Context: an optimization exercise on an open-source flow, tuned for small area. The choices shown serve that exercise and are no tape-out recipe.
RTL that was checked went through simulation tests only; none was proved equivalent to the original.
Not every run is shown, and edits may drop behaviour that the tests do not exercise.
The RTL of runs 5 to 8 was laid out without a check of its function.
Power is estimated from default activity; no workload was simulated.

File: flow/design.v
module chen_unsigned_div (clk, rst_n, divide_en, dividend, divisor,
                          divide_error, divide_done, quotient, remainde);
  input         clk;
  input         rst_n;
  input         divide_en;
  input  [31:0] dividend;
  input  [31:0] divisor;
  output        divide_error;
  output        divide_done;
  output [31:0] quotient;
  output [31:0] remainde;
  wire [0:0] t0 = dividend[31];
  wire [0:0] g0_0 = ~t0 & divisor[0:0];
  wire [0:0] p0_0 = ~t0 | divisor[0:0];
  wire [1:0] b0 = {g0_0[0], 1'b0};
  wire [1:0] s0 = {b0[1], divisor[0:0] ^ b0[0:0]};
  wire q0 = ~s0[1] & ~|divisor[31:1];
  wire [0:0] r1 = t0 ^ ({1{q0}} & s0[0:0]);
  wire [31:0] x1 = {dividend[30:0], q0};
  wire [1:0] t1 = {r1, x1[31]};
  wire [1:0] g1_0 = ~t1 & divisor[1:0];
  wire [1:0] p1_0 = ~t1 | divisor[1:0];
  wire g1_1_1 = g1_0[1] | (p1_0[1] & g1_0[0]);
  wire p1_1_1 = p1_0[1] & p1_0[0];
  wire [2:0] b1 = {g1_1_1, g1_0[0], 1'b0};
  wire [2:0] s1 = {b1[2], divisor[1:0] ^ b1[1:0]};
  wire q1 = ~s1[2] & ~|divisor[31:2];
  wire [1:0] r2 = t1 ^ ({2{q1}} & s1[1:0]);
  wire [31:0] x2 = {x1[30:0], q1};
  wire [2:0] t2 = {r2, x2[31]};
  wire [2:0] g2_0 = ~t2 & divisor[2:0];
  wire [2:0] p2_0 = ~t2 | divisor[2:0];
  wire g2_1_1 = g2_0[1] | (p2_0[1] & g2_0[0]);
  wire p2_1_1 = p2_0[1] & p2_0[0];
  wire g2_2_2 = g2_0[2] | (p2_0[2] & g2_1_1);
  wire p2_2_2 = p2_0[2] & p2_1_1;
  wire [3:0] b2 = {g2_2_2, g2_1_1, g2_0[0], 1'b0};
  wire [3:0] s2 = {b2[3], divisor[2:0] ^ b2[2:0]};
  wire q2 = ~s2[3] & ~|divisor[31:3];
  wire [2:0] r3 = t2 ^ ({3{q2}} & s2[2:0]);
  wire [31:0] x3 = {x2[30:0], q2};
  wire [3:0] t3 = {r3, x3[31]};
  wire [3:0] g3_0 = ~t3 & divisor[3:0];
  wire [3:0] p3_0 = ~t3 | divisor[3:0];
  wire g3_1_1 = g3_0[1] | (p3_0[1] & g3_0[0]);
  wire p3_1_1 = p3_0[1] & p3_0[0];
  wire g3_1_3 = g3_0[3] | (p3_0[3] & g3_0[2]);
  wire p3_1_3 = p3_0[3] & p3_0[2];
  wire g3_2_2 = g3_0[2] | (p3_0[2] & g3_1_1);
  wire p3_2_2 = p3_0[2] & p3_1_1;
  wire g3_2_3 = g3_1_3 | (p3_1_3 & g3_1_1);
  wire p3_2_3 = p3_1_3 & p3_1_1;
  wire [4:0] b3 = {g3_2_3, g3_2_2, g3_1_1, g3_0[0], 1'b0};
  wire [4:0] s3 = {b3[4], divisor[3:0] ^ b3[3:0]};
  wire q3 = ~s3[4] & ~|divisor[31:4];
  wire [3:0] r4 = t3 ^ ({4{q3}} & s3[3:0]);
  wire [31:0] x4 = {x3[30:0], q3};
  wire [4:0] t4 = {r4, x4[31]};
  wire [4:0] g4_0 = ~t4 & divisor[4:0];
  wire [4:0] p4_0 = ~t4 | divisor[4:0];
  wire g4_1_1 = g4_0[1] | (p4_0[1] & g4_0[0]);
  wire p4_1_1 = p4_0[1] & p4_0[0];
  wire g4_1_3 = g4_0[3] | (p4_0[3] & g4_0[2]);
  wire p4_1_3 = p4_0[3] & p4_0[2];
  wire g4_2_2 = g4_0[2] | (p4_0[2] & g4_1_1);
  wire p4_2_2 = p4_0[2] & p4_1_1;
  wire g4_2_3 = g4_1_3 | (p4_1_3 & g4_1_1);
  wire p4_2_3 = p4_1_3 & p4_1_1;
  wire g4_3_4 = g4_0[4] | (p4_0[4] & g4_2_3);
  wire p4_3_4 = p4_0[4] & p4_2_3;
  wire [5:0] b4 = {g4_3_4, g4_2_3, g4_2_2, g4_1_1, g4_0[0], 1'b0};
  wire [5:0] s4 = {b4[5], divisor[4:0] ^ b4[4:0]};
  wire q4 = ~s4[5] & ~|divisor[31:5];
  wire [4:0] r5 = t4 ^ ({5{q4}} & s4[4:0]);
  wire [31:0] x5 = {x4[30:0], q4};
  reg        v_0;
  reg [31:0] d_0;
  reg [31:0] x_0;
  reg [4:0] r_0;
  always @(posedge clk) begin
    v_0 <= rst_n & divide_en;
    d_0 <= divisor;
    x_0 <= x5;
    r_0 <= r5;
  end
  wire [5:0] t5 = {r_0, x_0[31]};
  wire [5:0] g5_0 = ~t5 & d_0[5:0];
  wire [5:0] p5_0 = ~t5 | d_0[5:0];
  wire g5_1_1 = g5_0[1] | (p5_0[1] & g5_0[0]);
  wire p5_1_1 = p5_0[1] & p5_0[0];
  wire g5_1_3 = g5_0[3] | (p5_0[3] & g5_0[2]);
  wire p5_1_3 = p5_0[3] & p5_0[2];
  wire g5_1_5 = g5_0[5] | (p5_0[5] & g5_0[4]);
  wire p5_1_5 = p5_0[5] & p5_0[4];
  wire g5_2_2 = g5_0[2] | (p5_0[2] & g5_1_1);
  wire p5_2_2 = p5_0[2] & p5_1_1;
  wire g5_2_3 = g5_1_3 | (p5_1_3 & g5_1_1);
  wire p5_2_3 = p5_1_3 & p5_1_1;
  wire g5_3_4 = g5_0[4] | (p5_0[4] & g5_2_3);
  wire p5_3_4 = p5_0[4] & p5_2_3;
  wire g5_3_5 = g5_1_5 | (p5_1_5 & g5_2_3);
  wire p5_3_5 = p5_1_5 & p5_2_3;
  wire [6:0] b5 = {g5_3_5, g5_3_4, g5_2_3, g5_2_2, g5_1_1, g5_0[0], 1'b0};
  wire [6:0] s5 = {b5[6], d_0[5:0] ^ b5[5:0]};
  wire q5 = ~s5[6] & ~|d_0[31:6];
  wire [5:0] r6 = t5 ^ ({6{q5}} & s5[5:0]);
  wire [31:0] x6 = {x_0[30:0], q5};
  wire [6:0] t6 = {r6, x6[31]};
  wire [6:0] g6_0 = ~t6 & d_0[6:0];
  wire [6:0] p6_0 = ~t6 | d_0[6:0];
  wire g6_1_1 = g6_0[1] | (p6_0[1] & g6_0[0]);
  wire p6_1_1 = p6_0[1] & p6_0[0];
  wire g6_1_3 = g6_0[3] | (p6_0[3] & g6_0[2]);
  wire p6_1_3 = p6_0[3] & p6_0[2];
  wire g6_1_5 = g6_0[5] | (p6_0[5] & g6_0[4]);
  wire p6_1_5 = p6_0[5] & p6_0[4];
  wire g6_2_2 = g6_0[2] | (p6_0[2] & g6_1_1);
  wire p6_2_2 = p6_0[2] & p6_1_1;
  wire g6_2_3 = g6_1_3 | (p6_1_3 & g6_1_1);
  wire p6_2_3 = p6_1_3 & p6_1_1;
  wire g6_2_6 = g6_0[6] | (p6_0[6] & g6_1_5);
  wire p6_2_6 = p6_0[6] & p6_1_5;
  wire g6_3_4 = g6_0[4] | (p6_0[4] & g6_2_3);
  wire p6_3_4 = p6_0[4] & p6_2_3;
  wire g6_3_5 = g6_1_5 | (p6_1_5 & g6_2_3);
  wire p6_3_5 = p6_1_5 & p6_2_3;
  wire g6_3_6 = g6_2_6 | (p6_2_6 & g6_2_3);
  wire p6_3_6 = p6_2_6 & p6_2_3;
  wire [7:0] b6 = {g6_3_6, g6_3_5, g6_3_4, g6_2_3, g6_2_2, g6_1_1, g6_0[0], 1'b0};
  wire [7:0] s6 = {b6[7], d_0[6:0] ^ b6[6:0]};
  wire q6 = ~s6[7] & ~|d_0[31:7];
  wire [6:0] r7 = t6 ^ ({7{q6}} & s6[6:0]);
  wire [31:0] x7 = {x6[30:0], q6};
  wire [7:0] t7 = {r7, x7[31]};
  wire [7:0] g7_0 = ~t7 & d_0[7:0];
  wire [7:0] p7_0 = ~t7 | d_0[7:0];
  wire g7_1_1 = g7_0[1] | (p7_0[1] & g7_0[0]);
  wire p7_1_1 = p7_0[1] & p7_0[0];
  wire g7_1_3 = g7_0[3] | (p7_0[3] & g7_0[2]);
  wire p7_1_3 = p7_0[3] & p7_0[2];
  wire g7_1_5 = g7_0[5] | (p7_0[5] & g7_0[4]);
  wire p7_1_5 = p7_0[5] & p7_0[4];
  wire g7_1_7 = g7_0[7] | (p7_0[7] & g7_0[6]);
  wire p7_1_7 = p7_0[7] & p7_0[6];
  wire g7_2_2 = g7_0[2] | (p7_0[2] & g7_1_1);
  wire p7_2_2 = p7_0[2] & p7_1_1;
  wire g7_2_3 = g7_1_3 | (p7_1_3 & g7_1_1);
  wire p7_2_3 = p7_1_3 & p7_1_1;
  wire g7_2_6 = g7_0[6] | (p7_0[6] & g7_1_5);
  wire p7_2_6 = p7_0[6] & p7_1_5;
  wire g7_2_7 = g7_1_7 | (p7_1_7 & g7_1_5);
  wire p7_2_7 = p7_1_7 & p7_1_5;
  wire g7_3_4 = g7_0[4] | (p7_0[4] & g7_2_3);
  wire p7_3_4 = p7_0[4] & p7_2_3;
  wire g7_3_5 = g7_1_5 | (p7_1_5 & g7_2_3);
  wire p7_3_5 = p7_1_5 & p7_2_3;
  wire g7_3_6 = g7_2_6 | (p7_2_6 & g7_2_3);
  wire p7_3_6 = p7_2_6 & p7_2_3;
  wire g7_3_7 = g7_2_7 | (p7_2_7 & g7_2_3);
  wire p7_3_7 = p7_2_7 & p7_2_3;
  wire [8:0] b7 = {g7_3_7, g7_3_6, g7_3_5, g7_3_4, g7_2_3, g7_2_2, g7_1_1, g7_0[0], 1'b0};
  wire [8:0] s7 = {b7[8], d_0[7:0] ^ b7[7:0]};
  wire q7 = ~s7[8] & ~|d_0[31:8];
  wire [7:0] r8 = t7 ^ ({8{q7}} & s7[7:0]);
  wire [31:0] x8 = {x7[30:0], q7};
  reg        v_1;
  reg [31:0] d_1;
  reg [31:0] x_1;
  reg [7:0] r_1;
  always @(posedge clk) begin
    v_1 <= rst_n & v_0;
    d_1 <= d_0;
    x_1 <= x8;
    r_1 <= r8;
  end
  wire [8:0] t8 = {r_1, x_1[31]};
  wire [8:0] g8_0 = ~t8 & d_1[8:0];
  wire [8:0] p8_0 = ~t8 | d_1[8:0];
  wire g8_1_1 = g8_0[1] | (p8_0[1] & g8_0[0]);
  wire p8_1_1 = p8_0[1] & p8_0[0];
  wire g8_1_3 = g8_0[3] | (p8_0[3] & g8_0[2]);
  wire p8_1_3 = p8_0[3] & p8_0[2];
  wire g8_1_5 = g8_0[5] | (p8_0[5] & g8_0[4]);
  wire p8_1_5 = p8_0[5] & p8_0[4];
  wire g8_1_7 = g8_0[7] | (p8_0[7] & g8_0[6]);
  wire p8_1_7 = p8_0[7] & p8_0[6];
  wire g8_2_2 = g8_0[2] | (p8_0[2] & g8_1_1);
  wire p8_2_2 = p8_0[2] & p8_1_1;
  wire g8_2_3 = g8_1_3 | (p8_1_3 & g8_1_1);
  wire p8_2_3 = p8_1_3 & p8_1_1;
  wire g8_2_6 = g8_0[6] | (p8_0[6] & g8_1_5);
  wire p8_2_6 = p8_0[6] & p8_1_5;
  wire g8_2_7 = g8_1_7 | (p8_1_7 & g8_1_5);
  wire p8_2_7 = p8_1_7 & p8_1_5;
  wire g8_3_4 = g8_0[4] | (p8_0[4] & g8_2_3);
  wire p8_3_4 = p8_0[4] & p8_2_3;
  wire g8_3_5 = g8_1_5 | (p8_1_5 & g8_2_3);
  wire p8_3_5 = p8_1_5 & p8_2_3;
  wire g8_3_6 = g8_2_6 | (p8_2_6 & g8_2_3);
  wire p8_3_6 = p8_2_6 & p8_2_3;
  wire g8_3_7 = g8_2_7 | (p8_2_7 & g8_2_3);
  wire p8_3_7 = p8_2_7 & p8_2_3;
  wire g8_4_8 = g8_0[8] | (p8_0[8] & g8_3_7);
  wire p8_4_8 = p8_0[8] & p8_3_7;
  wire [9:0] b8 = {g8_4_8, g8_3_7, g8_3_6, g8_3_5, g8_3_4, g8_2_3, g8_2_2, g8_1_1, g8_0[0], 1'b0};
  wire [9:0] s8 = {b8[9], d_1[8:0] ^ b8[8:0]};
  wire q8 = ~s8[9] & ~|d_1[31:9];
  wire [8:0] r9 = t8 ^ ({9{q8}} & s8[8:0]);
  wire [31:0] x9 = {x_1[30:0], q8};
  wire [9:0] t9 = {r9, x9[31]};
  wire [9:0] g9_0 = ~t9 & d_1[9:0];
  wire [9:0] p9_0 = ~t9 | d_1[9:0];
  wire g9_1_1 = g9_0[1] | (p9_0[1] & g9_0[0]);
  wire p9_1_1 = p9_0[1] & p9_0[0];
  wire g9_1_3 = g9_0[3] | (p9_0[3] & g9_0[2]);
  wire p9_1_3 = p9_0[3] & p9_0[2];
  wire g9_1_5 = g9_0[5] | (p9_0[5] & g9_0[4]);
  wire p9_1_5 = p9_0[5] & p9_0[4];
  wire g9_1_7 = g9_0[7] | (p9_0[7] & g9_0[6]);
  wire p9_1_7 = p9_0[7] & p9_0[6];
  wire g9_1_9 = g9_0[9] | (p9_0[9] & g9_0[8]);
  wire p9_1_9 = p9_0[9] & p9_0[8];
  wire g9_2_2 = g9_0[2] | (p9_0[2] & g9_1_1);
  wire p9_2_2 = p9_0[2] & p9_1_1;
  wire g9_2_3 = g9_1_3 | (p9_1_3 & g9_1_1);
  wire p9_2_3 = p9_1_3 & p9_1_1;
  wire g9_2_6 = g9_0[6] | (p9_0[6] & g9_1_5);
  wire p9_2_6 = p9_0[6] & p9_1_5;
  wire g9_2_7 = g9_1_7 | (p9_1_7 & g9_1_5);
  wire p9_2_7 = p9_1_7 & p9_1_5;
  wire g9_3_4 = g9_0[4] | (p9_0[4] & g9_2_3);
  wire p9_3_4 = p9_0[4] & p9_2_3;
  wire g9_3_5 = g9_1_5 | (p9_1_5 & g9_2_3);
  wire p9_3_5 = p9_1_5 & p9_2_3;
  wire g9_3_6 = g9_2_6 | (p9_2_6 & g9_2_3);
  wire p9_3_6 = p9_2_6 & p9_2_3;
  wire g9_3_7 = g9_2_7 | (p9_2_7 & g9_2_3);
  wire p9_3_7 = p9_2_7 & p9_2_3;
  wire g9_4_8 = g9_0[8] | (p9_0[8] & g9_3_7);
  wire p9_4_8 = p9_0[8] & p9_3_7;
  wire g9_4_9 = g9_1_9 | (p9_1_9 & g9_3_7);
  wire p9_4_9 = p9_1_9 & p9_3_7;
  wire [10:0] b9 = {g9_4_9, g9_4_8, g9_3_7, g9_3_6, g9_3_5, g9_3_4, g9_2_3, g9_2_2, g9_1_1, g9_0[0], 1'b0};
  wire [10:0] s9 = {b9[10], d_1[9:0] ^ b9[9:0]};
  wire q9 = ~s9[10] & ~|d_1[31:10];
  wire [9:0] r10 = t9 ^ ({10{q9}} & s9[9:0]);
  wire [31:0] x10 = {x9[30:0], q9};
  wire [10:0] t10 = {r10, x10[31]};
  wire [10:0] g10_0 = ~t10 & d_1[10:0];
  wire [10:0] p10_0 = ~t10 | d_1[10:0];
  wire g10_1_1 = g10_0[1] | (p10_0[1] & g10_0[0]);
  wire p10_1_1 = p10_0[1] & p10_0[0];
  wire g10_1_3 = g10_0[3] | (p10_0[3] & g10_0[2]);
  wire p10_1_3 = p10_0[3] & p10_0[2];
  wire g10_1_5 = g10_0[5] | (p10_0[5] & g10_0[4]);
  wire p10_1_5 = p10_0[5] & p10_0[4];
  wire g10_1_7 = g10_0[7] | (p10_0[7] & g10_0[6]);
  wire p10_1_7 = p10_0[7] & p10_0[6];
  wire g10_1_9 = g10_0[9] | (p10_0[9] & g10_0[8]);
  wire p10_1_9 = p10_0[9] & p10_0[8];
  wire g10_2_2 = g10_0[2] | (p10_0[2] & g10_1_1);
  wire p10_2_2 = p10_0[2] & p10_1_1;
  wire g10_2_3 = g10_1_3 | (p10_1_3 & g10_1_1);
  wire p10_2_3 = p10_1_3 & p10_1_1;
  wire g10_2_6 = g10_0[6] | (p10_0[6] & g10_1_5);
  wire p10_2_6 = p10_0[6] & p10_1_5;
  wire g10_2_7 = g10_1_7 | (p10_1_7 & g10_1_5);
  wire p10_2_7 = p10_1_7 & p10_1_5;
  wire g10_2_10 = g10_0[10] | (p10_0[10] & g10_1_9);
  wire p10_2_10 = p10_0[10] & p10_1_9;
  wire g10_3_4 = g10_0[4] | (p10_0[4] & g10_2_3);
  wire p10_3_4 = p10_0[4] & p10_2_3;
  wire g10_3_5 = g10_1_5 | (p10_1_5 & g10_2_3);
  wire p10_3_5 = p10_1_5 & p10_2_3;
  wire g10_3_6 = g10_2_6 | (p10_2_6 & g10_2_3);
  wire p10_3_6 = p10_2_6 & p10_2_3;
  wire g10_3_7 = g10_2_7 | (p10_2_7 & g10_2_3);
  wire p10_3_7 = p10_2_7 & p10_2_3;
  wire g10_4_8 = g10_0[8] | (p10_0[8] & g10_3_7);
  wire p10_4_8 = p10_0[8] & p10_3_7;
  wire g10_4_9 = g10_1_9 | (p10_1_9 & g10_3_7);
  wire p10_4_9 = p10_1_9 & p10_3_7;
  wire g10_4_10 = g10_2_10 | (p10_2_10 & g10_3_7);
  wire p10_4_10 = p10_2_10 & p10_3_7;
  wire [11:0] b10 = {g10_4_10, g10_4_9, g10_4_8, g10_3_7, g10_3_6, g10_3_5, g10_3_4, g10_2_3, g10_2_2, g10_1_1, g10_0[0], 1'b0};
  wire [11:0] s10 = {b10[11], d_1[10:0] ^ b10[10:0]};
  wire q10 = ~s10[11] & ~|d_1[31:11];
  wire [10:0] r11 = t10 ^ ({11{q10}} & s10[10:0]);
  wire [31:0] x11 = {x10[30:0], q10};
  reg        v_2;
  reg [31:0] d_2;
  reg [31:0] x_2;
  reg [10:0] r_2;
  always @(posedge clk) begin
    v_2 <= rst_n & v_1;
    d_2 <= d_1;
    x_2 <= x11;
    r_2 <= r11;
  end
  wire [11:0] t11 = {r_2, x_2[31]};
  wire [11:0] g11_0 = ~t11 & d_2[11:0];
  wire [11:0] p11_0 = ~t11 | d_2[11:0];
  wire g11_1_1 = g11_0[1] | (p11_0[1] & g11_0[0]);
  wire p11_1_1 = p11_0[1] & p11_0[0];
  wire g11_1_3 = g11_0[3] | (p11_0[3] & g11_0[2]);
  wire p11_1_3 = p11_0[3] & p11_0[2];
  wire g11_1_5 = g11_0[5] | (p11_0[5] & g11_0[4]);
  wire p11_1_5 = p11_0[5] & p11_0[4];
  wire g11_1_7 = g11_0[7] | (p11_0[7] & g11_0[6]);
  wire p11_1_7 = p11_0[7] & p11_0[6];
  wire g11_1_9 = g11_0[9] | (p11_0[9] & g11_0[8]);
  wire p11_1_9 = p11_0[9] & p11_0[8];
  wire g11_1_11 = g11_0[11] | (p11_0[11] & g11_0[10]);
  wire p11_1_11 = p11_0[11] & p11_0[10];
  wire g11_2_2 = g11_0[2] | (p11_0[2] & g11_1_1);
  wire p11_2_2 = p11_0[2] & p11_1_1;
  wire g11_2_3 = g11_1_3 | (p11_1_3 & g11_1_1);
  wire p11_2_3 = p11_1_3 & p11_1_1;
  wire g11_2_6 = g11_0[6] | (p11_0[6] & g11_1_5);
  wire p11_2_6 = p11_0[6] & p11_1_5;
  wire g11_2_7 = g11_1_7 | (p11_1_7 & g11_1_5);
  wire p11_2_7 = p11_1_7 & p11_1_5;
  wire g11_2_10 = g11_0[10] | (p11_0[10] & g11_1_9);
  wire p11_2_10 = p11_0[10] & p11_1_9;
  wire g11_2_11 = g11_1_11 | (p11_1_11 & g11_1_9);
  wire p11_2_11 = p11_1_11 & p11_1_9;
  wire g11_3_4 = g11_0[4] | (p11_0[4] & g11_2_3);
  wire p11_3_4 = p11_0[4] & p11_2_3;
  wire g11_3_5 = g11_1_5 | (p11_1_5 & g11_2_3);
  wire p11_3_5 = p11_1_5 & p11_2_3;
  wire g11_3_6 = g11_2_6 | (p11_2_6 & g11_2_3);
  wire p11_3_6 = p11_2_6 & p11_2_3;
  wire g11_3_7 = g11_2_7 | (p11_2_7 & g11_2_3);
  wire p11_3_7 = p11_2_7 & p11_2_3;
  wire g11_4_8 = g11_0[8] | (p11_0[8] & g11_3_7);
  wire p11_4_8 = p11_0[8] & p11_3_7;
  wire g11_4_9 = g11_1_9 | (p11_1_9 & g11_3_7);
  wire p11_4_9 = p11_1_9 & p11_3_7;
  wire g11_4_10 = g11_2_10 | (p11_2_10 & g11_3_7);
  wire p11_4_10 = p11_2_10 & p11_3_7;
  wire g11_4_11 = g11_2_11 | (p11_2_11 & g11_3_7);
  wire p11_4_11 = p11_2_11 & p11_3_7;
  wire [12:0] b11 = {g11_4_11, g11_4_10, g11_4_9, g11_4_8, g11_3_7, g11_3_6, g11_3_5, g11_3_4, g11_2_3, g11_2_2, g11_1_1, g11_0[0], 1'b0};
  wire [12:0] s11 = {b11[12], d_2[11:0] ^ b11[11:0]};
  wire q11 = ~s11[12] & ~|d_2[31:12];
  wire [11:0] r12 = t11 ^ ({12{q11}} & s11[11:0]);
  wire [31:0] x12 = {x_2[30:0], q11};
  wire [12:0] t12 = {r12, x12[31]};
  wire [12:0] g12_0 = ~t12 & d_2[12:0];
  wire [12:0] p12_0 = ~t12 | d_2[12:0];
  wire g12_1_1 = g12_0[1] | (p12_0[1] & g12_0[0]);
  wire p12_1_1 = p12_0[1] & p12_0[0];
  wire g12_1_3 = g12_0[3] | (p12_0[3] & g12_0[2]);
  wire p12_1_3 = p12_0[3] & p12_0[2];
  wire g12_1_5 = g12_0[5] | (p12_0[5] & g12_0[4]);
  wire p12_1_5 = p12_0[5] & p12_0[4];
  wire g12_1_7 = g12_0[7] | (p12_0[7] & g12_0[6]);
  wire p12_1_7 = p12_0[7] & p12_0[6];
  wire g12_1_9 = g12_0[9] | (p12_0[9] & g12_0[8]);
  wire p12_1_9 = p12_0[9] & p12_0[8];
  wire g12_1_11 = g12_0[11] | (p12_0[11] & g12_0[10]);
  wire p12_1_11 = p12_0[11] & p12_0[10];
  wire g12_2_2 = g12_0[2] | (p12_0[2] & g12_1_1);
  wire p12_2_2 = p12_0[2] & p12_1_1;
  wire g12_2_3 = g12_1_3 | (p12_1_3 & g12_1_1);
  wire p12_2_3 = p12_1_3 & p12_1_1;
  wire g12_2_6 = g12_0[6] | (p12_0[6] & g12_1_5);
  wire p12_2_6 = p12_0[6] & p12_1_5;
  wire g12_2_7 = g12_1_7 | (p12_1_7 & g12_1_5);
  wire p12_2_7 = p12_1_7 & p12_1_5;
  wire g12_2_10 = g12_0[10] | (p12_0[10] & g12_1_9);
  wire p12_2_10 = p12_0[10] & p12_1_9;
  wire g12_2_11 = g12_1_11 | (p12_1_11 & g12_1_9);
  wire p12_2_11 = p12_1_11 & p12_1_9;
  wire g12_3_4 = g12_0[4] | (p12_0[4] & g12_2_3);
  wire p12_3_4 = p12_0[4] & p12_2_3;
  wire g12_3_5 = g12_1_5 | (p12_1_5 & g12_2_3);
  wire p12_3_5 = p12_1_5 & p12_2_3;
  wire g12_3_6 = g12_2_6 | (p12_2_6 & g12_2_3);
  wire p12_3_6 = p12_2_6 & p12_2_3;
  wire g12_3_7 = g12_2_7 | (p12_2_7 & g12_2_3);
  wire p12_3_7 = p12_2_7 & p12_2_3;
  wire g12_3_12 = g12_0[12] | (p12_0[12] & g12_2_11);
  wire p12_3_12 = p12_0[12] & p12_2_11;
  wire g12_4_8 = g12_0[8] | (p12_0[8] & g12_3_7);
  wire p12_4_8 = p12_0[8] & p12_3_7;
  wire g12_4_9 = g12_1_9 | (p12_1_9 & g12_3_7);
  wire p12_4_9 = p12_1_9 & p12_3_7;
  wire g12_4_10 = g12_2_10 | (p12_2_10 & g12_3_7);
  wire p12_4_10 = p12_2_10 & p12_3_7;
  wire g12_4_11 = g12_2_11 | (p12_2_11 & g12_3_7);
  wire p12_4_11 = p12_2_11 & p12_3_7;
  wire g12_4_12 = g12_3_12 | (p12_3_12 & g12_3_7);
  wire p12_4_12 = p12_3_12 & p12_3_7;
  wire [13:0] b12 = {g12_4_12, g12_4_11, g12_4_10, g12_4_9, g12_4_8, g12_3_7, g12_3_6, g12_3_5, g12_3_4, g12_2_3, g12_2_2, g12_1_1, g12_0[0], 1'b0};
  wire [13:0] s12 = {b12[13], d_2[12:0] ^ b12[12:0]};
  wire q12 = ~s12[13] & ~|d_2[31:13];
  wire [12:0] r13 = t12 ^ ({13{q12}} & s12[12:0]);
  wire [31:0] x13 = {x12[30:0], q12};
  wire [13:0] t13 = {r13, x13[31]};
  wire [13:0] g13_0 = ~t13 & d_2[13:0];
  wire [13:0] p13_0 = ~t13 | d_2[13:0];
  wire g13_1_1 = g13_0[1] | (p13_0[1] & g13_0[0]);
  wire p13_1_1 = p13_0[1] & p13_0[0];
  wire g13_1_3 = g13_0[3] | (p13_0[3] & g13_0[2]);
  wire p13_1_3 = p13_0[3] & p13_0[2];
  wire g13_1_5 = g13_0[5] | (p13_0[5] & g13_0[4]);
  wire p13_1_5 = p13_0[5] & p13_0[4];
  wire g13_1_7 = g13_0[7] | (p13_0[7] & g13_0[6]);
  wire p13_1_7 = p13_0[7] & p13_0[6];
  wire g13_1_9 = g13_0[9] | (p13_0[9] & g13_0[8]);
  wire p13_1_9 = p13_0[9] & p13_0[8];
  wire g13_1_11 = g13_0[11] | (p13_0[11] & g13_0[10]);
  wire p13_1_11 = p13_0[11] & p13_0[10];
  wire g13_1_13 = g13_0[13] | (p13_0[13] & g13_0[12]);
  wire p13_1_13 = p13_0[13] & p13_0[12];
  wire g13_2_2 = g13_0[2] | (p13_0[2] & g13_1_1);
  wire p13_2_2 = p13_0[2] & p13_1_1;
  wire g13_2_3 = g13_1_3 | (p13_1_3 & g13_1_1);
  wire p13_2_3 = p13_1_3 & p13_1_1;
  wire g13_2_6 = g13_0[6] | (p13_0[6] & g13_1_5);
  wire p13_2_6 = p13_0[6] & p13_1_5;
  wire g13_2_7 = g13_1_7 | (p13_1_7 & g13_1_5);
  wire p13_2_7 = p13_1_7 & p13_1_5;
  wire g13_2_10 = g13_0[10] | (p13_0[10] & g13_1_9);
  wire p13_2_10 = p13_0[10] & p13_1_9;
  wire g13_2_11 = g13_1_11 | (p13_1_11 & g13_1_9);
  wire p13_2_11 = p13_1_11 & p13_1_9;
  wire g13_3_4 = g13_0[4] | (p13_0[4] & g13_2_3);
  wire p13_3_4 = p13_0[4] & p13_2_3;
  wire g13_3_5 = g13_1_5 | (p13_1_5 & g13_2_3);
  wire p13_3_5 = p13_1_5 & p13_2_3;
  wire g13_3_6 = g13_2_6 | (p13_2_6 & g13_2_3);
  wire p13_3_6 = p13_2_6 & p13_2_3;
  wire g13_3_7 = g13_2_7 | (p13_2_7 & g13_2_3);
  wire p13_3_7 = p13_2_7 & p13_2_3;
  wire g13_3_12 = g13_0[12] | (p13_0[12] & g13_2_11);
  wire p13_3_12 = p13_0[12] & p13_2_11;
  wire g13_3_13 = g13_1_13 | (p13_1_13 & g13_2_11);
  wire p13_3_13 = p13_1_13 & p13_2_11;
  wire g13_4_8 = g13_0[8] | (p13_0[8] & g13_3_7);
  wire p13_4_8 = p13_0[8] & p13_3_7;
  wire g13_4_9 = g13_1_9 | (p13_1_9 & g13_3_7);
  wire p13_4_9 = p13_1_9 & p13_3_7;
  wire g13_4_10 = g13_2_10 | (p13_2_10 & g13_3_7);
  wire p13_4_10 = p13_2_10 & p13_3_7;
  wire g13_4_11 = g13_2_11 | (p13_2_11 & g13_3_7);
  wire p13_4_11 = p13_2_11 & p13_3_7;
  wire g13_4_12 = g13_3_12 | (p13_3_12 & g13_3_7);
  wire p13_4_12 = p13_3_12 & p13_3_7;
  wire g13_4_13 = g13_3_13 | (p13_3_13 & g13_3_7);
  wire p13_4_13 = p13_3_13 & p13_3_7;
  wire [14:0] b13 = {g13_4_13, g13_4_12, g13_4_11, g13_4_10, g13_4_9, g13_4_8, g13_3_7, g13_3_6, g13_3_5, g13_3_4, g13_2_3, g13_2_2, g13_1_1, g13_0[0], 1'b0};
  wire [14:0] s13 = {b13[14], d_2[13:0] ^ b13[13:0]};
  wire q13 = ~s13[14] & ~|d_2[31:14];
  wire [13:0] r14 = t13 ^ ({14{q13}} & s13[13:0]);
  wire [31:0] x14 = {x13[30:0], q13};
  reg        v_3;
  reg [31:0] d_3;
  reg [31:0] x_3;
  reg [13:0] r_3;
  always @(posedge clk) begin
    v_3 <= rst_n & v_2;
    d_3 <= d_2;
    x_3 <= x14;
    r_3 <= r14;
  end
  wire [14:0] t14 = {r_3, x_3[31]};
  wire [14:0] g14_0 = ~t14 & d_3[14:0];
  wire [14:0] p14_0 = ~t14 | d_3[14:0];
  wire g14_1_1 = g14_0[1] | (p14_0[1] & g14_0[0]);
  wire p14_1_1 = p14_0[1] & p14_0[0];
  wire g14_1_3 = g14_0[3] | (p14_0[3] & g14_0[2]);
  wire p14_1_3 = p14_0[3] & p14_0[2];
  wire g14_1_5 = g14_0[5] | (p14_0[5] & g14_0[4]);
  wire p14_1_5 = p14_0[5] & p14_0[4];
  wire g14_1_7 = g14_0[7] | (p14_0[7] & g14_0[6]);
  wire p14_1_7 = p14_0[7] & p14_0[6];
  wire g14_1_9 = g14_0[9] | (p14_0[9] & g14_0[8]);
  wire p14_1_9 = p14_0[9] & p14_0[8];
  wire g14_1_11 = g14_0[11] | (p14_0[11] & g14_0[10]);
  wire p14_1_11 = p14_0[11] & p14_0[10];
  wire g14_1_13 = g14_0[13] | (p14_0[13] & g14_0[12]);
  wire p14_1_13 = p14_0[13] & p14_0[12];
  wire g14_2_2 = g14_0[2] | (p14_0[2] & g14_1_1);
  wire p14_2_2 = p14_0[2] & p14_1_1;
  wire g14_2_3 = g14_1_3 | (p14_1_3 & g14_1_1);
  wire p14_2_3 = p14_1_3 & p14_1_1;
  wire g14_2_6 = g14_0[6] | (p14_0[6] & g14_1_5);
  wire p14_2_6 = p14_0[6] & p14_1_5;
  wire g14_2_7 = g14_1_7 | (p14_1_7 & g14_1_5);
  wire p14_2_7 = p14_1_7 & p14_1_5;
  wire g14_2_10 = g14_0[10] | (p14_0[10] & g14_1_9);
  wire p14_2_10 = p14_0[10] & p14_1_9;
  wire g14_2_11 = g14_1_11 | (p14_1_11 & g14_1_9);
  wire p14_2_11 = p14_1_11 & p14_1_9;
  wire g14_2_14 = g14_0[14] | (p14_0[14] & g14_1_13);
  wire p14_2_14 = p14_0[14] & p14_1_13;
  wire g14_3_4 = g14_0[4] | (p14_0[4] & g14_2_3);
  wire p14_3_4 = p14_0[4] & p14_2_3;
  wire g14_3_5 = g14_1_5 | (p14_1_5 & g14_2_3);
  wire p14_3_5 = p14_1_5 & p14_2_3;
  wire g14_3_6 = g14_2_6 | (p14_2_6 & g14_2_3);
  wire p14_3_6 = p14_2_6 & p14_2_3;
  wire g14_3_7 = g14_2_7 | (p14_2_7 & g14_2_3);
  wire p14_3_7 = p14_2_7 & p14_2_3;
  wire g14_3_12 = g14_0[12] | (p14_0[12] & g14_2_11);
  wire p14_3_12 = p14_0[12] & p14_2_11;
  wire g14_3_13 = g14_1_13 | (p14_1_13 & g14_2_11);
  wire p14_3_13 = p14_1_13 & p14_2_11;
  wire g14_3_14 = g14_2_14 | (p14_2_14 & g14_2_11);
  wire p14_3_14 = p14_2_14 & p14_2_11;
  wire g14_4_8 = g14_0[8] | (p14_0[8] & g14_3_7);
  wire p14_4_8 = p14_0[8] & p14_3_7;
  wire g14_4_9 = g14_1_9 | (p14_1_9 & g14_3_7);
  wire p14_4_9 = p14_1_9 & p14_3_7;
  wire g14_4_10 = g14_2_10 | (p14_2_10 & g14_3_7);
  wire p14_4_10 = p14_2_10 & p14_3_7;
  wire g14_4_11 = g14_2_11 | (p14_2_11 & g14_3_7);
  wire p14_4_11 = p14_2_11 & p14_3_7;
  wire g14_4_12 = g14_3_12 | (p14_3_12 & g14_3_7);
  wire p14_4_12 = p14_3_12 & p14_3_7;
  wire g14_4_13 = g14_3_13 | (p14_3_13 & g14_3_7);
  wire p14_4_13 = p14_3_13 & p14_3_7;
  wire g14_4_14 = g14_3_14 | (p14_3_14 & g14_3_7);
  wire p14_4_14 = p14_3_14 & p14_3_7;
  wire [15:0] b14 = {g14_4_14, g14_4_13, g14_4_12, g14_4_11, g14_4_10, g14_4_9, g14_4_8, g14_3_7, g14_3_6, g14_3_5, g14_3_4, g14_2_3, g14_2_2, g14_1_1, g14_0[0], 1'b0};
  wire [15:0] s14 = {b14[15], d_3[14:0] ^ b14[14:0]};
  wire q14 = ~s14[15] & ~|d_3[31:15];
  wire [14:0] r15 = t14 ^ ({15{q14}} & s14[14:0]);
  wire [31:0] x15 = {x_3[30:0], q14};
  wire [15:0] t15 = {r15, x15[31]};
  wire [15:0] g15_0 = ~t15 & d_3[15:0];
  wire [15:0] p15_0 = ~t15 | d_3[15:0];
  wire g15_1_1 = g15_0[1] | (p15_0[1] & g15_0[0]);
  wire p15_1_1 = p15_0[1] & p15_0[0];
  wire g15_1_3 = g15_0[3] | (p15_0[3] & g15_0[2]);
  wire p15_1_3 = p15_0[3] & p15_0[2];
  wire g15_1_5 = g15_0[5] | (p15_0[5] & g15_0[4]);
  wire p15_1_5 = p15_0[5] & p15_0[4];
  wire g15_1_7 = g15_0[7] | (p15_0[7] & g15_0[6]);
  wire p15_1_7 = p15_0[7] & p15_0[6];
  wire g15_1_9 = g15_0[9] | (p15_0[9] & g15_0[8]);
  wire p15_1_9 = p15_0[9] & p15_0[8];
  wire g15_1_11 = g15_0[11] | (p15_0[11] & g15_0[10]);
  wire p15_1_11 = p15_0[11] & p15_0[10];
  wire g15_1_13 = g15_0[13] | (p15_0[13] & g15_0[12]);
  wire p15_1_13 = p15_0[13] & p15_0[12];
  wire g15_1_15 = g15_0[15] | (p15_0[15] & g15_0[14]);
  wire p15_1_15 = p15_0[15] & p15_0[14];
  wire g15_2_2 = g15_0[2] | (p15_0[2] & g15_1_1);
  wire p15_2_2 = p15_0[2] & p15_1_1;
  wire g15_2_3 = g15_1_3 | (p15_1_3 & g15_1_1);
  wire p15_2_3 = p15_1_3 & p15_1_1;
  wire g15_2_6 = g15_0[6] | (p15_0[6] & g15_1_5);
  wire p15_2_6 = p15_0[6] & p15_1_5;
  wire g15_2_7 = g15_1_7 | (p15_1_7 & g15_1_5);
  wire p15_2_7 = p15_1_7 & p15_1_5;
  wire g15_2_10 = g15_0[10] | (p15_0[10] & g15_1_9);
  wire p15_2_10 = p15_0[10] & p15_1_9;
  wire g15_2_11 = g15_1_11 | (p15_1_11 & g15_1_9);
  wire p15_2_11 = p15_1_11 & p15_1_9;
  wire g15_2_14 = g15_0[14] | (p15_0[14] & g15_1_13);
  wire p15_2_14 = p15_0[14] & p15_1_13;
  wire g15_2_15 = g15_1_15 | (p15_1_15 & g15_1_13);
  wire p15_2_15 = p15_1_15 & p15_1_13;
  wire g15_3_4 = g15_0[4] | (p15_0[4] & g15_2_3);
  wire p15_3_4 = p15_0[4] & p15_2_3;
  wire g15_3_5 = g15_1_5 | (p15_1_5 & g15_2_3);
  wire p15_3_5 = p15_1_5 & p15_2_3;
  wire g15_3_6 = g15_2_6 | (p15_2_6 & g15_2_3);
  wire p15_3_6 = p15_2_6 & p15_2_3;
  wire g15_3_7 = g15_2_7 | (p15_2_7 & g15_2_3);
  wire p15_3_7 = p15_2_7 & p15_2_3;
  wire g15_3_12 = g15_0[12] | (p15_0[12] & g15_2_11);
  wire p15_3_12 = p15_0[12] & p15_2_11;
  wire g15_3_13 = g15_1_13 | (p15_1_13 & g15_2_11);
  wire p15_3_13 = p15_1_13 & p15_2_11;
  wire g15_3_14 = g15_2_14 | (p15_2_14 & g15_2_11);
  wire p15_3_14 = p15_2_14 & p15_2_11;
  wire g15_3_15 = g15_2_15 | (p15_2_15 & g15_2_11);
  wire p15_3_15 = p15_2_15 & p15_2_11;
  wire g15_4_8 = g15_0[8] | (p15_0[8] & g15_3_7);
  wire p15_4_8 = p15_0[8] & p15_3_7;
  wire g15_4_9 = g15_1_9 | (p15_1_9 & g15_3_7);
  wire p15_4_9 = p15_1_9 & p15_3_7;
  wire g15_4_10 = g15_2_10 | (p15_2_10 & g15_3_7);
  wire p15_4_10 = p15_2_10 & p15_3_7;
  wire g15_4_11 = g15_2_11 | (p15_2_11 & g15_3_7);
  wire p15_4_11 = p15_2_11 & p15_3_7;
  wire g15_4_12 = g15_3_12 | (p15_3_12 & g15_3_7);
  wire p15_4_12 = p15_3_12 & p15_3_7;
  wire g15_4_13 = g15_3_13 | (p15_3_13 & g15_3_7);
  wire p15_4_13 = p15_3_13 & p15_3_7;
  wire g15_4_14 = g15_3_14 | (p15_3_14 & g15_3_7);
  wire p15_4_14 = p15_3_14 & p15_3_7;
  wire g15_4_15 = g15_3_15 | (p15_3_15 & g15_3_7);
  wire p15_4_15 = p15_3_15 & p15_3_7;
  wire [16:0] b15 = {g15_4_15, g15_4_14, g15_4_13, g15_4_12, g15_4_11, g15_4_10, g15_4_9, g15_4_8, g15_3_7, g15_3_6, g15_3_5, g15_3_4, g15_2_3, g15_2_2, g15_1_1, g15_0[0], 1'b0};
  wire [16:0] s15 = {b15[16], d_3[15:0] ^ b15[15:0]};
  wire q15 = ~s15[16] & ~|d_3[31:16];
  wire [15:0] r16 = t15 ^ ({16{q15}} & s15[15:0]);
  wire [31:0] x16 = {x15[30:0], q15};
  wire [16:0] t16 = {r16, x16[31]};
  wire [16:0] g16_0 = ~t16 & d_3[16:0];
  wire [16:0] p16_0 = ~t16 | d_3[16:0];
  wire g16_1_1 = g16_0[1] | (p16_0[1] & g16_0[0]);
  wire p16_1_1 = p16_0[1] & p16_0[0];
  wire g16_1_3 = g16_0[3] | (p16_0[3] & g16_0[2]);
  wire p16_1_3 = p16_0[3] & p16_0[2];
  wire g16_1_5 = g16_0[5] | (p16_0[5] & g16_0[4]);
  wire p16_1_5 = p16_0[5] & p16_0[4];
  wire g16_1_7 = g16_0[7] | (p16_0[7] & g16_0[6]);
  wire p16_1_7 = p16_0[7] & p16_0[6];
  wire g16_1_9 = g16_0[9] | (p16_0[9] & g16_0[8]);
  wire p16_1_9 = p16_0[9] & p16_0[8];
  wire g16_1_11 = g16_0[11] | (p16_0[11] & g16_0[10]);
  wire p16_1_11 = p16_0[11] & p16_0[10];
  wire g16_1_13 = g16_0[13] | (p16_0[13] & g16_0[12]);
  wire p16_1_13 = p16_0[13] & p16_0[12];
  wire g16_1_15 = g16_0[15] | (p16_0[15] & g16_0[14]);
  wire p16_1_15 = p16_0[15] & p16_0[14];
  wire g16_2_2 = g16_0[2] | (p16_0[2] & g16_1_1);
  wire p16_2_2 = p16_0[2] & p16_1_1;
  wire g16_2_3 = g16_1_3 | (p16_1_3 & g16_1_1);
  wire p16_2_3 = p16_1_3 & p16_1_1;
  wire g16_2_6 = g16_0[6] | (p16_0[6] & g16_1_5);
  wire p16_2_6 = p16_0[6] & p16_1_5;
  wire g16_2_7 = g16_1_7 | (p16_1_7 & g16_1_5);
  wire p16_2_7 = p16_1_7 & p16_1_5;
  wire g16_2_10 = g16_0[10] | (p16_0[10] & g16_1_9);
  wire p16_2_10 = p16_0[10] & p16_1_9;
  wire g16_2_11 = g16_1_11 | (p16_1_11 & g16_1_9);
  wire p16_2_11 = p16_1_11 & p16_1_9;
  wire g16_2_14 = g16_0[14] | (p16_0[14] & g16_1_13);
  wire p16_2_14 = p16_0[14] & p16_1_13;
  wire g16_2_15 = g16_1_15 | (p16_1_15 & g16_1_13);
  wire p16_2_15 = p16_1_15 & p16_1_13;
  wire g16_3_4 = g16_0[4] | (p16_0[4] & g16_2_3);
  wire p16_3_4 = p16_0[4] & p16_2_3;
  wire g16_3_5 = g16_1_5 | (p16_1_5 & g16_2_3);
  wire p16_3_5 = p16_1_5 & p16_2_3;
  wire g16_3_6 = g16_2_6 | (p16_2_6 & g16_2_3);
  wire p16_3_6 = p16_2_6 & p16_2_3;
  wire g16_3_7 = g16_2_7 | (p16_2_7 & g16_2_3);
  wire p16_3_7 = p16_2_7 & p16_2_3;
  wire g16_3_12 = g16_0[12] | (p16_0[12] & g16_2_11);
  wire p16_3_12 = p16_0[12] & p16_2_11;
  wire g16_3_13 = g16_1_13 | (p16_1_13 & g16_2_11);
  wire p16_3_13 = p16_1_13 & p16_2_11;
  wire g16_3_14 = g16_2_14 | (p16_2_14 & g16_2_11);
  wire p16_3_14 = p16_2_14 & p16_2_11;
  wire g16_3_15 = g16_2_15 | (p16_2_15 & g16_2_11);
  wire p16_3_15 = p16_2_15 & p16_2_11;
  wire g16_4_8 = g16_0[8] | (p16_0[8] & g16_3_7);
  wire p16_4_8 = p16_0[8] & p16_3_7;
  wire g16_4_9 = g16_1_9 | (p16_1_9 & g16_3_7);
  wire p16_4_9 = p16_1_9 & p16_3_7;
  wire g16_4_10 = g16_2_10 | (p16_2_10 & g16_3_7);
  wire p16_4_10 = p16_2_10 & p16_3_7;
  wire g16_4_11 = g16_2_11 | (p16_2_11 & g16_3_7);
  wire p16_4_11 = p16_2_11 & p16_3_7;
  wire g16_4_12 = g16_3_12 | (p16_3_12 & g16_3_7);
  wire p16_4_12 = p16_3_12 & p16_3_7;
  wire g16_4_13 = g16_3_13 | (p16_3_13 & g16_3_7);
  wire p16_4_13 = p16_3_13 & p16_3_7;
  wire g16_4_14 = g16_3_14 | (p16_3_14 & g16_3_7);
  wire p16_4_14 = p16_3_14 & p16_3_7;
  wire g16_4_15 = g16_3_15 | (p16_3_15 & g16_3_7);
  wire p16_4_15 = p16_3_15 & p16_3_7;
  wire g16_5_16 = g16_0[16] | (p16_0[16] & g16_4_15);
  wire p16_5_16 = p16_0[16] & p16_4_15;
  wire [17:0] b16 = {g16_5_16, g16_4_15, g16_4_14, g16_4_13, g16_4_12, g16_4_11, g16_4_10, g16_4_9, g16_4_8, g16_3_7, g16_3_6, g16_3_5, g16_3_4, g16_2_3, g16_2_2, g16_1_1, g16_0[0], 1'b0};
  wire [17:0] s16 = {b16[17], d_3[16:0] ^ b16[16:0]};
  wire q16 = ~s16[17] & ~|d_3[31:17];
  wire [16:0] r17 = t16 ^ ({17{q16}} & s16[16:0]);
  wire [31:0] x17 = {x16[30:0], q16};
  reg        v_4;
  reg [31:0] d_4;
  reg [31:0] x_4;
  reg [16:0] r_4;
  always @(posedge clk) begin
    v_4 <= rst_n & v_3;
    d_4 <= d_3;
    x_4 <= x17;
    r_4 <= r17;
  end
  wire [17:0] t17 = {r_4, x_4[31]};
  wire [17:0] g17_0 = ~t17 & d_4[17:0];
  wire [17:0] p17_0 = ~t17 | d_4[17:0];
  wire g17_1_1 = g17_0[1] | (p17_0[1] & g17_0[0]);
  wire p17_1_1 = p17_0[1] & p17_0[0];
  wire g17_1_3 = g17_0[3] | (p17_0[3] & g17_0[2]);
  wire p17_1_3 = p17_0[3] & p17_0[2];
  wire g17_1_5 = g17_0[5] | (p17_0[5] & g17_0[4]);
  wire p17_1_5 = p17_0[5] & p17_0[4];
  wire g17_1_7 = g17_0[7] | (p17_0[7] & g17_0[6]);
  wire p17_1_7 = p17_0[7] & p17_0[6];
  wire g17_1_9 = g17_0[9] | (p17_0[9] & g17_0[8]);
  wire p17_1_9 = p17_0[9] & p17_0[8];
  wire g17_1_11 = g17_0[11] | (p17_0[11] & g17_0[10]);
  wire p17_1_11 = p17_0[11] & p17_0[10];
  wire g17_1_13 = g17_0[13] | (p17_0[13] & g17_0[12]);
  wire p17_1_13 = p17_0[13] & p17_0[12];
  wire g17_1_15 = g17_0[15] | (p17_0[15] & g17_0[14]);
  wire p17_1_15 = p17_0[15] & p17_0[14];
  wire g17_1_17 = g17_0[17] | (p17_0[17] & g17_0[16]);
  wire p17_1_17 = p17_0[17] & p17_0[16];
  wire g17_2_2 = g17_0[2] | (p17_0[2] & g17_1_1);
  wire p17_2_2 = p17_0[2] & p17_1_1;
  wire g17_2_3 = g17_1_3 | (p17_1_3 & g17_1_1);
  wire p17_2_3 = p17_1_3 & p17_1_1;
  wire g17_2_6 = g17_0[6] | (p17_0[6] & g17_1_5);
  wire p17_2_6 = p17_0[6] & p17_1_5;
  wire g17_2_7 = g17_1_7 | (p17_1_7 & g17_1_5);
  wire p17_2_7 = p17_1_7 & p17_1_5;
  wire g17_2_10 = g17_0[10] | (p17_0[10] & g17_1_9);
  wire p17_2_10 = p17_0[10] & p17_1_9;
  wire g17_2_11 = g17_1_11 | (p17_1_11 & g17_1_9);
  wire p17_2_11 = p17_1_11 & p17_1_9;
  wire g17_2_14 = g17_0[14] | (p17_0[14] & g17_1_13);
  wire p17_2_14 = p17_0[14] & p17_1_13;
  wire g17_2_15 = g17_1_15 | (p17_1_15 & g17_1_13);
  wire p17_2_15 = p17_1_15 & p17_1_13;
  wire g17_3_4 = g17_0[4] | (p17_0[4] & g17_2_3);
  wire p17_3_4 = p17_0[4] & p17_2_3;
  wire g17_3_5 = g17_1_5 | (p17_1_5 & g17_2_3);
  wire p17_3_5 = p17_1_5 & p17_2_3;
  wire g17_3_6 = g17_2_6 | (p17_2_6 & g17_2_3);
  wire p17_3_6 = p17_2_6 & p17_2_3;
  wire g17_3_7 = g17_2_7 | (p17_2_7 & g17_2_3);
  wire p17_3_7 = p17_2_7 & p17_2_3;
  wire g17_3_12 = g17_0[12] | (p17_0[12] & g17_2_11);
  wire p17_3_12 = p17_0[12] & p17_2_11;
  wire g17_3_13 = g17_1_13 | (p17_1_13 & g17_2_11);
  wire p17_3_13 = p17_1_13 & p17_2_11;
  wire g17_3_14 = g17_2_14 | (p17_2_14 & g17_2_11);
  wire p17_3_14 = p17_2_14 & p17_2_11;
  wire g17_3_15 = g17_2_15 | (p17_2_15 & g17_2_11);
  wire p17_3_15 = p17_2_15 & p17_2_11;
  wire g17_4_8 = g17_0[8] | (p17_0[8] & g17_3_7);
  wire p17_4_8 = p17_0[8] & p17_3_7;
  wire g17_4_9 = g17_1_9 | (p17_1_9 & g17_3_7);
  wire p17_4_9 = p17_1_9 & p17_3_7;
  wire g17_4_10 = g17_2_10 | (p17_2_10 & g17_3_7);
  wire p17_4_10 = p17_2_10 & p17_3_7;
  wire g17_4_11 = g17_2_11 | (p17_2_11 & g17_3_7);
  wire p17_4_11 = p17_2_11 & p17_3_7;
  wire g17_4_12 = g17_3_12 | (p17_3_12 & g17_3_7);
  wire p17_4_12 = p17_3_12 & p17_3_7;
  wire g17_4_13 = g17_3_13 | (p17_3_13 & g17_3_7);
  wire p17_4_13 = p17_3_13 & p17_3_7;
  wire g17_4_14 = g17_3_14 | (p17_3_14 & g17_3_7);
  wire p17_4_14 = p17_3_14 & p17_3_7;
  wire g17_4_15 = g17_3_15 | (p17_3_15 & g17_3_7);
  wire p17_4_15 = p17_3_15 & p17_3_7;
  wire g17_5_16 = g17_0[16] | (p17_0[16] & g17_4_15);
  wire p17_5_16 = p17_0[16] & p17_4_15;
  wire g17_5_17 = g17_1_17 | (p17_1_17 & g17_4_15);
  wire p17_5_17 = p17_1_17 & p17_4_15;
  wire [18:0] b17 = {g17_5_17, g17_5_16, g17_4_15, g17_4_14, g17_4_13, g17_4_12, g17_4_11, g17_4_10, g17_4_9, g17_4_8, g17_3_7, g17_3_6, g17_3_5, g17_3_4, g17_2_3, g17_2_2, g17_1_1, g17_0[0], 1'b0};
  wire [18:0] s17 = {b17[18], d_4[17:0] ^ b17[17:0]};
  wire q17 = ~s17[18] & ~|d_4[31:18];
  wire [17:0] r18 = t17 ^ ({18{q17}} & s17[17:0]);
  wire [31:0] x18 = {x_4[30:0], q17};
  wire [18:0] t18 = {r18, x18[31]};
  wire [18:0] g18_0 = ~t18 & d_4[18:0];
  wire [18:0] p18_0 = ~t18 | d_4[18:0];
  wire g18_1_1 = g18_0[1] | (p18_0[1] & g18_0[0]);
  wire p18_1_1 = p18_0[1] & p18_0[0];
  wire g18_1_3 = g18_0[3] | (p18_0[3] & g18_0[2]);
  wire p18_1_3 = p18_0[3] & p18_0[2];
  wire g18_1_5 = g18_0[5] | (p18_0[5] & g18_0[4]);
  wire p18_1_5 = p18_0[5] & p18_0[4];
  wire g18_1_7 = g18_0[7] | (p18_0[7] & g18_0[6]);
  wire p18_1_7 = p18_0[7] & p18_0[6];
  wire g18_1_9 = g18_0[9] | (p18_0[9] & g18_0[8]);
  wire p18_1_9 = p18_0[9] & p18_0[8];
  wire g18_1_11 = g18_0[11] | (p18_0[11] & g18_0[10]);
  wire p18_1_11 = p18_0[11] & p18_0[10];
  wire g18_1_13 = g18_0[13] | (p18_0[13] & g18_0[12]);
  wire p18_1_13 = p18_0[13] & p18_0[12];
  wire g18_1_15 = g18_0[15] | (p18_0[15] & g18_0[14]);
  wire p18_1_15 = p18_0[15] & p18_0[14];
  wire g18_1_17 = g18_0[17] | (p18_0[17] & g18_0[16]);
  wire p18_1_17 = p18_0[17] & p18_0[16];
  wire g18_2_2 = g18_0[2] | (p18_0[2] & g18_1_1);
  wire p18_2_2 = p18_0[2] & p18_1_1;
  wire g18_2_3 = g18_1_3 | (p18_1_3 & g18_1_1);
  wire p18_2_3 = p18_1_3 & p18_1_1;
  wire g18_2_6 = g18_0[6] | (p18_0[6] & g18_1_5);
  wire p18_2_6 = p18_0[6] & p18_1_5;
  wire g18_2_7 = g18_1_7 | (p18_1_7 & g18_1_5);
  wire p18_2_7 = p18_1_7 & p18_1_5;
  wire g18_2_10 = g18_0[10] | (p18_0[10] & g18_1_9);
  wire p18_2_10 = p18_0[10] & p18_1_9;
  wire g18_2_11 = g18_1_11 | (p18_1_11 & g18_1_9);
  wire p18_2_11 = p18_1_11 & p18_1_9;
  wire g18_2_14 = g18_0[14] | (p18_0[14] & g18_1_13);
  wire p18_2_14 = p18_0[14] & p18_1_13;
  wire g18_2_15 = g18_1_15 | (p18_1_15 & g18_1_13);
  wire p18_2_15 = p18_1_15 & p18_1_13;
  wire g18_2_18 = g18_0[18] | (p18_0[18] & g18_1_17);
  wire p18_2_18 = p18_0[18] & p18_1_17;
  wire g18_3_4 = g18_0[4] | (p18_0[4] & g18_2_3);
  wire p18_3_4 = p18_0[4] & p18_2_3;
  wire g18_3_5 = g18_1_5 | (p18_1_5 & g18_2_3);
  wire p18_3_5 = p18_1_5 & p18_2_3;
  wire g18_3_6 = g18_2_6 | (p18_2_6 & g18_2_3);
  wire p18_3_6 = p18_2_6 & p18_2_3;
  wire g18_3_7 = g18_2_7 | (p18_2_7 & g18_2_3);
  wire p18_3_7 = p18_2_7 & p18_2_3;
  wire g18_3_12 = g18_0[12] | (p18_0[12] & g18_2_11);
  wire p18_3_12 = p18_0[12] & p18_2_11;
  wire g18_3_13 = g18_1_13 | (p18_1_13 & g18_2_11);
  wire p18_3_13 = p18_1_13 & p18_2_11;
  wire g18_3_14 = g18_2_14 | (p18_2_14 & g18_2_11);
  wire p18_3_14 = p18_2_14 & p18_2_11;
  wire g18_3_15 = g18_2_15 | (p18_2_15 & g18_2_11);
  wire p18_3_15 = p18_2_15 & p18_2_11;
  wire g18_4_8 = g18_0[8] | (p18_0[8] & g18_3_7);
  wire p18_4_8 = p18_0[8] & p18_3_7;
  wire g18_4_9 = g18_1_9 | (p18_1_9 & g18_3_7);
  wire p18_4_9 = p18_1_9 & p18_3_7;
  wire g18_4_10 = g18_2_10 | (p18_2_10 & g18_3_7);
  wire p18_4_10 = p18_2_10 & p18_3_7;
  wire g18_4_11 = g18_2_11 | (p18_2_11 & g18_3_7);
  wire p18_4_11 = p18_2_11 & p18_3_7;
  wire g18_4_12 = g18_3_12 | (p18_3_12 & g18_3_7);
  wire p18_4_12 = p18_3_12 & p18_3_7;
  wire g18_4_13 = g18_3_13 | (p18_3_13 & g18_3_7);
  wire p18_4_13 = p18_3_13 & p18_3_7;
  wire g18_4_14 = g18_3_14 | (p18_3_14 & g18_3_7);
  wire p18_4_14 = p18_3_14 & p18_3_7;
  wire g18_4_15 = g18_3_15 | (p18_3_15 & g18_3_7);
  wire p18_4_15 = p18_3_15 & p18_3_7;
  wire g18_5_16 = g18_0[16] | (p18_0[16] & g18_4_15);
  wire p18_5_16 = p18_0[16] & p18_4_15;
  wire g18_5_17 = g18_1_17 | (p18_1_17 & g18_4_15);
  wire p18_5_17 = p18_1_17 & p18_4_15;
  wire g18_5_18 = g18_2_18 | (p18_2_18 & g18_4_15);
  wire p18_5_18 = p18_2_18 & p18_4_15;
  wire [19:0] b18 = {g18_5_18, g18_5_17, g18_5_16, g18_4_15, g18_4_14, g18_4_13, g18_4_12, g18_4_11, g18_4_10, g18_4_9, g18_4_8, g18_3_7, g18_3_6, g18_3_5, g18_3_4, g18_2_3, g18_2_2, g18_1_1, g18_0[0], 1'b0};
  wire [19:0] s18 = {b18[19], d_4[18:0] ^ b18[18:0]};
  wire q18 = ~s18[19] & ~|d_4[31:19];
  wire [18:0] r19 = t18 ^ ({19{q18}} & s18[18:0]);
  wire [31:0] x19 = {x18[30:0], q18};
  wire [19:0] t19 = {r19, x19[31]};
  wire [19:0] g19_0 = ~t19 & d_4[19:0];
  wire [19:0] p19_0 = ~t19 | d_4[19:0];
  wire g19_1_1 = g19_0[1] | (p19_0[1] & g19_0[0]);
  wire p19_1_1 = p19_0[1] & p19_0[0];
  wire g19_1_3 = g19_0[3] | (p19_0[3] & g19_0[2]);
  wire p19_1_3 = p19_0[3] & p19_0[2];
  wire g19_1_5 = g19_0[5] | (p19_0[5] & g19_0[4]);
  wire p19_1_5 = p19_0[5] & p19_0[4];
  wire g19_1_7 = g19_0[7] | (p19_0[7] & g19_0[6]);
  wire p19_1_7 = p19_0[7] & p19_0[6];
  wire g19_1_9 = g19_0[9] | (p19_0[9] & g19_0[8]);
  wire p19_1_9 = p19_0[9] & p19_0[8];
  wire g19_1_11 = g19_0[11] | (p19_0[11] & g19_0[10]);
  wire p19_1_11 = p19_0[11] & p19_0[10];
  wire g19_1_13 = g19_0[13] | (p19_0[13] & g19_0[12]);
  wire p19_1_13 = p19_0[13] & p19_0[12];
  wire g19_1_15 = g19_0[15] | (p19_0[15] & g19_0[14]);
  wire p19_1_15 = p19_0[15] & p19_0[14];
  wire g19_1_17 = g19_0[17] | (p19_0[17] & g19_0[16]);
  wire p19_1_17 = p19_0[17] & p19_0[16];
  wire g19_1_19 = g19_0[19] | (p19_0[19] & g19_0[18]);
  wire p19_1_19 = p19_0[19] & p19_0[18];
  wire g19_2_2 = g19_0[2] | (p19_0[2] & g19_1_1);
  wire p19_2_2 = p19_0[2] & p19_1_1;
  wire g19_2_3 = g19_1_3 | (p19_1_3 & g19_1_1);
  wire p19_2_3 = p19_1_3 & p19_1_1;
  wire g19_2_6 = g19_0[6] | (p19_0[6] & g19_1_5);
  wire p19_2_6 = p19_0[6] & p19_1_5;
  wire g19_2_7 = g19_1_7 | (p19_1_7 & g19_1_5);
  wire p19_2_7 = p19_1_7 & p19_1_5;
  wire g19_2_10 = g19_0[10] | (p19_0[10] & g19_1_9);
  wire p19_2_10 = p19_0[10] & p19_1_9;
  wire g19_2_11 = g19_1_11 | (p19_1_11 & g19_1_9);
  wire p19_2_11 = p19_1_11 & p19_1_9;
  wire g19_2_14 = g19_0[14] | (p19_0[14] & g19_1_13);
  wire p19_2_14 = p19_0[14] & p19_1_13;
  wire g19_2_15 = g19_1_15 | (p19_1_15 & g19_1_13);
  wire p19_2_15 = p19_1_15 & p19_1_13;
  wire g19_2_18 = g19_0[18] | (p19_0[18] & g19_1_17);
  wire p19_2_18 = p19_0[18] & p19_1_17;
  wire g19_2_19 = g19_1_19 | (p19_1_19 & g19_1_17);
  wire p19_2_19 = p19_1_19 & p19_1_17;
  wire g19_3_4 = g19_0[4] | (p19_0[4] & g19_2_3);
  wire p19_3_4 = p19_0[4] & p19_2_3;
  wire g19_3_5 = g19_1_5 | (p19_1_5 & g19_2_3);
  wire p19_3_5 = p19_1_5 & p19_2_3;
  wire g19_3_6 = g19_2_6 | (p19_2_6 & g19_2_3);
  wire p19_3_6 = p19_2_6 & p19_2_3;
  wire g19_3_7 = g19_2_7 | (p19_2_7 & g19_2_3);
  wire p19_3_7 = p19_2_7 & p19_2_3;
  wire g19_3_12 = g19_0[12] | (p19_0[12] & g19_2_11);
  wire p19_3_12 = p19_0[12] & p19_2_11;
  wire g19_3_13 = g19_1_13 | (p19_1_13 & g19_2_11);
  wire p19_3_13 = p19_1_13 & p19_2_11;
  wire g19_3_14 = g19_2_14 | (p19_2_14 & g19_2_11);
  wire p19_3_14 = p19_2_14 & p19_2_11;
  wire g19_3_15 = g19_2_15 | (p19_2_15 & g19_2_11);
  wire p19_3_15 = p19_2_15 & p19_2_11;
  wire g19_4_8 = g19_0[8] | (p19_0[8] & g19_3_7);
  wire p19_4_8 = p19_0[8] & p19_3_7;
  wire g19_4_9 = g19_1_9 | (p19_1_9 & g19_3_7);
  wire p19_4_9 = p19_1_9 & p19_3_7;
  wire g19_4_10 = g19_2_10 | (p19_2_10 & g19_3_7);
  wire p19_4_10 = p19_2_10 & p19_3_7;
  wire g19_4_11 = g19_2_11 | (p19_2_11 & g19_3_7);
  wire p19_4_11 = p19_2_11 & p19_3_7;
  wire g19_4_12 = g19_3_12 | (p19_3_12 & g19_3_7);
  wire p19_4_12 = p19_3_12 & p19_3_7;
  wire g19_4_13 = g19_3_13 | (p19_3_13 & g19_3_7);
  wire p19_4_13 = p19_3_13 & p19_3_7;
  wire g19_4_14 = g19_3_14 | (p19_3_14 & g19_3_7);
  wire p19_4_14 = p19_3_14 & p19_3_7;
  wire g19_4_15 = g19_3_15 | (p19_3_15 & g19_3_7);
  wire p19_4_15 = p19_3_15 & p19_3_7;
  wire g19_5_16 = g19_0[16] | (p19_0[16] & g19_4_15);
  wire p19_5_16 = p19_0[16] & p19_4_15;
  wire g19_5_17 = g19_1_17 | (p19_1_17 & g19_4_15);
  wire p19_5_17 = p19_1_17 & p19_4_15;
  wire g19_5_18 = g19_2_18 | (p19_2_18 & g19_4_15);
  wire p19_5_18 = p19_2_18 & p19_4_15;
  wire g19_5_19 = g19_2_19 | (p19_2_19 & g19_4_15);
  wire p19_5_19 = p19_2_19 & p19_4_15;
  wire [20:0] b19 = {g19_5_19, g19_5_18, g19_5_17, g19_5_16, g19_4_15, g19_4_14, g19_4_13, g19_4_12, g19_4_11, g19_4_10, g19_4_9, g19_4_8, g19_3_7, g19_3_6, g19_3_5, g19_3_4, g19_2_3, g19_2_2, g19_1_1, g19_0[0], 1'b0};
  wire [20:0] s19 = {b19[20], d_4[19:0] ^ b19[19:0]};
  wire q19 = ~s19[20] & ~|d_4[31:20];
  wire [19:0] r20 = t19 ^ ({20{q19}} & s19[19:0]);
  wire [31:0] x20 = {x19[30:0], q19};
  reg        v_5;
  reg [31:0] d_5;
  reg [31:0] x_5;
  reg [19:0] r_5;
  always @(posedge clk) begin
    v_5 <= rst_n & v_4;
    d_5 <= d_4;
    x_5 <= x20;
    r_5 <= r20;
  end
  wire [20:0] t20 = {r_5, x_5[31]};
  wire [20:0] g20_0 = ~t20 & d_5[20:0];
  wire [20:0] p20_0 = ~t20 | d_5[20:0];
  wire g20_1_1 = g20_0[1] | (p20_0[1] & g20_0[0]);
  wire p20_1_1 = p20_0[1] & p20_0[0];
  wire g20_1_3 = g20_0[3] | (p20_0[3] & g20_0[2]);
  wire p20_1_3 = p20_0[3] & p20_0[2];
  wire g20_1_5 = g20_0[5] | (p20_0[5] & g20_0[4]);
  wire p20_1_5 = p20_0[5] & p20_0[4];
  wire g20_1_7 = g20_0[7] | (p20_0[7] & g20_0[6]);
  wire p20_1_7 = p20_0[7] & p20_0[6];
  wire g20_1_9 = g20_0[9] | (p20_0[9] & g20_0[8]);
  wire p20_1_9 = p20_0[9] & p20_0[8];
  wire g20_1_11 = g20_0[11] | (p20_0[11] & g20_0[10]);
  wire p20_1_11 = p20_0[11] & p20_0[10];
  wire g20_1_13 = g20_0[13] | (p20_0[13] & g20_0[12]);
  wire p20_1_13 = p20_0[13] & p20_0[12];
  wire g20_1_15 = g20_0[15] | (p20_0[15] & g20_0[14]);
  wire p20_1_15 = p20_0[15] & p20_0[14];
  wire g20_1_17 = g20_0[17] | (p20_0[17] & g20_0[16]);
  wire p20_1_17 = p20_0[17] & p20_0[16];
  wire g20_1_19 = g20_0[19] | (p20_0[19] & g20_0[18]);
  wire p20_1_19 = p20_0[19] & p20_0[18];
  wire g20_2_2 = g20_0[2] | (p20_0[2] & g20_1_1);
  wire p20_2_2 = p20_0[2] & p20_1_1;
  wire g20_2_3 = g20_1_3 | (p20_1_3 & g20_1_1);
  wire p20_2_3 = p20_1_3 & p20_1_1;
  wire g20_2_6 = g20_0[6] | (p20_0[6] & g20_1_5);
  wire p20_2_6 = p20_0[6] & p20_1_5;
  wire g20_2_7 = g20_1_7 | (p20_1_7 & g20_1_5);
  wire p20_2_7 = p20_1_7 & p20_1_5;
  wire g20_2_10 = g20_0[10] | (p20_0[10] & g20_1_9);
  wire p20_2_10 = p20_0[10] & p20_1_9;
  wire g20_2_11 = g20_1_11 | (p20_1_11 & g20_1_9);
  wire p20_2_11 = p20_1_11 & p20_1_9;
  wire g20_2_14 = g20_0[14] | (p20_0[14] & g20_1_13);
  wire p20_2_14 = p20_0[14] & p20_1_13;
  wire g20_2_15 = g20_1_15 | (p20_1_15 & g20_1_13);
  wire p20_2_15 = p20_1_15 & p20_1_13;
  wire g20_2_18 = g20_0[18] | (p20_0[18] & g20_1_17);
  wire p20_2_18 = p20_0[18] & p20_1_17;
  wire g20_2_19 = g20_1_19 | (p20_1_19 & g20_1_17);
  wire p20_2_19 = p20_1_19 & p20_1_17;
  wire g20_3_4 = g20_0[4] | (p20_0[4] & g20_2_3);
  wire p20_3_4 = p20_0[4] & p20_2_3;
  wire g20_3_5 = g20_1_5 | (p20_1_5 & g20_2_3);
  wire p20_3_5 = p20_1_5 & p20_2_3;
  wire g20_3_6 = g20_2_6 | (p20_2_6 & g20_2_3);
  wire p20_3_6 = p20_2_6 & p20_2_3;
  wire g20_3_7 = g20_2_7 | (p20_2_7 & g20_2_3);
  wire p20_3_7 = p20_2_7 & p20_2_3;
  wire g20_3_12 = g20_0[12] | (p20_0[12] & g20_2_11);
  wire p20_3_12 = p20_0[12] & p20_2_11;
  wire g20_3_13 = g20_1_13 | (p20_1_13 & g20_2_11);
  wire p20_3_13 = p20_1_13 & p20_2_11;
  wire g20_3_14 = g20_2_14 | (p20_2_14 & g20_2_11);
  wire p20_3_14 = p20_2_14 & p20_2_11;
  wire g20_3_15 = g20_2_15 | (p20_2_15 & g20_2_11);
  wire p20_3_15 = p20_2_15 & p20_2_11;
  wire g20_3_20 = g20_0[20] | (p20_0[20] & g20_2_19);
  wire p20_3_20 = p20_0[20] & p20_2_19;
  wire g20_4_8 = g20_0[8] | (p20_0[8] & g20_3_7);
  wire p20_4_8 = p20_0[8] & p20_3_7;
  wire g20_4_9 = g20_1_9 | (p20_1_9 & g20_3_7);
  wire p20_4_9 = p20_1_9 & p20_3_7;
  wire g20_4_10 = g20_2_10 | (p20_2_10 & g20_3_7);
  wire p20_4_10 = p20_2_10 & p20_3_7;
  wire g20_4_11 = g20_2_11 | (p20_2_11 & g20_3_7);
  wire p20_4_11 = p20_2_11 & p20_3_7;
  wire g20_4_12 = g20_3_12 | (p20_3_12 & g20_3_7);
  wire p20_4_12 = p20_3_12 & p20_3_7;
  wire g20_4_13 = g20_3_13 | (p20_3_13 & g20_3_7);
  wire p20_4_13 = p20_3_13 & p20_3_7;
  wire g20_4_14 = g20_3_14 | (p20_3_14 & g20_3_7);
  wire p20_4_14 = p20_3_14 & p20_3_7;
  wire g20_4_15 = g20_3_15 | (p20_3_15 & g20_3_7);
  wire p20_4_15 = p20_3_15 & p20_3_7;
  wire g20_5_16 = g20_0[16] | (p20_0[16] & g20_4_15);
  wire p20_5_16 = p20_0[16] & p20_4_15;
  wire g20_5_17 = g20_1_17 | (p20_1_17 & g20_4_15);
  wire p20_5_17 = p20_1_17 & p20_4_15;
  wire g20_5_18 = g20_2_18 | (p20_2_18 & g20_4_15);
  wire p20_5_18 = p20_2_18 & p20_4_15;
  wire g20_5_19 = g20_2_19 | (p20_2_19 & g20_4_15);
  wire p20_5_19 = p20_2_19 & p20_4_15;
  wire g20_5_20 = g20_3_20 | (p20_3_20 & g20_4_15);
  wire p20_5_20 = p20_3_20 & p20_4_15;
  wire [21:0] b20 = {g20_5_20, g20_5_19, g20_5_18, g20_5_17, g20_5_16, g20_4_15, g20_4_14, g20_4_13, g20_4_12, g20_4_11, g20_4_10, g20_4_9, g20_4_8, g20_3_7, g20_3_6, g20_3_5, g20_3_4, g20_2_3, g20_2_2, g20_1_1, g20_0[0], 1'b0};
  wire [21:0] s20 = {b20[21], d_5[20:0] ^ b20[20:0]};
  wire q20 = ~s20[21] & ~|d_5[31:21];
  wire [20:0] r21 = t20 ^ ({21{q20}} & s20[20:0]);
  wire [31:0] x21 = {x_5[30:0], q20};
  wire [21:0] t21 = {r21, x21[31]};
  wire [21:0] g21_0 = ~t21 & d_5[21:0];
  wire [21:0] p21_0 = ~t21 | d_5[21:0];
  wire g21_1_1 = g21_0[1] | (p21_0[1] & g21_0[0]);
  wire p21_1_1 = p21_0[1] & p21_0[0];
  wire g21_1_3 = g21_0[3] | (p21_0[3] & g21_0[2]);
  wire p21_1_3 = p21_0[3] & p21_0[2];
  wire g21_1_5 = g21_0[5] | (p21_0[5] & g21_0[4]);
  wire p21_1_5 = p21_0[5] & p21_0[4];
  wire g21_1_7 = g21_0[7] | (p21_0[7] & g21_0[6]);
  wire p21_1_7 = p21_0[7] & p21_0[6];
  wire g21_1_9 = g21_0[9] | (p21_0[9] & g21_0[8]);
  wire p21_1_9 = p21_0[9] & p21_0[8];
  wire g21_1_11 = g21_0[11] | (p21_0[11] & g21_0[10]);
  wire p21_1_11 = p21_0[11] & p21_0[10];
  wire g21_1_13 = g21_0[13] | (p21_0[13] & g21_0[12]);
  wire p21_1_13 = p21_0[13] & p21_0[12];
  wire g21_1_15 = g21_0[15] | (p21_0[15] & g21_0[14]);
  wire p21_1_15 = p21_0[15] & p21_0[14];
  wire g21_1_17 = g21_0[17] | (p21_0[17] & g21_0[16]);
  wire p21_1_17 = p21_0[17] & p21_0[16];
  wire g21_1_19 = g21_0[19] | (p21_0[19] & g21_0[18]);
  wire p21_1_19 = p21_0[19] & p21_0[18];
  wire g21_1_21 = g21_0[21] | (p21_0[21] & g21_0[20]);
  wire p21_1_21 = p21_0[21] & p21_0[20];
  wire g21_2_2 = g21_0[2] | (p21_0[2] & g21_1_1);
  wire p21_2_2 = p21_0[2] & p21_1_1;
  wire g21_2_3 = g21_1_3 | (p21_1_3 & g21_1_1);
  wire p21_2_3 = p21_1_3 & p21_1_1;
  wire g21_2_6 = g21_0[6] | (p21_0[6] & g21_1_5);
  wire p21_2_6 = p21_0[6] & p21_1_5;
  wire g21_2_7 = g21_1_7 | (p21_1_7 & g21_1_5);
  wire p21_2_7 = p21_1_7 & p21_1_5;
  wire g21_2_10 = g21_0[10] | (p21_0[10] & g21_1_9);
  wire p21_2_10 = p21_0[10] & p21_1_9;
  wire g21_2_11 = g21_1_11 | (p21_1_11 & g21_1_9);
  wire p21_2_11 = p21_1_11 & p21_1_9;
  wire g21_2_14 = g21_0[14] | (p21_0[14] & g21_1_13);
  wire p21_2_14 = p21_0[14] & p21_1_13;
  wire g21_2_15 = g21_1_15 | (p21_1_15 & g21_1_13);
  wire p21_2_15 = p21_1_15 & p21_1_13;
  wire g21_2_18 = g21_0[18] | (p21_0[18] & g21_1_17);
  wire p21_2_18 = p21_0[18] & p21_1_17;
  wire g21_2_19 = g21_1_19 | (p21_1_19 & g21_1_17);
  wire p21_2_19 = p21_1_19 & p21_1_17;
  wire g21_3_4 = g21_0[4] | (p21_0[4] & g21_2_3);
  wire p21_3_4 = p21_0[4] & p21_2_3;
  wire g21_3_5 = g21_1_5 | (p21_1_5 & g21_2_3);
  wire p21_3_5 = p21_1_5 & p21_2_3;
  wire g21_3_6 = g21_2_6 | (p21_2_6 & g21_2_3);
  wire p21_3_6 = p21_2_6 & p21_2_3;
  wire g21_3_7 = g21_2_7 | (p21_2_7 & g21_2_3);
  wire p21_3_7 = p21_2_7 & p21_2_3;
  wire g21_3_12 = g21_0[12] | (p21_0[12] & g21_2_11);
  wire p21_3_12 = p21_0[12] & p21_2_11;
  wire g21_3_13 = g21_1_13 | (p21_1_13 & g21_2_11);
  wire p21_3_13 = p21_1_13 & p21_2_11;
  wire g21_3_14 = g21_2_14 | (p21_2_14 & g21_2_11);
  wire p21_3_14 = p21_2_14 & p21_2_11;
  wire g21_3_15 = g21_2_15 | (p21_2_15 & g21_2_11);
  wire p21_3_15 = p21_2_15 & p21_2_11;
  wire g21_3_20 = g21_0[20] | (p21_0[20] & g21_2_19);
  wire p21_3_20 = p21_0[20] & p21_2_19;
  wire g21_3_21 = g21_1_21 | (p21_1_21 & g21_2_19);
  wire p21_3_21 = p21_1_21 & p21_2_19;
  wire g21_4_8 = g21_0[8] | (p21_0[8] & g21_3_7);
  wire p21_4_8 = p21_0[8] & p21_3_7;
  wire g21_4_9 = g21_1_9 | (p21_1_9 & g21_3_7);
  wire p21_4_9 = p21_1_9 & p21_3_7;
  wire g21_4_10 = g21_2_10 | (p21_2_10 & g21_3_7);
  wire p21_4_10 = p21_2_10 & p21_3_7;
  wire g21_4_11 = g21_2_11 | (p21_2_11 & g21_3_7);
  wire p21_4_11 = p21_2_11 & p21_3_7;
  wire g21_4_12 = g21_3_12 | (p21_3_12 & g21_3_7);
  wire p21_4_12 = p21_3_12 & p21_3_7;
  wire g21_4_13 = g21_3_13 | (p21_3_13 & g21_3_7);
  wire p21_4_13 = p21_3_13 & p21_3_7;
  wire g21_4_14 = g21_3_14 | (p21_3_14 & g21_3_7);
  wire p21_4_14 = p21_3_14 & p21_3_7;
  wire g21_4_15 = g21_3_15 | (p21_3_15 & g21_3_7);
  wire p21_4_15 = p21_3_15 & p21_3_7;
  wire g21_5_16 = g21_0[16] | (p21_0[16] & g21_4_15);
  wire p21_5_16 = p21_0[16] & p21_4_15;
  wire g21_5_17 = g21_1_17 | (p21_1_17 & g21_4_15);
  wire p21_5_17 = p21_1_17 & p21_4_15;
  wire g21_5_18 = g21_2_18 | (p21_2_18 & g21_4_15);
  wire p21_5_18 = p21_2_18 & p21_4_15;
  wire g21_5_19 = g21_2_19 | (p21_2_19 & g21_4_15);
  wire p21_5_19 = p21_2_19 & p21_4_15;
  wire g21_5_20 = g21_3_20 | (p21_3_20 & g21_4_15);
  wire p21_5_20 = p21_3_20 & p21_4_15;
  wire g21_5_21 = g21_3_21 | (p21_3_21 & g21_4_15);
  wire p21_5_21 = p21_3_21 & p21_4_15;
  wire [22:0] b21 = {g21_5_21, g21_5_20, g21_5_19, g21_5_18, g21_5_17, g21_5_16, g21_4_15, g21_4_14, g21_4_13, g21_4_12, g21_4_11, g21_4_10, g21_4_9, g21_4_8, g21_3_7, g21_3_6, g21_3_5, g21_3_4, g21_2_3, g21_2_2, g21_1_1, g21_0[0], 1'b0};
  wire [22:0] s21 = {b21[22], d_5[21:0] ^ b21[21:0]};
  wire q21 = ~s21[22] & ~|d_5[31:22];
  wire [21:0] r22 = t21 ^ ({22{q21}} & s21[21:0]);
  wire [31:0] x22 = {x21[30:0], q21};
  wire [22:0] t22 = {r22, x22[31]};
  wire [22:0] g22_0 = ~t22 & d_5[22:0];
  wire [22:0] p22_0 = ~t22 | d_5[22:0];
  wire g22_1_1 = g22_0[1] | (p22_0[1] & g22_0[0]);
  wire p22_1_1 = p22_0[1] & p22_0[0];
  wire g22_1_3 = g22_0[3] | (p22_0[3] & g22_0[2]);
  wire p22_1_3 = p22_0[3] & p22_0[2];
  wire g22_1_5 = g22_0[5] | (p22_0[5] & g22_0[4]);
  wire p22_1_5 = p22_0[5] & p22_0[4];
  wire g22_1_7 = g22_0[7] | (p22_0[7] & g22_0[6]);
  wire p22_1_7 = p22_0[7] & p22_0[6];
  wire g22_1_9 = g22_0[9] | (p22_0[9] & g22_0[8]);
  wire p22_1_9 = p22_0[9] & p22_0[8];
  wire g22_1_11 = g22_0[11] | (p22_0[11] & g22_0[10]);
  wire p22_1_11 = p22_0[11] & p22_0[10];
  wire g22_1_13 = g22_0[13] | (p22_0[13] & g22_0[12]);
  wire p22_1_13 = p22_0[13] & p22_0[12];
  wire g22_1_15 = g22_0[15] | (p22_0[15] & g22_0[14]);
  wire p22_1_15 = p22_0[15] & p22_0[14];
  wire g22_1_17 = g22_0[17] | (p22_0[17] & g22_0[16]);
  wire p22_1_17 = p22_0[17] & p22_0[16];
  wire g22_1_19 = g22_0[19] | (p22_0[19] & g22_0[18]);
  wire p22_1_19 = p22_0[19] & p22_0[18];
  wire g22_1_21 = g22_0[21] | (p22_0[21] & g22_0[20]);
  wire p22_1_21 = p22_0[21] & p22_0[20];
  wire g22_2_2 = g22_0[2] | (p22_0[2] & g22_1_1);
  wire p22_2_2 = p22_0[2] & p22_1_1;
  wire g22_2_3 = g22_1_3 | (p22_1_3 & g22_1_1);
  wire p22_2_3 = p22_1_3 & p22_1_1;
  wire g22_2_6 = g22_0[6] | (p22_0[6] & g22_1_5);
  wire p22_2_6 = p22_0[6] & p22_1_5;
  wire g22_2_7 = g22_1_7 | (p22_1_7 & g22_1_5);
  wire p22_2_7 = p22_1_7 & p22_1_5;
  wire g22_2_10 = g22_0[10] | (p22_0[10] & g22_1_9);
  wire p22_2_10 = p22_0[10] & p22_1_9;
  wire g22_2_11 = g22_1_11 | (p22_1_11 & g22_1_9);
  wire p22_2_11 = p22_1_11 & p22_1_9;
  wire g22_2_14 = g22_0[14] | (p22_0[14] & g22_1_13);
  wire p22_2_14 = p22_0[14] & p22_1_13;
  wire g22_2_15 = g22_1_15 | (p22_1_15 & g22_1_13);
  wire p22_2_15 = p22_1_15 & p22_1_13;
  wire g22_2_18 = g22_0[18] | (p22_0[18] & g22_1_17);
  wire p22_2_18 = p22_0[18] & p22_1_17;
  wire g22_2_19 = g22_1_19 | (p22_1_19 & g22_1_17);
  wire p22_2_19 = p22_1_19 & p22_1_17;
  wire g22_2_22 = g22_0[22] | (p22_0[22] & g22_1_21);
  wire p22_2_22 = p22_0[22] & p22_1_21;
  wire g22_3_4 = g22_0[4] | (p22_0[4] & g22_2_3);
  wire p22_3_4 = p22_0[4] & p22_2_3;
  wire g22_3_5 = g22_1_5 | (p22_1_5 & g22_2_3);
  wire p22_3_5 = p22_1_5 & p22_2_3;
  wire g22_3_6 = g22_2_6 | (p22_2_6 & g22_2_3);
  wire p22_3_6 = p22_2_6 & p22_2_3;
  wire g22_3_7 = g22_2_7 | (p22_2_7 & g22_2_3);
  wire p22_3_7 = p22_2_7 & p22_2_3;
  wire g22_3_12 = g22_0[12] | (p22_0[12] & g22_2_11);
  wire p22_3_12 = p22_0[12] & p22_2_11;
  wire g22_3_13 = g22_1_13 | (p22_1_13 & g22_2_11);
  wire p22_3_13 = p22_1_13 & p22_2_11;
  wire g22_3_14 = g22_2_14 | (p22_2_14 & g22_2_11);
  wire p22_3_14 = p22_2_14 & p22_2_11;
  wire g22_3_15 = g22_2_15 | (p22_2_15 & g22_2_11);
  wire p22_3_15 = p22_2_15 & p22_2_11;
  wire g22_3_20 = g22_0[20] | (p22_0[20] & g22_2_19);
  wire p22_3_20 = p22_0[20] & p22_2_19;
  wire g22_3_21 = g22_1_21 | (p22_1_21 & g22_2_19);
  wire p22_3_21 = p22_1_21 & p22_2_19;
  wire g22_3_22 = g22_2_22 | (p22_2_22 & g22_2_19);
  wire p22_3_22 = p22_2_22 & p22_2_19;
  wire g22_4_8 = g22_0[8] | (p22_0[8] & g22_3_7);
  wire p22_4_8 = p22_0[8] & p22_3_7;
  wire g22_4_9 = g22_1_9 | (p22_1_9 & g22_3_7);
  wire p22_4_9 = p22_1_9 & p22_3_7;
  wire g22_4_10 = g22_2_10 | (p22_2_10 & g22_3_7);
  wire p22_4_10 = p22_2_10 & p22_3_7;
  wire g22_4_11 = g22_2_11 | (p22_2_11 & g22_3_7);
  wire p22_4_11 = p22_2_11 & p22_3_7;
  wire g22_4_12 = g22_3_12 | (p22_3_12 & g22_3_7);
  wire p22_4_12 = p22_3_12 & p22_3_7;
  wire g22_4_13 = g22_3_13 | (p22_3_13 & g22_3_7);
  wire p22_4_13 = p22_3_13 & p22_3_7;
  wire g22_4_14 = g22_3_14 | (p22_3_14 & g22_3_7);
  wire p22_4_14 = p22_3_14 & p22_3_7;
  wire g22_4_15 = g22_3_15 | (p22_3_15 & g22_3_7);
  wire p22_4_15 = p22_3_15 & p22_3_7;
  wire g22_5_16 = g22_0[16] | (p22_0[16] & g22_4_15);
  wire p22_5_16 = p22_0[16] & p22_4_15;
  wire g22_5_17 = g22_1_17 | (p22_1_17 & g22_4_15);
  wire p22_5_17 = p22_1_17 & p22_4_15;
  wire g22_5_18 = g22_2_18 | (p22_2_18 & g22_4_15);
  wire p22_5_18 = p22_2_18 & p22_4_15;
  wire g22_5_19 = g22_2_19 | (p22_2_19 & g22_4_15);
  wire p22_5_19 = p22_2_19 & p22_4_15;
  wire g22_5_20 = g22_3_20 | (p22_3_20 & g22_4_15);
  wire p22_5_20 = p22_3_20 & p22_4_15;
  wire g22_5_21 = g22_3_21 | (p22_3_21 & g22_4_15);
  wire p22_5_21 = p22_3_21 & p22_4_15;
  wire g22_5_22 = g22_3_22 | (p22_3_22 & g22_4_15);
  wire p22_5_22 = p22_3_22 & p22_4_15;
  wire [23:0] b22 = {g22_5_22, g22_5_21, g22_5_20, g22_5_19, g22_5_18, g22_5_17, g22_5_16, g22_4_15, g22_4_14, g22_4_13, g22_4_12, g22_4_11, g22_4_10, g22_4_9, g22_4_8, g22_3_7, g22_3_6, g22_3_5, g22_3_4, g22_2_3, g22_2_2, g22_1_1, g22_0[0], 1'b0};
  wire [23:0] s22 = {b22[23], d_5[22:0] ^ b22[22:0]};
  wire q22 = ~s22[23] & ~|d_5[31:23];
  wire [22:0] r23 = t22 ^ ({23{q22}} & s22[22:0]);
  wire [31:0] x23 = {x22[30:0], q22};
  reg        v_6;
  reg [31:0] d_6;
  reg [31:0] x_6;
  reg [22:0] r_6;
  always @(posedge clk) begin
    v_6 <= rst_n & v_5;
    d_6 <= d_5;
    x_6 <= x23;
    r_6 <= r23;
  end
  wire [23:0] t23 = {r_6, x_6[31]};
  wire [23:0] g23_0 = ~t23 & d_6[23:0];
  wire [23:0] p23_0 = ~t23 | d_6[23:0];
  wire g23_1_1 = g23_0[1] | (p23_0[1] & g23_0[0]);
  wire p23_1_1 = p23_0[1] & p23_0[0];
  wire g23_1_3 = g23_0[3] | (p23_0[3] & g23_0[2]);
  wire p23_1_3 = p23_0[3] & p23_0[2];
  wire g23_1_5 = g23_0[5] | (p23_0[5] & g23_0[4]);
  wire p23_1_5 = p23_0[5] & p23_0[4];
  wire g23_1_7 = g23_0[7] | (p23_0[7] & g23_0[6]);
  wire p23_1_7 = p23_0[7] & p23_0[6];
  wire g23_1_9 = g23_0[9] | (p23_0[9] & g23_0[8]);
  wire p23_1_9 = p23_0[9] & p23_0[8];
  wire g23_1_11 = g23_0[11] | (p23_0[11] & g23_0[10]);
  wire p23_1_11 = p23_0[11] & p23_0[10];
  wire g23_1_13 = g23_0[13] | (p23_0[13] & g23_0[12]);
  wire p23_1_13 = p23_0[13] & p23_0[12];
  wire g23_1_15 = g23_0[15] | (p23_0[15] & g23_0[14]);
  wire p23_1_15 = p23_0[15] & p23_0[14];
  wire g23_1_17 = g23_0[17] | (p23_0[17] & g23_0[16]);
  wire p23_1_17 = p23_0[17] & p23_0[16];
  wire g23_1_19 = g23_0[19] | (p23_0[19] & g23_0[18]);
  wire p23_1_19 = p23_0[19] & p23_0[18];
  wire g23_1_21 = g23_0[21] | (p23_0[21] & g23_0[20]);
  wire p23_1_21 = p23_0[21] & p23_0[20];
  wire g23_1_23 = g23_0[23] | (p23_0[23] & g23_0[22]);
  wire p23_1_23 = p23_0[23] & p23_0[22];
  wire g23_2_2 = g23_0[2] | (p23_0[2] & g23_1_1);
  wire p23_2_2 = p23_0[2] & p23_1_1;
  wire g23_2_3 = g23_1_3 | (p23_1_3 & g23_1_1);
  wire p23_2_3 = p23_1_3 & p23_1_1;
  wire g23_2_6 = g23_0[6] | (p23_0[6] & g23_1_5);
  wire p23_2_6 = p23_0[6] & p23_1_5;
  wire g23_2_7 = g23_1_7 | (p23_1_7 & g23_1_5);
  wire p23_2_7 = p23_1_7 & p23_1_5;
  wire g23_2_10 = g23_0[10] | (p23_0[10] & g23_1_9);
  wire p23_2_10 = p23_0[10] & p23_1_9;
  wire g23_2_11 = g23_1_11 | (p23_1_11 & g23_1_9);
  wire p23_2_11 = p23_1_11 & p23_1_9;
  wire g23_2_14 = g23_0[14] | (p23_0[14] & g23_1_13);
  wire p23_2_14 = p23_0[14] & p23_1_13;
  wire g23_2_15 = g23_1_15 | (p23_1_15 & g23_1_13);
  wire p23_2_15 = p23_1_15 & p23_1_13;
  wire g23_2_18 = g23_0[18] | (p23_0[18] & g23_1_17);
  wire p23_2_18 = p23_0[18] & p23_1_17;
  wire g23_2_19 = g23_1_19 | (p23_1_19 & g23_1_17);
  wire p23_2_19 = p23_1_19 & p23_1_17;
  wire g23_2_22 = g23_0[22] | (p23_0[22] & g23_1_21);
  wire p23_2_22 = p23_0[22] & p23_1_21;
  wire g23_2_23 = g23_1_23 | (p23_1_23 & g23_1_21);
  wire p23_2_23 = p23_1_23 & p23_1_21;
  wire g23_3_4 = g23_0[4] | (p23_0[4] & g23_2_3);
  wire p23_3_4 = p23_0[4] & p23_2_3;
  wire g23_3_5 = g23_1_5 | (p23_1_5 & g23_2_3);
  wire p23_3_5 = p23_1_5 & p23_2_3;
  wire g23_3_6 = g23_2_6 | (p23_2_6 & g23_2_3);
  wire p23_3_6 = p23_2_6 & p23_2_3;
  wire g23_3_7 = g23_2_7 | (p23_2_7 & g23_2_3);
  wire p23_3_7 = p23_2_7 & p23_2_3;
  wire g23_3_12 = g23_0[12] | (p23_0[12] & g23_2_11);
  wire p23_3_12 = p23_0[12] & p23_2_11;
  wire g23_3_13 = g23_1_13 | (p23_1_13 & g23_2_11);
  wire p23_3_13 = p23_1_13 & p23_2_11;
  wire g23_3_14 = g23_2_14 | (p23_2_14 & g23_2_11);
  wire p23_3_14 = p23_2_14 & p23_2_11;
  wire g23_3_15 = g23_2_15 | (p23_2_15 & g23_2_11);
  wire p23_3_15 = p23_2_15 & p23_2_11;
  wire g23_3_20 = g23_0[20] | (p23_0[20] & g23_2_19);
  wire p23_3_20 = p23_0[20] & p23_2_19;
  wire g23_3_21 = g23_1_21 | (p23_1_21 & g23_2_19);
  wire p23_3_21 = p23_1_21 & p23_2_19;
  wire g23_3_22 = g23_2_22 | (p23_2_22 & g23_2_19);
  wire p23_3_22 = p23_2_22 & p23_2_19;
  wire g23_3_23 = g23_2_23 | (p23_2_23 & g23_2_19);
  wire p23_3_23 = p23_2_23 & p23_2_19;
  wire g23_4_8 = g23_0[8] | (p23_0[8] & g23_3_7);
  wire p23_4_8 = p23_0[8] & p23_3_7;
  wire g23_4_9 = g23_1_9 | (p23_1_9 & g23_3_7);
  wire p23_4_9 = p23_1_9 & p23_3_7;
  wire g23_4_10 = g23_2_10 | (p23_2_10 & g23_3_7);
  wire p23_4_10 = p23_2_10 & p23_3_7;
  wire g23_4_11 = g23_2_11 | (p23_2_11 & g23_3_7);
  wire p23_4_11 = p23_2_11 & p23_3_7;
  wire g23_4_12 = g23_3_12 | (p23_3_12 & g23_3_7);
  wire p23_4_12 = p23_3_12 & p23_3_7;
  wire g23_4_13 = g23_3_13 | (p23_3_13 & g23_3_7);
  wire p23_4_13 = p23_3_13 & p23_3_7;
  wire g23_4_14 = g23_3_14 | (p23_3_14 & g23_3_7);
  wire p23_4_14 = p23_3_14 & p23_3_7;
  wire g23_4_15 = g23_3_15 | (p23_3_15 & g23_3_7);
  wire p23_4_15 = p23_3_15 & p23_3_7;
  wire g23_5_16 = g23_0[16] | (p23_0[16] & g23_4_15);
  wire p23_5_16 = p23_0[16] & p23_4_15;
  wire g23_5_17 = g23_1_17 | (p23_1_17 & g23_4_15);
  wire p23_5_17 = p23_1_17 & p23_4_15;
  wire g23_5_18 = g23_2_18 | (p23_2_18 & g23_4_15);
  wire p23_5_18 = p23_2_18 & p23_4_15;
  wire g23_5_19 = g23_2_19 | (p23_2_19 & g23_4_15);
  wire p23_5_19 = p23_2_19 & p23_4_15;
  wire g23_5_20 = g23_3_20 | (p23_3_20 & g23_4_15);
  wire p23_5_20 = p23_3_20 & p23_4_15;
  wire g23_5_21 = g23_3_21 | (p23_3_21 & g23_4_15);
  wire p23_5_21 = p23_3_21 & p23_4_15;
  wire g23_5_22 = g23_3_22 | (p23_3_22 & g23_4_15);
  wire p23_5_22 = p23_3_22 & p23_4_15;
  wire g23_5_23 = g23_3_23 | (p23_3_23 & g23_4_15);
  wire p23_5_23 = p23_3_23 & p23_4_15;
  wire [24:0] b23 = {g23_5_23, g23_5_22, g23_5_21, g23_5_20, g23_5_19, g23_5_18, g23_5_17, g23_5_16, g23_4_15, g23_4_14, g23_4_13, g23_4_12, g23_4_11, g23_4_10, g23_4_9, g23_4_8, g23_3_7, g23_3_6, g23_3_5, g23_3_4, g23_2_3, g23_2_2, g23_1_1, g23_0[0], 1'b0};
  wire [24:0] s23 = {b23[24], d_6[23:0] ^ b23[23:0]};
  wire q23 = ~s23[24] & ~|d_6[31:24];
  wire [23:0] r24 = t23 ^ ({24{q23}} & s23[23:0]);
  wire [31:0] x24 = {x_6[30:0], q23};
  wire [24:0] t24 = {r24, x24[31]};
  wire [24:0] g24_0 = ~t24 & d_6[24:0];
  wire [24:0] p24_0 = ~t24 | d_6[24:0];
  wire g24_1_1 = g24_0[1] | (p24_0[1] & g24_0[0]);
  wire p24_1_1 = p24_0[1] & p24_0[0];
  wire g24_1_3 = g24_0[3] | (p24_0[3] & g24_0[2]);
  wire p24_1_3 = p24_0[3] & p24_0[2];
  wire g24_1_5 = g24_0[5] | (p24_0[5] & g24_0[4]);
  wire p24_1_5 = p24_0[5] & p24_0[4];
  wire g24_1_7 = g24_0[7] | (p24_0[7] & g24_0[6]);
  wire p24_1_7 = p24_0[7] & p24_0[6];
  wire g24_1_9 = g24_0[9] | (p24_0[9] & g24_0[8]);
  wire p24_1_9 = p24_0[9] & p24_0[8];
  wire g24_1_11 = g24_0[11] | (p24_0[11] & g24_0[10]);
  wire p24_1_11 = p24_0[11] & p24_0[10];
  wire g24_1_13 = g24_0[13] | (p24_0[13] & g24_0[12]);
  wire p24_1_13 = p24_0[13] & p24_0[12];
  wire g24_1_15 = g24_0[15] | (p24_0[15] & g24_0[14]);
  wire p24_1_15 = p24_0[15] & p24_0[14];
  wire g24_1_17 = g24_0[17] | (p24_0[17] & g24_0[16]);
  wire p24_1_17 = p24_0[17] & p24_0[16];
  wire g24_1_19 = g24_0[19] | (p24_0[19] & g24_0[18]);
  wire p24_1_19 = p24_0[19] & p24_0[18];
  wire g24_1_21 = g24_0[21] | (p24_0[21] & g24_0[20]);
  wire p24_1_21 = p24_0[21] & p24_0[20];
  wire g24_1_23 = g24_0[23] | (p24_0[23] & g24_0[22]);
  wire p24_1_23 = p24_0[23] & p24_0[22];
  wire g24_2_2 = g24_0[2] | (p24_0[2] & g24_1_1);
  wire p24_2_2 = p24_0[2] & p24_1_1;
  wire g24_2_3 = g24_1_3 | (p24_1_3 & g24_1_1);
  wire p24_2_3 = p24_1_3 & p24_1_1;
  wire g24_2_6 = g24_0[6] | (p24_0[6] & g24_1_5);
  wire p24_2_6 = p24_0[6] & p24_1_5;
  wire g24_2_7 = g24_1_7 | (p24_1_7 & g24_1_5);
  wire p24_2_7 = p24_1_7 & p24_1_5;
  wire g24_2_10 = g24_0[10] | (p24_0[10] & g24_1_9);
  wire p24_2_10 = p24_0[10] & p24_1_9;
  wire g24_2_11 = g24_1_11 | (p24_1_11 & g24_1_9);
  wire p24_2_11 = p24_1_11 & p24_1_9;
  wire g24_2_14 = g24_0[14] | (p24_0[14] & g24_1_13);
  wire p24_2_14 = p24_0[14] & p24_1_13;
  wire g24_2_15 = g24_1_15 | (p24_1_15 & g24_1_13);
  wire p24_2_15 = p24_1_15 & p24_1_13;
  wire g24_2_18 = g24_0[18] | (p24_0[18] & g24_1_17);
  wire p24_2_18 = p24_0[18] & p24_1_17;
  wire g24_2_19 = g24_1_19 | (p24_1_19 & g24_1_17);
  wire p24_2_19 = p24_1_19 & p24_1_17;
  wire g24_2_22 = g24_0[22] | (p24_0[22] & g24_1_21);
  wire p24_2_22 = p24_0[22] & p24_1_21;
  wire g24_2_23 = g24_1_23 | (p24_1_23 & g24_1_21);
  wire p24_2_23 = p24_1_23 & p24_1_21;
  wire g24_3_4 = g24_0[4] | (p24_0[4] & g24_2_3);
  wire p24_3_4 = p24_0[4] & p24_2_3;
  wire g24_3_5 = g24_1_5 | (p24_1_5 & g24_2_3);
  wire p24_3_5 = p24_1_5 & p24_2_3;
  wire g24_3_6 = g24_2_6 | (p24_2_6 & g24_2_3);
  wire p24_3_6 = p24_2_6 & p24_2_3;
  wire g24_3_7 = g24_2_7 | (p24_2_7 & g24_2_3);
  wire p24_3_7 = p24_2_7 & p24_2_3;
  wire g24_3_12 = g24_0[12] | (p24_0[12] & g24_2_11);
  wire p24_3_12 = p24_0[12] & p24_2_11;
  wire g24_3_13 = g24_1_13 | (p24_1_13 & g24_2_11);
  wire p24_3_13 = p24_1_13 & p24_2_11;
  wire g24_3_14 = g24_2_14 | (p24_2_14 & g24_2_11);
  wire p24_3_14 = p24_2_14 & p24_2_11;
  wire g24_3_15 = g24_2_15 | (p24_2_15 & g24_2_11);
  wire p24_3_15 = p24_2_15 & p24_2_11;
  wire g24_3_20 = g24_0[20] | (p24_0[20] & g24_2_19);
  wire p24_3_20 = p24_0[20] & p24_2_19;
  wire g24_3_21 = g24_1_21 | (p24_1_21 & g24_2_19);
  wire p24_3_21 = p24_1_21 & p24_2_19;
  wire g24_3_22 = g24_2_22 | (p24_2_22 & g24_2_19);
  wire p24_3_22 = p24_2_22 & p24_2_19;
  wire g24_3_23 = g24_2_23 | (p24_2_23 & g24_2_19);
  wire p24_3_23 = p24_2_23 & p24_2_19;
  wire g24_4_8 = g24_0[8] | (p24_0[8] & g24_3_7);
  wire p24_4_8 = p24_0[8] & p24_3_7;
  wire g24_4_9 = g24_1_9 | (p24_1_9 & g24_3_7);
  wire p24_4_9 = p24_1_9 & p24_3_7;
  wire g24_4_10 = g24_2_10 | (p24_2_10 & g24_3_7);
  wire p24_4_10 = p24_2_10 & p24_3_7;
  wire g24_4_11 = g24_2_11 | (p24_2_11 & g24_3_7);
  wire p24_4_11 = p24_2_11 & p24_3_7;
  wire g24_4_12 = g24_3_12 | (p24_3_12 & g24_3_7);
  wire p24_4_12 = p24_3_12 & p24_3_7;
  wire g24_4_13 = g24_3_13 | (p24_3_13 & g24_3_7);
  wire p24_4_13 = p24_3_13 & p24_3_7;
  wire g24_4_14 = g24_3_14 | (p24_3_14 & g24_3_7);
  wire p24_4_14 = p24_3_14 & p24_3_7;
  wire g24_4_15 = g24_3_15 | (p24_3_15 & g24_3_7);
  wire p24_4_15 = p24_3_15 & p24_3_7;
  wire g24_4_24 = g24_0[24] | (p24_0[24] & g24_3_23);
  wire p24_4_24 = p24_0[24] & p24_3_23;
  wire g24_5_16 = g24_0[16] | (p24_0[16] & g24_4_15);
  wire p24_5_16 = p24_0[16] & p24_4_15;
  wire g24_5_17 = g24_1_17 | (p24_1_17 & g24_4_15);
  wire p24_5_17 = p24_1_17 & p24_4_15;
  wire g24_5_18 = g24_2_18 | (p24_2_18 & g24_4_15);
  wire p24_5_18 = p24_2_18 & p24_4_15;
  wire g24_5_19 = g24_2_19 | (p24_2_19 & g24_4_15);
  wire p24_5_19 = p24_2_19 & p24_4_15;
  wire g24_5_20 = g24_3_20 | (p24_3_20 & g24_4_15);
  wire p24_5_20 = p24_3_20 & p24_4_15;
  wire g24_5_21 = g24_3_21 | (p24_3_21 & g24_4_15);
  wire p24_5_21 = p24_3_21 & p24_4_15;
  wire g24_5_22 = g24_3_22 | (p24_3_22 & g24_4_15);
  wire p24_5_22 = p24_3_22 & p24_4_15;
  wire g24_5_23 = g24_3_23 | (p24_3_23 & g24_4_15);
  wire p24_5_23 = p24_3_23 & p24_4_15;
  wire g24_5_24 = g24_4_24 | (p24_4_24 & g24_4_15);
  wire p24_5_24 = p24_4_24 & p24_4_15;
  wire [25:0] b24 = {g24_5_24, g24_5_23, g24_5_22, g24_5_21, g24_5_20, g24_5_19, g24_5_18, g24_5_17, g24_5_16, g24_4_15, g24_4_14, g24_4_13, g24_4_12, g24_4_11, g24_4_10, g24_4_9, g24_4_8, g24_3_7, g24_3_6, g24_3_5, g24_3_4, g24_2_3, g24_2_2, g24_1_1, g24_0[0], 1'b0};
  wire [25:0] s24 = {b24[25], d_6[24:0] ^ b24[24:0]};
  wire q24 = ~s24[25] & ~|d_6[31:25];
  wire [24:0] r25 = t24 ^ ({25{q24}} & s24[24:0]);
  wire [31:0] x25 = {x24[30:0], q24};
  wire [25:0] t25 = {r25, x25[31]};
  wire [25:0] g25_0 = ~t25 & d_6[25:0];
  wire [25:0] p25_0 = ~t25 | d_6[25:0];
  wire g25_1_1 = g25_0[1] | (p25_0[1] & g25_0[0]);
  wire p25_1_1 = p25_0[1] & p25_0[0];
  wire g25_1_3 = g25_0[3] | (p25_0[3] & g25_0[2]);
  wire p25_1_3 = p25_0[3] & p25_0[2];
  wire g25_1_5 = g25_0[5] | (p25_0[5] & g25_0[4]);
  wire p25_1_5 = p25_0[5] & p25_0[4];
  wire g25_1_7 = g25_0[7] | (p25_0[7] & g25_0[6]);
  wire p25_1_7 = p25_0[7] & p25_0[6];
  wire g25_1_9 = g25_0[9] | (p25_0[9] & g25_0[8]);
  wire p25_1_9 = p25_0[9] & p25_0[8];
  wire g25_1_11 = g25_0[11] | (p25_0[11] & g25_0[10]);
  wire p25_1_11 = p25_0[11] & p25_0[10];
  wire g25_1_13 = g25_0[13] | (p25_0[13] & g25_0[12]);
  wire p25_1_13 = p25_0[13] & p25_0[12];
  wire g25_1_15 = g25_0[15] | (p25_0[15] & g25_0[14]);
  wire p25_1_15 = p25_0[15] & p25_0[14];
  wire g25_1_17 = g25_0[17] | (p25_0[17] & g25_0[16]);
  wire p25_1_17 = p25_0[17] & p25_0[16];
  wire g25_1_19 = g25_0[19] | (p25_0[19] & g25_0[18]);
  wire p25_1_19 = p25_0[19] & p25_0[18];
  wire g25_1_21 = g25_0[21] | (p25_0[21] & g25_0[20]);
  wire p25_1_21 = p25_0[21] & p25_0[20];
  wire g25_1_23 = g25_0[23] | (p25_0[23] & g25_0[22]);
  wire p25_1_23 = p25_0[23] & p25_0[22];
  wire g25_1_25 = g25_0[25] | (p25_0[25] & g25_0[24]);
  wire p25_1_25 = p25_0[25] & p25_0[24];
  wire g25_2_2 = g25_0[2] | (p25_0[2] & g25_1_1);
  wire p25_2_2 = p25_0[2] & p25_1_1;
  wire g25_2_3 = g25_1_3 | (p25_1_3 & g25_1_1);
  wire p25_2_3 = p25_1_3 & p25_1_1;
  wire g25_2_6 = g25_0[6] | (p25_0[6] & g25_1_5);
  wire p25_2_6 = p25_0[6] & p25_1_5;
  wire g25_2_7 = g25_1_7 | (p25_1_7 & g25_1_5);
  wire p25_2_7 = p25_1_7 & p25_1_5;
  wire g25_2_10 = g25_0[10] | (p25_0[10] & g25_1_9);
  wire p25_2_10 = p25_0[10] & p25_1_9;
  wire g25_2_11 = g25_1_11 | (p25_1_11 & g25_1_9);
  wire p25_2_11 = p25_1_11 & p25_1_9;
  wire g25_2_14 = g25_0[14] | (p25_0[14] & g25_1_13);
  wire p25_2_14 = p25_0[14] & p25_1_13;
  wire g25_2_15 = g25_1_15 | (p25_1_15 & g25_1_13);
  wire p25_2_15 = p25_1_15 & p25_1_13;
  wire g25_2_18 = g25_0[18] | (p25_0[18] & g25_1_17);
  wire p25_2_18 = p25_0[18] & p25_1_17;
  wire g25_2_19 = g25_1_19 | (p25_1_19 & g25_1_17);
  wire p25_2_19 = p25_1_19 & p25_1_17;
  wire g25_2_22 = g25_0[22] | (p25_0[22] & g25_1_21);
  wire p25_2_22 = p25_0[22] & p25_1_21;
  wire g25_2_23 = g25_1_23 | (p25_1_23 & g25_1_21);
  wire p25_2_23 = p25_1_23 & p25_1_21;
  wire g25_3_4 = g25_0[4] | (p25_0[4] & g25_2_3);
  wire p25_3_4 = p25_0[4] & p25_2_3;
  wire g25_3_5 = g25_1_5 | (p25_1_5 & g25_2_3);
  wire p25_3_5 = p25_1_5 & p25_2_3;
  wire g25_3_6 = g25_2_6 | (p25_2_6 & g25_2_3);
  wire p25_3_6 = p25_2_6 & p25_2_3;
  wire g25_3_7 = g25_2_7 | (p25_2_7 & g25_2_3);
  wire p25_3_7 = p25_2_7 & p25_2_3;
  wire g25_3_12 = g25_0[12] | (p25_0[12] & g25_2_11);
  wire p25_3_12 = p25_0[12] & p25_2_11;
  wire g25_3_13 = g25_1_13 | (p25_1_13 & g25_2_11);
  wire p25_3_13 = p25_1_13 & p25_2_11;
  wire g25_3_14 = g25_2_14 | (p25_2_14 & g25_2_11);
  wire p25_3_14 = p25_2_14 & p25_2_11;
  wire g25_3_15 = g25_2_15 | (p25_2_15 & g25_2_11);
  wire p25_3_15 = p25_2_15 & p25_2_11;
  wire g25_3_20 = g25_0[20] | (p25_0[20] & g25_2_19);
  wire p25_3_20 = p25_0[20] & p25_2_19;
  wire g25_3_21 = g25_1_21 | (p25_1_21 & g25_2_19);
  wire p25_3_21 = p25_1_21 & p25_2_19;
  wire g25_3_22 = g25_2_22 | (p25_2_22 & g25_2_19);
  wire p25_3_22 = p25_2_22 & p25_2_19;
  wire g25_3_23 = g25_2_23 | (p25_2_23 & g25_2_19);
  wire p25_3_23 = p25_2_23 & p25_2_19;
  wire g25_4_8 = g25_0[8] | (p25_0[8] & g25_3_7);
  wire p25_4_8 = p25_0[8] & p25_3_7;
  wire g25_4_9 = g25_1_9 | (p25_1_9 & g25_3_7);
  wire p25_4_9 = p25_1_9 & p25_3_7;
  wire g25_4_10 = g25_2_10 | (p25_2_10 & g25_3_7);
  wire p25_4_10 = p25_2_10 & p25_3_7;
  wire g25_4_11 = g25_2_11 | (p25_2_11 & g25_3_7);
  wire p25_4_11 = p25_2_11 & p25_3_7;
  wire g25_4_12 = g25_3_12 | (p25_3_12 & g25_3_7);
  wire p25_4_12 = p25_3_12 & p25_3_7;
  wire g25_4_13 = g25_3_13 | (p25_3_13 & g25_3_7);
  wire p25_4_13 = p25_3_13 & p25_3_7;
  wire g25_4_14 = g25_3_14 | (p25_3_14 & g25_3_7);
  wire p25_4_14 = p25_3_14 & p25_3_7;
  wire g25_4_15 = g25_3_15 | (p25_3_15 & g25_3_7);
  wire p25_4_15 = p25_3_15 & p25_3_7;
  wire g25_4_24 = g25_0[24] | (p25_0[24] & g25_3_23);
  wire p25_4_24 = p25_0[24] & p25_3_23;
  wire g25_4_25 = g25_1_25 | (p25_1_25 & g25_3_23);
  wire p25_4_25 = p25_1_25 & p25_3_23;
  wire g25_5_16 = g25_0[16] | (p25_0[16] & g25_4_15);
  wire p25_5_16 = p25_0[16] & p25_4_15;
  wire g25_5_17 = g25_1_17 | (p25_1_17 & g25_4_15);
  wire p25_5_17 = p25_1_17 & p25_4_15;
  wire g25_5_18 = g25_2_18 | (p25_2_18 & g25_4_15);
  wire p25_5_18 = p25_2_18 & p25_4_15;
  wire g25_5_19 = g25_2_19 | (p25_2_19 & g25_4_15);
  wire p25_5_19 = p25_2_19 & p25_4_15;
  wire g25_5_20 = g25_3_20 | (p25_3_20 & g25_4_15);
  wire p25_5_20 = p25_3_20 & p25_4_15;
  wire g25_5_21 = g25_3_21 | (p25_3_21 & g25_4_15);
  wire p25_5_21 = p25_3_21 & p25_4_15;
  wire g25_5_22 = g25_3_22 | (p25_3_22 & g25_4_15);
  wire p25_5_22 = p25_3_22 & p25_4_15;
  wire g25_5_23 = g25_3_23 | (p25_3_23 & g25_4_15);
  wire p25_5_23 = p25_3_23 & p25_4_15;
  wire g25_5_24 = g25_4_24 | (p25_4_24 & g25_4_15);
  wire p25_5_24 = p25_4_24 & p25_4_15;
  wire g25_5_25 = g25_4_25 | (p25_4_25 & g25_4_15);
  wire p25_5_25 = p25_4_25 & p25_4_15;
  wire [26:0] b25 = {g25_5_25, g25_5_24, g25_5_23, g25_5_22, g25_5_21, g25_5_20, g25_5_19, g25_5_18, g25_5_17, g25_5_16, g25_4_15, g25_4_14, g25_4_13, g25_4_12, g25_4_11, g25_4_10, g25_4_9, g25_4_8, g25_3_7, g25_3_6, g25_3_5, g25_3_4, g25_2_3, g25_2_2, g25_1_1, g25_0[0], 1'b0};
  wire [26:0] s25 = {b25[26], d_6[25:0] ^ b25[25:0]};
  wire q25 = ~s25[26] & ~|d_6[31:26];
  wire [25:0] r26 = t25 ^ ({26{q25}} & s25[25:0]);
  wire [31:0] x26 = {x25[30:0], q25};
  reg        v_7;
  reg [31:0] d_7;
  reg [31:0] x_7;
  reg [25:0] r_7;
  always @(posedge clk) begin
    v_7 <= rst_n & v_6;
    d_7 <= d_6;
    x_7 <= x26;
    r_7 <= r26;
  end
  wire [26:0] t26 = {r_7, x_7[31]};
  wire [26:0] g26_0 = ~t26 & d_7[26:0];
  wire [26:0] p26_0 = ~t26 | d_7[26:0];
  wire g26_1_1 = g26_0[1] | (p26_0[1] & g26_0[0]);
  wire p26_1_1 = p26_0[1] & p26_0[0];
  wire g26_1_3 = g26_0[3] | (p26_0[3] & g26_0[2]);
  wire p26_1_3 = p26_0[3] & p26_0[2];
  wire g26_1_5 = g26_0[5] | (p26_0[5] & g26_0[4]);
  wire p26_1_5 = p26_0[5] & p26_0[4];
  wire g26_1_7 = g26_0[7] | (p26_0[7] & g26_0[6]);
  wire p26_1_7 = p26_0[7] & p26_0[6];
  wire g26_1_9 = g26_0[9] | (p26_0[9] & g26_0[8]);
  wire p26_1_9 = p26_0[9] & p26_0[8];
  wire g26_1_11 = g26_0[11] | (p26_0[11] & g26_0[10]);
  wire p26_1_11 = p26_0[11] & p26_0[10];
  wire g26_1_13 = g26_0[13] | (p26_0[13] & g26_0[12]);
  wire p26_1_13 = p26_0[13] & p26_0[12];
  wire g26_1_15 = g26_0[15] | (p26_0[15] & g26_0[14]);
  wire p26_1_15 = p26_0[15] & p26_0[14];
  wire g26_1_17 = g26_0[17] | (p26_0[17] & g26_0[16]);
  wire p26_1_17 = p26_0[17] & p26_0[16];
  wire g26_1_19 = g26_0[19] | (p26_0[19] & g26_0[18]);
  wire p26_1_19 = p26_0[19] & p26_0[18];
  wire g26_1_21 = g26_0[21] | (p26_0[21] & g26_0[20]);
  wire p26_1_21 = p26_0[21] & p26_0[20];
  wire g26_1_23 = g26_0[23] | (p26_0[23] & g26_0[22]);
  wire p26_1_23 = p26_0[23] & p26_0[22];
  wire g26_1_25 = g26_0[25] | (p26_0[25] & g26_0[24]);
  wire p26_1_25 = p26_0[25] & p26_0[24];
  wire g26_2_2 = g26_0[2] | (p26_0[2] & g26_1_1);
  wire p26_2_2 = p26_0[2] & p26_1_1;
  wire g26_2_3 = g26_1_3 | (p26_1_3 & g26_1_1);
  wire p26_2_3 = p26_1_3 & p26_1_1;
  wire g26_2_6 = g26_0[6] | (p26_0[6] & g26_1_5);
  wire p26_2_6 = p26_0[6] & p26_1_5;
  wire g26_2_7 = g26_1_7 | (p26_1_7 & g26_1_5);
  wire p26_2_7 = p26_1_7 & p26_1_5;
  wire g26_2_10 = g26_0[10] | (p26_0[10] & g26_1_9);
  wire p26_2_10 = p26_0[10] & p26_1_9;
  wire g26_2_11 = g26_1_11 | (p26_1_11 & g26_1_9);
  wire p26_2_11 = p26_1_11 & p26_1_9;
  wire g26_2_14 = g26_0[14] | (p26_0[14] & g26_1_13);
  wire p26_2_14 = p26_0[14] & p26_1_13;
  wire g26_2_15 = g26_1_15 | (p26_1_15 & g26_1_13);
  wire p26_2_15 = p26_1_15 & p26_1_13;
  wire g26_2_18 = g26_0[18] | (p26_0[18] & g26_1_17);
  wire p26_2_18 = p26_0[18] & p26_1_17;
  wire g26_2_19 = g26_1_19 | (p26_1_19 & g26_1_17);
  wire p26_2_19 = p26_1_19 & p26_1_17;
  wire g26_2_22 = g26_0[22] | (p26_0[22] & g26_1_21);
  wire p26_2_22 = p26_0[22] & p26_1_21;
  wire g26_2_23 = g26_1_23 | (p26_1_23 & g26_1_21);
  wire p26_2_23 = p26_1_23 & p26_1_21;
  wire g26_2_26 = g26_0[26] | (p26_0[26] & g26_1_25);
  wire p26_2_26 = p26_0[26] & p26_1_25;
  wire g26_3_4 = g26_0[4] | (p26_0[4] & g26_2_3);
  wire p26_3_4 = p26_0[4] & p26_2_3;
  wire g26_3_5 = g26_1_5 | (p26_1_5 & g26_2_3);
  wire p26_3_5 = p26_1_5 & p26_2_3;
  wire g26_3_6 = g26_2_6 | (p26_2_6 & g26_2_3);
  wire p26_3_6 = p26_2_6 & p26_2_3;
  wire g26_3_7 = g26_2_7 | (p26_2_7 & g26_2_3);
  wire p26_3_7 = p26_2_7 & p26_2_3;
  wire g26_3_12 = g26_0[12] | (p26_0[12] & g26_2_11);
  wire p26_3_12 = p26_0[12] & p26_2_11;
  wire g26_3_13 = g26_1_13 | (p26_1_13 & g26_2_11);
  wire p26_3_13 = p26_1_13 & p26_2_11;
  wire g26_3_14 = g26_2_14 | (p26_2_14 & g26_2_11);
  wire p26_3_14 = p26_2_14 & p26_2_11;
  wire g26_3_15 = g26_2_15 | (p26_2_15 & g26_2_11);
  wire p26_3_15 = p26_2_15 & p26_2_11;
  wire g26_3_20 = g26_0[20] | (p26_0[20] & g26_2_19);
  wire p26_3_20 = p26_0[20] & p26_2_19;
  wire g26_3_21 = g26_1_21 | (p26_1_21 & g26_2_19);
  wire p26_3_21 = p26_1_21 & p26_2_19;
  wire g26_3_22 = g26_2_22 | (p26_2_22 & g26_2_19);
  wire p26_3_22 = p26_2_22 & p26_2_19;
  wire g26_3_23 = g26_2_23 | (p26_2_23 & g26_2_19);
  wire p26_3_23 = p26_2_23 & p26_2_19;
  wire g26_4_8 = g26_0[8] | (p26_0[8] & g26_3_7);
  wire p26_4_8 = p26_0[8] & p26_3_7;
  wire g26_4_9 = g26_1_9 | (p26_1_9 & g26_3_7);
  wire p26_4_9 = p26_1_9 & p26_3_7;
  wire g26_4_10 = g26_2_10 | (p26_2_10 & g26_3_7);
  wire p26_4_10 = p26_2_10 & p26_3_7;
  wire g26_4_11 = g26_2_11 | (p26_2_11 & g26_3_7);
  wire p26_4_11 = p26_2_11 & p26_3_7;
  wire g26_4_12 = g26_3_12 | (p26_3_12 & g26_3_7);
  wire p26_4_12 = p26_3_12 & p26_3_7;
  wire g26_4_13 = g26_3_13 | (p26_3_13 & g26_3_7);
  wire p26_4_13 = p26_3_13 & p26_3_7;
  wire g26_4_14 = g26_3_14 | (p26_3_14 & g26_3_7);
  wire p26_4_14 = p26_3_14 & p26_3_7;
  wire g26_4_15 = g26_3_15 | (p26_3_15 & g26_3_7);
  wire p26_4_15 = p26_3_15 & p26_3_7;
  wire g26_4_24 = g26_0[24] | (p26_0[24] & g26_3_23);
  wire p26_4_24 = p26_0[24] & p26_3_23;
  wire g26_4_25 = g26_1_25 | (p26_1_25 & g26_3_23);
  wire p26_4_25 = p26_1_25 & p26_3_23;
  wire g26_4_26 = g26_2_26 | (p26_2_26 & g26_3_23);
  wire p26_4_26 = p26_2_26 & p26_3_23;
  wire g26_5_16 = g26_0[16] | (p26_0[16] & g26_4_15);
  wire p26_5_16 = p26_0[16] & p26_4_15;
  wire g26_5_17 = g26_1_17 | (p26_1_17 & g26_4_15);
  wire p26_5_17 = p26_1_17 & p26_4_15;
  wire g26_5_18 = g26_2_18 | (p26_2_18 & g26_4_15);
  wire p26_5_18 = p26_2_18 & p26_4_15;
  wire g26_5_19 = g26_2_19 | (p26_2_19 & g26_4_15);
  wire p26_5_19 = p26_2_19 & p26_4_15;
  wire g26_5_20 = g26_3_20 | (p26_3_20 & g26_4_15);
  wire p26_5_20 = p26_3_20 & p26_4_15;
  wire g26_5_21 = g26_3_21 | (p26_3_21 & g26_4_15);
  wire p26_5_21 = p26_3_21 & p26_4_15;
  wire g26_5_22 = g26_3_22 | (p26_3_22 & g26_4_15);
  wire p26_5_22 = p26_3_22 & p26_4_15;
  wire g26_5_23 = g26_3_23 | (p26_3_23 & g26_4_15);
  wire p26_5_23 = p26_3_23 & p26_4_15;
  wire g26_5_24 = g26_4_24 | (p26_4_24 & g26_4_15);
  wire p26_5_24 = p26_4_24 & p26_4_15;
  wire g26_5_25 = g26_4_25 | (p26_4_25 & g26_4_15);
  wire p26_5_25 = p26_4_25 & p26_4_15;
  wire g26_5_26 = g26_4_26 | (p26_4_26 & g26_4_15);
  wire p26_5_26 = p26_4_26 & p26_4_15;
  wire [27:0] b26 = {g26_5_26, g26_5_25, g26_5_24, g26_5_23, g26_5_22, g26_5_21, g26_5_20, g26_5_19, g26_5_18, g26_5_17, g26_5_16, g26_4_15, g26_4_14, g26_4_13, g26_4_12, g26_4_11, g26_4_10, g26_4_9, g26_4_8, g26_3_7, g26_3_6, g26_3_5, g26_3_4, g26_2_3, g26_2_2, g26_1_1, g26_0[0], 1'b0};
  wire [27:0] s26 = {b26[27], d_7[26:0] ^ b26[26:0]};
  wire q26 = ~s26[27] & ~|d_7[31:27];
  wire [26:0] r27 = t26 ^ ({27{q26}} & s26[26:0]);
  wire [31:0] x27 = {x_7[30:0], q26};
  wire [27:0] t27 = {r27, x27[31]};
  wire [27:0] g27_0 = ~t27 & d_7[27:0];
  wire [27:0] p27_0 = ~t27 | d_7[27:0];
  wire g27_1_1 = g27_0[1] | (p27_0[1] & g27_0[0]);
  wire p27_1_1 = p27_0[1] & p27_0[0];
  wire g27_1_3 = g27_0[3] | (p27_0[3] & g27_0[2]);
  wire p27_1_3 = p27_0[3] & p27_0[2];
  wire g27_1_5 = g27_0[5] | (p27_0[5] & g27_0[4]);
  wire p27_1_5 = p27_0[5] & p27_0[4];
  wire g27_1_7 = g27_0[7] | (p27_0[7] & g27_0[6]);
  wire p27_1_7 = p27_0[7] & p27_0[6];
  wire g27_1_9 = g27_0[9] | (p27_0[9] & g27_0[8]);
  wire p27_1_9 = p27_0[9] & p27_0[8];
  wire g27_1_11 = g27_0[11] | (p27_0[11] & g27_0[10]);
  wire p27_1_11 = p27_0[11] & p27_0[10];
  wire g27_1_13 = g27_0[13] | (p27_0[13] & g27_0[12]);
  wire p27_1_13 = p27_0[13] & p27_0[12];
  wire g27_1_15 = g27_0[15] | (p27_0[15] & g27_0[14]);
  wire p27_1_15 = p27_0[15] & p27_0[14];
  wire g27_1_17 = g27_0[17] | (p27_0[17] & g27_0[16]);
  wire p27_1_17 = p27_0[17] & p27_0[16];
  wire g27_1_19 = g27_0[19] | (p27_0[19] & g27_0[18]);
  wire p27_1_19 = p27_0[19] & p27_0[18];
  wire g27_1_21 = g27_0[21] | (p27_0[21] & g27_0[20]);
  wire p27_1_21 = p27_0[21] & p27_0[20];
  wire g27_1_23 = g27_0[23] | (p27_0[23] & g27_0[22]);
  wire p27_1_23 = p27_0[23] & p27_0[22];
  wire g27_1_25 = g27_0[25] | (p27_0[25] & g27_0[24]);
  wire p27_1_25 = p27_0[25] & p27_0[24];
  wire g27_1_27 = g27_0[27] | (p27_0[27] & g27_0[26]);
  wire p27_1_27 = p27_0[27] & p27_0[26];
  wire g27_2_2 = g27_0[2] | (p27_0[2] & g27_1_1);
  wire p27_2_2 = p27_0[2] & p27_1_1;
  wire g27_2_3 = g27_1_3 | (p27_1_3 & g27_1_1);
  wire p27_2_3 = p27_1_3 & p27_1_1;
  wire g27_2_6 = g27_0[6] | (p27_0[6] & g27_1_5);
  wire p27_2_6 = p27_0[6] & p27_1_5;
  wire g27_2_7 = g27_1_7 | (p27_1_7 & g27_1_5);
  wire p27_2_7 = p27_1_7 & p27_1_5;
  wire g27_2_10 = g27_0[10] | (p27_0[10] & g27_1_9);
  wire p27_2_10 = p27_0[10] & p27_1_9;
  wire g27_2_11 = g27_1_11 | (p27_1_11 & g27_1_9);
  wire p27_2_11 = p27_1_11 & p27_1_9;
  wire g27_2_14 = g27_0[14] | (p27_0[14] & g27_1_13);
  wire p27_2_14 = p27_0[14] & p27_1_13;
  wire g27_2_15 = g27_1_15 | (p27_1_15 & g27_1_13);
  wire p27_2_15 = p27_1_15 & p27_1_13;
  wire g27_2_18 = g27_0[18] | (p27_0[18] & g27_1_17);
  wire p27_2_18 = p27_0[18] & p27_1_17;
  wire g27_2_19 = g27_1_19 | (p27_1_19 & g27_1_17);
  wire p27_2_19 = p27_1_19 & p27_1_17;
  wire g27_2_22 = g27_0[22] | (p27_0[22] & g27_1_21);
  wire p27_2_22 = p27_0[22] & p27_1_21;
  wire g27_2_23 = g27_1_23 | (p27_1_23 & g27_1_21);
  wire p27_2_23 = p27_1_23 & p27_1_21;
  wire g27_2_26 = g27_0[26] | (p27_0[26] & g27_1_25);
  wire p27_2_26 = p27_0[26] & p27_1_25;
  wire g27_2_27 = g27_1_27 | (p27_1_27 & g27_1_25);
  wire p27_2_27 = p27_1_27 & p27_1_25;
  wire g27_3_4 = g27_0[4] | (p27_0[4] & g27_2_3);
  wire p27_3_4 = p27_0[4] & p27_2_3;
  wire g27_3_5 = g27_1_5 | (p27_1_5 & g27_2_3);
  wire p27_3_5 = p27_1_5 & p27_2_3;
  wire g27_3_6 = g27_2_6 | (p27_2_6 & g27_2_3);
  wire p27_3_6 = p27_2_6 & p27_2_3;
  wire g27_3_7 = g27_2_7 | (p27_2_7 & g27_2_3);
  wire p27_3_7 = p27_2_7 & p27_2_3;
  wire g27_3_12 = g27_0[12] | (p27_0[12] & g27_2_11);
  wire p27_3_12 = p27_0[12] & p27_2_11;
  wire g27_3_13 = g27_1_13 | (p27_1_13 & g27_2_11);
  wire p27_3_13 = p27_1_13 & p27_2_11;
  wire g27_3_14 = g27_2_14 | (p27_2_14 & g27_2_11);
  wire p27_3_14 = p27_2_14 & p27_2_11;
  wire g27_3_15 = g27_2_15 | (p27_2_15 & g27_2_11);
  wire p27_3_15 = p27_2_15 & p27_2_11;
  wire g27_3_20 = g27_0[20] | (p27_0[20] & g27_2_19);
  wire p27_3_20 = p27_0[20] & p27_2_19;
  wire g27_3_21 = g27_1_21 | (p27_1_21 & g27_2_19);
  wire p27_3_21 = p27_1_21 & p27_2_19;
  wire g27_3_22 = g27_2_22 | (p27_2_22 & g27_2_19);
  wire p27_3_22 = p27_2_22 & p27_2_19;
  wire g27_3_23 = g27_2_23 | (p27_2_23 & g27_2_19);
  wire p27_3_23 = p27_2_23 & p27_2_19;
  wire g27_4_8 = g27_0[8] | (p27_0[8] & g27_3_7);
  wire p27_4_8 = p27_0[8] & p27_3_7;
  wire g27_4_9 = g27_1_9 | (p27_1_9 & g27_3_7);
  wire p27_4_9 = p27_1_9 & p27_3_7;
  wire g27_4_10 = g27_2_10 | (p27_2_10 & g27_3_7);
  wire p27_4_10 = p27_2_10 & p27_3_7;
  wire g27_4_11 = g27_2_11 | (p27_2_11 & g27_3_7);
  wire p27_4_11 = p27_2_11 & p27_3_7;
  wire g27_4_12 = g27_3_12 | (p27_3_12 & g27_3_7);
  wire p27_4_12 = p27_3_12 & p27_3_7;
  wire g27_4_13 = g27_3_13 | (p27_3_13 & g27_3_7);
  wire p27_4_13 = p27_3_13 & p27_3_7;
  wire g27_4_14 = g27_3_14 | (p27_3_14 & g27_3_7);
  wire p27_4_14 = p27_3_14 & p27_3_7;
  wire g27_4_15 = g27_3_15 | (p27_3_15 & g27_3_7);
  wire p27_4_15 = p27_3_15 & p27_3_7;
  wire g27_4_24 = g27_0[24] | (p27_0[24] & g27_3_23);
  wire p27_4_24 = p27_0[24] & p27_3_23;
  wire g27_4_25 = g27_1_25 | (p27_1_25 & g27_3_23);
  wire p27_4_25 = p27_1_25 & p27_3_23;
  wire g27_4_26 = g27_2_26 | (p27_2_26 & g27_3_23);
  wire p27_4_26 = p27_2_26 & p27_3_23;
  wire g27_4_27 = g27_2_27 | (p27_2_27 & g27_3_23);
  wire p27_4_27 = p27_2_27 & p27_3_23;
  wire g27_5_16 = g27_0[16] | (p27_0[16] & g27_4_15);
  wire p27_5_16 = p27_0[16] & p27_4_15;
  wire g27_5_17 = g27_1_17 | (p27_1_17 & g27_4_15);
  wire p27_5_17 = p27_1_17 & p27_4_15;
  wire g27_5_18 = g27_2_18 | (p27_2_18 & g27_4_15);
  wire p27_5_18 = p27_2_18 & p27_4_15;
  wire g27_5_19 = g27_2_19 | (p27_2_19 & g27_4_15);
  wire p27_5_19 = p27_2_19 & p27_4_15;
  wire g27_5_20 = g27_3_20 | (p27_3_20 & g27_4_15);
  wire p27_5_20 = p27_3_20 & p27_4_15;
  wire g27_5_21 = g27_3_21 | (p27_3_21 & g27_4_15);
  wire p27_5_21 = p27_3_21 & p27_4_15;
  wire g27_5_22 = g27_3_22 | (p27_3_22 & g27_4_15);
  wire p27_5_22 = p27_3_22 & p27_4_15;
  wire g27_5_23 = g27_3_23 | (p27_3_23 & g27_4_15);
  wire p27_5_23 = p27_3_23 & p27_4_15;
  wire g27_5_24 = g27_4_24 | (p27_4_24 & g27_4_15);
  wire p27_5_24 = p27_4_24 & p27_4_15;
  wire g27_5_25 = g27_4_25 | (p27_4_25 & g27_4_15);
  wire p27_5_25 = p27_4_25 & p27_4_15;
  wire g27_5_26 = g27_4_26 | (p27_4_26 & g27_4_15);
  wire p27_5_26 = p27_4_26 & p27_4_15;
  wire g27_5_27 = g27_4_27 | (p27_4_27 & g27_4_15);
  wire p27_5_27 = p27_4_27 & p27_4_15;
  wire [28:0] b27 = {g27_5_27, g27_5_26, g27_5_25, g27_5_24, g27_5_23, g27_5_22, g27_5_21, g27_5_20, g27_5_19, g27_5_18, g27_5_17, g27_5_16, g27_4_15, g27_4_14, g27_4_13, g27_4_12, g27_4_11, g27_4_10, g27_4_9, g27_4_8, g27_3_7, g27_3_6, g27_3_5, g27_3_4, g27_2_3, g27_2_2, g27_1_1, g27_0[0], 1'b0};
  wire [28:0] s27 = {b27[28], d_7[27:0] ^ b27[27:0]};
  wire q27 = ~s27[28] & ~|d_7[31:28];
  wire [27:0] r28 = t27 ^ ({28{q27}} & s27[27:0]);
  wire [31:0] x28 = {x27[30:0], q27};
  wire [28:0] t28 = {r28, x28[31]};
  wire [28:0] g28_0 = ~t28 & d_7[28:0];
  wire [28:0] p28_0 = ~t28 | d_7[28:0];
  wire g28_1_1 = g28_0[1] | (p28_0[1] & g28_0[0]);
  wire p28_1_1 = p28_0[1] & p28_0[0];
  wire g28_1_3 = g28_0[3] | (p28_0[3] & g28_0[2]);
  wire p28_1_3 = p28_0[3] & p28_0[2];
  wire g28_1_5 = g28_0[5] | (p28_0[5] & g28_0[4]);
  wire p28_1_5 = p28_0[5] & p28_0[4];
  wire g28_1_7 = g28_0[7] | (p28_0[7] & g28_0[6]);
  wire p28_1_7 = p28_0[7] & p28_0[6];
  wire g28_1_9 = g28_0[9] | (p28_0[9] & g28_0[8]);
  wire p28_1_9 = p28_0[9] & p28_0[8];
  wire g28_1_11 = g28_0[11] | (p28_0[11] & g28_0[10]);
  wire p28_1_11 = p28_0[11] & p28_0[10];
  wire g28_1_13 = g28_0[13] | (p28_0[13] & g28_0[12]);
  wire p28_1_13 = p28_0[13] & p28_0[12];
  wire g28_1_15 = g28_0[15] | (p28_0[15] & g28_0[14]);
  wire p28_1_15 = p28_0[15] & p28_0[14];
  wire g28_1_17 = g28_0[17] | (p28_0[17] & g28_0[16]);
  wire p28_1_17 = p28_0[17] & p28_0[16];
  wire g28_1_19 = g28_0[19] | (p28_0[19] & g28_0[18]);
  wire p28_1_19 = p28_0[19] & p28_0[18];
  wire g28_1_21 = g28_0[21] | (p28_0[21] & g28_0[20]);
  wire p28_1_21 = p28_0[21] & p28_0[20];
  wire g28_1_23 = g28_0[23] | (p28_0[23] & g28_0[22]);
  wire p28_1_23 = p28_0[23] & p28_0[22];
  wire g28_1_25 = g28_0[25] | (p28_0[25] & g28_0[24]);
  wire p28_1_25 = p28_0[25] & p28_0[24];
  wire g28_1_27 = g28_0[27] | (p28_0[27] & g28_0[26]);
  wire p28_1_27 = p28_0[27] & p28_0[26];
  wire g28_2_2 = g28_0[2] | (p28_0[2] & g28_1_1);
  wire p28_2_2 = p28_0[2] & p28_1_1;
  wire g28_2_3 = g28_1_3 | (p28_1_3 & g28_1_1);
  wire p28_2_3 = p28_1_3 & p28_1_1;
  wire g28_2_6 = g28_0[6] | (p28_0[6] & g28_1_5);
  wire p28_2_6 = p28_0[6] & p28_1_5;
  wire g28_2_7 = g28_1_7 | (p28_1_7 & g28_1_5);
  wire p28_2_7 = p28_1_7 & p28_1_5;
  wire g28_2_10 = g28_0[10] | (p28_0[10] & g28_1_9);
  wire p28_2_10 = p28_0[10] & p28_1_9;
  wire g28_2_11 = g28_1_11 | (p28_1_11 & g28_1_9);
  wire p28_2_11 = p28_1_11 & p28_1_9;
  wire g28_2_14 = g28_0[14] | (p28_0[14] & g28_1_13);
  wire p28_2_14 = p28_0[14] & p28_1_13;
  wire g28_2_15 = g28_1_15 | (p28_1_15 & g28_1_13);
  wire p28_2_15 = p28_1_15 & p28_1_13;
  wire g28_2_18 = g28_0[18] | (p28_0[18] & g28_1_17);
  wire p28_2_18 = p28_0[18] & p28_1_17;
  wire g28_2_19 = g28_1_19 | (p28_1_19 & g28_1_17);
  wire p28_2_19 = p28_1_19 & p28_1_17;
  wire g28_2_22 = g28_0[22] | (p28_0[22] & g28_1_21);
  wire p28_2_22 = p28_0[22] & p28_1_21;
  wire g28_2_23 = g28_1_23 | (p28_1_23 & g28_1_21);
  wire p28_2_23 = p28_1_23 & p28_1_21;
  wire g28_2_26 = g28_0[26] | (p28_0[26] & g28_1_25);
  wire p28_2_26 = p28_0[26] & p28_1_25;
  wire g28_2_27 = g28_1_27 | (p28_1_27 & g28_1_25);
  wire p28_2_27 = p28_1_27 & p28_1_25;
  wire g28_3_4 = g28_0[4] | (p28_0[4] & g28_2_3);
  wire p28_3_4 = p28_0[4] & p28_2_3;
  wire g28_3_5 = g28_1_5 | (p28_1_5 & g28_2_3);
  wire p28_3_5 = p28_1_5 & p28_2_3;
  wire g28_3_6 = g28_2_6 | (p28_2_6 & g28_2_3);
  wire p28_3_6 = p28_2_6 & p28_2_3;
  wire g28_3_7 = g28_2_7 | (p28_2_7 & g28_2_3);
  wire p28_3_7 = p28_2_7 & p28_2_3;
  wire g28_3_12 = g28_0[12] | (p28_0[12] & g28_2_11);
  wire p28_3_12 = p28_0[12] & p28_2_11;
  wire g28_3_13 = g28_1_13 | (p28_1_13 & g28_2_11);
  wire p28_3_13 = p28_1_13 & p28_2_11;
  wire g28_3_14 = g28_2_14 | (p28_2_14 & g28_2_11);
  wire p28_3_14 = p28_2_14 & p28_2_11;
  wire g28_3_15 = g28_2_15 | (p28_2_15 & g28_2_11);
  wire p28_3_15 = p28_2_15 & p28_2_11;
  wire g28_3_20 = g28_0[20] | (p28_0[20] & g28_2_19);
  wire p28_3_20 = p28_0[20] & p28_2_19;
  wire g28_3_21 = g28_1_21 | (p28_1_21 & g28_2_19);
  wire p28_3_21 = p28_1_21 & p28_2_19;
  wire g28_3_22 = g28_2_22 | (p28_2_22 & g28_2_19);
  wire p28_3_22 = p28_2_22 & p28_2_19;
  wire g28_3_23 = g28_2_23 | (p28_2_23 & g28_2_19);
  wire p28_3_23 = p28_2_23 & p28_2_19;
  wire g28_3_28 = g28_0[28] | (p28_0[28] & g28_2_27);
  wire p28_3_28 = p28_0[28] & p28_2_27;
  wire g28_4_8 = g28_0[8] | (p28_0[8] & g28_3_7);
  wire p28_4_8 = p28_0[8] & p28_3_7;
  wire g28_4_9 = g28_1_9 | (p28_1_9 & g28_3_7);
  wire p28_4_9 = p28_1_9 & p28_3_7;
  wire g28_4_10 = g28_2_10 | (p28_2_10 & g28_3_7);
  wire p28_4_10 = p28_2_10 & p28_3_7;
  wire g28_4_11 = g28_2_11 | (p28_2_11 & g28_3_7);
  wire p28_4_11 = p28_2_11 & p28_3_7;
  wire g28_4_12 = g28_3_12 | (p28_3_12 & g28_3_7);
  wire p28_4_12 = p28_3_12 & p28_3_7;
  wire g28_4_13 = g28_3_13 | (p28_3_13 & g28_3_7);
  wire p28_4_13 = p28_3_13 & p28_3_7;
  wire g28_4_14 = g28_3_14 | (p28_3_14 & g28_3_7);
  wire p28_4_14 = p28_3_14 & p28_3_7;
  wire g28_4_15 = g28_3_15 | (p28_3_15 & g28_3_7);
  wire p28_4_15 = p28_3_15 & p28_3_7;
  wire g28_4_24 = g28_0[24] | (p28_0[24] & g28_3_23);
  wire p28_4_24 = p28_0[24] & p28_3_23;
  wire g28_4_25 = g28_1_25 | (p28_1_25 & g28_3_23);
  wire p28_4_25 = p28_1_25 & p28_3_23;
  wire g28_4_26 = g28_2_26 | (p28_2_26 & g28_3_23);
  wire p28_4_26 = p28_2_26 & p28_3_23;
  wire g28_4_27 = g28_2_27 | (p28_2_27 & g28_3_23);
  wire p28_4_27 = p28_2_27 & p28_3_23;
  wire g28_4_28 = g28_3_28 | (p28_3_28 & g28_3_23);
  wire p28_4_28 = p28_3_28 & p28_3_23;
  wire g28_5_16 = g28_0[16] | (p28_0[16] & g28_4_15);
  wire p28_5_16 = p28_0[16] & p28_4_15;
  wire g28_5_17 = g28_1_17 | (p28_1_17 & g28_4_15);
  wire p28_5_17 = p28_1_17 & p28_4_15;
  wire g28_5_18 = g28_2_18 | (p28_2_18 & g28_4_15);
  wire p28_5_18 = p28_2_18 & p28_4_15;
  wire g28_5_19 = g28_2_19 | (p28_2_19 & g28_4_15);
  wire p28_5_19 = p28_2_19 & p28_4_15;
  wire g28_5_20 = g28_3_20 | (p28_3_20 & g28_4_15);
  wire p28_5_20 = p28_3_20 & p28_4_15;
  wire g28_5_21 = g28_3_21 | (p28_3_21 & g28_4_15);
  wire p28_5_21 = p28_3_21 & p28_4_15;
  wire g28_5_22 = g28_3_22 | (p28_3_22 & g28_4_15);
  wire p28_5_22 = p28_3_22 & p28_4_15;
  wire g28_5_23 = g28_3_23 | (p28_3_23 & g28_4_15);
  wire p28_5_23 = p28_3_23 & p28_4_15;
  wire g28_5_24 = g28_4_24 | (p28_4_24 & g28_4_15);
  wire p28_5_24 = p28_4_24 & p28_4_15;
  wire g28_5_25 = g28_4_25 | (p28_4_25 & g28_4_15);
  wire p28_5_25 = p28_4_25 & p28_4_15;
  wire g28_5_26 = g28_4_26 | (p28_4_26 & g28_4_15);
  wire p28_5_26 = p28_4_26 & p28_4_15;
  wire g28_5_27 = g28_4_27 | (p28_4_27 & g28_4_15);
  wire p28_5_27 = p28_4_27 & p28_4_15;
  wire g28_5_28 = g28_4_28 | (p28_4_28 & g28_4_15);
  wire p28_5_28 = p28_4_28 & p28_4_15;
  wire [29:0] b28 = {g28_5_28, g28_5_27, g28_5_26, g28_5_25, g28_5_24, g28_5_23, g28_5_22, g28_5_21, g28_5_20, g28_5_19, g28_5_18, g28_5_17, g28_5_16, g28_4_15, g28_4_14, g28_4_13, g28_4_12, g28_4_11, g28_4_10, g28_4_9, g28_4_8, g28_3_7, g28_3_6, g28_3_5, g28_3_4, g28_2_3, g28_2_2, g28_1_1, g28_0[0], 1'b0};
  wire [29:0] s28 = {b28[29], d_7[28:0] ^ b28[28:0]};
  wire q28 = ~s28[29] & ~|d_7[31:29];
  wire [28:0] r29 = t28 ^ ({29{q28}} & s28[28:0]);
  wire [31:0] x29 = {x28[30:0], q28};
  reg        v_8;
  reg [31:0] d_8;
  reg [31:0] x_8;
  reg [28:0] r_8;
  always @(posedge clk) begin
    v_8 <= rst_n & v_7;
    d_8 <= d_7;
    x_8 <= x29;
    r_8 <= r29;
  end
  wire [29:0] t29 = {r_8, x_8[31]};
  wire [29:0] g29_0 = ~t29 & d_8[29:0];
  wire [29:0] p29_0 = ~t29 | d_8[29:0];
  wire g29_1_1 = g29_0[1] | (p29_0[1] & g29_0[0]);
  wire p29_1_1 = p29_0[1] & p29_0[0];
  wire g29_1_3 = g29_0[3] | (p29_0[3] & g29_0[2]);
  wire p29_1_3 = p29_0[3] & p29_0[2];
  wire g29_1_5 = g29_0[5] | (p29_0[5] & g29_0[4]);
  wire p29_1_5 = p29_0[5] & p29_0[4];
  wire g29_1_7 = g29_0[7] | (p29_0[7] & g29_0[6]);
  wire p29_1_7 = p29_0[7] & p29_0[6];
  wire g29_1_9 = g29_0[9] | (p29_0[9] & g29_0[8]);
  wire p29_1_9 = p29_0[9] & p29_0[8];
  wire g29_1_11 = g29_0[11] | (p29_0[11] & g29_0[10]);
  wire p29_1_11 = p29_0[11] & p29_0[10];
  wire g29_1_13 = g29_0[13] | (p29_0[13] & g29_0[12]);
  wire p29_1_13 = p29_0[13] & p29_0[12];
  wire g29_1_15 = g29_0[15] | (p29_0[15] & g29_0[14]);
  wire p29_1_15 = p29_0[15] & p29_0[14];
  wire g29_1_17 = g29_0[17] | (p29_0[17] & g29_0[16]);
  wire p29_1_17 = p29_0[17] & p29_0[16];
  wire g29_1_19 = g29_0[19] | (p29_0[19] & g29_0[18]);
  wire p29_1_19 = p29_0[19] & p29_0[18];
  wire g29_1_21 = g29_0[21] | (p29_0[21] & g29_0[20]);
  wire p29_1_21 = p29_0[21] & p29_0[20];
  wire g29_1_23 = g29_0[23] | (p29_0[23] & g29_0[22]);
  wire p29_1_23 = p29_0[23] & p29_0[22];
  wire g29_1_25 = g29_0[25] | (p29_0[25] & g29_0[24]);
  wire p29_1_25 = p29_0[25] & p29_0[24];
  wire g29_1_27 = g29_0[27] | (p29_0[27] & g29_0[26]);
  wire p29_1_27 = p29_0[27] & p29_0[26];
  wire g29_1_29 = g29_0[29] | (p29_0[29] & g29_0[28]);
  wire p29_1_29 = p29_0[29] & p29_0[28];
  wire g29_2_2 = g29_0[2] | (p29_0[2] & g29_1_1);
  wire p29_2_2 = p29_0[2] & p29_1_1;
  wire g29_2_3 = g29_1_3 | (p29_1_3 & g29_1_1);
  wire p29_2_3 = p29_1_3 & p29_1_1;
  wire g29_2_6 = g29_0[6] | (p29_0[6] & g29_1_5);
  wire p29_2_6 = p29_0[6] & p29_1_5;
  wire g29_2_7 = g29_1_7 | (p29_1_7 & g29_1_5);
  wire p29_2_7 = p29_1_7 & p29_1_5;
  wire g29_2_10 = g29_0[10] | (p29_0[10] & g29_1_9);
  wire p29_2_10 = p29_0[10] & p29_1_9;
  wire g29_2_11 = g29_1_11 | (p29_1_11 & g29_1_9);
  wire p29_2_11 = p29_1_11 & p29_1_9;
  wire g29_2_14 = g29_0[14] | (p29_0[14] & g29_1_13);
  wire p29_2_14 = p29_0[14] & p29_1_13;
  wire g29_2_15 = g29_1_15 | (p29_1_15 & g29_1_13);
  wire p29_2_15 = p29_1_15 & p29_1_13;
  wire g29_2_18 = g29_0[18] | (p29_0[18] & g29_1_17);
  wire p29_2_18 = p29_0[18] & p29_1_17;
  wire g29_2_19 = g29_1_19 | (p29_1_19 & g29_1_17);
  wire p29_2_19 = p29_1_19 & p29_1_17;
  wire g29_2_22 = g29_0[22] | (p29_0[22] & g29_1_21);
  wire p29_2_22 = p29_0[22] & p29_1_21;
  wire g29_2_23 = g29_1_23 | (p29_1_23 & g29_1_21);
  wire p29_2_23 = p29_1_23 & p29_1_21;
  wire g29_2_26 = g29_0[26] | (p29_0[26] & g29_1_25);
  wire p29_2_26 = p29_0[26] & p29_1_25;
  wire g29_2_27 = g29_1_27 | (p29_1_27 & g29_1_25);
  wire p29_2_27 = p29_1_27 & p29_1_25;
  wire g29_3_4 = g29_0[4] | (p29_0[4] & g29_2_3);
  wire p29_3_4 = p29_0[4] & p29_2_3;
  wire g29_3_5 = g29_1_5 | (p29_1_5 & g29_2_3);
  wire p29_3_5 = p29_1_5 & p29_2_3;
  wire g29_3_6 = g29_2_6 | (p29_2_6 & g29_2_3);
  wire p29_3_6 = p29_2_6 & p29_2_3;
  wire g29_3_7 = g29_2_7 | (p29_2_7 & g29_2_3);
  wire p29_3_7 = p29_2_7 & p29_2_3;
  wire g29_3_12 = g29_0[12] | (p29_0[12] & g29_2_11);
  wire p29_3_12 = p29_0[12] & p29_2_11;
  wire g29_3_13 = g29_1_13 | (p29_1_13 & g29_2_11);
  wire p29_3_13 = p29_1_13 & p29_2_11;
  wire g29_3_14 = g29_2_14 | (p29_2_14 & g29_2_11);
  wire p29_3_14 = p29_2_14 & p29_2_11;
  wire g29_3_15 = g29_2_15 | (p29_2_15 & g29_2_11);
  wire p29_3_15 = p29_2_15 & p29_2_11;
  wire g29_3_20 = g29_0[20] | (p29_0[20] & g29_2_19);
  wire p29_3_20 = p29_0[20] & p29_2_19;
  wire g29_3_21 = g29_1_21 | (p29_1_21 & g29_2_19);
  wire p29_3_21 = p29_1_21 & p29_2_19;
  wire g29_3_22 = g29_2_22 | (p29_2_22 & g29_2_19);
  wire p29_3_22 = p29_2_22 & p29_2_19;
  wire g29_3_23 = g29_2_23 | (p29_2_23 & g29_2_19);
  wire p29_3_23 = p29_2_23 & p29_2_19;
  wire g29_3_28 = g29_0[28] | (p29_0[28] & g29_2_27);
  wire p29_3_28 = p29_0[28] & p29_2_27;
  wire g29_3_29 = g29_1_29 | (p29_1_29 & g29_2_27);
  wire p29_3_29 = p29_1_29 & p29_2_27;
  wire g29_4_8 = g29_0[8] | (p29_0[8] & g29_3_7);
  wire p29_4_8 = p29_0[8] & p29_3_7;
  wire g29_4_9 = g29_1_9 | (p29_1_9 & g29_3_7);
  wire p29_4_9 = p29_1_9 & p29_3_7;
  wire g29_4_10 = g29_2_10 | (p29_2_10 & g29_3_7);
  wire p29_4_10 = p29_2_10 & p29_3_7;
  wire g29_4_11 = g29_2_11 | (p29_2_11 & g29_3_7);
  wire p29_4_11 = p29_2_11 & p29_3_7;
  wire g29_4_12 = g29_3_12 | (p29_3_12 & g29_3_7);
  wire p29_4_12 = p29_3_12 & p29_3_7;
  wire g29_4_13 = g29_3_13 | (p29_3_13 & g29_3_7);
  wire p29_4_13 = p29_3_13 & p29_3_7;
  wire g29_4_14 = g29_3_14 | (p29_3_14 & g29_3_7);
  wire p29_4_14 = p29_3_14 & p29_3_7;
  wire g29_4_15 = g29_3_15 | (p29_3_15 & g29_3_7);
  wire p29_4_15 = p29_3_15 & p29_3_7;
  wire g29_4_24 = g29_0[24] | (p29_0[24] & g29_3_23);
  wire p29_4_24 = p29_0[24] & p29_3_23;
  wire g29_4_25 = g29_1_25 | (p29_1_25 & g29_3_23);
  wire p29_4_25 = p29_1_25 & p29_3_23;
  wire g29_4_26 = g29_2_26 | (p29_2_26 & g29_3_23);
  wire p29_4_26 = p29_2_26 & p29_3_23;
  wire g29_4_27 = g29_2_27 | (p29_2_27 & g29_3_23);
  wire p29_4_27 = p29_2_27 & p29_3_23;
  wire g29_4_28 = g29_3_28 | (p29_3_28 & g29_3_23);
  wire p29_4_28 = p29_3_28 & p29_3_23;
  wire g29_4_29 = g29_3_29 | (p29_3_29 & g29_3_23);
  wire p29_4_29 = p29_3_29 & p29_3_23;
  wire g29_5_16 = g29_0[16] | (p29_0[16] & g29_4_15);
  wire p29_5_16 = p29_0[16] & p29_4_15;
  wire g29_5_17 = g29_1_17 | (p29_1_17 & g29_4_15);
  wire p29_5_17 = p29_1_17 & p29_4_15;
  wire g29_5_18 = g29_2_18 | (p29_2_18 & g29_4_15);
  wire p29_5_18 = p29_2_18 & p29_4_15;
  wire g29_5_19 = g29_2_19 | (p29_2_19 & g29_4_15);
  wire p29_5_19 = p29_2_19 & p29_4_15;
  wire g29_5_20 = g29_3_20 | (p29_3_20 & g29_4_15);
  wire p29_5_20 = p29_3_20 & p29_4_15;
  wire g29_5_21 = g29_3_21 | (p29_3_21 & g29_4_15);
  wire p29_5_21 = p29_3_21 & p29_4_15;
  wire g29_5_22 = g29_3_22 | (p29_3_22 & g29_4_15);
  wire p29_5_22 = p29_3_22 & p29_4_15;
  wire g29_5_23 = g29_3_23 | (p29_3_23 & g29_4_15);
  wire p29_5_23 = p29_3_23 & p29_4_15;
  wire g29_5_24 = g29_4_24 | (p29_4_24 & g29_4_15);
  wire p29_5_24 = p29_4_24 & p29_4_15;
  wire g29_5_25 = g29_4_25 | (p29_4_25 & g29_4_15);
  wire p29_5_25 = p29_4_25 & p29_4_15;
  wire g29_5_26 = g29_4_26 | (p29_4_26 & g29_4_15);
  wire p29_5_26 = p29_4_26 & p29_4_15;
  wire g29_5_27 = g29_4_27 | (p29_4_27 & g29_4_15);
  wire p29_5_27 = p29_4_27 & p29_4_15;
  wire g29_5_28 = g29_4_28 | (p29_4_28 & g29_4_15);
  wire p29_5_28 = p29_4_28 & p29_4_15;
  wire g29_5_29 = g29_4_29 | (p29_4_29 & g29_4_15);
  wire p29_5_29 = p29_4_29 & p29_4_15;
  wire [30:0] b29 = {g29_5_29, g29_5_28, g29_5_27, g29_5_26, g29_5_25, g29_5_24, g29_5_23, g29_5_22, g29_5_21, g29_5_20, g29_5_19, g29_5_18, g29_5_17, g29_5_16, g29_4_15, g29_4_14, g29_4_13, g29_4_12, g29_4_11, g29_4_10, g29_4_9, g29_4_8, g29_3_7, g29_3_6, g29_3_5, g29_3_4, g29_2_3, g29_2_2, g29_1_1, g29_0[0], 1'b0};
  wire [30:0] s29 = {b29[30], d_8[29:0] ^ b29[29:0]};
  wire q29 = ~s29[30] & ~|d_8[31:30];
  wire [29:0] r30 = t29 ^ ({30{q29}} & s29[29:0]);
  wire [31:0] x30 = {x_8[30:0], q29};
  wire [30:0] t30 = {r30, x30[31]};
  wire [30:0] g30_0 = ~t30 & d_8[30:0];
  wire [30:0] p30_0 = ~t30 | d_8[30:0];
  wire g30_1_1 = g30_0[1] | (p30_0[1] & g30_0[0]);
  wire p30_1_1 = p30_0[1] & p30_0[0];
  wire g30_1_3 = g30_0[3] | (p30_0[3] & g30_0[2]);
  wire p30_1_3 = p30_0[3] & p30_0[2];
  wire g30_1_5 = g30_0[5] | (p30_0[5] & g30_0[4]);
  wire p30_1_5 = p30_0[5] & p30_0[4];
  wire g30_1_7 = g30_0[7] | (p30_0[7] & g30_0[6]);
  wire p30_1_7 = p30_0[7] & p30_0[6];
  wire g30_1_9 = g30_0[9] | (p30_0[9] & g30_0[8]);
  wire p30_1_9 = p30_0[9] & p30_0[8];
  wire g30_1_11 = g30_0[11] | (p30_0[11] & g30_0[10]);
  wire p30_1_11 = p30_0[11] & p30_0[10];
  wire g30_1_13 = g30_0[13] | (p30_0[13] & g30_0[12]);
  wire p30_1_13 = p30_0[13] & p30_0[12];
  wire g30_1_15 = g30_0[15] | (p30_0[15] & g30_0[14]);
  wire p30_1_15 = p30_0[15] & p30_0[14];
  wire g30_1_17 = g30_0[17] | (p30_0[17] & g30_0[16]);
  wire p30_1_17 = p30_0[17] & p30_0[16];
  wire g30_1_19 = g30_0[19] | (p30_0[19] & g30_0[18]);
  wire p30_1_19 = p30_0[19] & p30_0[18];
  wire g30_1_21 = g30_0[21] | (p30_0[21] & g30_0[20]);
  wire p30_1_21 = p30_0[21] & p30_0[20];
  wire g30_1_23 = g30_0[23] | (p30_0[23] & g30_0[22]);
  wire p30_1_23 = p30_0[23] & p30_0[22];
  wire g30_1_25 = g30_0[25] | (p30_0[25] & g30_0[24]);
  wire p30_1_25 = p30_0[25] & p30_0[24];
  wire g30_1_27 = g30_0[27] | (p30_0[27] & g30_0[26]);
  wire p30_1_27 = p30_0[27] & p30_0[26];
  wire g30_1_29 = g30_0[29] | (p30_0[29] & g30_0[28]);
  wire p30_1_29 = p30_0[29] & p30_0[28];
  wire g30_2_2 = g30_0[2] | (p30_0[2] & g30_1_1);
  wire p30_2_2 = p30_0[2] & p30_1_1;
  wire g30_2_3 = g30_1_3 | (p30_1_3 & g30_1_1);
  wire p30_2_3 = p30_1_3 & p30_1_1;
  wire g30_2_6 = g30_0[6] | (p30_0[6] & g30_1_5);
  wire p30_2_6 = p30_0[6] & p30_1_5;
  wire g30_2_7 = g30_1_7 | (p30_1_7 & g30_1_5);
  wire p30_2_7 = p30_1_7 & p30_1_5;
  wire g30_2_10 = g30_0[10] | (p30_0[10] & g30_1_9);
  wire p30_2_10 = p30_0[10] & p30_1_9;
  wire g30_2_11 = g30_1_11 | (p30_1_11 & g30_1_9);
  wire p30_2_11 = p30_1_11 & p30_1_9;
  wire g30_2_14 = g30_0[14] | (p30_0[14] & g30_1_13);
  wire p30_2_14 = p30_0[14] & p30_1_13;
  wire g30_2_15 = g30_1_15 | (p30_1_15 & g30_1_13);
  wire p30_2_15 = p30_1_15 & p30_1_13;
  wire g30_2_18 = g30_0[18] | (p30_0[18] & g30_1_17);
  wire p30_2_18 = p30_0[18] & p30_1_17;
  wire g30_2_19 = g30_1_19 | (p30_1_19 & g30_1_17);
  wire p30_2_19 = p30_1_19 & p30_1_17;
  wire g30_2_22 = g30_0[22] | (p30_0[22] & g30_1_21);
  wire p30_2_22 = p30_0[22] & p30_1_21;
  wire g30_2_23 = g30_1_23 | (p30_1_23 & g30_1_21);
  wire p30_2_23 = p30_1_23 & p30_1_21;
  wire g30_2_26 = g30_0[26] | (p30_0[26] & g30_1_25);
  wire p30_2_26 = p30_0[26] & p30_1_25;
  wire g30_2_27 = g30_1_27 | (p30_1_27 & g30_1_25);
  wire p30_2_27 = p30_1_27 & p30_1_25;
  wire g30_2_30 = g30_0[30] | (p30_0[30] & g30_1_29);
  wire p30_2_30 = p30_0[30] & p30_1_29;
  wire g30_3_4 = g30_0[4] | (p30_0[4] & g30_2_3);
  wire p30_3_4 = p30_0[4] & p30_2_3;
  wire g30_3_5 = g30_1_5 | (p30_1_5 & g30_2_3);
  wire p30_3_5 = p30_1_5 & p30_2_3;
  wire g30_3_6 = g30_2_6 | (p30_2_6 & g30_2_3);
  wire p30_3_6 = p30_2_6 & p30_2_3;
  wire g30_3_7 = g30_2_7 | (p30_2_7 & g30_2_3);
  wire p30_3_7 = p30_2_7 & p30_2_3;
  wire g30_3_12 = g30_0[12] | (p30_0[12] & g30_2_11);
  wire p30_3_12 = p30_0[12] & p30_2_11;
  wire g30_3_13 = g30_1_13 | (p30_1_13 & g30_2_11);
  wire p30_3_13 = p30_1_13 & p30_2_11;
  wire g30_3_14 = g30_2_14 | (p30_2_14 & g30_2_11);
  wire p30_3_14 = p30_2_14 & p30_2_11;
  wire g30_3_15 = g30_2_15 | (p30_2_15 & g30_2_11);
  wire p30_3_15 = p30_2_15 & p30_2_11;
  wire g30_3_20 = g30_0[20] | (p30_0[20] & g30_2_19);
  wire p30_3_20 = p30_0[20] & p30_2_19;
  wire g30_3_21 = g30_1_21 | (p30_1_21 & g30_2_19);
  wire p30_3_21 = p30_1_21 & p30_2_19;
  wire g30_3_22 = g30_2_22 | (p30_2_22 & g30_2_19);
  wire p30_3_22 = p30_2_22 & p30_2_19;
  wire g30_3_23 = g30_2_23 | (p30_2_23 & g30_2_19);
  wire p30_3_23 = p30_2_23 & p30_2_19;
  wire g30_3_28 = g30_0[28] | (p30_0[28] & g30_2_27);
  wire p30_3_28 = p30_0[28] & p30_2_27;
  wire g30_3_29 = g30_1_29 | (p30_1_29 & g30_2_27);
  wire p30_3_29 = p30_1_29 & p30_2_27;
  wire g30_3_30 = g30_2_30 | (p30_2_30 & g30_2_27);
  wire p30_3_30 = p30_2_30 & p30_2_27;
  wire g30_4_8 = g30_0[8] | (p30_0[8] & g30_3_7);
  wire p30_4_8 = p30_0[8] & p30_3_7;
  wire g30_4_9 = g30_1_9 | (p30_1_9 & g30_3_7);
  wire p30_4_9 = p30_1_9 & p30_3_7;
  wire g30_4_10 = g30_2_10 | (p30_2_10 & g30_3_7);
  wire p30_4_10 = p30_2_10 & p30_3_7;
  wire g30_4_11 = g30_2_11 | (p30_2_11 & g30_3_7);
  wire p30_4_11 = p30_2_11 & p30_3_7;
  wire g30_4_12 = g30_3_12 | (p30_3_12 & g30_3_7);
  wire p30_4_12 = p30_3_12 & p30_3_7;
  wire g30_4_13 = g30_3_13 | (p30_3_13 & g30_3_7);
  wire p30_4_13 = p30_3_13 & p30_3_7;
  wire g30_4_14 = g30_3_14 | (p30_3_14 & g30_3_7);
  wire p30_4_14 = p30_3_14 & p30_3_7;
  wire g30_4_15 = g30_3_15 | (p30_3_15 & g30_3_7);
  wire p30_4_15 = p30_3_15 & p30_3_7;
  wire g30_4_24 = g30_0[24] | (p30_0[24] & g30_3_23);
  wire p30_4_24 = p30_0[24] & p30_3_23;
  wire g30_4_25 = g30_1_25 | (p30_1_25 & g30_3_23);
  wire p30_4_25 = p30_1_25 & p30_3_23;
  wire g30_4_26 = g30_2_26 | (p30_2_26 & g30_3_23);
  wire p30_4_26 = p30_2_26 & p30_3_23;
  wire g30_4_27 = g30_2_27 | (p30_2_27 & g30_3_23);
  wire p30_4_27 = p30_2_27 & p30_3_23;
  wire g30_4_28 = g30_3_28 | (p30_3_28 & g30_3_23);
  wire p30_4_28 = p30_3_28 & p30_3_23;
  wire g30_4_29 = g30_3_29 | (p30_3_29 & g30_3_23);
  wire p30_4_29 = p30_3_29 & p30_3_23;
  wire g30_4_30 = g30_3_30 | (p30_3_30 & g30_3_23);
  wire p30_4_30 = p30_3_30 & p30_3_23;
  wire g30_5_16 = g30_0[16] | (p30_0[16] & g30_4_15);
  wire p30_5_16 = p30_0[16] & p30_4_15;
  wire g30_5_17 = g30_1_17 | (p30_1_17 & g30_4_15);
  wire p30_5_17 = p30_1_17 & p30_4_15;
  wire g30_5_18 = g30_2_18 | (p30_2_18 & g30_4_15);
  wire p30_5_18 = p30_2_18 & p30_4_15;
  wire g30_5_19 = g30_2_19 | (p30_2_19 & g30_4_15);
  wire p30_5_19 = p30_2_19 & p30_4_15;
  wire g30_5_20 = g30_3_20 | (p30_3_20 & g30_4_15);
  wire p30_5_20 = p30_3_20 & p30_4_15;
  wire g30_5_21 = g30_3_21 | (p30_3_21 & g30_4_15);
  wire p30_5_21 = p30_3_21 & p30_4_15;
  wire g30_5_22 = g30_3_22 | (p30_3_22 & g30_4_15);
  wire p30_5_22 = p30_3_22 & p30_4_15;
  wire g30_5_23 = g30_3_23 | (p30_3_23 & g30_4_15);
  wire p30_5_23 = p30_3_23 & p30_4_15;
  wire g30_5_24 = g30_4_24 | (p30_4_24 & g30_4_15);
  wire p30_5_24 = p30_4_24 & p30_4_15;
  wire g30_5_25 = g30_4_25 | (p30_4_25 & g30_4_15);
  wire p30_5_25 = p30_4_25 & p30_4_15;
  wire g30_5_26 = g30_4_26 | (p30_4_26 & g30_4_15);
  wire p30_5_26 = p30_4_26 & p30_4_15;
  wire g30_5_27 = g30_4_27 | (p30_4_27 & g30_4_15);
  wire p30_5_27 = p30_4_27 & p30_4_15;
  wire g30_5_28 = g30_4_28 | (p30_4_28 & g30_4_15);
  wire p30_5_28 = p30_4_28 & p30_4_15;
  wire g30_5_29 = g30_4_29 | (p30_4_29 & g30_4_15);
  wire p30_5_29 = p30_4_29 & p30_4_15;
  wire g30_5_30 = g30_4_30 | (p30_4_30 & g30_4_15);
  wire p30_5_30 = p30_4_30 & p30_4_15;
  wire [31:0] b30 = {g30_5_30, g30_5_29, g30_5_28, g30_5_27, g30_5_26, g30_5_25, g30_5_24, g30_5_23, g30_5_22, g30_5_21, g30_5_20, g30_5_19, g30_5_18, g30_5_17, g30_5_16, g30_4_15, g30_4_14, g30_4_13, g30_4_12, g30_4_11, g30_4_10, g30_4_9, g30_4_8, g30_3_7, g30_3_6, g30_3_5, g30_3_4, g30_2_3, g30_2_2, g30_1_1, g30_0[0], 1'b0};
  wire [31:0] s30 = {b30[31], d_8[30:0] ^ b30[30:0]};
  wire q30 = ~s30[31] & ~|d_8[31:31];
  wire [30:0] r31 = t30 ^ ({31{q30}} & s30[30:0]);
  wire [31:0] x31 = {x30[30:0], q30};
  wire [31:0] t31 = {r31, x31[31]};
  wire [31:0] g31_0 = ~t31 & d_8[31:0];
  wire [31:0] p31_0 = ~t31 | d_8[31:0];
  wire g31_1_1 = g31_0[1] | (p31_0[1] & g31_0[0]);
  wire p31_1_1 = p31_0[1] & p31_0[0];
  wire g31_1_3 = g31_0[3] | (p31_0[3] & g31_0[2]);
  wire p31_1_3 = p31_0[3] & p31_0[2];
  wire g31_1_5 = g31_0[5] | (p31_0[5] & g31_0[4]);
  wire p31_1_5 = p31_0[5] & p31_0[4];
  wire g31_1_7 = g31_0[7] | (p31_0[7] & g31_0[6]);
  wire p31_1_7 = p31_0[7] & p31_0[6];
  wire g31_1_9 = g31_0[9] | (p31_0[9] & g31_0[8]);
  wire p31_1_9 = p31_0[9] & p31_0[8];
  wire g31_1_11 = g31_0[11] | (p31_0[11] & g31_0[10]);
  wire p31_1_11 = p31_0[11] & p31_0[10];
  wire g31_1_13 = g31_0[13] | (p31_0[13] & g31_0[12]);
  wire p31_1_13 = p31_0[13] & p31_0[12];
  wire g31_1_15 = g31_0[15] | (p31_0[15] & g31_0[14]);
  wire p31_1_15 = p31_0[15] & p31_0[14];
  wire g31_1_17 = g31_0[17] | (p31_0[17] & g31_0[16]);
  wire p31_1_17 = p31_0[17] & p31_0[16];
  wire g31_1_19 = g31_0[19] | (p31_0[19] & g31_0[18]);
  wire p31_1_19 = p31_0[19] & p31_0[18];
  wire g31_1_21 = g31_0[21] | (p31_0[21] & g31_0[20]);
  wire p31_1_21 = p31_0[21] & p31_0[20];
  wire g31_1_23 = g31_0[23] | (p31_0[23] & g31_0[22]);
  wire p31_1_23 = p31_0[23] & p31_0[22];
  wire g31_1_25 = g31_0[25] | (p31_0[25] & g31_0[24]);
  wire p31_1_25 = p31_0[25] & p31_0[24];
  wire g31_1_27 = g31_0[27] | (p31_0[27] & g31_0[26]);
  wire p31_1_27 = p31_0[27] & p31_0[26];
  wire g31_1_29 = g31_0[29] | (p31_0[29] & g31_0[28]);
  wire p31_1_29 = p31_0[29] & p31_0[28];
  wire g31_1_31 = g31_0[31] | (p31_0[31] & g31_0[30]);
  wire p31_1_31 = p31_0[31] & p31_0[30];
  wire g31_2_2 = g31_0[2] | (p31_0[2] & g31_1_1);
  wire p31_2_2 = p31_0[2] & p31_1_1;
  wire g31_2_3 = g31_1_3 | (p31_1_3 & g31_1_1);
  wire p31_2_3 = p31_1_3 & p31_1_1;
  wire g31_2_6 = g31_0[6] | (p31_0[6] & g31_1_5);
  wire p31_2_6 = p31_0[6] & p31_1_5;
  wire g31_2_7 = g31_1_7 | (p31_1_7 & g31_1_5);
  wire p31_2_7 = p31_1_7 & p31_1_5;
  wire g31_2_10 = g31_0[10] | (p31_0[10] & g31_1_9);
  wire p31_2_10 = p31_0[10] & p31_1_9;
  wire g31_2_11 = g31_1_11 | (p31_1_11 & g31_1_9);
  wire p31_2_11 = p31_1_11 & p31_1_9;
  wire g31_2_14 = g31_0[14] | (p31_0[14] & g31_1_13);
  wire p31_2_14 = p31_0[14] & p31_1_13;
  wire g31_2_15 = g31_1_15 | (p31_1_15 & g31_1_13);
  wire p31_2_15 = p31_1_15 & p31_1_13;
  wire g31_2_18 = g31_0[18] | (p31_0[18] & g31_1_17);
  wire p31_2_18 = p31_0[18] & p31_1_17;
  wire g31_2_19 = g31_1_19 | (p31_1_19 & g31_1_17);
  wire p31_2_19 = p31_1_19 & p31_1_17;
  wire g31_2_22 = g31_0[22] | (p31_0[22] & g31_1_21);
  wire p31_2_22 = p31_0[22] & p31_1_21;
  wire g31_2_23 = g31_1_23 | (p31_1_23 & g31_1_21);
  wire p31_2_23 = p31_1_23 & p31_1_21;
  wire g31_2_26 = g31_0[26] | (p31_0[26] & g31_1_25);
  wire p31_2_26 = p31_0[26] & p31_1_25;
  wire g31_2_27 = g31_1_27 | (p31_1_27 & g31_1_25);
  wire p31_2_27 = p31_1_27 & p31_1_25;
  wire g31_2_30 = g31_0[30] | (p31_0[30] & g31_1_29);
  wire p31_2_30 = p31_0[30] & p31_1_29;
  wire g31_2_31 = g31_1_31 | (p31_1_31 & g31_1_29);
  wire p31_2_31 = p31_1_31 & p31_1_29;
  wire g31_3_4 = g31_0[4] | (p31_0[4] & g31_2_3);
  wire p31_3_4 = p31_0[4] & p31_2_3;
  wire g31_3_5 = g31_1_5 | (p31_1_5 & g31_2_3);
  wire p31_3_5 = p31_1_5 & p31_2_3;
  wire g31_3_6 = g31_2_6 | (p31_2_6 & g31_2_3);
  wire p31_3_6 = p31_2_6 & p31_2_3;
  wire g31_3_7 = g31_2_7 | (p31_2_7 & g31_2_3);
  wire p31_3_7 = p31_2_7 & p31_2_3;
  wire g31_3_12 = g31_0[12] | (p31_0[12] & g31_2_11);
  wire p31_3_12 = p31_0[12] & p31_2_11;
  wire g31_3_13 = g31_1_13 | (p31_1_13 & g31_2_11);
  wire p31_3_13 = p31_1_13 & p31_2_11;
  wire g31_3_14 = g31_2_14 | (p31_2_14 & g31_2_11);
  wire p31_3_14 = p31_2_14 & p31_2_11;
  wire g31_3_15 = g31_2_15 | (p31_2_15 & g31_2_11);
  wire p31_3_15 = p31_2_15 & p31_2_11;
  wire g31_3_20 = g31_0[20] | (p31_0[20] & g31_2_19);
  wire p31_3_20 = p31_0[20] & p31_2_19;
  wire g31_3_21 = g31_1_21 | (p31_1_21 & g31_2_19);
  wire p31_3_21 = p31_1_21 & p31_2_19;
  wire g31_3_22 = g31_2_22 | (p31_2_22 & g31_2_19);
  wire p31_3_22 = p31_2_22 & p31_2_19;
  wire g31_3_23 = g31_2_23 | (p31_2_23 & g31_2_19);
  wire p31_3_23 = p31_2_23 & p31_2_19;
  wire g31_3_28 = g31_0[28] | (p31_0[28] & g31_2_27);
  wire p31_3_28 = p31_0[28] & p31_2_27;
  wire g31_3_29 = g31_1_29 | (p31_1_29 & g31_2_27);
  wire p31_3_29 = p31_1_29 & p31_2_27;
  wire g31_3_30 = g31_2_30 | (p31_2_30 & g31_2_27);
  wire p31_3_30 = p31_2_30 & p31_2_27;
  wire g31_3_31 = g31_2_31 | (p31_2_31 & g31_2_27);
  wire p31_3_31 = p31_2_31 & p31_2_27;
  wire g31_4_8 = g31_0[8] | (p31_0[8] & g31_3_7);
  wire p31_4_8 = p31_0[8] & p31_3_7;
  wire g31_4_9 = g31_1_9 | (p31_1_9 & g31_3_7);
  wire p31_4_9 = p31_1_9 & p31_3_7;
  wire g31_4_10 = g31_2_10 | (p31_2_10 & g31_3_7);
  wire p31_4_10 = p31_2_10 & p31_3_7;
  wire g31_4_11 = g31_2_11 | (p31_2_11 & g31_3_7);
  wire p31_4_11 = p31_2_11 & p31_3_7;
  wire g31_4_12 = g31_3_12 | (p31_3_12 & g31_3_7);
  wire p31_4_12 = p31_3_12 & p31_3_7;
  wire g31_4_13 = g31_3_13 | (p31_3_13 & g31_3_7);
  wire p31_4_13 = p31_3_13 & p31_3_7;
  wire g31_4_14 = g31_3_14 | (p31_3_14 & g31_3_7);
  wire p31_4_14 = p31_3_14 & p31_3_7;
  wire g31_4_15 = g31_3_15 | (p31_3_15 & g31_3_7);
  wire p31_4_15 = p31_3_15 & p31_3_7;
  wire g31_4_24 = g31_0[24] | (p31_0[24] & g31_3_23);
  wire p31_4_24 = p31_0[24] & p31_3_23;
  wire g31_4_25 = g31_1_25 | (p31_1_25 & g31_3_23);
  wire p31_4_25 = p31_1_25 & p31_3_23;
  wire g31_4_26 = g31_2_26 | (p31_2_26 & g31_3_23);
  wire p31_4_26 = p31_2_26 & p31_3_23;
  wire g31_4_27 = g31_2_27 | (p31_2_27 & g31_3_23);
  wire p31_4_27 = p31_2_27 & p31_3_23;
  wire g31_4_28 = g31_3_28 | (p31_3_28 & g31_3_23);
  wire p31_4_28 = p31_3_28 & p31_3_23;
  wire g31_4_29 = g31_3_29 | (p31_3_29 & g31_3_23);
  wire p31_4_29 = p31_3_29 & p31_3_23;
  wire g31_4_30 = g31_3_30 | (p31_3_30 & g31_3_23);
  wire p31_4_30 = p31_3_30 & p31_3_23;
  wire g31_4_31 = g31_3_31 | (p31_3_31 & g31_3_23);
  wire p31_4_31 = p31_3_31 & p31_3_23;
  wire g31_5_16 = g31_0[16] | (p31_0[16] & g31_4_15);
  wire p31_5_16 = p31_0[16] & p31_4_15;
  wire g31_5_17 = g31_1_17 | (p31_1_17 & g31_4_15);
  wire p31_5_17 = p31_1_17 & p31_4_15;
  wire g31_5_18 = g31_2_18 | (p31_2_18 & g31_4_15);
  wire p31_5_18 = p31_2_18 & p31_4_15;
  wire g31_5_19 = g31_2_19 | (p31_2_19 & g31_4_15);
  wire p31_5_19 = p31_2_19 & p31_4_15;
  wire g31_5_20 = g31_3_20 | (p31_3_20 & g31_4_15);
  wire p31_5_20 = p31_3_20 & p31_4_15;
  wire g31_5_21 = g31_3_21 | (p31_3_21 & g31_4_15);
  wire p31_5_21 = p31_3_21 & p31_4_15;
  wire g31_5_22 = g31_3_22 | (p31_3_22 & g31_4_15);
  wire p31_5_22 = p31_3_22 & p31_4_15;
  wire g31_5_23 = g31_3_23 | (p31_3_23 & g31_4_15);
  wire p31_5_23 = p31_3_23 & p31_4_15;
  wire g31_5_24 = g31_4_24 | (p31_4_24 & g31_4_15);
  wire p31_5_24 = p31_4_24 & p31_4_15;
  wire g31_5_25 = g31_4_25 | (p31_4_25 & g31_4_15);
  wire p31_5_25 = p31_4_25 & p31_4_15;
  wire g31_5_26 = g31_4_26 | (p31_4_26 & g31_4_15);
  wire p31_5_26 = p31_4_26 & p31_4_15;
  wire g31_5_27 = g31_4_27 | (p31_4_27 & g31_4_15);
  wire p31_5_27 = p31_4_27 & p31_4_15;
  wire g31_5_28 = g31_4_28 | (p31_4_28 & g31_4_15);
  wire p31_5_28 = p31_4_28 & p31_4_15;
  wire g31_5_29 = g31_4_29 | (p31_4_29 & g31_4_15);
  wire p31_5_29 = p31_4_29 & p31_4_15;
  wire g31_5_30 = g31_4_30 | (p31_4_30 & g31_4_15);
  wire p31_5_30 = p31_4_30 & p31_4_15;
  wire g31_5_31 = g31_4_31 | (p31_4_31 & g31_4_15);
  wire p31_5_31 = p31_4_31 & p31_4_15;
  wire [32:0] b31 = {g31_5_31, g31_5_30, g31_5_29, g31_5_28, g31_5_27, g31_5_26, g31_5_25, g31_5_24, g31_5_23, g31_5_22, g31_5_21, g31_5_20, g31_5_19, g31_5_18, g31_5_17, g31_5_16, g31_4_15, g31_4_14, g31_4_13, g31_4_12, g31_4_11, g31_4_10, g31_4_9, g31_4_8, g31_3_7, g31_3_6, g31_3_5, g31_3_4, g31_2_3, g31_2_2, g31_1_1, g31_0[0], 1'b0};
  wire [32:0] s31 = {b31[32], d_8[31:0] ^ b31[31:0]};
  wire q31 = ~s31[32];
  wire [31:0] r32 = t31 ^ ({32{q31}} & s31[31:0]);
  wire [31:0] x32 = {x31[30:0], q31};
  reg        v_9;
  reg        e_9;
  reg [31:0] x_9;
  reg [31:0] r_9;
  always @(posedge clk) begin
    v_9 <= rst_n & v_8;
    e_9 <= ~|d_8;
    x_9 <= x32;
    r_9 <= r32;
  end
  assign divide_done  = v_9;
  assign divide_error = v_9 & e_9;
  assign quotient     = x_9;
  assign remainde     = r_9;
endmodule
File: flow/run.sh
#!/bin/bash
# synth_recipe.tcl (not shown) runs the flow's synth.tcl, then flattens the netlist and writes it again
# the make line also repeats each setting of config.mk as NAME=value (left out here)
make -C /OpenROAD-flow-scripts/flow DESIGN_CONFIG=/design/flow/config.mk WORK_HOME=/design/flow/orfs CLKGATE_MAP_FILE= SYNTH_SCRIPT=/design/flow/synth_recipe.tcl finish
File: flow/config.mk
export PLATFORM = sky130hd
export DESIGN_NAME = chen_unsigned_div
export DESIGN_NICKNAME = chen_unsigned_div
export VERILOG_FILES = /design/flow/design.v
export SDC_FILE = /design/flow/constraint.sdc
export NUM_CORES = 4
export LEC_CHECK = 0
export ABC_AREA = 1
export CAP_MARGIN = 20
export CORE_MARGIN = 2
export CORE_UTILIZATION = 50
export SLEW_MARGIN = 20
File: flow/constraint.sdc
create_clock -name core_clock -period 5.0 [get_ports {clk}]
set_input_delay 1.0000 -clock core_clock [delete_from_list [all_inputs] [get_ports {clk}]]
set_output_delay 1.0000 -clock core_clock [all_outputs]
set_load 0.01 [all_outputs]
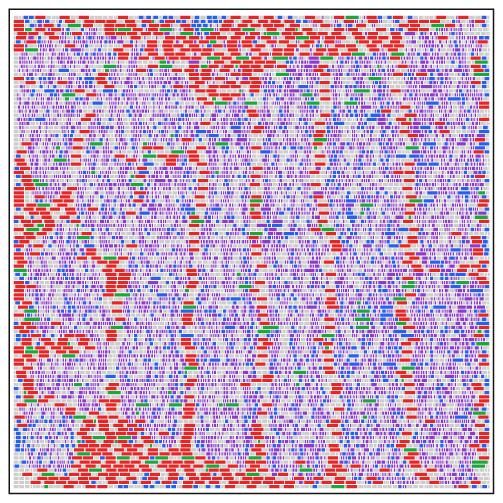
**Above:** run 1 (cells colored by class).
Scale: 1.5 px per um. Fill, decap, tap and diode cells in gray.
[all other logic] purple | cells: 7,369 | share of their area: 55%
[flip-flops] red | cells: 804 | share of their area: 26%
[clock drivers and dummy loads] green | cells: 160 | share of their area: 4.7%
[other buffers and delay cells] blue | cells: 1,120 | share of their area: 15%

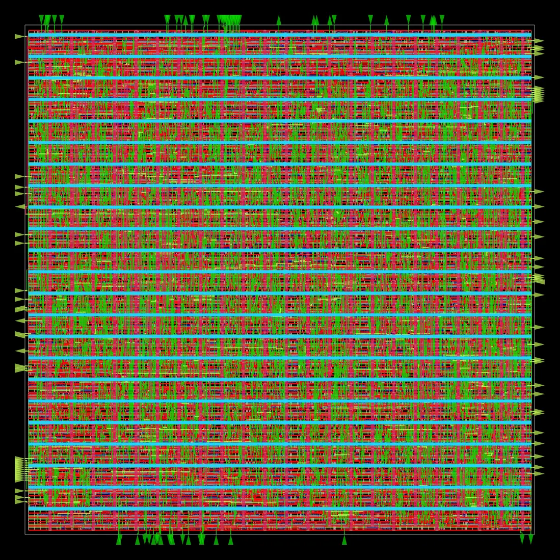
**Above:** run 1 (final layout).
Total Wirelength: 142,000 um
Final Cell Area: 0.0651 mm2
Die Width: 322 um

==> summary.txt, run 1 <==
Layout
  • Area of the multi-input gates: 0.0302 mm2
  • ClkCell Share: 4.55%
  • Comb_multi_in: 6,227
  • Multi-input combinational area share: 46.4%
  • Leading cell kind: multi-input combinational cells
  • Fill cells: 9,220
  • Layout area overhead: 28.9%
  • Non-clock buffer count: 1,120
  • Leading cell type in the layout, fill and taps excluded: nand2_1
  • Seq_cells: 804

Hold path
  • Hold path depth: 0
  • Hold Crit Class: register to register

GRT
  • GR Util met1: 26.4%
  • GRT Residual Overflow: 0
  • GRT busiest layer: met2
  • Initial antenna violation count: 0
  • Met3 Usage GRT: 2.44%

Worst setup path
  • CP Launch Type: register
  • Crit path max fanout: 8
  • Worst r2r path cells: 34
  • Crit path kind: register to register
  • FF-to-FF setup slack: 120 ps
  • Slowest CP cell: dfxtp_4
  • WP depth: 34

Synthesis
  • Number of synthesized flops with an enable pin: 0
  • Synth top area share: 31.9%
  • Area share of and/or/nand/nor cells after synthesis: 46.1%
  • Synth Area in Adders: 0.0198%
  • Synthesized cell area: 0.0505 mm2
  • Syn_area_per_cell: 6.09 um2
  • Count of state elements after synthesis: 804
  • Post-synthesis compound-gate area fraction: 7.76%

Power
  • Static leakage: 34.7 nW
  • Pwr/cell area: 294 mW/mm2

Routing
  • Post-route DRC: 0
  • Via density: 4.98
  • Number of DRC markers in iteration 0: 2,383
  • WL met3: 3470 um
  • Vias: 53.6k

Clock tree
  • Buffer count from post-CTS setup fixing: 1
  • Root buffer cell: clkbuf_16
  • # hold bufs at CTS: 0
  • H-tree depth: 3
  • CTS max path bufs: 3

Timing
  • Slew margin rel.: 39.2%
  • Top achievable clock speed: 205 MHz
  • Final setup viols: 0

Floorplanning
  • Rows: 116

Place
  • DP HPWL: 110,000 um

Status
  • Status: timing/DRC/antenna clean
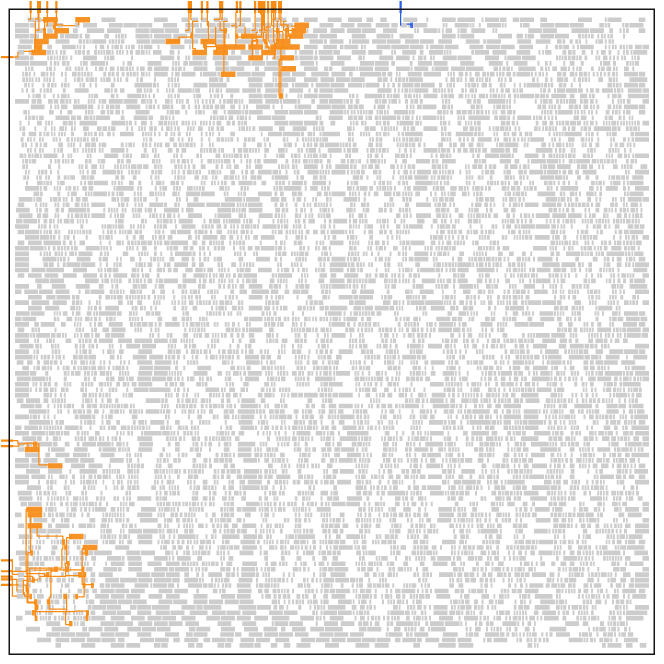
**Above:** run 1 (nets reached from selected ports).
Scale: 2 px per um.
[divide_en] blue | direction: input | end cells: 1 | wire: 9.80 um
[divisor] orange | direction: input | end cells: 72 | wire: 1,110 um

## run 1: power by group
group	internal, mW	switching (mW)
registers	6.79	0.258
logic	2.28	3.21
clock network	3.75	2.81
total	12.8	6.28
## run 1: Yosys cell counts (all sizes together), types with 10 or more instances
master and instances:
o21bai 53, nand4 287, and2 13, nor3 28
nor2 665, nand3b 26, a21oi 203, nand3 1062
a31o 10, buf 105, a31oi 18, o21ai 317
xor2 202, or2 13, nor4 24, inv 1114
nand2 3212, dfxtp 804, a21boi 35, o21a 14
clkinv 24, clkbuf 21, xnor2 15
## run 1: metrics by stage
step	setup slack [ps]	instance area [um2]	utilization, %	total power, mW	hold slack, ps
6_report	121	65100	65.0	19.1	307
5_1_grt	-167	65100	65.0	20.3	324
4_1_cts	11.2	62700	62.6	18.8	314
3_5_place_dp	-634	59600	59.6	12.2	312
3_3_place_gp	-522	59600	59.6	12.1	310
2_1_floorplan	768	50500	-	10.5	310
## run 1: worst register-to-register path, delay by kind of cell, from the launching register on
| family | cells | cell delay (ps) |
|---|---|---|
| simple gates | 21 | 2230 |
| buf+inv | 8 | 1130 |
| xor+xnor | 1 | 140 |
| flops | 1 | 360 |
| compound gates | 4 | 920 |
==> run 2, diff against run 1 <==
--- a/flow/config.mk
+++ b/flow/config.mk
@@ -10,3 +10,4 @@
 export CORE_MARGIN = 2
-export CORE_UTILIZATION = 50
+export CORE_UTILIZATION = 65
+export PLACE_DENSITY = 0.8
 export SLEW_MARGIN = 20
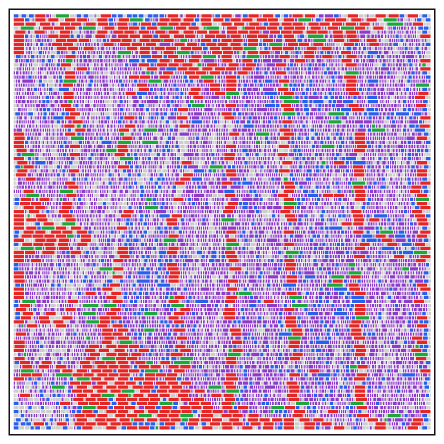
**Above:** run 2 (cells colored by class).
Scale: 1.5 px per um. Fill, decap, tap and diode cells in gray.
[clock drivers and dummy loads] green | cells: 149 | share of their area: 4.6%
[all other logic] purple | cells: 7,369 | share of their area: 56%
[other buffers and delay cells] blue | cells: 971 | share of their area: 14%
[flip-flops] red | cells: 804 | share of their area: 26%

==> summary.txt, run 2 <==
Status
  • Status: finished with violations (was timing/DRC/antenna clean)
  • Layout check faults: setup timing

Synthesis
  • Distinct cell type count after synthesis: 70 (unchanged)
  • Count of state elements after synthesis: 804 (unchanged)
  • Count leader, synth: nand2_1 (unchanged)
  • Syn nets: 8,354 (unchanged)
  • Top cells by count, synth: 3,072 x nand2_1, 1,037 x nand3_1, 1,023 x inv_1 (unchanged)
  • Post-synth top flop: dfxtp_1 (unchanged)
  • Number of synthesized flops with an enable pin: 0 (unchanged)
  • Synth area leaders: dfxtp_1 32%, nand2_1 23%, nand3_1 10% (unchanged)
  • Synthesized cell area: 0.0505 mm2 (unchanged)
  • Syn_area_per_cell: 6.09 um2 (unchanged)
  • Post-synthesis cell count: 8,287 (unchanged)
  • Post-synth top area cell: dfxtp_1 (unchanged)
  • Synth top area share: 31.9% (unchanged)

Place
  • Setup slack at placement: -297 ps (was -634 ps)
  • DP HPWL: 105,000 um (was 110,000 um)
  • Placed Area: 0.0578 mm2 (was 0.0596 mm2)

Layout
  • Final Cell Area: 0.0640 mm2 (was 0.0651 mm2)
  • Commonest non-fill, non-tap cells in the layout: 2,935 x nand2_1, 1,005 x inv_1, 1,001 x nand3_1, 756 x buf_4, 740 x dfxtp_1 (was 2,999 x nand2_1, 1,019 x inv_1, 1,015 x nand3_1, 906 x buf_4, 745 x dfxtp_1)
  • Leading cell type in the layout, fill and taps excluded: nand2_1 (unchanged)
  • Layout area overhead: 26.8% (was 28.9%)
  • Fill cells: 5,221 (was 9,220)
  • Final core occ: 82.9% (was 65.0%)

GRT
  • GRT Util Overall: 33.4% (was 25.8%)
  • Vias in the first global route: 52.3k (was 49.7k)
  • Global-route wire length before repair: 225,000 um (was 224,000 um)
  • GRT Residual Overflow: 0 (unchanged)
  • Initial antenna violation count: 0 (unchanged)

Routing
  • Total Wirelength: 152,000 um (was 142,000 um)
  • Via density: 5.50 (was 4.98)
  • Post-DRT Antenna Nets: 0 (unchanged)
  • Vias: 56.9k (was 53.6k)
  • Post-route DRC: 0 (unchanged)
  • Number of DRC markers in iteration 0: 3,657 (was 2,383)

Power
  • Clock power share: 33.6% (was 34.3%)
  • Combinational group power: 5.51 mW (was 5.49 mW)
  • Static leakage: 34.1 nW (was 34.7 nW)
  • Comb pwr share: 29.0% (was 28.7%)
  • Switching share of power: 34.0% (was 32.9%)
  • Sw power: 6.44 mW (was 6.28 mW)
  • Int Pwr: 12.5 mW (was 12.8 mW)
  • Clock group: 6.38 mW (was 6.56 mW)
  • Sequential Power: 7.08 mW (was 7.05 mW)
  • Total Power: 19.0 mW (was 19.1 mW)
  • Pwr/cell area: 296 mW/mm2 (was 294 mW/mm2)
  • Largest power group: registers (unchanged)
  • Sequential share of power: 37.3% (was 36.9%)
  • Worst VDD drop: 0.346 mV (was 0.343 mV)

Timing
  • Top achievable clock speed: 196 MHz (was 205 MHz)
  • Final worst slack: -110 ps (was 121 ps)
  • Slew margin rel.: 35.2% (was 39.2%)
  • Final setup viols: 16 (was 0)
  • Fin Hold WS: 321 ps (was 307 ps)
  • Worst-margin pin slew: 963 ps (was 903 ps)
  • Post-layout min period: 5110 ps (was 4880 ps)
  • Fin. max-slew vios: 0 (unchanged)
  • Fin crit share: 102% (was 97.6%)

Clock tree
  • Buffer count from post-CTS setup fixing: 3 (was 1)
  • Root buffer cell: clkbuf_16 (unchanged)
  • H-tree depth: 3 (unchanged)
  • CTS max path bufs: 3 (unchanged)
  • Resize count post-CTS: 8 (was 5)
  • Cts bufs inserted: 84 (was 88)
  • Worst-path clk slew: 70 ps (was 60 ps)
  • Clk Latency, worst-skew pair: 680 ps (was 690 ps)
  • # hold bufs at CTS: 0 (unchanged)

Hold path
  • Hold Crit Class: register to register (unchanged)
  • Worst hold endpoint: x_7[11] (was x_4[23])
  • Hold path depth: 0 (unchanged)

Worst setup path
  • Critical R2R Capture: r_7[0] (was r_9[4])
  • Crit path kind: register to register (unchanged)
  • Slowest CP cell: dfxtp_2 (was dfxtp_4)
  • Critical path's top delay family: simple AND/OR/NAND/NOR gates (unchanged)
  • Crit path max fanout: 8 (unchanged)
  • Worst r2r path cells: 35 (was 34)
  • Worst r2r src: d_6[29] (was d_8[11])
  • CP Launch Type: register (unchanged)
  • FF-to-FF setup slack: -110 ps (was 120 ps)
  • WP depth: 35 (was 34)

Floorplanning
  • Die Width: 283 um (was 322 um)
  • Rows: 102 (was 116)
  • Die Y: 283 um (was 322 um)
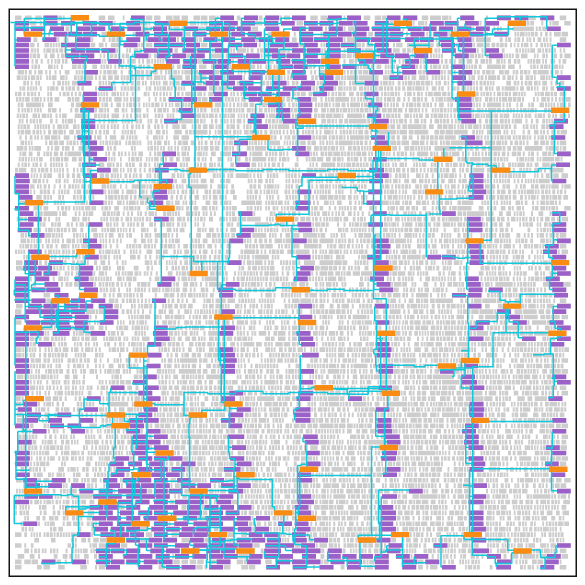
**Above:** run 2 (routed clock nets over the placement).
Scale: 2 px per um.
[clock wires] cyan | length: 9,330 um
[cells driving clock nets] orange | count: 84
[flip-flops] purple | count: 804
flops lie: widely spread
routed clock nets: 85

[run 2: cell families (layout without fill, tap and decap cells)]
group,Yosys count,after routing,share of synthesized area (%)
buffers and inverters,1264,2261,10.5
AO/OA/AOI/OAI,669,670,7.76
adder cells (fa/ha/maj),1,1,0.0198
AND/OR/NAND/NOR,5332,5340,46.1
XOR/XNOR,217,217,3.76
flip-flops,804,804,31.9
[run 2: layout make-up]
class | count | area (um2) | area share, %
Clock buffer | 103 | 2260 | 3.54
Clock inverter | 46 | 593 | 0.926
Inverter | 1138 | 4370 | 6.82
Multi-Input combinational cell | 6228 | 30700 | 48.0
Sequential cell | 804 | 16200 | 25.3
Tap cell | 1040 | 1300 | 2.03
Timing Repair Buffer | 971 | 8510 | 13.3
Timing Repair inverter | 3 | 36.3 | 0.0567
[run 2: layer usage]
| layer | vias up | global-route usage (%) | share of wire [%] |
|---|---|---|---|
| met3 | 882 | 4.11 | 4.9 |
| met4 | 0 | 25.2 | 10 |
| li1 | 28300 | - | - |
| met2 | 2129 | 64.6 | 50 |
| met1 | 25500 | 32.1 | 35 |
| met5 | - | 0 | 0 |
==> run 3, diff against run 2 <==
--- a/flow/design.v
+++ b/flow/design.v
@@ -1135,5 +1135,15 @@
   wire [31:0] x22 = {x21[30:0], q21};
-  wire [22:0] t22 = {r22, x22[31]};
-  wire [22:0] g22_0 = ~t22 & d_5[22:0];
-  wire [22:0] p22_0 = ~t22 | d_5[22:0];
+  reg        v_6;
+  reg [31:0] d_6;
+  reg [31:0] x_6;
+  reg [21:0] r_6;
+  always @(posedge clk) begin
+    v_6 <= rst_n & v_5;
+    d_6 <= d_5;
+    x_6 <= x22;
+    r_6 <= r22;
+  end
+  wire [22:0] t22 = {r_6, x_6[31]};
+  wire [22:0] g22_0 = ~t22 & d_6[22:0];
+  wire [22:0] p22_0 = ~t22 | d_6[22:0];
   wire g22_1_1 = g22_0[1] | (p22_0[1] & g22_0[0]);
@@ -1235,17 +1245,7 @@
   wire [23:0] b22 = {g22_5_22, g22_5_21, g22_5_20, g22_5_19, g22_5_18, g22_5_17, g22_5_16, g22_4_15, g22_4_14, g22_4_13, g22_4_12, g22_4_11, g22_4_10, g22_4_9, g22_4_8, g22_3_7, g22_3_6, g22_3_5, g22_3_4, g22_2_3, g22_2_2, g22_1_1, g22_0[0], 1'b0};
-  wire [23:0] s22 = {b22[23], d_5[22:0] ^ b22[22:0]};
-  wire q22 = ~s22[23] & ~|d_5[31:23];
+  wire [23:0] s22 = {b22[23], d_6[22:0] ^ b22[22:0]};
+  wire q22 = ~s22[23] & ~|d_6[31:23];
   wire [22:0] r23 = t22 ^ ({23{q22}} & s22[22:0]);
-  wire [31:0] x23 = {x22[30:0], q22};
-  reg        v_6;
-  reg [31:0] d_6;
-  reg [31:0] x_6;
-  reg [22:0] r_6;
-  always @(posedge clk) begin
-    v_6 <= rst_n & v_5;
-    d_6 <= d_5;
-    x_6 <= x23;
-    r_6 <= r23;
-  end
-  wire [23:0] t23 = {r_6, x_6[31]};
+  wire [31:0] x23 = {x_6[30:0], q22};
+  wire [23:0] t23 = {r23, x23[31]};
   wire [23:0] g23_0 = ~t23 & d_6[23:0];
@@ -1360,6 +1360,16 @@
   wire [23:0] r24 = t23 ^ ({24{q23}} & s23[23:0]);
-  wire [31:0] x24 = {x_6[30:0], q23};
-  wire [24:0] t24 = {r24, x24[31]};
-  wire [24:0] g24_0 = ~t24 & d_6[24:0];
-  wire [24:0] p24_0 = ~t24 | d_6[24:0];
+  wire [31:0] x24 = {x23[30:0], q23};
+  reg        v_7;
+  reg [31:0] d_7;
+  reg [31:0] x_7;
+  reg [23:0] r_7;
+  always @(posedge clk) begin
+    v_7 <= rst_n & v_6;
+    d_7 <= d_6;
+    x_7 <= x24;
+    r_7 <= r24;
+  end
+  wire [24:0] t24 = {r_7, x_7[31]};
+  wire [24:0] g24_0 = ~t24 & d_7[24:0];
+  wire [24:0] p24_0 = ~t24 | d_7[24:0];
   wire g24_1_1 = g24_0[1] | (p24_0[1] & g24_0[0]);
@@ -1473,9 +1483,9 @@
   wire [25:0] b24 = {g24_5_24, g24_5_23, g24_5_22, g24_5_21, g24_5_20, g24_5_19, g24_5_18, g24_5_17, g24_5_16, g24_4_15, g24_4_14, g24_4_13, g24_4_12, g24_4_11, g24_4_10, g24_4_9, g24_4_8, g24_3_7, g24_3_6, g24_3_5, g24_3_4, g24_2_3, g24_2_2, g24_1_1, g24_0[0], 1'b0};
-  wire [25:0] s24 = {b24[25], d_6[24:0] ^ b24[24:0]};
-  wire q24 = ~s24[25] & ~|d_6[31:25];
+  wire [25:0] s24 = {b24[25], d_7[24:0] ^ b24[24:0]};
+  wire q24 = ~s24[25] & ~|d_7[31:25];
   wire [24:0] r25 = t24 ^ ({25{q24}} & s24[24:0]);
-  wire [31:0] x25 = {x24[30:0], q24};
+  wire [31:0] x25 = {x_7[30:0], q24};
   wire [25:0] t25 = {r25, x25[31]};
-  wire [25:0] g25_0 = ~t25 & d_6[25:0];
-  wire [25:0] p25_0 = ~t25 | d_6[25:0];
+  wire [25:0] g25_0 = ~t25 & d_7[25:0];
+  wire [25:0] p25_0 = ~t25 | d_7[25:0];
   wire g25_1_1 = g25_0[1] | (p25_0[1] & g25_0[0]);
@@ -1595,19 +1605,19 @@
   wire [26:0] b25 = {g25_5_25, g25_5_24, g25_5_23, g25_5_22, g25_5_21, g25_5_20, g25_5_19, g25_5_18, g25_5_17, g25_5_16, g25_4_15, g25_4_14, g25_4_13, g25_4_12, g25_4_11, g25_4_10, g25_4_9, g25_4_8, g25_3_7, g25_3_6, g25_3_5, g25_3_4, g25_2_3, g25_2_2, g25_1_1, g25_0[0], 1'b0};
-  wire [26:0] s25 = {b25[26], d_6[25:0] ^ b25[25:0]};
-  wire q25 = ~s25[26] & ~|d_6[31:26];
+  wire [26:0] s25 = {b25[26], d_7[25:0] ^ b25[25:0]};
+  wire q25 = ~s25[26] & ~|d_7[31:26];
   wire [25:0] r26 = t25 ^ ({26{q25}} & s25[25:0]);
   wire [31:0] x26 = {x25[30:0], q25};
-  reg        v_7;
-  reg [31:0] d_7;
-  reg [31:0] x_7;
-  reg [25:0] r_7;
+  reg        v_8;
+  reg [31:0] d_8;
+  reg [31:0] x_8;
+  reg [25:0] r_8;
   always @(posedge clk) begin
-    v_7 <= rst_n & v_6;
-    d_7 <= d_6;
-    x_7 <= x26;
-    r_7 <= r26;
+    v_8 <= rst_n & v_7;
+    d_8 <= d_7;
+    x_8 <= x26;
+    r_8 <= r26;
   end
-  wire [26:0] t26 = {r_7, x_7[31]};
-  wire [26:0] g26_0 = ~t26 & d_7[26:0];
-  wire [26:0] p26_0 = ~t26 | d_7[26:0];
+  wire [26:0] t26 = {r_8, x_8[31]};
+  wire [26:0] g26_0 = ~t26 & d_8[26:0];
+  wire [26:0] p26_0 = ~t26 | d_8[26:0];
   wire g26_1_1 = g26_0[1] | (p26_0[1] & g26_0[0]);
@@ -1733,9 +1743,9 @@
   wire [27:0] b26 = {g26_5_26, g26_5_25, g26_5_24, g26_5_23, g26_5_22, g26_5_21, g26_5_20, g26_5_19, g26_5_18, g26_5_17, g26_5_16, g26_4_15, g26_4_14, g26_4_13, g26_4_12, g26_4_11, g26_4_10, g26_4_9, g26_4_8, g26_3_7, g26_3_6, g26_3_5, g26_3_4, g26_2_3, g26_2_2, g26_1_1, g26_0[0], 1'b0};
-  wire [27:0] s26 = {b26[27], d_7[26:0] ^ b26[26:0]};
-  wire q26 = ~s26[27] & ~|d_7[31:27];
+  wire [27:0] s26 = {b26[27], d_8[26:0] ^ b26[26:0]};
+  wire q26 = ~s26[27] & ~|d_8[31:27];
   wire [26:0] r27 = t26 ^ ({27{q26}} & s26[26:0]);
-  wire [31:0] x27 = {x_7[30:0], q26};
+  wire [31:0] x27 = {x_8[30:0], q26};
   wire [27:0] t27 = {r27, x27[31]};
-  wire [27:0] g27_0 = ~t27 & d_7[27:0];
-  wire [27:0] p27_0 = ~t27 | d_7[27:0];
+  wire [27:0] g27_0 = ~t27 & d_8[27:0];
+  wire [27:0] p27_0 = ~t27 | d_8[27:0];
   wire g27_1_1 = g27_0[1] | (p27_0[1] & g27_0[0]);
@@ -1869,9 +1879,19 @@
   wire [28:0] b27 = {g27_5_27, g27_5_26, g27_5_25, g27_5_24, g27_5_23, g27_5_22, g27_5_21, g27_5_20, g27_5_19, g27_5_18, g27_5_17, g27_5_16, g27_4_15, g27_4_14, g27_4_13, g27_4_12, g27_4_11, g27_4_10, g27_4_9, g27_4_8, g27_3_7, g27_3_6, g27_3_5, g27_3_4, g27_2_3, g27_2_2, g27_1_1, g27_0[0], 1'b0};
-  wire [28:0] s27 = {b27[28], d_7[27:0] ^ b27[27:0]};
-  wire q27 = ~s27[28] & ~|d_7[31:28];
+  wire [28:0] s27 = {b27[28], d_8[27:0] ^ b27[27:0]};
+  wire q27 = ~s27[28] & ~|d_8[31:28];
   wire [27:0] r28 = t27 ^ ({28{q27}} & s27[27:0]);
   wire [31:0] x28 = {x27[30:0], q27};
-  wire [28:0] t28 = {r28, x28[31]};
-  wire [28:0] g28_0 = ~t28 & d_7[28:0];
-  wire [28:0] p28_0 = ~t28 | d_7[28:0];
+  reg        v_9;
+  reg [31:0] d_9;
+  reg [31:0] x_9;
+  reg [27:0] r_9;
+  always @(posedge clk) begin
+    v_9 <= rst_n & v_8;
+    d_9 <= d_8;
+    x_9 <= x28;
+    r_9 <= r28;
+  end
+  wire [28:0] t28 = {r_9, x_9[31]};
+  wire [28:0] g28_0 = ~t28 & d_9[28:0];
+  wire [28:0] p28_0 = ~t28 | d_9[28:0];
   wire g28_1_1 = g28_0[1] | (p28_0[1] & g28_0[0]);
@@ -2011,19 +2031,9 @@
   wire [29:0] b28 = {g28_5_28, g28_5_27, g28_5_26, g28_5_25, g28_5_24, g28_5_23, g28_5_22, g28_5_21, g28_5_20, g28_5_19, g28_5_18, g28_5_17, g28_5_16, g28_4_15, g28_4_14, g28_4_13, g28_4_12, g28_4_11, g28_4_10, g28_4_9, g28_4_8, g28_3_7, g28_3_6, g28_3_5, g28_3_4, g28_2_3, g28_2_2, g28_1_1, g28_0[0], 1'b0};
-  wire [29:0] s28 = {b28[29], d_7[28:0] ^ b28[28:0]};
-  wire q28 = ~s28[29] & ~|d_7[31:29];
+  wire [29:0] s28 = {b28[29], d_9[28:0] ^ b28[28:0]};
+  wire q28 = ~s28[29] & ~|d_9[31:29];
   wire [28:0] r29 = t28 ^ ({29{q28}} & s28[28:0]);
-  wire [31:0] x29 = {x28[30:0], q28};
-  reg        v_8;
-  reg [31:0] d_8;
-  reg [31:0] x_8;
-  reg [28:0] r_8;
-  always @(posedge clk) begin
-    v_8 <= rst_n & v_7;
-    d_8 <= d_7;
-    x_8 <= x29;
-    r_8 <= r29;
-  end
-  wire [29:0] t29 = {r_8, x_8[31]};
-  wire [29:0] g29_0 = ~t29 & d_8[29:0];
-  wire [29:0] p29_0 = ~t29 | d_8[29:0];
+  wire [31:0] x29 = {x_9[30:0], q28};
+  wire [29:0] t29 = {r29, x29[31]};
+  wire [29:0] g29_0 = ~t29 & d_9[29:0];
+  wire [29:0] p29_0 = ~t29 | d_9[29:0];
   wire g29_1_1 = g29_0[1] | (p29_0[1] & g29_0[0]);
@@ -2171,9 +2181,19 @@
   wire [30:0] b29 = {g29_5_29, g29_5_28, g29_5_27, g29_5_26, g29_5_25, g29_5_24, g29_5_23, g29_5_22, g29_5_21, g29_5_20, g29_5_19, g29_5_18, g29_5_17, g29_5_16, g29_4_15, g29_4_14, g29_4_13, g29_4_12, g29_4_11, g29_4_10, g29_4_9, g29_4_8, g29_3_7, g29_3_6, g29_3_5, g29_3_4, g29_2_3, g29_2_2, g29_1_1, g29_0[0], 1'b0};
-  wire [30:0] s29 = {b29[30], d_8[29:0] ^ b29[29:0]};
-  wire q29 = ~s29[30] & ~|d_8[31:30];
+  wire [30:0] s29 = {b29[30], d_9[29:0] ^ b29[29:0]};
+  wire q29 = ~s29[30] & ~|d_9[31:30];
   wire [29:0] r30 = t29 ^ ({30{q29}} & s29[29:0]);
-  wire [31:0] x30 = {x_8[30:0], q29};
-  wire [30:0] t30 = {r30, x30[31]};
-  wire [30:0] g30_0 = ~t30 & d_8[30:0];
-  wire [30:0] p30_0 = ~t30 | d_8[30:0];
+  wire [31:0] x30 = {x29[30:0], q29};
+  reg        v_10;
+  reg [31:0] d_10;
+  reg [31:0] x_10;
+  reg [29:0] r_10;
+  always @(posedge clk) begin
+    v_10 <= rst_n & v_9;
+    d_10 <= d_9;
+    x_10 <= x30;
+    r_10 <= r30;
+  end
+  wire [30:0] t30 = {r_10, x_10[31]};
+  wire [30:0] g30_0 = ~t30 & d_10[30:0];
+  wire [30:0] p30_0 = ~t30 | d_10[30:0];
   wire g30_1_1 = g30_0[1] | (p30_0[1] & g30_0[0]);
@@ -2329,9 +2349,9 @@
   wire [31:0] b30 = {g30_5_30, g30_5_29, g30_5_28, g30_5_27, g30_5_26, g30_5_25, g30_5_24, g30_5_23, g30_5_22, g30_5_21, g30_5_20, g30_5_19, g30_5_18, g30_5_17, g30_5_16, g30_4_15, g30_4_14, g30_4_13, g30_4_12, g30_4_11, g30_4_10, g30_4_9, g30_4_8, g30_3_7, g30_3_6, g30_3_5, g30_3_4, g30_2_3, g30_2_2, g30_1_1, g30_0[0], 1'b0};
-  wire [31:0] s30 = {b30[31], d_8[30:0] ^ b30[30:0]};
-  wire q30 = ~s30[31] & ~|d_8[31:31];
+  wire [31:0] s30 = {b30[31], d_10[30:0] ^ b30[30:0]};
+  wire q30 = ~s30[31] & ~|d_10[31:31];
   wire [30:0] r31 = t30 ^ ({31{q30}} & s30[30:0]);
-  wire [31:0] x31 = {x30[30:0], q30};
+  wire [31:0] x31 = {x_10[30:0], q30};
   wire [31:0] t31 = {r31, x31[31]};
-  wire [31:0] g31_0 = ~t31 & d_8[31:0];
-  wire [31:0] p31_0 = ~t31 | d_8[31:0];
+  wire [31:0] g31_0 = ~t31 & d_10[31:0];
+  wire [31:0] p31_0 = ~t31 | d_10[31:0];
   wire g31_1_1 = g31_0[1] | (p31_0[1] & g31_0[0]);
@@ -2497,3 +2517,3 @@
   wire [32:0] b31 = {g31_5_31, g31_5_30, g31_5_29, g31_5_28, g31_5_27, g31_5_26, g31_5_25, g31_5_24, g31_5_23, g31_5_22, g31_5_21, g31_5_20, g31_5_19, g31_5_18, g31_5_17, g31_5_16, g31_4_15, g31_4_14, g31_4_13, g31_4_12, g31_4_11, g31_4_10, g31_4_9, g31_4_8, g31_3_7, g31_3_6, g31_3_5, g31_3_4, g31_2_3, g31_2_2, g31_1_1, g31_0[0], 1'b0};
-  wire [32:0] s31 = {b31[32], d_8[31:0] ^ b31[31:0]};
+  wire [32:0] s31 = {b31[32], d_10[31:0] ^ b31[31:0]};
   wire q31 = ~s31[32];
@@ -2501,16 +2521,16 @@
   wire [31:0] x32 = {x31[30:0], q31};
-  reg        v_9;
-  reg        e_9;
-  reg [31:0] x_9;
-  reg [31:0] r_9;
+  reg        v_11;
+  reg        e_11;
+  reg [31:0] x_11;
+  reg [31:0] r_11;
   always @(posedge clk) begin
-    v_9 <= rst_n & v_8;
-    e_9 <= ~|d_8;
-    x_9 <= x32;
-    r_9 <= r32;
+    v_11 <= rst_n & v_10;
+    e_11 <= ~|d_10;
+    x_11 <= x32;
+    r_11 <= r32;
   end
-  assign divide_done  = v_9;
-  assign divide_error = v_9 & e_9;
-  assign quotient     = x_9;
-  assign remainde     = r_9;
+  assign divide_done  = v_11;
+  assign divide_error = v_11 & e_11;
+  assign quotient     = x_11;
+  assign remainde     = r_11;
 endmodule
--- a/flow/config.mk
+++ b/flow/config.mk
@@ -10,4 +10,6 @@
 export CORE_MARGIN = 2
-export CORE_UTILIZATION = 65
-export PLACE_DENSITY = 0.8
+export CORE_UTILIZATION = 50
+export CTS_CLUSTER_DIAMETER = 80
+export CTS_CLUSTER_SIZE = 25
+export GPL_TIMING_DRIVEN = 0
 export SLEW_MARGIN = 20
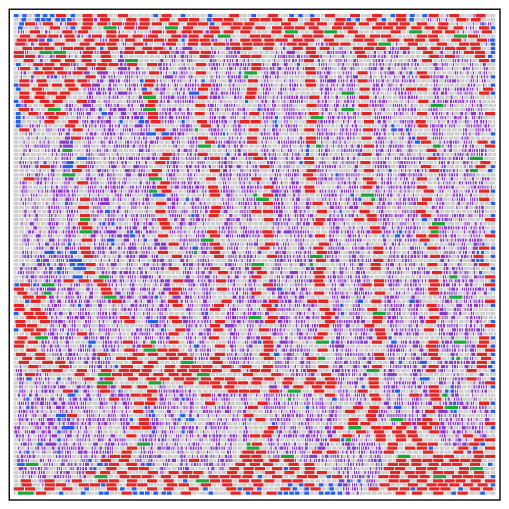
**Above:** run 3 (cells colored by class).
Scale: 1.5 px per um. Fill, decap, tap and diode cells in gray.
[all other logic] purple | cells: 6,848 | share of their area: 57%
[clock drivers and dummy loads] green | cells: 83 | share of their area: 3.2%
[flip-flops] red | cells: 986 | share of their area: 35%
[other buffers and delay cells] blue | cells: 298 | share of their area: 5.1%
Rows: 118
Seq/total area: 34.0%

==> summary.txt, run 3 <==
Place
  • Final Wtd Congestion: 0.913 (was 0.959)
  • Setup slack at placement: -2230 ps (was -297 ps)
  • Placed Area: 0.0549 mm2 (was 0.0578 mm2)
  • DP HPWL: 107,000 um (was 105,000 um)

Routing
  • Vias: 47.7k (was 56.9k)
  • Number of DRC markers in iteration 0: 2,449 (was 3,657)
  • Pre-antenna DRT Iters: 5 (was 10)
  • Post-DRT Antenna Nets: 0 (unchanged)
  • Post-route DRC: 0 (unchanged)
  • Via density: 4.97 (was 5.50)
  • Wire per inst: 13.7 um (was 14.7 um)
  • Total Wirelength: 132,000 um (was 152,000 um)

Power
  • Clock group: 5.00 mW (was 6.38 mW)
  • Switching share of power: 32.5% (was 34.0%)
  • Comb pwr share: 23.4% (was 29.0%)
  • Largest power group: registers (unchanged)
  • Clock power share: 28.0% (was 33.6%)
  • Total Power: 17.9 mW (was 19.0 mW)
  • Sequential Power: 8.67 mW (was 7.08 mW)
  • Worst VDD drop: 0.309 mV (was 0.346 mV)
  • Static leakage: 29.8 nW (was 34.1 nW)
  • Combinational group power: 4.18 mW (was 5.51 mW)
  • Sw power: 5.80 mW (was 6.44 mW)
  • Int Pwr: 12.1 mW (was 12.5 mW)
  • Pwr/cell area: 307 mW/mm2 (was 296 mW/mm2)
  • Sequential share of power: 48.6% (was 37.3%)

Synthesis
  • Synthesized cell area: 0.0519 mm2 (was 0.0505 mm2)
  • Number of synthesized flops with an enable pin: 0 (unchanged)
  • Area share of and/or/nand/nor cells after synthesis: 38.7% (was 46.1%)
  • Count leader, synth: nand2_1 (unchanged)
  • Register area share after synthesis: 38.1% (was 31.9%)
  • Synth top area share: 38.1% (was 31.9%)
  • Distinct cell type count after synthesis: 70 (unchanged)
  • Largest family of logic cells by synthesized area: simple AND/OR/NAND/NOR gates (unchanged)
  • Xor/xnor share of the synthesized area: 5.33% (was 3.76%)
  • Synth Area in Adders: 0.147% (was 0.0198%)
  • Post-synth top flop: dfxtp_1 (unchanged)
  • Count of state elements after synthesis: 986 (was 804)
  • Post-synthesis compound-gate area fraction: 8.27% (was 7.76%)
  • Synth area leaders: dfxtp_1 38%, nand2_1 19%, nand3_1 7.9% (was dfxtp_1 32%, nand2_1 23%, nand3_1 10%)
  • Syn nets: 8,000 (was 8,354)
  • Post-synth top area cell: dfxtp_1 (unchanged)
  • Top cells by count, synth: 2,605 x nand2_1, 1,038 x inv_1, 986 x dfxtp_1 (was 3,072 x nand2_1, 1,037 x nand3_1, 1,023 x inv_1)
  • Multiplexer area fraction after synthesis: 0% (unchanged)
  • Syn_area_per_cell: 6.54 um2 (was 6.09 um2)
  • Yosys warnings: 1 (unchanged)
  • Post-synthesis cell count: 7,933 (was 8,287)

Timing
  • Fin crit share: 93.6% (was 102%)
  • Final worst slack: 322 ps (was -110 ps)
  • Final setup viols: 0 (was 16)
  • RSZ-0062 raised after global routing: true
  • Fin. max-slew vios: 0 (unchanged)
  • Final Hold Fails: 0 (unchanged)
  • Top achievable clock speed: 214 MHz (was 196 MHz)
  • Slew margin rel.: 45.9% (was 35.2%)
  • Fin Hold WS: 318 ps (was 321 ps)
  • Setup TNS: 0 ps (was -651 ps)
  • Worst-margin pin slew: 804 ps (was 963 ps)
  • Clk_skew: 33.8 ps (was 43.0 ps)
  • Post-layout min period: 4680 ps (was 5110 ps)

Worst setup path
  • Worst r2r path cells: 37 (was 35)
  • CP most frequent cell: nand2_1
  • Critical path's top delay family: simple AND/OR/NAND/NOR gates (unchanged)
  • Critical path arrival: 5250 ps (was 5640 ps)
  • Buf/Inv on CP: 8 (was 5)
  • Crit path kind: input port to register (was register to register)
  • Crit path max fanout: 8 (unchanged)
  • Critical Path End Type: register (unchanged)
  • Worst Path Required: 5570 ps (was 5530 ps)
  • Slowest CP cell: clkdlybuf4s50_1 (was dfxtp_2)
  • CP startpoint: divisor[6] (was d_6[29])
  • Critical R2R Capture: r_4[7] (was r_7[0])
  • Worst r2r src: d_3[6] (was d_6[29])
  • Max incr delay on CP: 440 ps (was 330 ps)
  • FF-to-FF setup slack: 340 ps (was -110 ps)
  • CP Launch Type: input port (was register)

GRT
  • GRT Residual Overflow: 0 (unchanged)
  • GRT Util Overall: 24.2% (was 33.4%)
  • Global-route wire length before repair: 214,000 um (was 225,000 um)
  • Initial antenna violation count: 3 (was 0)
  • Largest net degree at the start of global routing: 26 (was 50)
  • Vias in the first global route: 44.1k (was 52.3k)

Floorplanning
  • Core area: 0.103 mm2 (was 0.0772 mm2)
  • Die Y: 326 um (was 283 um)
  • Die Width: 326 um (was 283 um)
  • Initial Utilization: 50.3% (was 65.4%)
  • Total die area: 0.106 mm2 (was 0.0799 mm2)

Clock tree
  • Cts bufs inserted: 55 (was 84)
  • Worst-path clk slew: 90 ps (was 70 ps)
  • Clk Latency, worst-skew pair: 690 ps (was 680 ps)
  • H-tree depth: 2 (was 3)
  • CTS sink cnt: 986 (was 804)
  • Root buffer cell: clkbuf_16 (unchanged)
  • CTS tree: yes (unchanged)
  • # hold bufs at CTS: 0 (unchanged)
  • CTS max path bufs: 3 (unchanged)

Layout
  • Layout area overhead: 12.2% (was 26.8%)
  • Final core occ: 56.4% (was 82.9%)
  • Fraction of layout cells with a size suffix above 1: 8.06% (was 18.8%)
  • Leading cell type in the layout, fill and taps excluded: nand2_1 (unchanged)
  • Post-Layout Cell Count: 9,600 (was 10.3k)
  • Final Cell Area: 0.0582 mm2 (was 0.0640 mm2)
  • Nets: 8,256 (was 9,297)
  • Commonest non-fill, non-tap cells in the layout: 2,576 x nand2_1, 1,035 x inv_1, 959 x dfxtp_1, 809 x nand3_1, 714 x nor2_1 (was 2,935 x nand2_1, 1,005 x inv_1, 1,001 x nand3_1, 756 x buf_4, 740 x dfxtp_1)

Status
  • Status: timing/DRC/antenna clean (was finished with violations)

Hold path
  • Hold Crit Class: register to register (unchanged)
  • Hold path depth: 0 (unchanged)
  • Worst hold endpoint: x_8[10] (was x_7[11])

Flow run
  • Max_cap viols: 0 (unchanged)
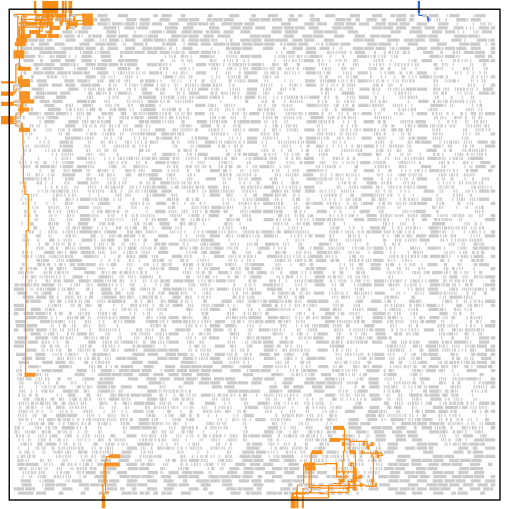
**Above:** run 3 (nets reached from selected ports).
Scale: 1.5 px per um.
[divisor] orange | direction: input | end cells: 72 | wire: 1,330 um
[divide_en] blue | direction: input | end cells: 1 | wire: 8.20 um
Port Buffers: 132
I/O pin count: 133

run 3: area by class of cell:
class,count,area (um2)
fillers,10200,45000
multi-input cells,5737,27800
flip-flops and latches,986,19800
inverters,1111,4210
repair buffers,198,1970
well taps,1380,1730
clock buffers,58,1430
plain buffers,100,893
clock inverters,25,353
diodes,5,12.5
run 3: per-layer routing:
metal	GRT usage (%)	part of all wire, %	vias up
li1	-	-	25600
met1	27.1	42	21200
met2	44.7	49	709
met3	2.47	2.9	258
met4	13.7	6.3	0
met5	0	0	-
run 3: how the worst max path moves through the flow:
stage,end,slack [ps],depth (start not counted)
floorplan,r_0[3],800,31
global placement,r_0[2],-2100,32
detailed placement,r_0[3],-2230,32
CTS,r_11[21],0.1,32
global route,r_0[0],-50,37
finish,r_0[0],320,37
run 3: logic make-up after synthesis:
family	after synthesis
AND/OR/NAND/NOR	4665
buffers and inverters	1211
flip-flops	986
AO/OA/AOI/OAI	751
XOR/XNOR	313
adder cells (fa/ha/maj)	7
run 3: what timing repair did:
| item | 4_1_cts | 5_1_grt |
|---|---|---|
| buffers inserted | 7 | 55 |
| pin swaps | 6 | 39 |
| gates resized for setup | 28 | 246 |
| setup endpoints to repair | 137 | 247 |
| cloned | 0 | 5 |
==> run 4, diff against run 3 <==
--- a/flow/config.mk
+++ b/flow/config.mk
@@ -13,3 +13,2 @@
 export CTS_CLUSTER_SIZE = 25
-export GPL_TIMING_DRIVEN = 0
 export SLEW_MARGIN = 20
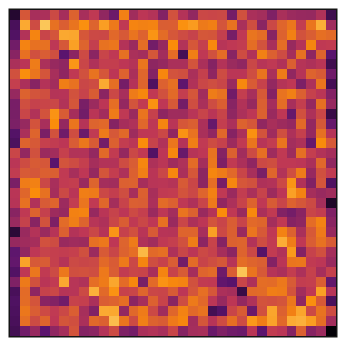
**Above:** run 4 (placement density heat map).
Scale: 1 px per um. 33 x 33 tiles, from black (low) to pale yellow (high), 0 to 100% covered.
nearly empty tiles: 0.10%
mean over tiles: 53%
tiles over 75% full: 4.3%
fullest tile: 88%
core area: 0.103 mm2
final core occ: 56.3%

==> summary.txt, run 4 <==
Synthesis
  • Synthesized cell area: 0.0519 mm2 (unchanged)
  • Count of state elements after synthesis: 986 (unchanged)
  • Post-synth top flop: dfxtp_1 (unchanged)
  • Post-synth top area cell: dfxtp_1 (unchanged)
  • Count leader, synth: nand2_1 (unchanged)
  • Top cells by count, synth: 2,605 x nand2_1, 1,038 x inv_1, 986 x dfxtp_1 (unchanged)
  • Number of synthesized flops with an enable pin: 0 (unchanged)
  • Yosys warnings: 1 (unchanged)
  • Distinct cell type count after synthesis: 70 (unchanged)
  • Syn_area_per_cell: 6.54 um2 (unchanged)
  • Syn nets: 8,000 (unchanged)
  • Synth top area share: 38.1% (unchanged)

Place
  • Final Wtd Congestion: 0.894 (was 0.913)
  • DP HPWL: 101,000 um (was 107,000 um)

Power
  • Sw power: 5.82 mW (was 5.80 mW)
  • Static leakage: 30.0 nW (was 29.8 nW)
  • Pwr/cell area: 312 mW/mm2 (was 307 mW/mm2)
  • Largest power group: registers (unchanged)
  • Comb pwr share: 23.1% (was 23.4%)
  • Switching share of power: 32.0% (was 32.5%)
  • Combinational group power: 4.20 mW (was 4.18 mW)
  • Total Power: 18.2 mW (was 17.9 mW)

Layout
  • Area of the multi-input gates: 0.0273 mm2 (was 0.0278 mm2)
  • Invs w/o clock: 1,112 (was 1,111)
  • Comb_multi_in: 5,739 (was 5,737)
  • Commonest non-fill, non-tap cells in the layout: 2,602 x nand2_1, 1,037 x inv_1, 980 x dfxtp_1, 818 x nand3_1, 737 x nor2_1 (was 2,576 x nand2_1, 1,035 x inv_1, 959 x dfxtp_1, 809 x nand3_1, 714 x nor2_1)
  • ClkCell Share: 3.36% (was 3.06%)
  • Multi-input combinational area share: 47.0% (was 47.8%)
  • Non-clock buffer count: 360 (was 298)
  • Layout area overhead: 12.1% (was 12.2%)
  • Fraction of layout cells with a size suffix above 1: 7.56% (was 8.06%)
  • Fill cells: 10.1k (was 10.2k)
  • Leading cell type in the layout, fill and taps excluded: nand2_1 (unchanged)
  • Clkbuf count: 63 (was 58)

Floorplanning
  • Initial Utilization: 50.3% (unchanged)
  • I/O pin count: 133 (unchanged)
  • Die Width: 326 um (unchanged)
  • Die Y: 326 um (unchanged)

GRT
  • Global-route wire length before repair: 205,000 um (was 214,000 um)
  • Initial antenna violation count: 1 (was 3)
  • GRT Residual Overflow: 0 (unchanged)
  • GRT Util Overall: 22.8% (was 24.2%)

Timing
  • Final setup viols: 0 (unchanged)
  • Clk_skew: 21.6 ps (was 33.8 ps)
  • Worst-margin pin slew: 736 ps (was 804 ps)
  • Fin. max-slew vios: 0 (unchanged)
  • Fin crit share: 91.2% (was 93.6%)
  • Final Hold Fails: 0 (unchanged)

Routing
  • Number of DRC markers in iteration 0: 2,442 (was 2,449)
  • Total Wirelength: 123,000 um (was 132,000 um)
  • Vias: 47.4k (was 47.7k)
  • Post-DRT Antenna Nets: 0 (unchanged)
  • Via density: 4.90 (was 4.97)

Worst setup path
  • FF-to-FF setup slack: 440 ps (was 340 ps)
  • Max incr delay on CP: 360 ps (was 440 ps)
  • Crit path kind: register to register (was input port to register)
  • Worst r2r path cells: 29 (was 37)
  • Buf/Inv on CP: 3 (was 8)
  • Critical path's top delay family: simple AND/OR/NAND/NOR gates (unchanged)
  • Critical Path End Type: register (unchanged)

Clock tree
  • Worst-path clk slew: 90 ps (about the same)
  • Clk Latency, worst-skew pair: 690 ps (about the same)
  • Buffer count from post-CTS setup fixing: 0 (was 7)
  • CTS sink cnt: 986 (unchanged)
  • Root buffer cell: clkbuf_16 (unchanged)
  • CTS max path bufs: 3 (unchanged)
  • CTS tree: yes (unchanged)

Flow run
  • Max_cap viols: 0 (unchanged)

Status
  • Status: timing/DRC/antenna clean (unchanged)
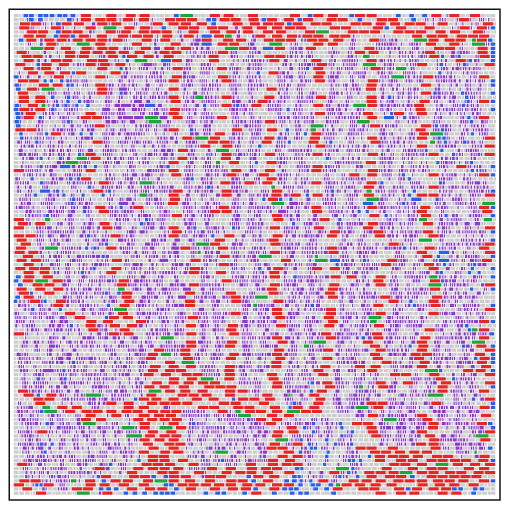
**Above:** run 4 (cells colored by class).
Scale: 1.5 px per um. Fill, decap, tap and diode cells in gray.
[all other logic] purple | cells: 6,851 | share of their area: 56%
[clock drivers and dummy loads] green | cells: 94 | share of their area: 3.5%
[flip-flops] red | cells: 986 | share of their area: 35%
[other buffers and delay cells] blue | cells: 360 | share of their area: 5.7%
Final Cell Area: 0.0581 mm2
Seq/total area: 34.0%

-- run 4: cell counts after synthesis --
No cell type changed its count.
-- run 4: stage by stage --
step / setup slack (ps) / cells / hold slack, ps
after floorplan: 801 / 7933 / 310
after global placement: -169 / 9567 / 310
after detailed placement: -262 / 9567 / 312
after CTS: 116 / 9661 / 327
after global routing: -15.2 / 9672 / 329
final: 442 / 9672 / 329
-- run 4: how the worst max path moves through the flow --
stage	from	to	slack [ps]	depth (start not counted)
floorplan	divisor[6]	r_0[3]	800	31
global placement	divisor[6]	r_0[0]	-170	37
detailed placement	divisor[6]	r_0[0]	-260	37
CTS	r_10[24]	r_11[13]	120	28
global route	d_2[27]	r_3[10]	-20	31
finish	d_8[0]	r_9[3]	440	29
-- run 4: routing by layer --
metal	routed length (um)	global-route usage, %	up-vias
li1	-	-	25700
met1	53500	26.3	20800
met2	61800	42.9	616
met3	3270	2.43	192
met4	4900	8.93	0
met5	0	0	-
-- run 4: cell families (layout without fill, tap and decap cells) --
logic type,Yosys count,count (layout),synth area share (%)
fa+ha+maj,7,7,0.147
other cells,0,1,0
flops,986,986,38.1
xor+xnor,313,313,5.33
compound gates,751,752,8.27
simple gates,4665,4667,38.7
buf+inv,1211,1566,9.47
==> run 5: too many edits to list; what changed since run 4 <==
flow/design.v: 2536 -> 2506 lines; modules unchanged: 0
  chen_unsigned_div: edited, 2536 -> 2506 lines
--- a/flow/config.mk
+++ b/flow/config.mk
@@ -9,6 +9,4 @@
 export CAP_MARGIN = 20
 export CORE_MARGIN = 2
-export CORE_UTILIZATION = 50
-export CTS_CLUSTER_DIAMETER = 80
-export CTS_CLUSTER_SIZE = 25
+export CORE_UTILIZATION = 40
 export SLEW_MARGIN = 20
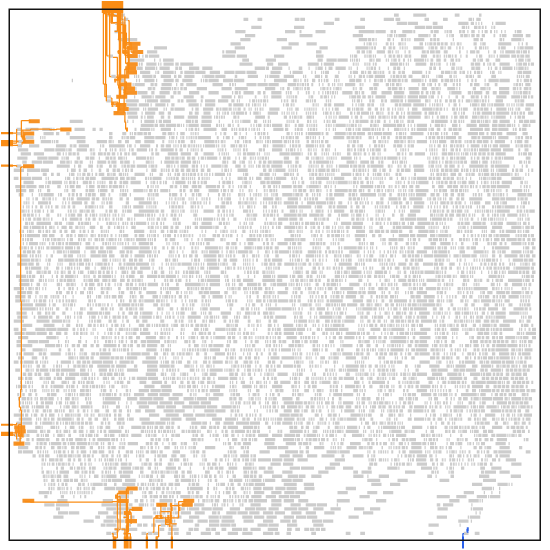
**Above:** run 5 (nets reached from selected ports).
Scale: 1.5 px per um.
[divisor] orange | direction: input | end cells: 53 | wire: 1,530 um
[divide_en] blue | direction: input | end cells: 1 | wire: 7.00 um

==> summary.txt, run 5 <==
Routing
  • Pre-antenna DRT Iters: 6 (was 8)
  • Vias: 54.7k (was 47.4k)
  • Via density: 4.87 (was 4.90)
  • DR WL met2: 81,400 um (was 61,800 um)
  • Wire per inst: 13.6 um (was 12.8 um)
  • Post-route DRC: 0 (unchanged)
  • WL met3: 3610 um (was 3270 um)
  • Top sig layer: met4 (unchanged)
  • Total Wirelength: 153,000 um (was 123,000 um)

Timing
  • Slew margin rel.: 52.5% (was 50.8%)
  • RSZ-0062 raised after global routing: true
  • Setup TNS: -23,420 ps (was 0 ps)
  • Final worst slack: -960 ps (was 442 ps)
  • Worst-margin pin slew: 706 ps (was 736 ps)
  • Final setup viols: 56 (was 0)
  • Top achievable clock speed: 168 MHz (was 219 MHz)
  • Post-layout min period: 5960 ps (was 4560 ps)
  • Fin. max-slew vios: 0 (unchanged)

Status
  • Status: finished with violations (was timing/DRC/antenna clean)
  • Layout check faults: setup timing

Power
  • Int Pwr: 12.8 mW (was 12.3 mW)
  • Largest power group: clock (was registers)
  • Comb pwr share: 31.8% (was 23.1%)
  • Pwr/cell area: 270 mW/mm2 (was 312 mW/mm2)
  • Sw power: 6.43 mW (was 5.82 mW)
  • Sequential Power: 6.51 mW (was 8.67 mW)
  • Static leakage: 36.6 nW (was 30.0 nW)
  • Worst VDD drop: 0.286 mV (was 0.366 mV)

Clock tree
  • Root buffer cell: clkbuf_16 (unchanged)
  • Cts bufs inserted: 86 (was 57)
  • CTS tree: yes (unchanged)
  • CTS sink cnt: 749 (was 986)
  • # hold bufs at CTS: 0 (unchanged)
  • Worst-path clk slew: 60 ps (was 90 ps)
  • CTS max path bufs: 3 (unchanged)

Layout
  • ClkCell Share: 4.25% (was 3.36%)
  • Clkbuf count: 104 (was 63)
  • Commonest non-fill, non-tap cells in the layout: 2,394 x nand2_1, 1,226 x buf_4, 978 x inv_1, 851 x nand3_1, 711 x dfxtp_1 (was 2,602 x nand2_1, 1,037 x inv_1, 980 x dfxtp_1, 818 x nand3_1, 737 x nor2_1)
  • Layout area overhead: 46.2% (was 12.1%)
  • Leading cell type in the layout, fill and taps excluded: nand2_1 (unchanged)
  • Leading cell kind: multi-input combinational cells (unchanged)
  • Seq_cells: 749 (was 986)
  • FF/Latch Area: 0.0150 mm2 (was 0.0197 mm2)
  • Non-clock buffer share: 18.8% (was 5.50%)
  • ANT cells: 0 (was 1)
  • Fill cells: 11.4k (was 10.1k)
  • Nets: 9,589 (was 8,323)
  • Seq/total area: 21.1% (was 34.0%)
  • Invs w/o clock: 1,129 (was 1,112)
  • Multi-input combinational area share: 46.9% (was 47.0%)
  • Non-clock buffer count: 1,540 (was 360)
  • Final core occ: 58.7% (was 56.3%)
  • Final Cell Area: 0.0712 mm2 (was 0.0581 mm2)

Worst setup path
  • Critical path's top delay family: buffers and inverters (was simple AND/OR/NAND/NOR gates)
  • CP startpoint: d_8[0] (unchanged)
  • Slowest CP cell: dfxtp_2 (was dfxtp_1)
  • CP most frequent cell: buf_4 (was nand2_1)
  • Critical path arrival: 4960 ps (was 5130 ps)
  • Max incr delay on CP: 330 ps (was 360 ps)
  • CP Launch Type: register (unchanged)
  • Crit path max fanout: 2 (was 31)
  • Worst r2r src: r_2[0] (was d_8[0])
  • Critical Path End Type: output port (was register)

Synthesis
  • Synth area leaders: dfxtp_1 31%, nand2_1 22%, nand3_1 11% (was dfxtp_1 38%, nand2_1 19%, nand3_1 7.9%)
  • Synth top area share: 30.8% (was 38.1%)
  • Count leader, synth: nand2_1 (unchanged)
  • Synthesized cell area: 0.0487 mm2 (was 0.0519 mm2)
  • Post-synth top area cell: dfxtp_1 (unchanged)
  • Number of synthesized flops with an enable pin: 0 (unchanged)
  • Post-synthesis cell count: 7,995 (was 7,933)

Floorplanning
  • Initial Utilization: 40.1% (was 50.3%)
  • Total die area: 0.125 mm2 (was 0.106 mm2)
  • Die Width: 353 um (was 326 um)
  • Die Y: 353 um (was 326 um)
  • I/O pin count: 133 (unchanged)
  • Rows: 128 (was 118)

Place
  • Port Buffers: 132 (unchanged)
  • Placed Area: 0.0594 mm2 (was 0.0560 mm2)

GRT
  • GRT Residual Overflow: 0 (unchanged)
  • GRT Util Overall: 21.9% (was 22.8%)
  • Vias in the first global route: 50.1k (was 43.5k)
  • Largest net degree at the start of global routing: 42 (was 45)
  • GR Util met1: 22.8% (was 26.3%)
  • Met3 Usage GRT: 2.10% (was 2.43%)

Flow run
  • Max_cap viols: 0 (unchanged)

Hold path
  • Hold Crit Class: register to register (unchanged)
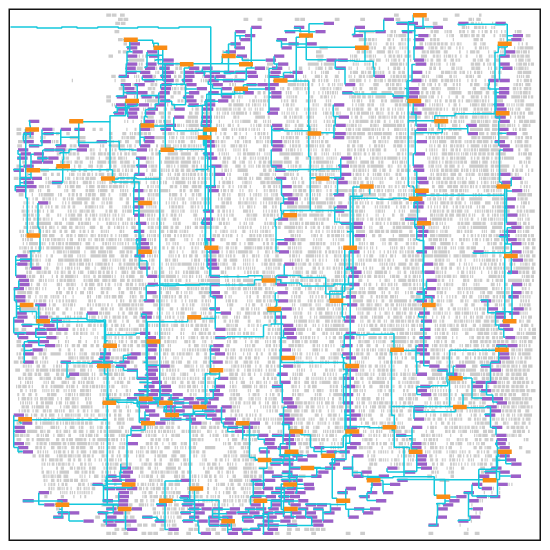
**Above:** run 5 (routed clock nets over the placement).
Scale: 1.5 px per um.
[cells driving clock nets] orange | count: 86
[flip-flops] purple | count: 749
[clock wires] cyan | length: 10,000 um
routed clock nets: 87
Clk Latency, worst-skew pair: 710 ps
clock power share: 34.4%
clk_skew: 39.5 ps
Clock group: 6.61 mW

[run 5: metrics by stage]
step / hold slack (ps) / setup slack, ps / std cells / power [mW]
floorplan: 310 / 129 / 7995 / 9.70
global placement: 310 / -955 / 10700 / 11.4
detailed placement: 312 / -1050 / 10700 / 11.5
CTS: 310 / -758 / 11000 / 18.5
global route: 310 / -1170 / 11200 / 20.3
finish: 316 / -960 / 11200 / 19.2
[run 5: repair_timing]
item,CTS,global route
resized for setup,298,1340
setup buffers,129,205
gates cloned,17,49
setup endpoints to repair,139,203
pin swaps,41,576
[run 5: path summary, 6_finish.rpt]
kind,end,cells past startpoint
setup / recovery,remainde[3],35
hold / removal,x_3[9],0
setup reg to reg,r_3[7],46
hold reg to reg,x_3[9],0
[run 5: cells by family after synthesis]
family	count (synthesis)	synth area share, %
AO/OA/AOI/OAI	616	7.73
XOR/XNOR	247	4.46
adder cells (fa/ha/maj)	1	0.0205
buffers and inverters	1241	10.6
flip-flops	749	30.8
AND/OR/NAND/NOR	5141	46.4
--- run 6: outline of the changes from run 5 ---
flow/design.v: 2506 -> 2506 lines; modules unchanged: 0
  chen_unsigned_div: edited, 2506 -> 2506 lines
--- a/flow/config.mk
+++ b/flow/config.mk
@@ -9,4 +9,4 @@
 export CAP_MARGIN = 20
 export CORE_MARGIN = 2
-export CORE_UTILIZATION = 40
+export CORE_UTILIZATION = 50
 export SLEW_MARGIN = 20
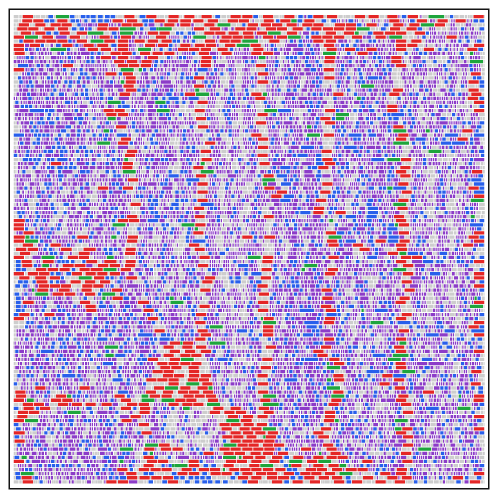
**Above:** run 6 (cells colored by class).
Scale: 1.5 px per um. Fill, decap, tap and diode cells in gray.
[all other logic] purple | cells: 7,531 | share of their area: 54%
[clock drivers and dummy loads] green | cells: 148 | share of their area: 4.0%
[other buffers and delay cells] blue | cells: 1,762 | share of their area: 21%
[flip-flops] red | cells: 728 | share of their area: 21%

==> summary.txt, run 6 <==
Power
  • Worst VDD drop: 0.319 mV (was 0.286 mV)
  • Static leakage: 38.2 nW (was 36.6 nW)
  • Comb pwr share: 33.5% (was 31.8%)
  • Clock power share: 32.9% (was 34.4%)
  • Combinational group power: 6.32 mW (was 6.12 mW)

Layout
  • Post-Layout Cell Count: 11.5k (was 11.2k)
  • Fill cells: 8,239 (was 11.4k)
  • Final core occ: 73.5% (was 58.7%)
  • Layout area overhead: 45.9% (was 46.2%)
  • ANT cells: 0 (unchanged)
  • Commonest non-fill, non-tap cells in the layout: 2,660 x nand2_1, 1,482 x buf_4, 1,054 x inv_1, 985 x nand3_1, 691 x dfxtp_1 (was 2,394 x nand2_1, 1,226 x buf_4, 978 x inv_1, 851 x nand3_1, 711 x dfxtp_1)
  • Leading cell type in the layout, fill and taps excluded: nand2_1 (unchanged)

Worst setup path
  • WP depth: 41 (was 35)
  • Max incr delay on CP: 380 ps (was 330 ps)
  • Critical R2R Capture: r_6[10] (was r_3[7])
  • Worst Path Required: 5620 ps (was 4000 ps)
  • Setup crit end: r_6[10] (was remainde[3])
  • FF-to-FF setup slack: -150 ps (was -90 ps)
  • CP Launch Type: register (unchanged)
  • CP most frequent cell: nand2_4 (was buf_4)
  • CP startpoint: x_5[31] (was d_8[0])

Timing
  • Worst-margin pin slew: 896 ps (was 706 ps)
  • Setup TNS: -4060 ps (was -23,420 ps)
  • Post-layout min period: 5150 ps (was 5960 ps)
  • Final worst slack: -150 ps (was -960 ps)
  • Fin. max-slew vios: 0 (unchanged)
  • Fin crit share: 103% (was 119%)
  • Clk_skew: 20.8 ps (was 39.5 ps)
  • Final setup viols: 70 (was 56)
  • RSZ-0062 raised after global routing: true (unchanged)
  • Top achievable clock speed: 194 MHz (was 168 MHz)

Routing
  • Wire per inst: 13.8 um (was 13.6 um)
  • Number of DRC markers in iteration 0: 2,898 (was 2,478)
  • Vias: 58.2k (was 54.7k)
  • Total Wirelength: 158,000 um (was 153,000 um)
  • Pre-antenna DRT Iters: 5 (was 6)

Synthesis
  • Multiplexer area fraction after synthesis: 0% (unchanged)
  • Post-synth top flop: dfxtp_1 (unchanged)
  • Number of synthesized flops with an enable pin: 0 (unchanged)
  • Register area share after synthesis: 29.4% (was 30.8%)
  • Top cells by count, synth: 3,068 x nand2_1, 1,151 x nand3_1, 1,099 x inv_1 (was 2,833 x nand2_1, 1,060 x nand3_1, 1,020 x inv_1)
  • Area share of and/or/nand/nor cells after synthesis: 48.7% (was 46.4%)
  • Post-synth top area cell: dfxtp_1 (unchanged)
  • Syn nets: 8,450 (was 8,062)
  • Post-synthesis cell count: 8,383 (was 7,995)
  • Largest family of logic cells by synthesized area: simple AND/OR/NAND/NOR gates (unchanged)
  • Synthesized cell area: 0.0495 mm2 (was 0.0487 mm2)

GRT
  • Vias in the first global route: 53.8k (was 50.1k)
  • Global-route wire length before repair: 243,000 um (was 230,000 um)
  • GRT Util Overall: 28.2% (was 21.9%)
  • Largest net degree at the start of global routing: 34 (was 42)

Place
  • Final Wtd Congestion: 0.933 (was 0.894)
  • DP HPWL: 115,000 um (was 108,000 um)
  • Setup slack at placement: -1090 ps (was -1050 ps)

Floorplanning
  • I/O pin count: 133 (unchanged)
  • Core area: 0.0983 mm2 (was 0.121 mm2)
  • Die Y: 319 um (was 353 um)
  • Total die area: 0.102 mm2 (was 0.125 mm2)
  • Die Width: 319 um (was 353 um)
  • Rows: 115 (was 128)

Clock tree
  • Cts bufs inserted: 80 (was 86)
  • Clk Latency, worst-skew pair: 680 ps (was 710 ps)
  • CTS tree: yes (unchanged)

Hold path
  • Hold Crit Class: register to register (unchanged)

Status
  • Status: finished with violations (unchanged)
  • Layout check faults: setup timing (unchanged)
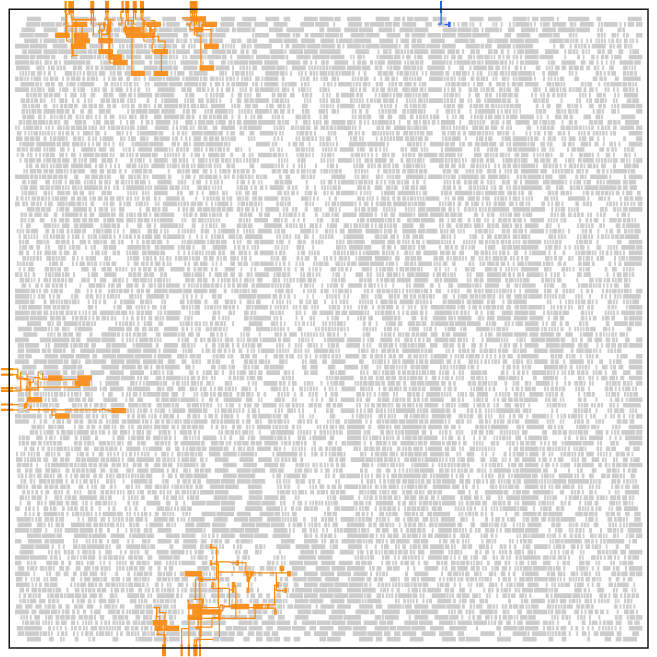
**Above:** run 6 (nets reached from selected ports).
Scale: 2 px per um.
[divide_en] blue | direction: input | end cells: 1 | wire: 10.3 um
[divisor] orange | direction: input | end cells: 68 | wire: 1,290 um

run 6: layout make-up:
type | count | area (um2) | area share [%]
Sequential cell | 728 | 14600 | 20.3
Tap cell | 1287 | 1610 | 2.23
Clock inverter | 50 | 643 | 0.891
Inverter | 1197 | 4620 | 6.40
Timing Repair inverter | 4 | 38.8 | 0.0537
Multi-Input combinational cell | 6330 | 33500 | 46.4
Timing Repair Buffer | 1762 | 15000 | 20.8
Clock buffer | 98 | 2170 | 3.00
run 6: routing by layer:
layer / vias up / global-route usage, % / share of wire, %
met5: - / 0 / 0
li1: 30200 / - / -
met4: 0 / 14.7 / 6.6
met3: 461 / 2.85 / 2.8
met2: 1101 / 55.3 / 53
met1: 26400 / 29.3 / 38
run 6: how the worst min path moves through the flow:
stage,from,to,slack (ps),depth (start not counted)
finish,x_4[18],x_5[21],320,0
global route,x_6[9],x_7[12],320,0
CTS,x_4[17],x_5[20],320,0
detailed placement,x_1[8],x_2[12],310,0
global placement,x_0[10],x_1[14],310,0
floorplan,x_0[6],x_1[10],310,0
run 6: repair_timing:
action	in CTS	in global routing
resized for setup	247	1103
buffers inserted	66	139
pin swaps	73	440
setup endpoints to repair	129	183
cloned	18	35
hold buffers	0	0
## Run 7: large edit since run 6, in outline
flow/design.v: 2506 -> 1918 lines; modules unchanged: 0
  chen_unsigned_div: edited, 2506 -> 1918 lines
--- a/flow/config.mk
+++ b/flow/config.mk
@@ -10,3 +10,6 @@
 export CORE_MARGIN = 2
 export CORE_UTILIZATION = 50
+export CTS_CLUSTER_DIAMETER = 80
+export CTS_CLUSTER_SIZE = 25
+export GPL_TIMING_DRIVEN = 0
 export SLEW_MARGIN = 20
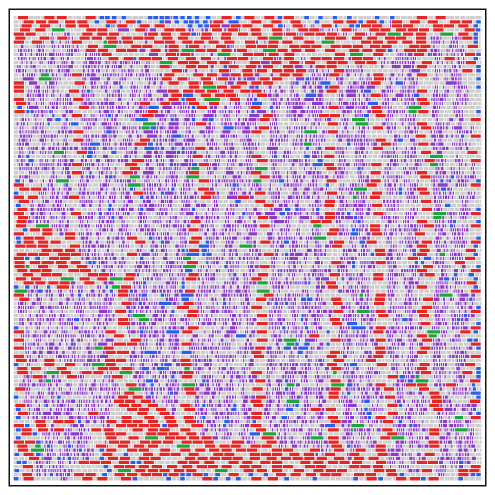
**Above:** run 7 (cells colored by class).
Scale: 1.5 px per um. Fill, decap, tap and diode cells in gray.
[flip-flops] red | cells: 898 | share of their area: 33%
[other buffers and delay cells] blue | cells: 369 | share of their area: 6.6%
[all other logic] purple | cells: 6,477 | share of their area: 57%
[clock drivers and dummy loads] green | cells: 88 | share of their area: 3.4%
Seq/total area: 31.7%
Final Cell Area: 0.0570 mm2

==> summary.txt, run 7 <==
Timing
  • Final Hold Fails: 0 (unchanged)
  • Final setup viols: 0 (was 70)
  • Top achievable clock speed: 211 MHz (was 194 MHz)
  • Final worst slack: 261 ps (was -150 ps)
  • Fin Hold WS: 327 ps (was 316 ps)
  • Fin crit share: 94.8% (was 103%)
  • Setup TNS: 0 ps (was -4060 ps)
  • Fin. max-slew vios: 0 (unchanged)

Synthesis
  • Top cells by count, synth: 2,564 x nand2_1, 913 x inv_1, 898 x dfxtp_1 (was 3,068 x nand2_1, 1,151 x nand3_1, 1,099 x inv_1)
  • Syn_area_per_cell: 6.55 um2 (was 5.90 um2)
  • Number of synthesized flops with an enable pin: 0 (unchanged)
  • Post-synthesis cell count: 7,463 (was 8,383)
  • Xor/xnor share of the synthesized area: 6.52% (was 3.24%)
  • Count of state elements after synthesis: 898 (was 728)
  • Post-synth top flop: dfxtp_1 (unchanged)
  • Multiplexer area fraction after synthesis: 0% (unchanged)
  • Yosys warnings: 1 (unchanged)
  • Distinct cell type count after synthesis: 64 (was 63)
  • Area share of and/or/nand/nor cells after synthesis: 40.9% (was 48.7%)

Worst setup path
  • Max incr delay on CP: 350 ps (was 380 ps)
  • Slowest CP cell: dfxtp_1 (was nand3_1)
  • Crit path max fanout: 11 (was 7)
  • Worst r2r src: d_6[12] (was x_5[31])
  • Worst Path Required: 5620 ps (about the same)
  • Critical path arrival: 5360 ps (was 5770 ps)
  • CP Launch Type: register (unchanged)
  • CP most frequent cell: nand2_1 (was nand2_4)

Layout
  • Invs w/o clock: 1,023 (was 1,201)
  • Leading cell type in the layout, fill and taps excluded: nand2_1 (unchanged)
  • Commonest non-fill, non-tap cells in the layout: 2,454 x nand2_1, 893 x inv_1, 837 x dfxtp_1, 813 x nand3_1, 508 x nor2_1 (was 2,660 x nand2_1, 1,482 x buf_4, 1,054 x inv_1, 985 x nand3_1, 691 x dfxtp_1)
  • Leading cell kind: multi-input combinational cells (unchanged)
  • FF/Latch Area: 0.0181 mm2 (was 0.0146 mm2)
  • Non-clock buffer count: 369 (was 1,762)
  • Final core occ: 59.0% (was 73.5%)
  • Clkbuf count: 56 (was 98)
  • Seq_cells: 898 (was 728)
  • ANT cells: 3 (was 0)

Power
  • Int Pwr: 11.4 mW (was 12.5 mW)
  • Static leakage: 29.1 nW (was 38.2 nW)
  • Clock group: 4.99 mW (was 6.21 mW)
  • Pwr/cell area: 301 mW/mm2 (was 262 mW/mm2)
  • Sequential Power: 7.92 mW (was 6.36 mW)
  • Sequential share of power: 46.1% (was 33.7%)
  • Comb pwr share: 24.8% (was 33.5%)
  • Sw power: 5.74 mW (was 6.44 mW)
  • Switching share of power: 33.4% (was 34.1%)
  • Worst VDD drop: 0.323 mV (was 0.319 mV)

GRT
  • Met3 Usage GRT: 2.52% (was 2.85%)
  • Global-route wire length before repair: 200,000 um (was 243,000 um)
  • Largest net degree at the start of global routing: 26 (was 34)
  • M2 GR Usage: 48.5% (was 55.3%)
  • GRT Util Overall: 24.3% (was 28.2%)
  • GRT Residual Overflow: 0 (unchanged)

Clock tree
  • CTS sink cnt: 898 (was 728)
  • Resize count post-CTS: 117 (was 247)
  • Root buffer cell: clkbuf_16 (unchanged)
  • Clk Latency, worst-skew pair: 680 ps (about the same)
  • Buffer count from post-CTS setup fixing: 32 (was 66)
  • Worst-path clk slew: 90 ps (was 60 ps)
  • Cts bufs inserted: 55 (was 80)
  • CTS tree: yes (unchanged)

Routing
  • Vias: 45.5k (was 58.2k)
  • Post-route DRC: 0 (unchanged)
  • Post-DRT Antenna Nets: 0 (unchanged)
  • Total Wirelength: 125,000 um (was 158,000 um)
  • Pre-antenna DRT Iters: 5 (unchanged)

Hold path
  • Hold path depth: 0 (unchanged)

Floorplanning
  • Die Y: 317 um (was 319 um)
  • Core area: 0.0967 mm2 (was 0.0983 mm2)
  • Die Width: 317 um (was 319 um)

Place
  • Number of instances in the placed design: 8,872 (was 11.1k)
  • Port Buffers: 132 (unchanged)
  • Setup slack at placement: -1540 ps (was -1090 ps)

Status
  • Status: timing/DRC/antenna clean (was finished with violations)
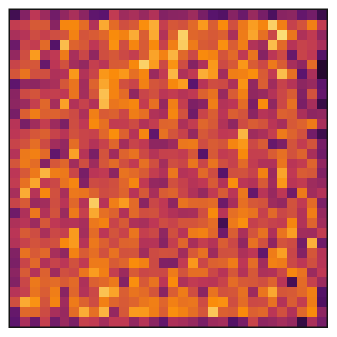
**Above:** run 7 (placement density heat map).
Scale: 1 px per um. 32 x 32 tiles, from black (low) to pale yellow (high), 0 to 100% covered.
tiles over 75% full: 7.2%
fullest tile: 92%
mean over tiles: 55%

## run 7: cell types whose count changed after synthesis, moves of 31 or more
| cell | before | now |
|---|---|---|
| o21bai_1 | 59 | 28 |
| nand2_1 | 3068 | 2564 |
| inv_2 | 58 | 93 |
| inv_1 | 1099 | 913 |
| nand3_1 | 1151 | 845 |
| dfxtp_1 | 728 | 898 |
| nor2_1 | 683 | 551 |
| xor2_1 | 168 | 330 |
| nand4_1 | 293 | 247 |
| a21oi_1 | 160 | 116 |
## run 7: path summary, 6_finish.rpt
kind                  end  slack [ps]
hold / removal     x_1[5]         330
hold reg to reg    x_1[5]         330
setup reg to reg  r_7[19]         260
setup / recovery  r_7[19]         260
## run 7: layer usage
layer  vias to the layer above  share of wire, %
met2                       601                53
li1                      24300                 -
met3                       281               2.2
met5                         -                 0
met4                         0               6.0
met1                     20300                38
## run 7: worst max-delay path, delay by kind of cell, from the launching register on
kind / cells / cell delay [ps]
AO/OA/AOI/OAI: 5 / 940
AND/OR/NAND/NOR: 24 / 2360
buffers and inverters: 7 / 990
flip-flops: 1 / 350
==> run 8, diff against run 7 <==
--- a/flow/design.v
+++ b/flow/design.v
@@ -71,15 +71,5 @@
   wire [31:0] x5 = {x4[30:0], q4};
-  reg        v_0;
-  reg [31:0] d_0;
-  reg [31:0] x_0;
-  reg [4:0] r_0;
-  always @(posedge clk) begin
-    v_0 <= rst_n & divide_en;
-    d_0 <= divisor;
-    x_0 <= x5;
-    r_0 <= r5;
-  end
-  wire [5:0] t5 = {r_0, x_0[31]};
-  wire [5:0] g5_0 = ~t5 & d_0[5:0];
-  wire [5:0] p5_0 = ~t5 | d_0[5:0];
+  wire [5:0] t5 = {r5, x5[31]};
+  wire [5:0] g5_0 = ~t5 & divisor[5:0];
+  wire [5:0] p5_0 = ~t5 | divisor[5:0];
   wire g5_a_1 = g5_0[1] | (p5_0[1] & g5_0[0]);
@@ -97,7 +87,17 @@
   wire [6:0] b5 = {g5_3_5, g5_z_4, g5_2_3, g5_z_2, g5_a_1, g5_0[0], 1'b0};
-  wire [6:0] s5 = {b5[6], d_0[5:0] ^ b5[5:0]};
-  wire q5 = ~s5[6] & ~|d_0[31:6];
+  wire [6:0] s5 = {b5[6], divisor[5:0] ^ b5[5:0]};
+  wire q5 = ~s5[6] & ~|divisor[31:6];
   wire [5:0] r6 = t5 ^ ({6{q5}} & s5[5:0]);
-  wire [31:0] x6 = {x_0[30:0], q5};
-  wire [6:0] t6 = {r6, x6[31]};
+  wire [31:0] x6 = {x5[30:0], q5};
+  reg        v_0;
+  reg [31:0] d_0;
+  reg [31:0] x_0;
+  reg [5:0] r_0;
+  always @(posedge clk) begin
+    v_0 <= rst_n & divide_en;
+    d_0 <= divisor;
+    x_0 <= x6;
+    r_0 <= r6;
+  end
+  wire [6:0] t6 = {r_0, x_0[31]};
   wire [6:0] g6_0 = ~t6 & d_0[6:0];
@@ -121,3 +121,3 @@
   wire [6:0] r7 = t6 ^ ({7{q6}} & s6[6:0]);
-  wire [31:0] x7 = {x6[30:0], q6};
+  wire [31:0] x7 = {x_0[30:0], q6};
   wire [7:0] t7 = {r7, x7[31]};
@@ -149,15 +149,5 @@
   wire [31:0] x8 = {x7[30:0], q7};
-  reg        v_1;
-  reg [31:0] d_1;
-  reg [31:0] x_1;
-  reg [7:0] r_1;
-  always @(posedge clk) begin
-    v_1 <= rst_n & v_0;
-    d_1 <= d_0;
-    x_1 <= x8;
-    r_1 <= r8;
-  end
-  wire [8:0] t8 = {r_1, x_1[31]};
-  wire [8:0] g8_0 = ~t8 & d_1[8:0];
-  wire [8:0] p8_0 = ~t8 | d_1[8:0];
+  wire [8:0] t8 = {r8, x8[31]};
+  wire [8:0] g8_0 = ~t8 & d_0[8:0];
+  wire [8:0] p8_0 = ~t8 | d_0[8:0];
   wire g8_a_1 = g8_0[1] | (p8_0[1] & g8_0[0]);
@@ -183,7 +173,17 @@
   wire [9:0] b8 = {g8_z_8, g8_3_7, g8_z_6, g8_3_5, g8_z_4, g8_2_3, g8_z_2, g8_a_1, g8_0[0], 1'b0};
-  wire [9:0] s8 = {b8[9], d_1[8:0] ^ b8[8:0]};
-  wire q8 = ~s8[9] & ~|d_1[31:9];
+  wire [9:0] s8 = {b8[9], d_0[8:0] ^ b8[8:0]};
+  wire q8 = ~s8[9] & ~|d_0[31:9];
   wire [8:0] r9 = t8 ^ ({9{q8}} & s8[8:0]);
-  wire [31:0] x9 = {x_1[30:0], q8};
-  wire [9:0] t9 = {r9, x9[31]};
+  wire [31:0] x9 = {x8[30:0], q8};
+  reg        v_1;
+  reg [31:0] d_1;
+  reg [31:0] x_1;
+  reg [8:0] r_1;
+  always @(posedge clk) begin
+    v_1 <= rst_n & v_0;
+    d_1 <= d_0;
+    x_1 <= x9;
+    r_1 <= r9;
+  end
+  wire [9:0] t9 = {r_1, x_1[31]};
   wire [9:0] g9_0 = ~t9 & d_1[9:0];
@@ -218,3 +218,3 @@
   wire [9:0] r10 = t9 ^ ({10{q9}} & s9[9:0]);
-  wire [31:0] x10 = {x9[30:0], q9};
+  wire [31:0] x10 = {x_1[30:0], q9};
   wire [10:0] t10 = {r10, x10[31]};
@@ -252,15 +252,5 @@
   wire [31:0] x11 = {x10[30:0], q10};
-  reg        v_2;
-  reg [31:0] d_2;
-  reg [31:0] x_2;
-  reg [10:0] r_2;
-  always @(posedge clk) begin
-    v_2 <= rst_n & v_1;
-    d_2 <= d_1;
-    x_2 <= x11;
-    r_2 <= r11;
-  end
-  wire [11:0] t11 = {r_2, x_2[31]};
-  wire [11:0] g11_0 = ~t11 & d_2[11:0];
-  wire [11:0] p11_0 = ~t11 | d_2[11:0];
+  wire [11:0] t11 = {r11, x11[31]};
+  wire [11:0] g11_0 = ~t11 & d_1[11:0];
+  wire [11:0] p11_0 = ~t11 | d_1[11:0];
   wire g11_a_1 = g11_0[1] | (p11_0[1] & g11_0[0]);
@@ -297,7 +287,17 @@
   wire [12:0] b11 = {g11_4_11, g11_z_10, g11_4_9, g11_z_8, g11_3_7, g11_z_6, g11_3_5, g11_z_4, g11_2_3, g11_z_2, g11_a_1, g11_0[0], 1'b0};
-  wire [12:0] s11 = {b11[12], d_2[11:0] ^ b11[11:0]};
-  wire q11 = ~s11[12] & ~|d_2[31:12];
+  wire [12:0] s11 = {b11[12], d_1[11:0] ^ b11[11:0]};
+  wire q11 = ~s11[12] & ~|d_1[31:12];
   wire [11:0] r12 = t11 ^ ({12{q11}} & s11[11:0]);
-  wire [31:0] x12 = {x_2[30:0], q11};
-  wire [12:0] t12 = {r12, x12[31]};
+  wire [31:0] x12 = {x11[30:0], q11};
+  reg        v_2;
+  reg [31:0] d_2;
+  reg [31:0] x_2;
+  reg [11:0] r_2;
+  always @(posedge clk) begin
+    v_2 <= rst_n & v_1;
+    d_2 <= d_1;
+    x_2 <= x12;
+    r_2 <= r12;
+  end
+  wire [12:0] t12 = {r_2, x_2[31]};
   wire [12:0] g12_0 = ~t12 & d_2[12:0];
@@ -340,3 +340,3 @@
   wire [12:0] r13 = t12 ^ ({13{q12}} & s12[12:0]);
-  wire [31:0] x13 = {x12[30:0], q12};
+  wire [31:0] x13 = {x_2[30:0], q12};
   wire [13:0] t13 = {r13, x13[31]};
@@ -387,15 +387,5 @@
   wire [31:0] x14 = {x13[30:0], q13};
-  reg        v_3;
-  reg [31:0] d_3;
-  reg [31:0] x_3;
-  reg [13:0] r_3;
-  always @(posedge clk) begin
-    v_3 <= rst_n & v_2;
-    d_3 <= d_2;
-    x_3 <= x14;
-    r_3 <= r14;
-  end
-  wire [14:0] t14 = {r_3, x_3[31]};
-  wire [14:0] g14_0 = ~t14 & d_3[14:0];
-  wire [14:0] p14_0 = ~t14 | d_3[14:0];
+  wire [14:0] t14 = {r14, x14[31]};
+  wire [14:0] g14_0 = ~t14 & d_2[14:0];
+  wire [14:0] p14_0 = ~t14 | d_2[14:0];
   wire g14_a_1 = g14_0[1] | (p14_0[1] & g14_0[0]);
@@ -440,7 +430,17 @@
   wire [15:0] b14 = {g14_z_14, g14_4_13, g14_z_12, g14_4_11, g14_z_10, g14_4_9, g14_z_8, g14_3_7, g14_z_6, g14_3_5, g14_z_4, g14_2_3, g14_z_2, g14_a_1, g14_0[0], 1'b0};
-  wire [15:0] s14 = {b14[15], d_3[14:0] ^ b14[14:0]};
-  wire q14 = ~s14[15] & ~|d_3[31:15];
+  wire [15:0] s14 = {b14[15], d_2[14:0] ^ b14[14:0]};
+  wire q14 = ~s14[15] & ~|d_2[31:15];
   wire [14:0] r15 = t14 ^ ({15{q14}} & s14[14:0]);
-  wire [31:0] x15 = {x_3[30:0], q14};
-  wire [15:0] t15 = {r15, x15[31]};
+  wire [31:0] x15 = {x14[30:0], q14};
+  reg        v_3;
+  reg [31:0] d_3;
+  reg [31:0] x_3;
+  reg [14:0] r_3;
+  always @(posedge clk) begin
+    v_3 <= rst_n & v_2;
+    d_3 <= d_2;
+    x_3 <= x15;
+    r_3 <= r15;
+  end
+  wire [15:0] t15 = {r_3, x_3[31]};
   wire [15:0] g15_0 = ~t15 & d_3[15:0];
@@ -498,3 +498,3 @@
   wire [15:0] r16 = t15 ^ ({16{q15}} & s15[15:0]);
-  wire [31:0] x16 = {x15[30:0], q15};
+  wire [31:0] x16 = {x_3[30:0], q15};
   wire [16:0] t16 = {r16, x16[31]};
@@ -555,15 +555,5 @@
   wire [31:0] x17 = {x16[30:0], q16};
-  reg        v_4;
-  reg [31:0] d_4;
-  reg [31:0] x_4;
-  reg [16:0] r_4;
-  always @(posedge clk) begin
-    v_4 <= rst_n & v_3;
-    d_4 <= d_3;
-    x_4 <= x17;
-    r_4 <= r17;
-  end
-  wire [17:0] t17 = {r_4, x_4[31]};
-  wire [17:0] g17_0 = ~t17 & d_4[17:0];
-  wire [17:0] p17_0 = ~t17 | d_4[17:0];
+  wire [17:0] t17 = {r17, x17[31]};
+  wire [17:0] g17_0 = ~t17 & d_3[17:0];
+  wire [17:0] p17_0 = ~t17 | d_3[17:0];
   wire g17_a_1 = g17_0[1] | (p17_0[1] & g17_0[0]);
@@ -621,7 +611,17 @@
   wire [18:0] b17 = {g17_5_17, g17_z_16, g17_4_15, g17_z_14, g17_4_13, g17_z_12, g17_4_11, g17_z_10, g17_4_9, g17_z_8, g17_3_7, g17_z_6, g17_3_5, g17_z_4, g17_2_3, g17_z_2, g17_a_1, g17_0[0], 1'b0};
-  wire [18:0] s17 = {b17[18], d_4[17:0] ^ b17[17:0]};
-  wire q17 = ~s17[18] & ~|d_4[31:18];
+  wire [18:0] s17 = {b17[18], d_3[17:0] ^ b17[17:0]};
+  wire q17 = ~s17[18] & ~|d_3[31:18];
   wire [17:0] r18 = t17 ^ ({18{q17}} & s17[17:0]);
-  wire [31:0] x18 = {x_4[30:0], q17};
-  wire [18:0] t18 = {r18, x18[31]};
+  wire [31:0] x18 = {x17[30:0], q17};
+  reg        v_4;
+  reg [31:0] d_4;
+  reg [31:0] x_4;
+  reg [17:0] r_4;
+  always @(posedge clk) begin
+    v_4 <= rst_n & v_3;
+    d_4 <= d_3;
+    x_4 <= x18;
+    r_4 <= r18;
+  end
+  wire [18:0] t18 = {r_4, x_4[31]};
   wire [18:0] g18_0 = ~t18 & d_4[18:0];
@@ -685,3 +685,3 @@
   wire [18:0] r19 = t18 ^ ({19{q18}} & s18[18:0]);
-  wire [31:0] x19 = {x18[30:0], q18};
+  wire [31:0] x19 = {x_4[30:0], q18};
   wire [19:0] t19 = {r19, x19[31]};
@@ -753,15 +753,5 @@
   wire [31:0] x20 = {x19[30:0], q19};
-  reg        v_5;
-  reg [31:0] d_5;
-  reg [31:0] x_5;
-  reg [19:0] r_5;
-  always @(posedge clk) begin
-    v_5 <= rst_n & v_4;
-    d_5 <= d_4;
-    x_5 <= x20;
-    r_5 <= r20;
-  end
-  wire [20:0] t20 = {r_5, x_5[31]};
-  wire [20:0] g20_0 = ~t20 & d_5[20:0];
-  wire [20:0] p20_0 = ~t20 | d_5[20:0];
+  wire [20:0] t20 = {r20, x20[31]};
+  wire [20:0] g20_0 = ~t20 & d_4[20:0];
+  wire [20:0] p20_0 = ~t20 | d_4[20:0];
   wire g20_a_1 = g20_0[1] | (p20_0[1] & g20_0[0]);
@@ -827,7 +817,17 @@
   wire [21:0] b20 = {g20_z_20, g20_5_19, g20_z_18, g20_5_17, g20_z_16, g20_4_15, g20_z_14, g20_4_13, g20_z_12, g20_4_11, g20_z_10, g20_4_9, g20_z_8, g20_3_7, g20_z_6, g20_3_5, g20_z_4, g20_2_3, g20_z_2, g20_a_1, g20_0[0], 1'b0};
-  wire [21:0] s20 = {b20[21], d_5[20:0] ^ b20[20:0]};
-  wire q20 = ~s20[21] & ~|d_5[31:21];
+  wire [21:0] s20 = {b20[21], d_4[20:0] ^ b20[20:0]};
+  wire q20 = ~s20[21] & ~|d_4[31:21];
   wire [20:0] r21 = t20 ^ ({21{q20}} & s20[20:0]);
-  wire [31:0] x21 = {x_5[30:0], q20};
-  wire [21:0] t21 = {r21, x21[31]};
+  wire [31:0] x21 = {x20[30:0], q20};
+  reg        v_5;
+  reg [31:0] d_5;
+  reg [31:0] x_5;
+  reg [20:0] r_5;
+  always @(posedge clk) begin
+    v_5 <= rst_n & v_4;
+    d_5 <= d_4;
+    x_5 <= x21;
+    r_5 <= r21;
+  end
+  wire [21:0] t21 = {r_5, x_5[31]};
   wire [21:0] g21_0 = ~t21 & d_5[21:0];
@@ -904,3 +904,3 @@
   wire [21:0] r22 = t21 ^ ({22{q21}} & s21[21:0]);
-  wire [31:0] x22 = {x21[30:0], q21};
+  wire [31:0] x22 = {x_5[30:0], q21};
   wire [22:0] t22 = {r22, x22[31]};
@@ -980,15 +980,5 @@
   wire [31:0] x23 = {x22[30:0], q22};
-  reg        v_6;
-  reg [31:0] d_6;
-  reg [31:0] x_6;
-  reg [22:0] r_6;
-  always @(posedge clk) begin
-    v_6 <= rst_n & v_5;
-    d_6 <= d_5;
-    x_6 <= x23;
-    r_6 <= r23;
-  end
-  wire [23:0] t23 = {r_6, x_6[31]};
-  wire [23:0] g23_0 = ~t23 & d_6[23:0];
-  wire [23:0] p23_0 = ~t23 | d_6[23:0];
+  wire [23:0] t23 = {r23, x23[31]};
+  wire [23:0] g23_0 = ~t23 & d_5[23:0];
+  wire [23:0] p23_0 = ~t23 | d_5[23:0];
   wire g23_a_1 = g23_0[1] | (p23_0[1] & g23_0[0]);
@@ -1069,7 +1059,17 @@
   wire [24:0] b23 = {g23_5_23, g23_z_22, g23_5_21, g23_z_20, g23_5_19, g23_z_18, g23_5_17, g23_z_16, g23_4_15, g23_z_14, g23_4_13, g23_z_12, g23_4_11, g23_z_10, g23_4_9, g23_z_8, g23_3_7, g23_z_6, g23_3_5, g23_z_4, g23_2_3, g23_z_2, g23_a_1, g23_0[0], 1'b0};
-  wire [24:0] s23 = {b23[24], d_6[23:0] ^ b23[23:0]};
-  wire q23 = ~s23[24] & ~|d_6[31:24];
+  wire [24:0] s23 = {b23[24], d_5[23:0] ^ b23[23:0]};
+  wire q23 = ~s23[24] & ~|d_5[31:24];
   wire [23:0] r24 = t23 ^ ({24{q23}} & s23[23:0]);
-  wire [31:0] x24 = {x_6[30:0], q23};
-  wire [24:0] t24 = {r24, x24[31]};
+  wire [31:0] x24 = {x23[30:0], q23};
+  reg        v_6;
+  reg [31:0] d_6;
+  reg [31:0] x_6;
+  reg [23:0] r_6;
+  always @(posedge clk) begin
+    v_6 <= rst_n & v_5;
+    d_6 <= d_5;
+    x_6 <= x24;
+    r_6 <= r24;
+  end
+  wire [24:0] t24 = {r_6, x_6[31]};
   wire [24:0] g24_0 = ~t24 & d_6[24:0];
@@ -1156,3 +1156,3 @@
   wire [24:0] r25 = t24 ^ ({25{q24}} & s24[24:0]);
-  wire [31:0] x25 = {x24[30:0], q24};
+  wire [31:0] x25 = {x_6[30:0], q24};
   wire [25:0] t25 = {r25, x25[31]};
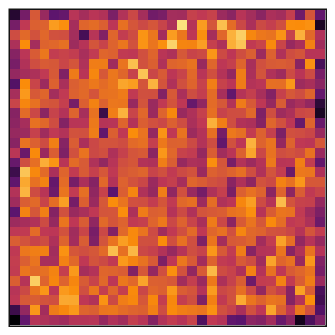
**Above:** run 8 (placement density heat map).
Scale: 1 px per um. 32 x 32 tiles, from black (low) to pale yellow (high), 0 to 100% covered.
nearly empty tiles: 0.10%
fullest tile: 94%
mean over tiles: 55%

==> summary.txt, run 8 <==
Status
  • Status: timing/DRC/antenna clean (unchanged)

Worst setup path
  • Worst r2r src: x_8[31] (was d_6[12])
  • Critical R2R Capture: r_9[20] (was r_7[19])
  • CP Launch Type: register (unchanged)
  • WP depth: 31 (was 36)
  • Critical path's top delay family: simple AND/OR/NAND/NOR gates (unchanged)
  • Slowest CP cell: dfxtp_4 (was dfxtp_1)
  • Critical Path End Type: register (unchanged)
  • Buf/Inv on CP: 5 (was 7)
  • Critical path arrival: 5320 ps (was 5360 ps)
  • CP startpoint: x_8[31] (was d_6[12])
  • FF-to-FF setup slack: 250 ps (was 260 ps)
  • Crit path max fanout: 10 (was 11)
  • CP most frequent cell: nand2_1 (unchanged)

Layout
  • FF/Latch Area: 0.0182 mm2 (was 0.0181 mm2)
  • Comb_multi_in: 5,345 (was 5,454)
  • Leading cell type in the layout, fill and taps excluded: nand2_1 (unchanged)
  • Invs w/o clock: 992 (was 1,023)
  • Area of the multi-input gates: 0.0274 mm2 (was 0.0278 mm2)
  • Seq/total area: 32.1% (was 31.7%)
  • ANT cells: 7 (was 3)
  • Seq_cells: 905 (was 898)
  • Final core occ: 58.9% (was 59.0%)
  • Clkbuf count: 57 (was 56)
  • Non-clock buffer share: 6.79% (was 6.45%)
  • Commonest non-fill, non-tap cells in the layout: 2,326 x nand2_1, 901 x inv_1, 860 x dfxtp_1, 767 x nand3_1, 563 x nor2_1 (was 2,454 x nand2_1, 893 x inv_1, 837 x dfxtp_1, 813 x nand3_1, 508 x nor2_1)
  • Fraction of layout cells with a size suffix above 1: 12.0% (was 12.9%)
  • Nets: 7,749 (was 7,868)
  • Leading cell kind: multi-input combinational cells (unchanged)

Place
  • Placed Area: 0.0514 mm2 (was 0.0518 mm2)
  • Port Buffers: 132 (unchanged)
  • Final Wtd Congestion: 0.914 (was 0.924)
  • Number of instances in the placed design: 8,736 (was 8,872)
  • Setup slack at placement: -1200 ps (was -1540 ps)

Timing
  • RSZ-0062 raised after global routing: true
  • Clk_skew: 25.7 ps (was 20.1 ps)
  • Fin Hold WS: 320 ps (was 327 ps)
  • Worst-margin pin slew: 1020 ps (was 1130 ps)
  • Final setup viols: 0 (unchanged)
  • Slew margin rel.: 31.4% (was 24.1%)
  • Setup TNS: 0 ps (unchanged)
  • Final Hold Fails: 0 (unchanged)
  • Post-layout min period: 4750 ps (was 4740 ps)

Power
  • Total Power: 17.2 mW (about the same)
  • Worst VDD drop: 0.309 mV (was 0.323 mV)

Hold path
  • Hold_sp: x_1[26] (was x_0[2])
  • Hold path depth: 0 (unchanged)
  • Hold Crit Class: register to register (unchanged)
  • Worst hold endpoint: x_2[29] (was x_1[5])

Routing
  • Post-route DRC: 0 (unchanged)
  • Via density: 5.02 (was 5.00)
  • Vias: 45.1k (was 45.5k)
  • Number of DRC markers in iteration 0: 2,248 (was 2,123)
  • Wire per inst: 13.9 um (was 13.8 um)

Floorplanning
  • Die Y: 315 um (was 317 um)
  • I/O pin count: 133 (unchanged)
  • Total die area: 0.0995 mm2 (was 0.100 mm2)
  • Tap cells: 1,276 (unchanged)
  • Initial Utilization: 50.3% (was 50.5%)

Synthesis
  • Top cells by count, synth: 2,417 x nand2_1, 926 x inv_1, 905 x dfxtp_1 (was 2,564 x nand2_1, 913 x inv_1, 898 x dfxtp_1)
  • Distinct cell type count after synthesis: 64 (unchanged)
  • Count leader, synth: nand2_1 (unchanged)
  • Synthesized cell area: 0.0485 mm2 (was 0.0489 mm2)
  • Synth area leaders: dfxtp_1 37%, nand2_1 19%, nand3_1 8.2% (was dfxtp_1 37%, nand2_1 20%, nand3_1 8.7%)

Clock tree
  • # hold bufs at CTS: 0 (unchanged)
  • CTS sink cnt: 905 (was 898)
  • Worst-path clk slew: 100 ps (was 90 ps)
  • H-tree depth: 2 (unchanged)
  • Clk Latency, worst-skew pair: 690 ps (was 680 ps)
  • CTS max path bufs: 3 (unchanged)

Flow run
  • Max_cap viols: 0 (unchanged)

GRT
  • Global-route wire length before repair: 198,000 um (was 200,000 um)
  • Vias in the first global route: 41.6k (was 42.2k)
  • Initial antenna violation count: 2 (was 1)
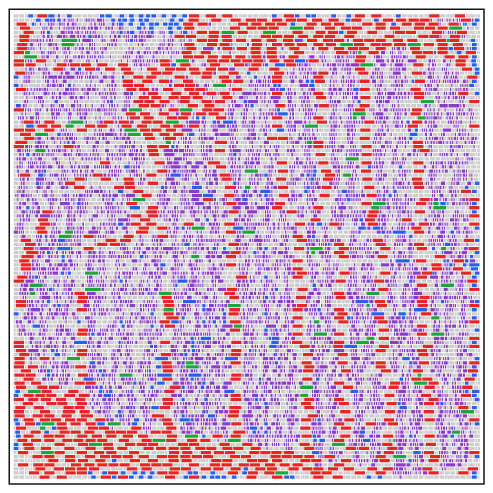
**Above:** run 8 (cells colored by class).
Scale: 1.5 px per um. Fill, decap, tap and diode cells in gray.
[clock drivers and dummy loads] green | cells: 88 | share of their area: 3.3%
[other buffers and delay cells] blue | cells: 383 | share of their area: 7.0%
[all other logic] purple | cells: 6,337 | share of their area: 57%
[flip-flops] red | cells: 905 | share of their area: 33%
core area: 0.0964 mm2
Rows: 114

## run 8: cell count changes in the layout (fill, tap and decap cells not counted), moves of 33 or more
cell	change
nand4_1	-33
inv_2	-36
o21ai_0	+49
nor2_1	+55
nand2_1	-128
nand3_1	-46
## run 8: report_power, final
group	internal (mW)	total [mW]	switching, mW
clock network	2.20	4.94	2.73
registers	7.65	7.98	0.334
logic	1.64	4.32	2.68
total	11.5	17.2	5.74
## run 8: per-layer routing
| layer | track usage (%) | part of all wire (%) | vias up |
|---|---|---|---|
| li1 | - | - | 23900 |
| met1 | 24.7 | 38 | 20200 |
| met2 | 47.7 | 53 | 724 |
| met3 | 2.19 | 2.5 | 296 |
| met4 | 13.8 | 6.6 | 0 |
| met5 | 0 | 0 | - |
## run 8: kinds of logic (layout without fill, tap and decap cells)
group           after synthesis  after routing  synth area share (%)
other cells                   0              7                     0
flops                       905            905                  37.4
simple gates               4325           4329                  39.0
buf+inv                    1081           1463                  8.91
compound gates              616            616                  7.37
fa+ha+maj                     6              6                 0.132
xor+xnor                    394            394                  7.22
## run 8: timing repair
item	in CTS	in global routing
setup endpoints to repair	211	231
hold endpoints to repair	0	0
buffers inserted	42	105
pin swaps	23	113
resized for setup	141	447
gates cloned	2	16

## separate check: timing with driven ports
In the flow no input, the clock included, has a driving cell. The finished layouts below were timed again as built, in two steps. Step 1, drivers: a clkbuf_16 drives clk and a buf_2 each remaining input, both assumed. Step 2 times the ports against the registers' clock, not the clock port: input delays grow and output delays shrink by t, the midpoint of the rising clock arrivals with the driver on. Slacks: no drivers / after step 1 / after step 2; pairs: no drivers / after step 1.
run | t, ns | setup WS [ns] | latest minus earliest clock arrival (ns) | cell pins on the clock port's net
run 1 | 0.736 | 0.121 / 0.121 / 0.026 | 0.044 / 0.043 | 1
run 2 | 0.737 | -0.110 / -0.110 / -0.159 | 0.058 / 0.058 | 1
run 3 | 0.743 | 0.322 / 0.335 / -0.369 | 0.034 / 0.034 | 1
run 4 | 0.746 | 0.442 / 0.442 / -0.192 | 0.025 / 0.025 | 1
run 5 | 0.756 | -0.960 / -1.030 / -0.275 | 0.043 / 0.043 | 1
run 6 | 0.743 | -0.150 / -0.150 / -0.382 | 0.023 / 0.022 | 1
run 7 | 0.741 | 0.261 / 0.261 / -0.384 | 0.025 / 0.024 | 1
run 8 | 0.750 | 0.249 / 0.249 / -0.256 | 0.031 / 0.030 | 1
With both steps, setup timing fails in run 3, run 4, run 7 and run 8, where it was met with ideal ports. For run 3, which loses most, drivers alone change the setup slack by +0.013 ns; drivers and shift together by -0.691 ns.
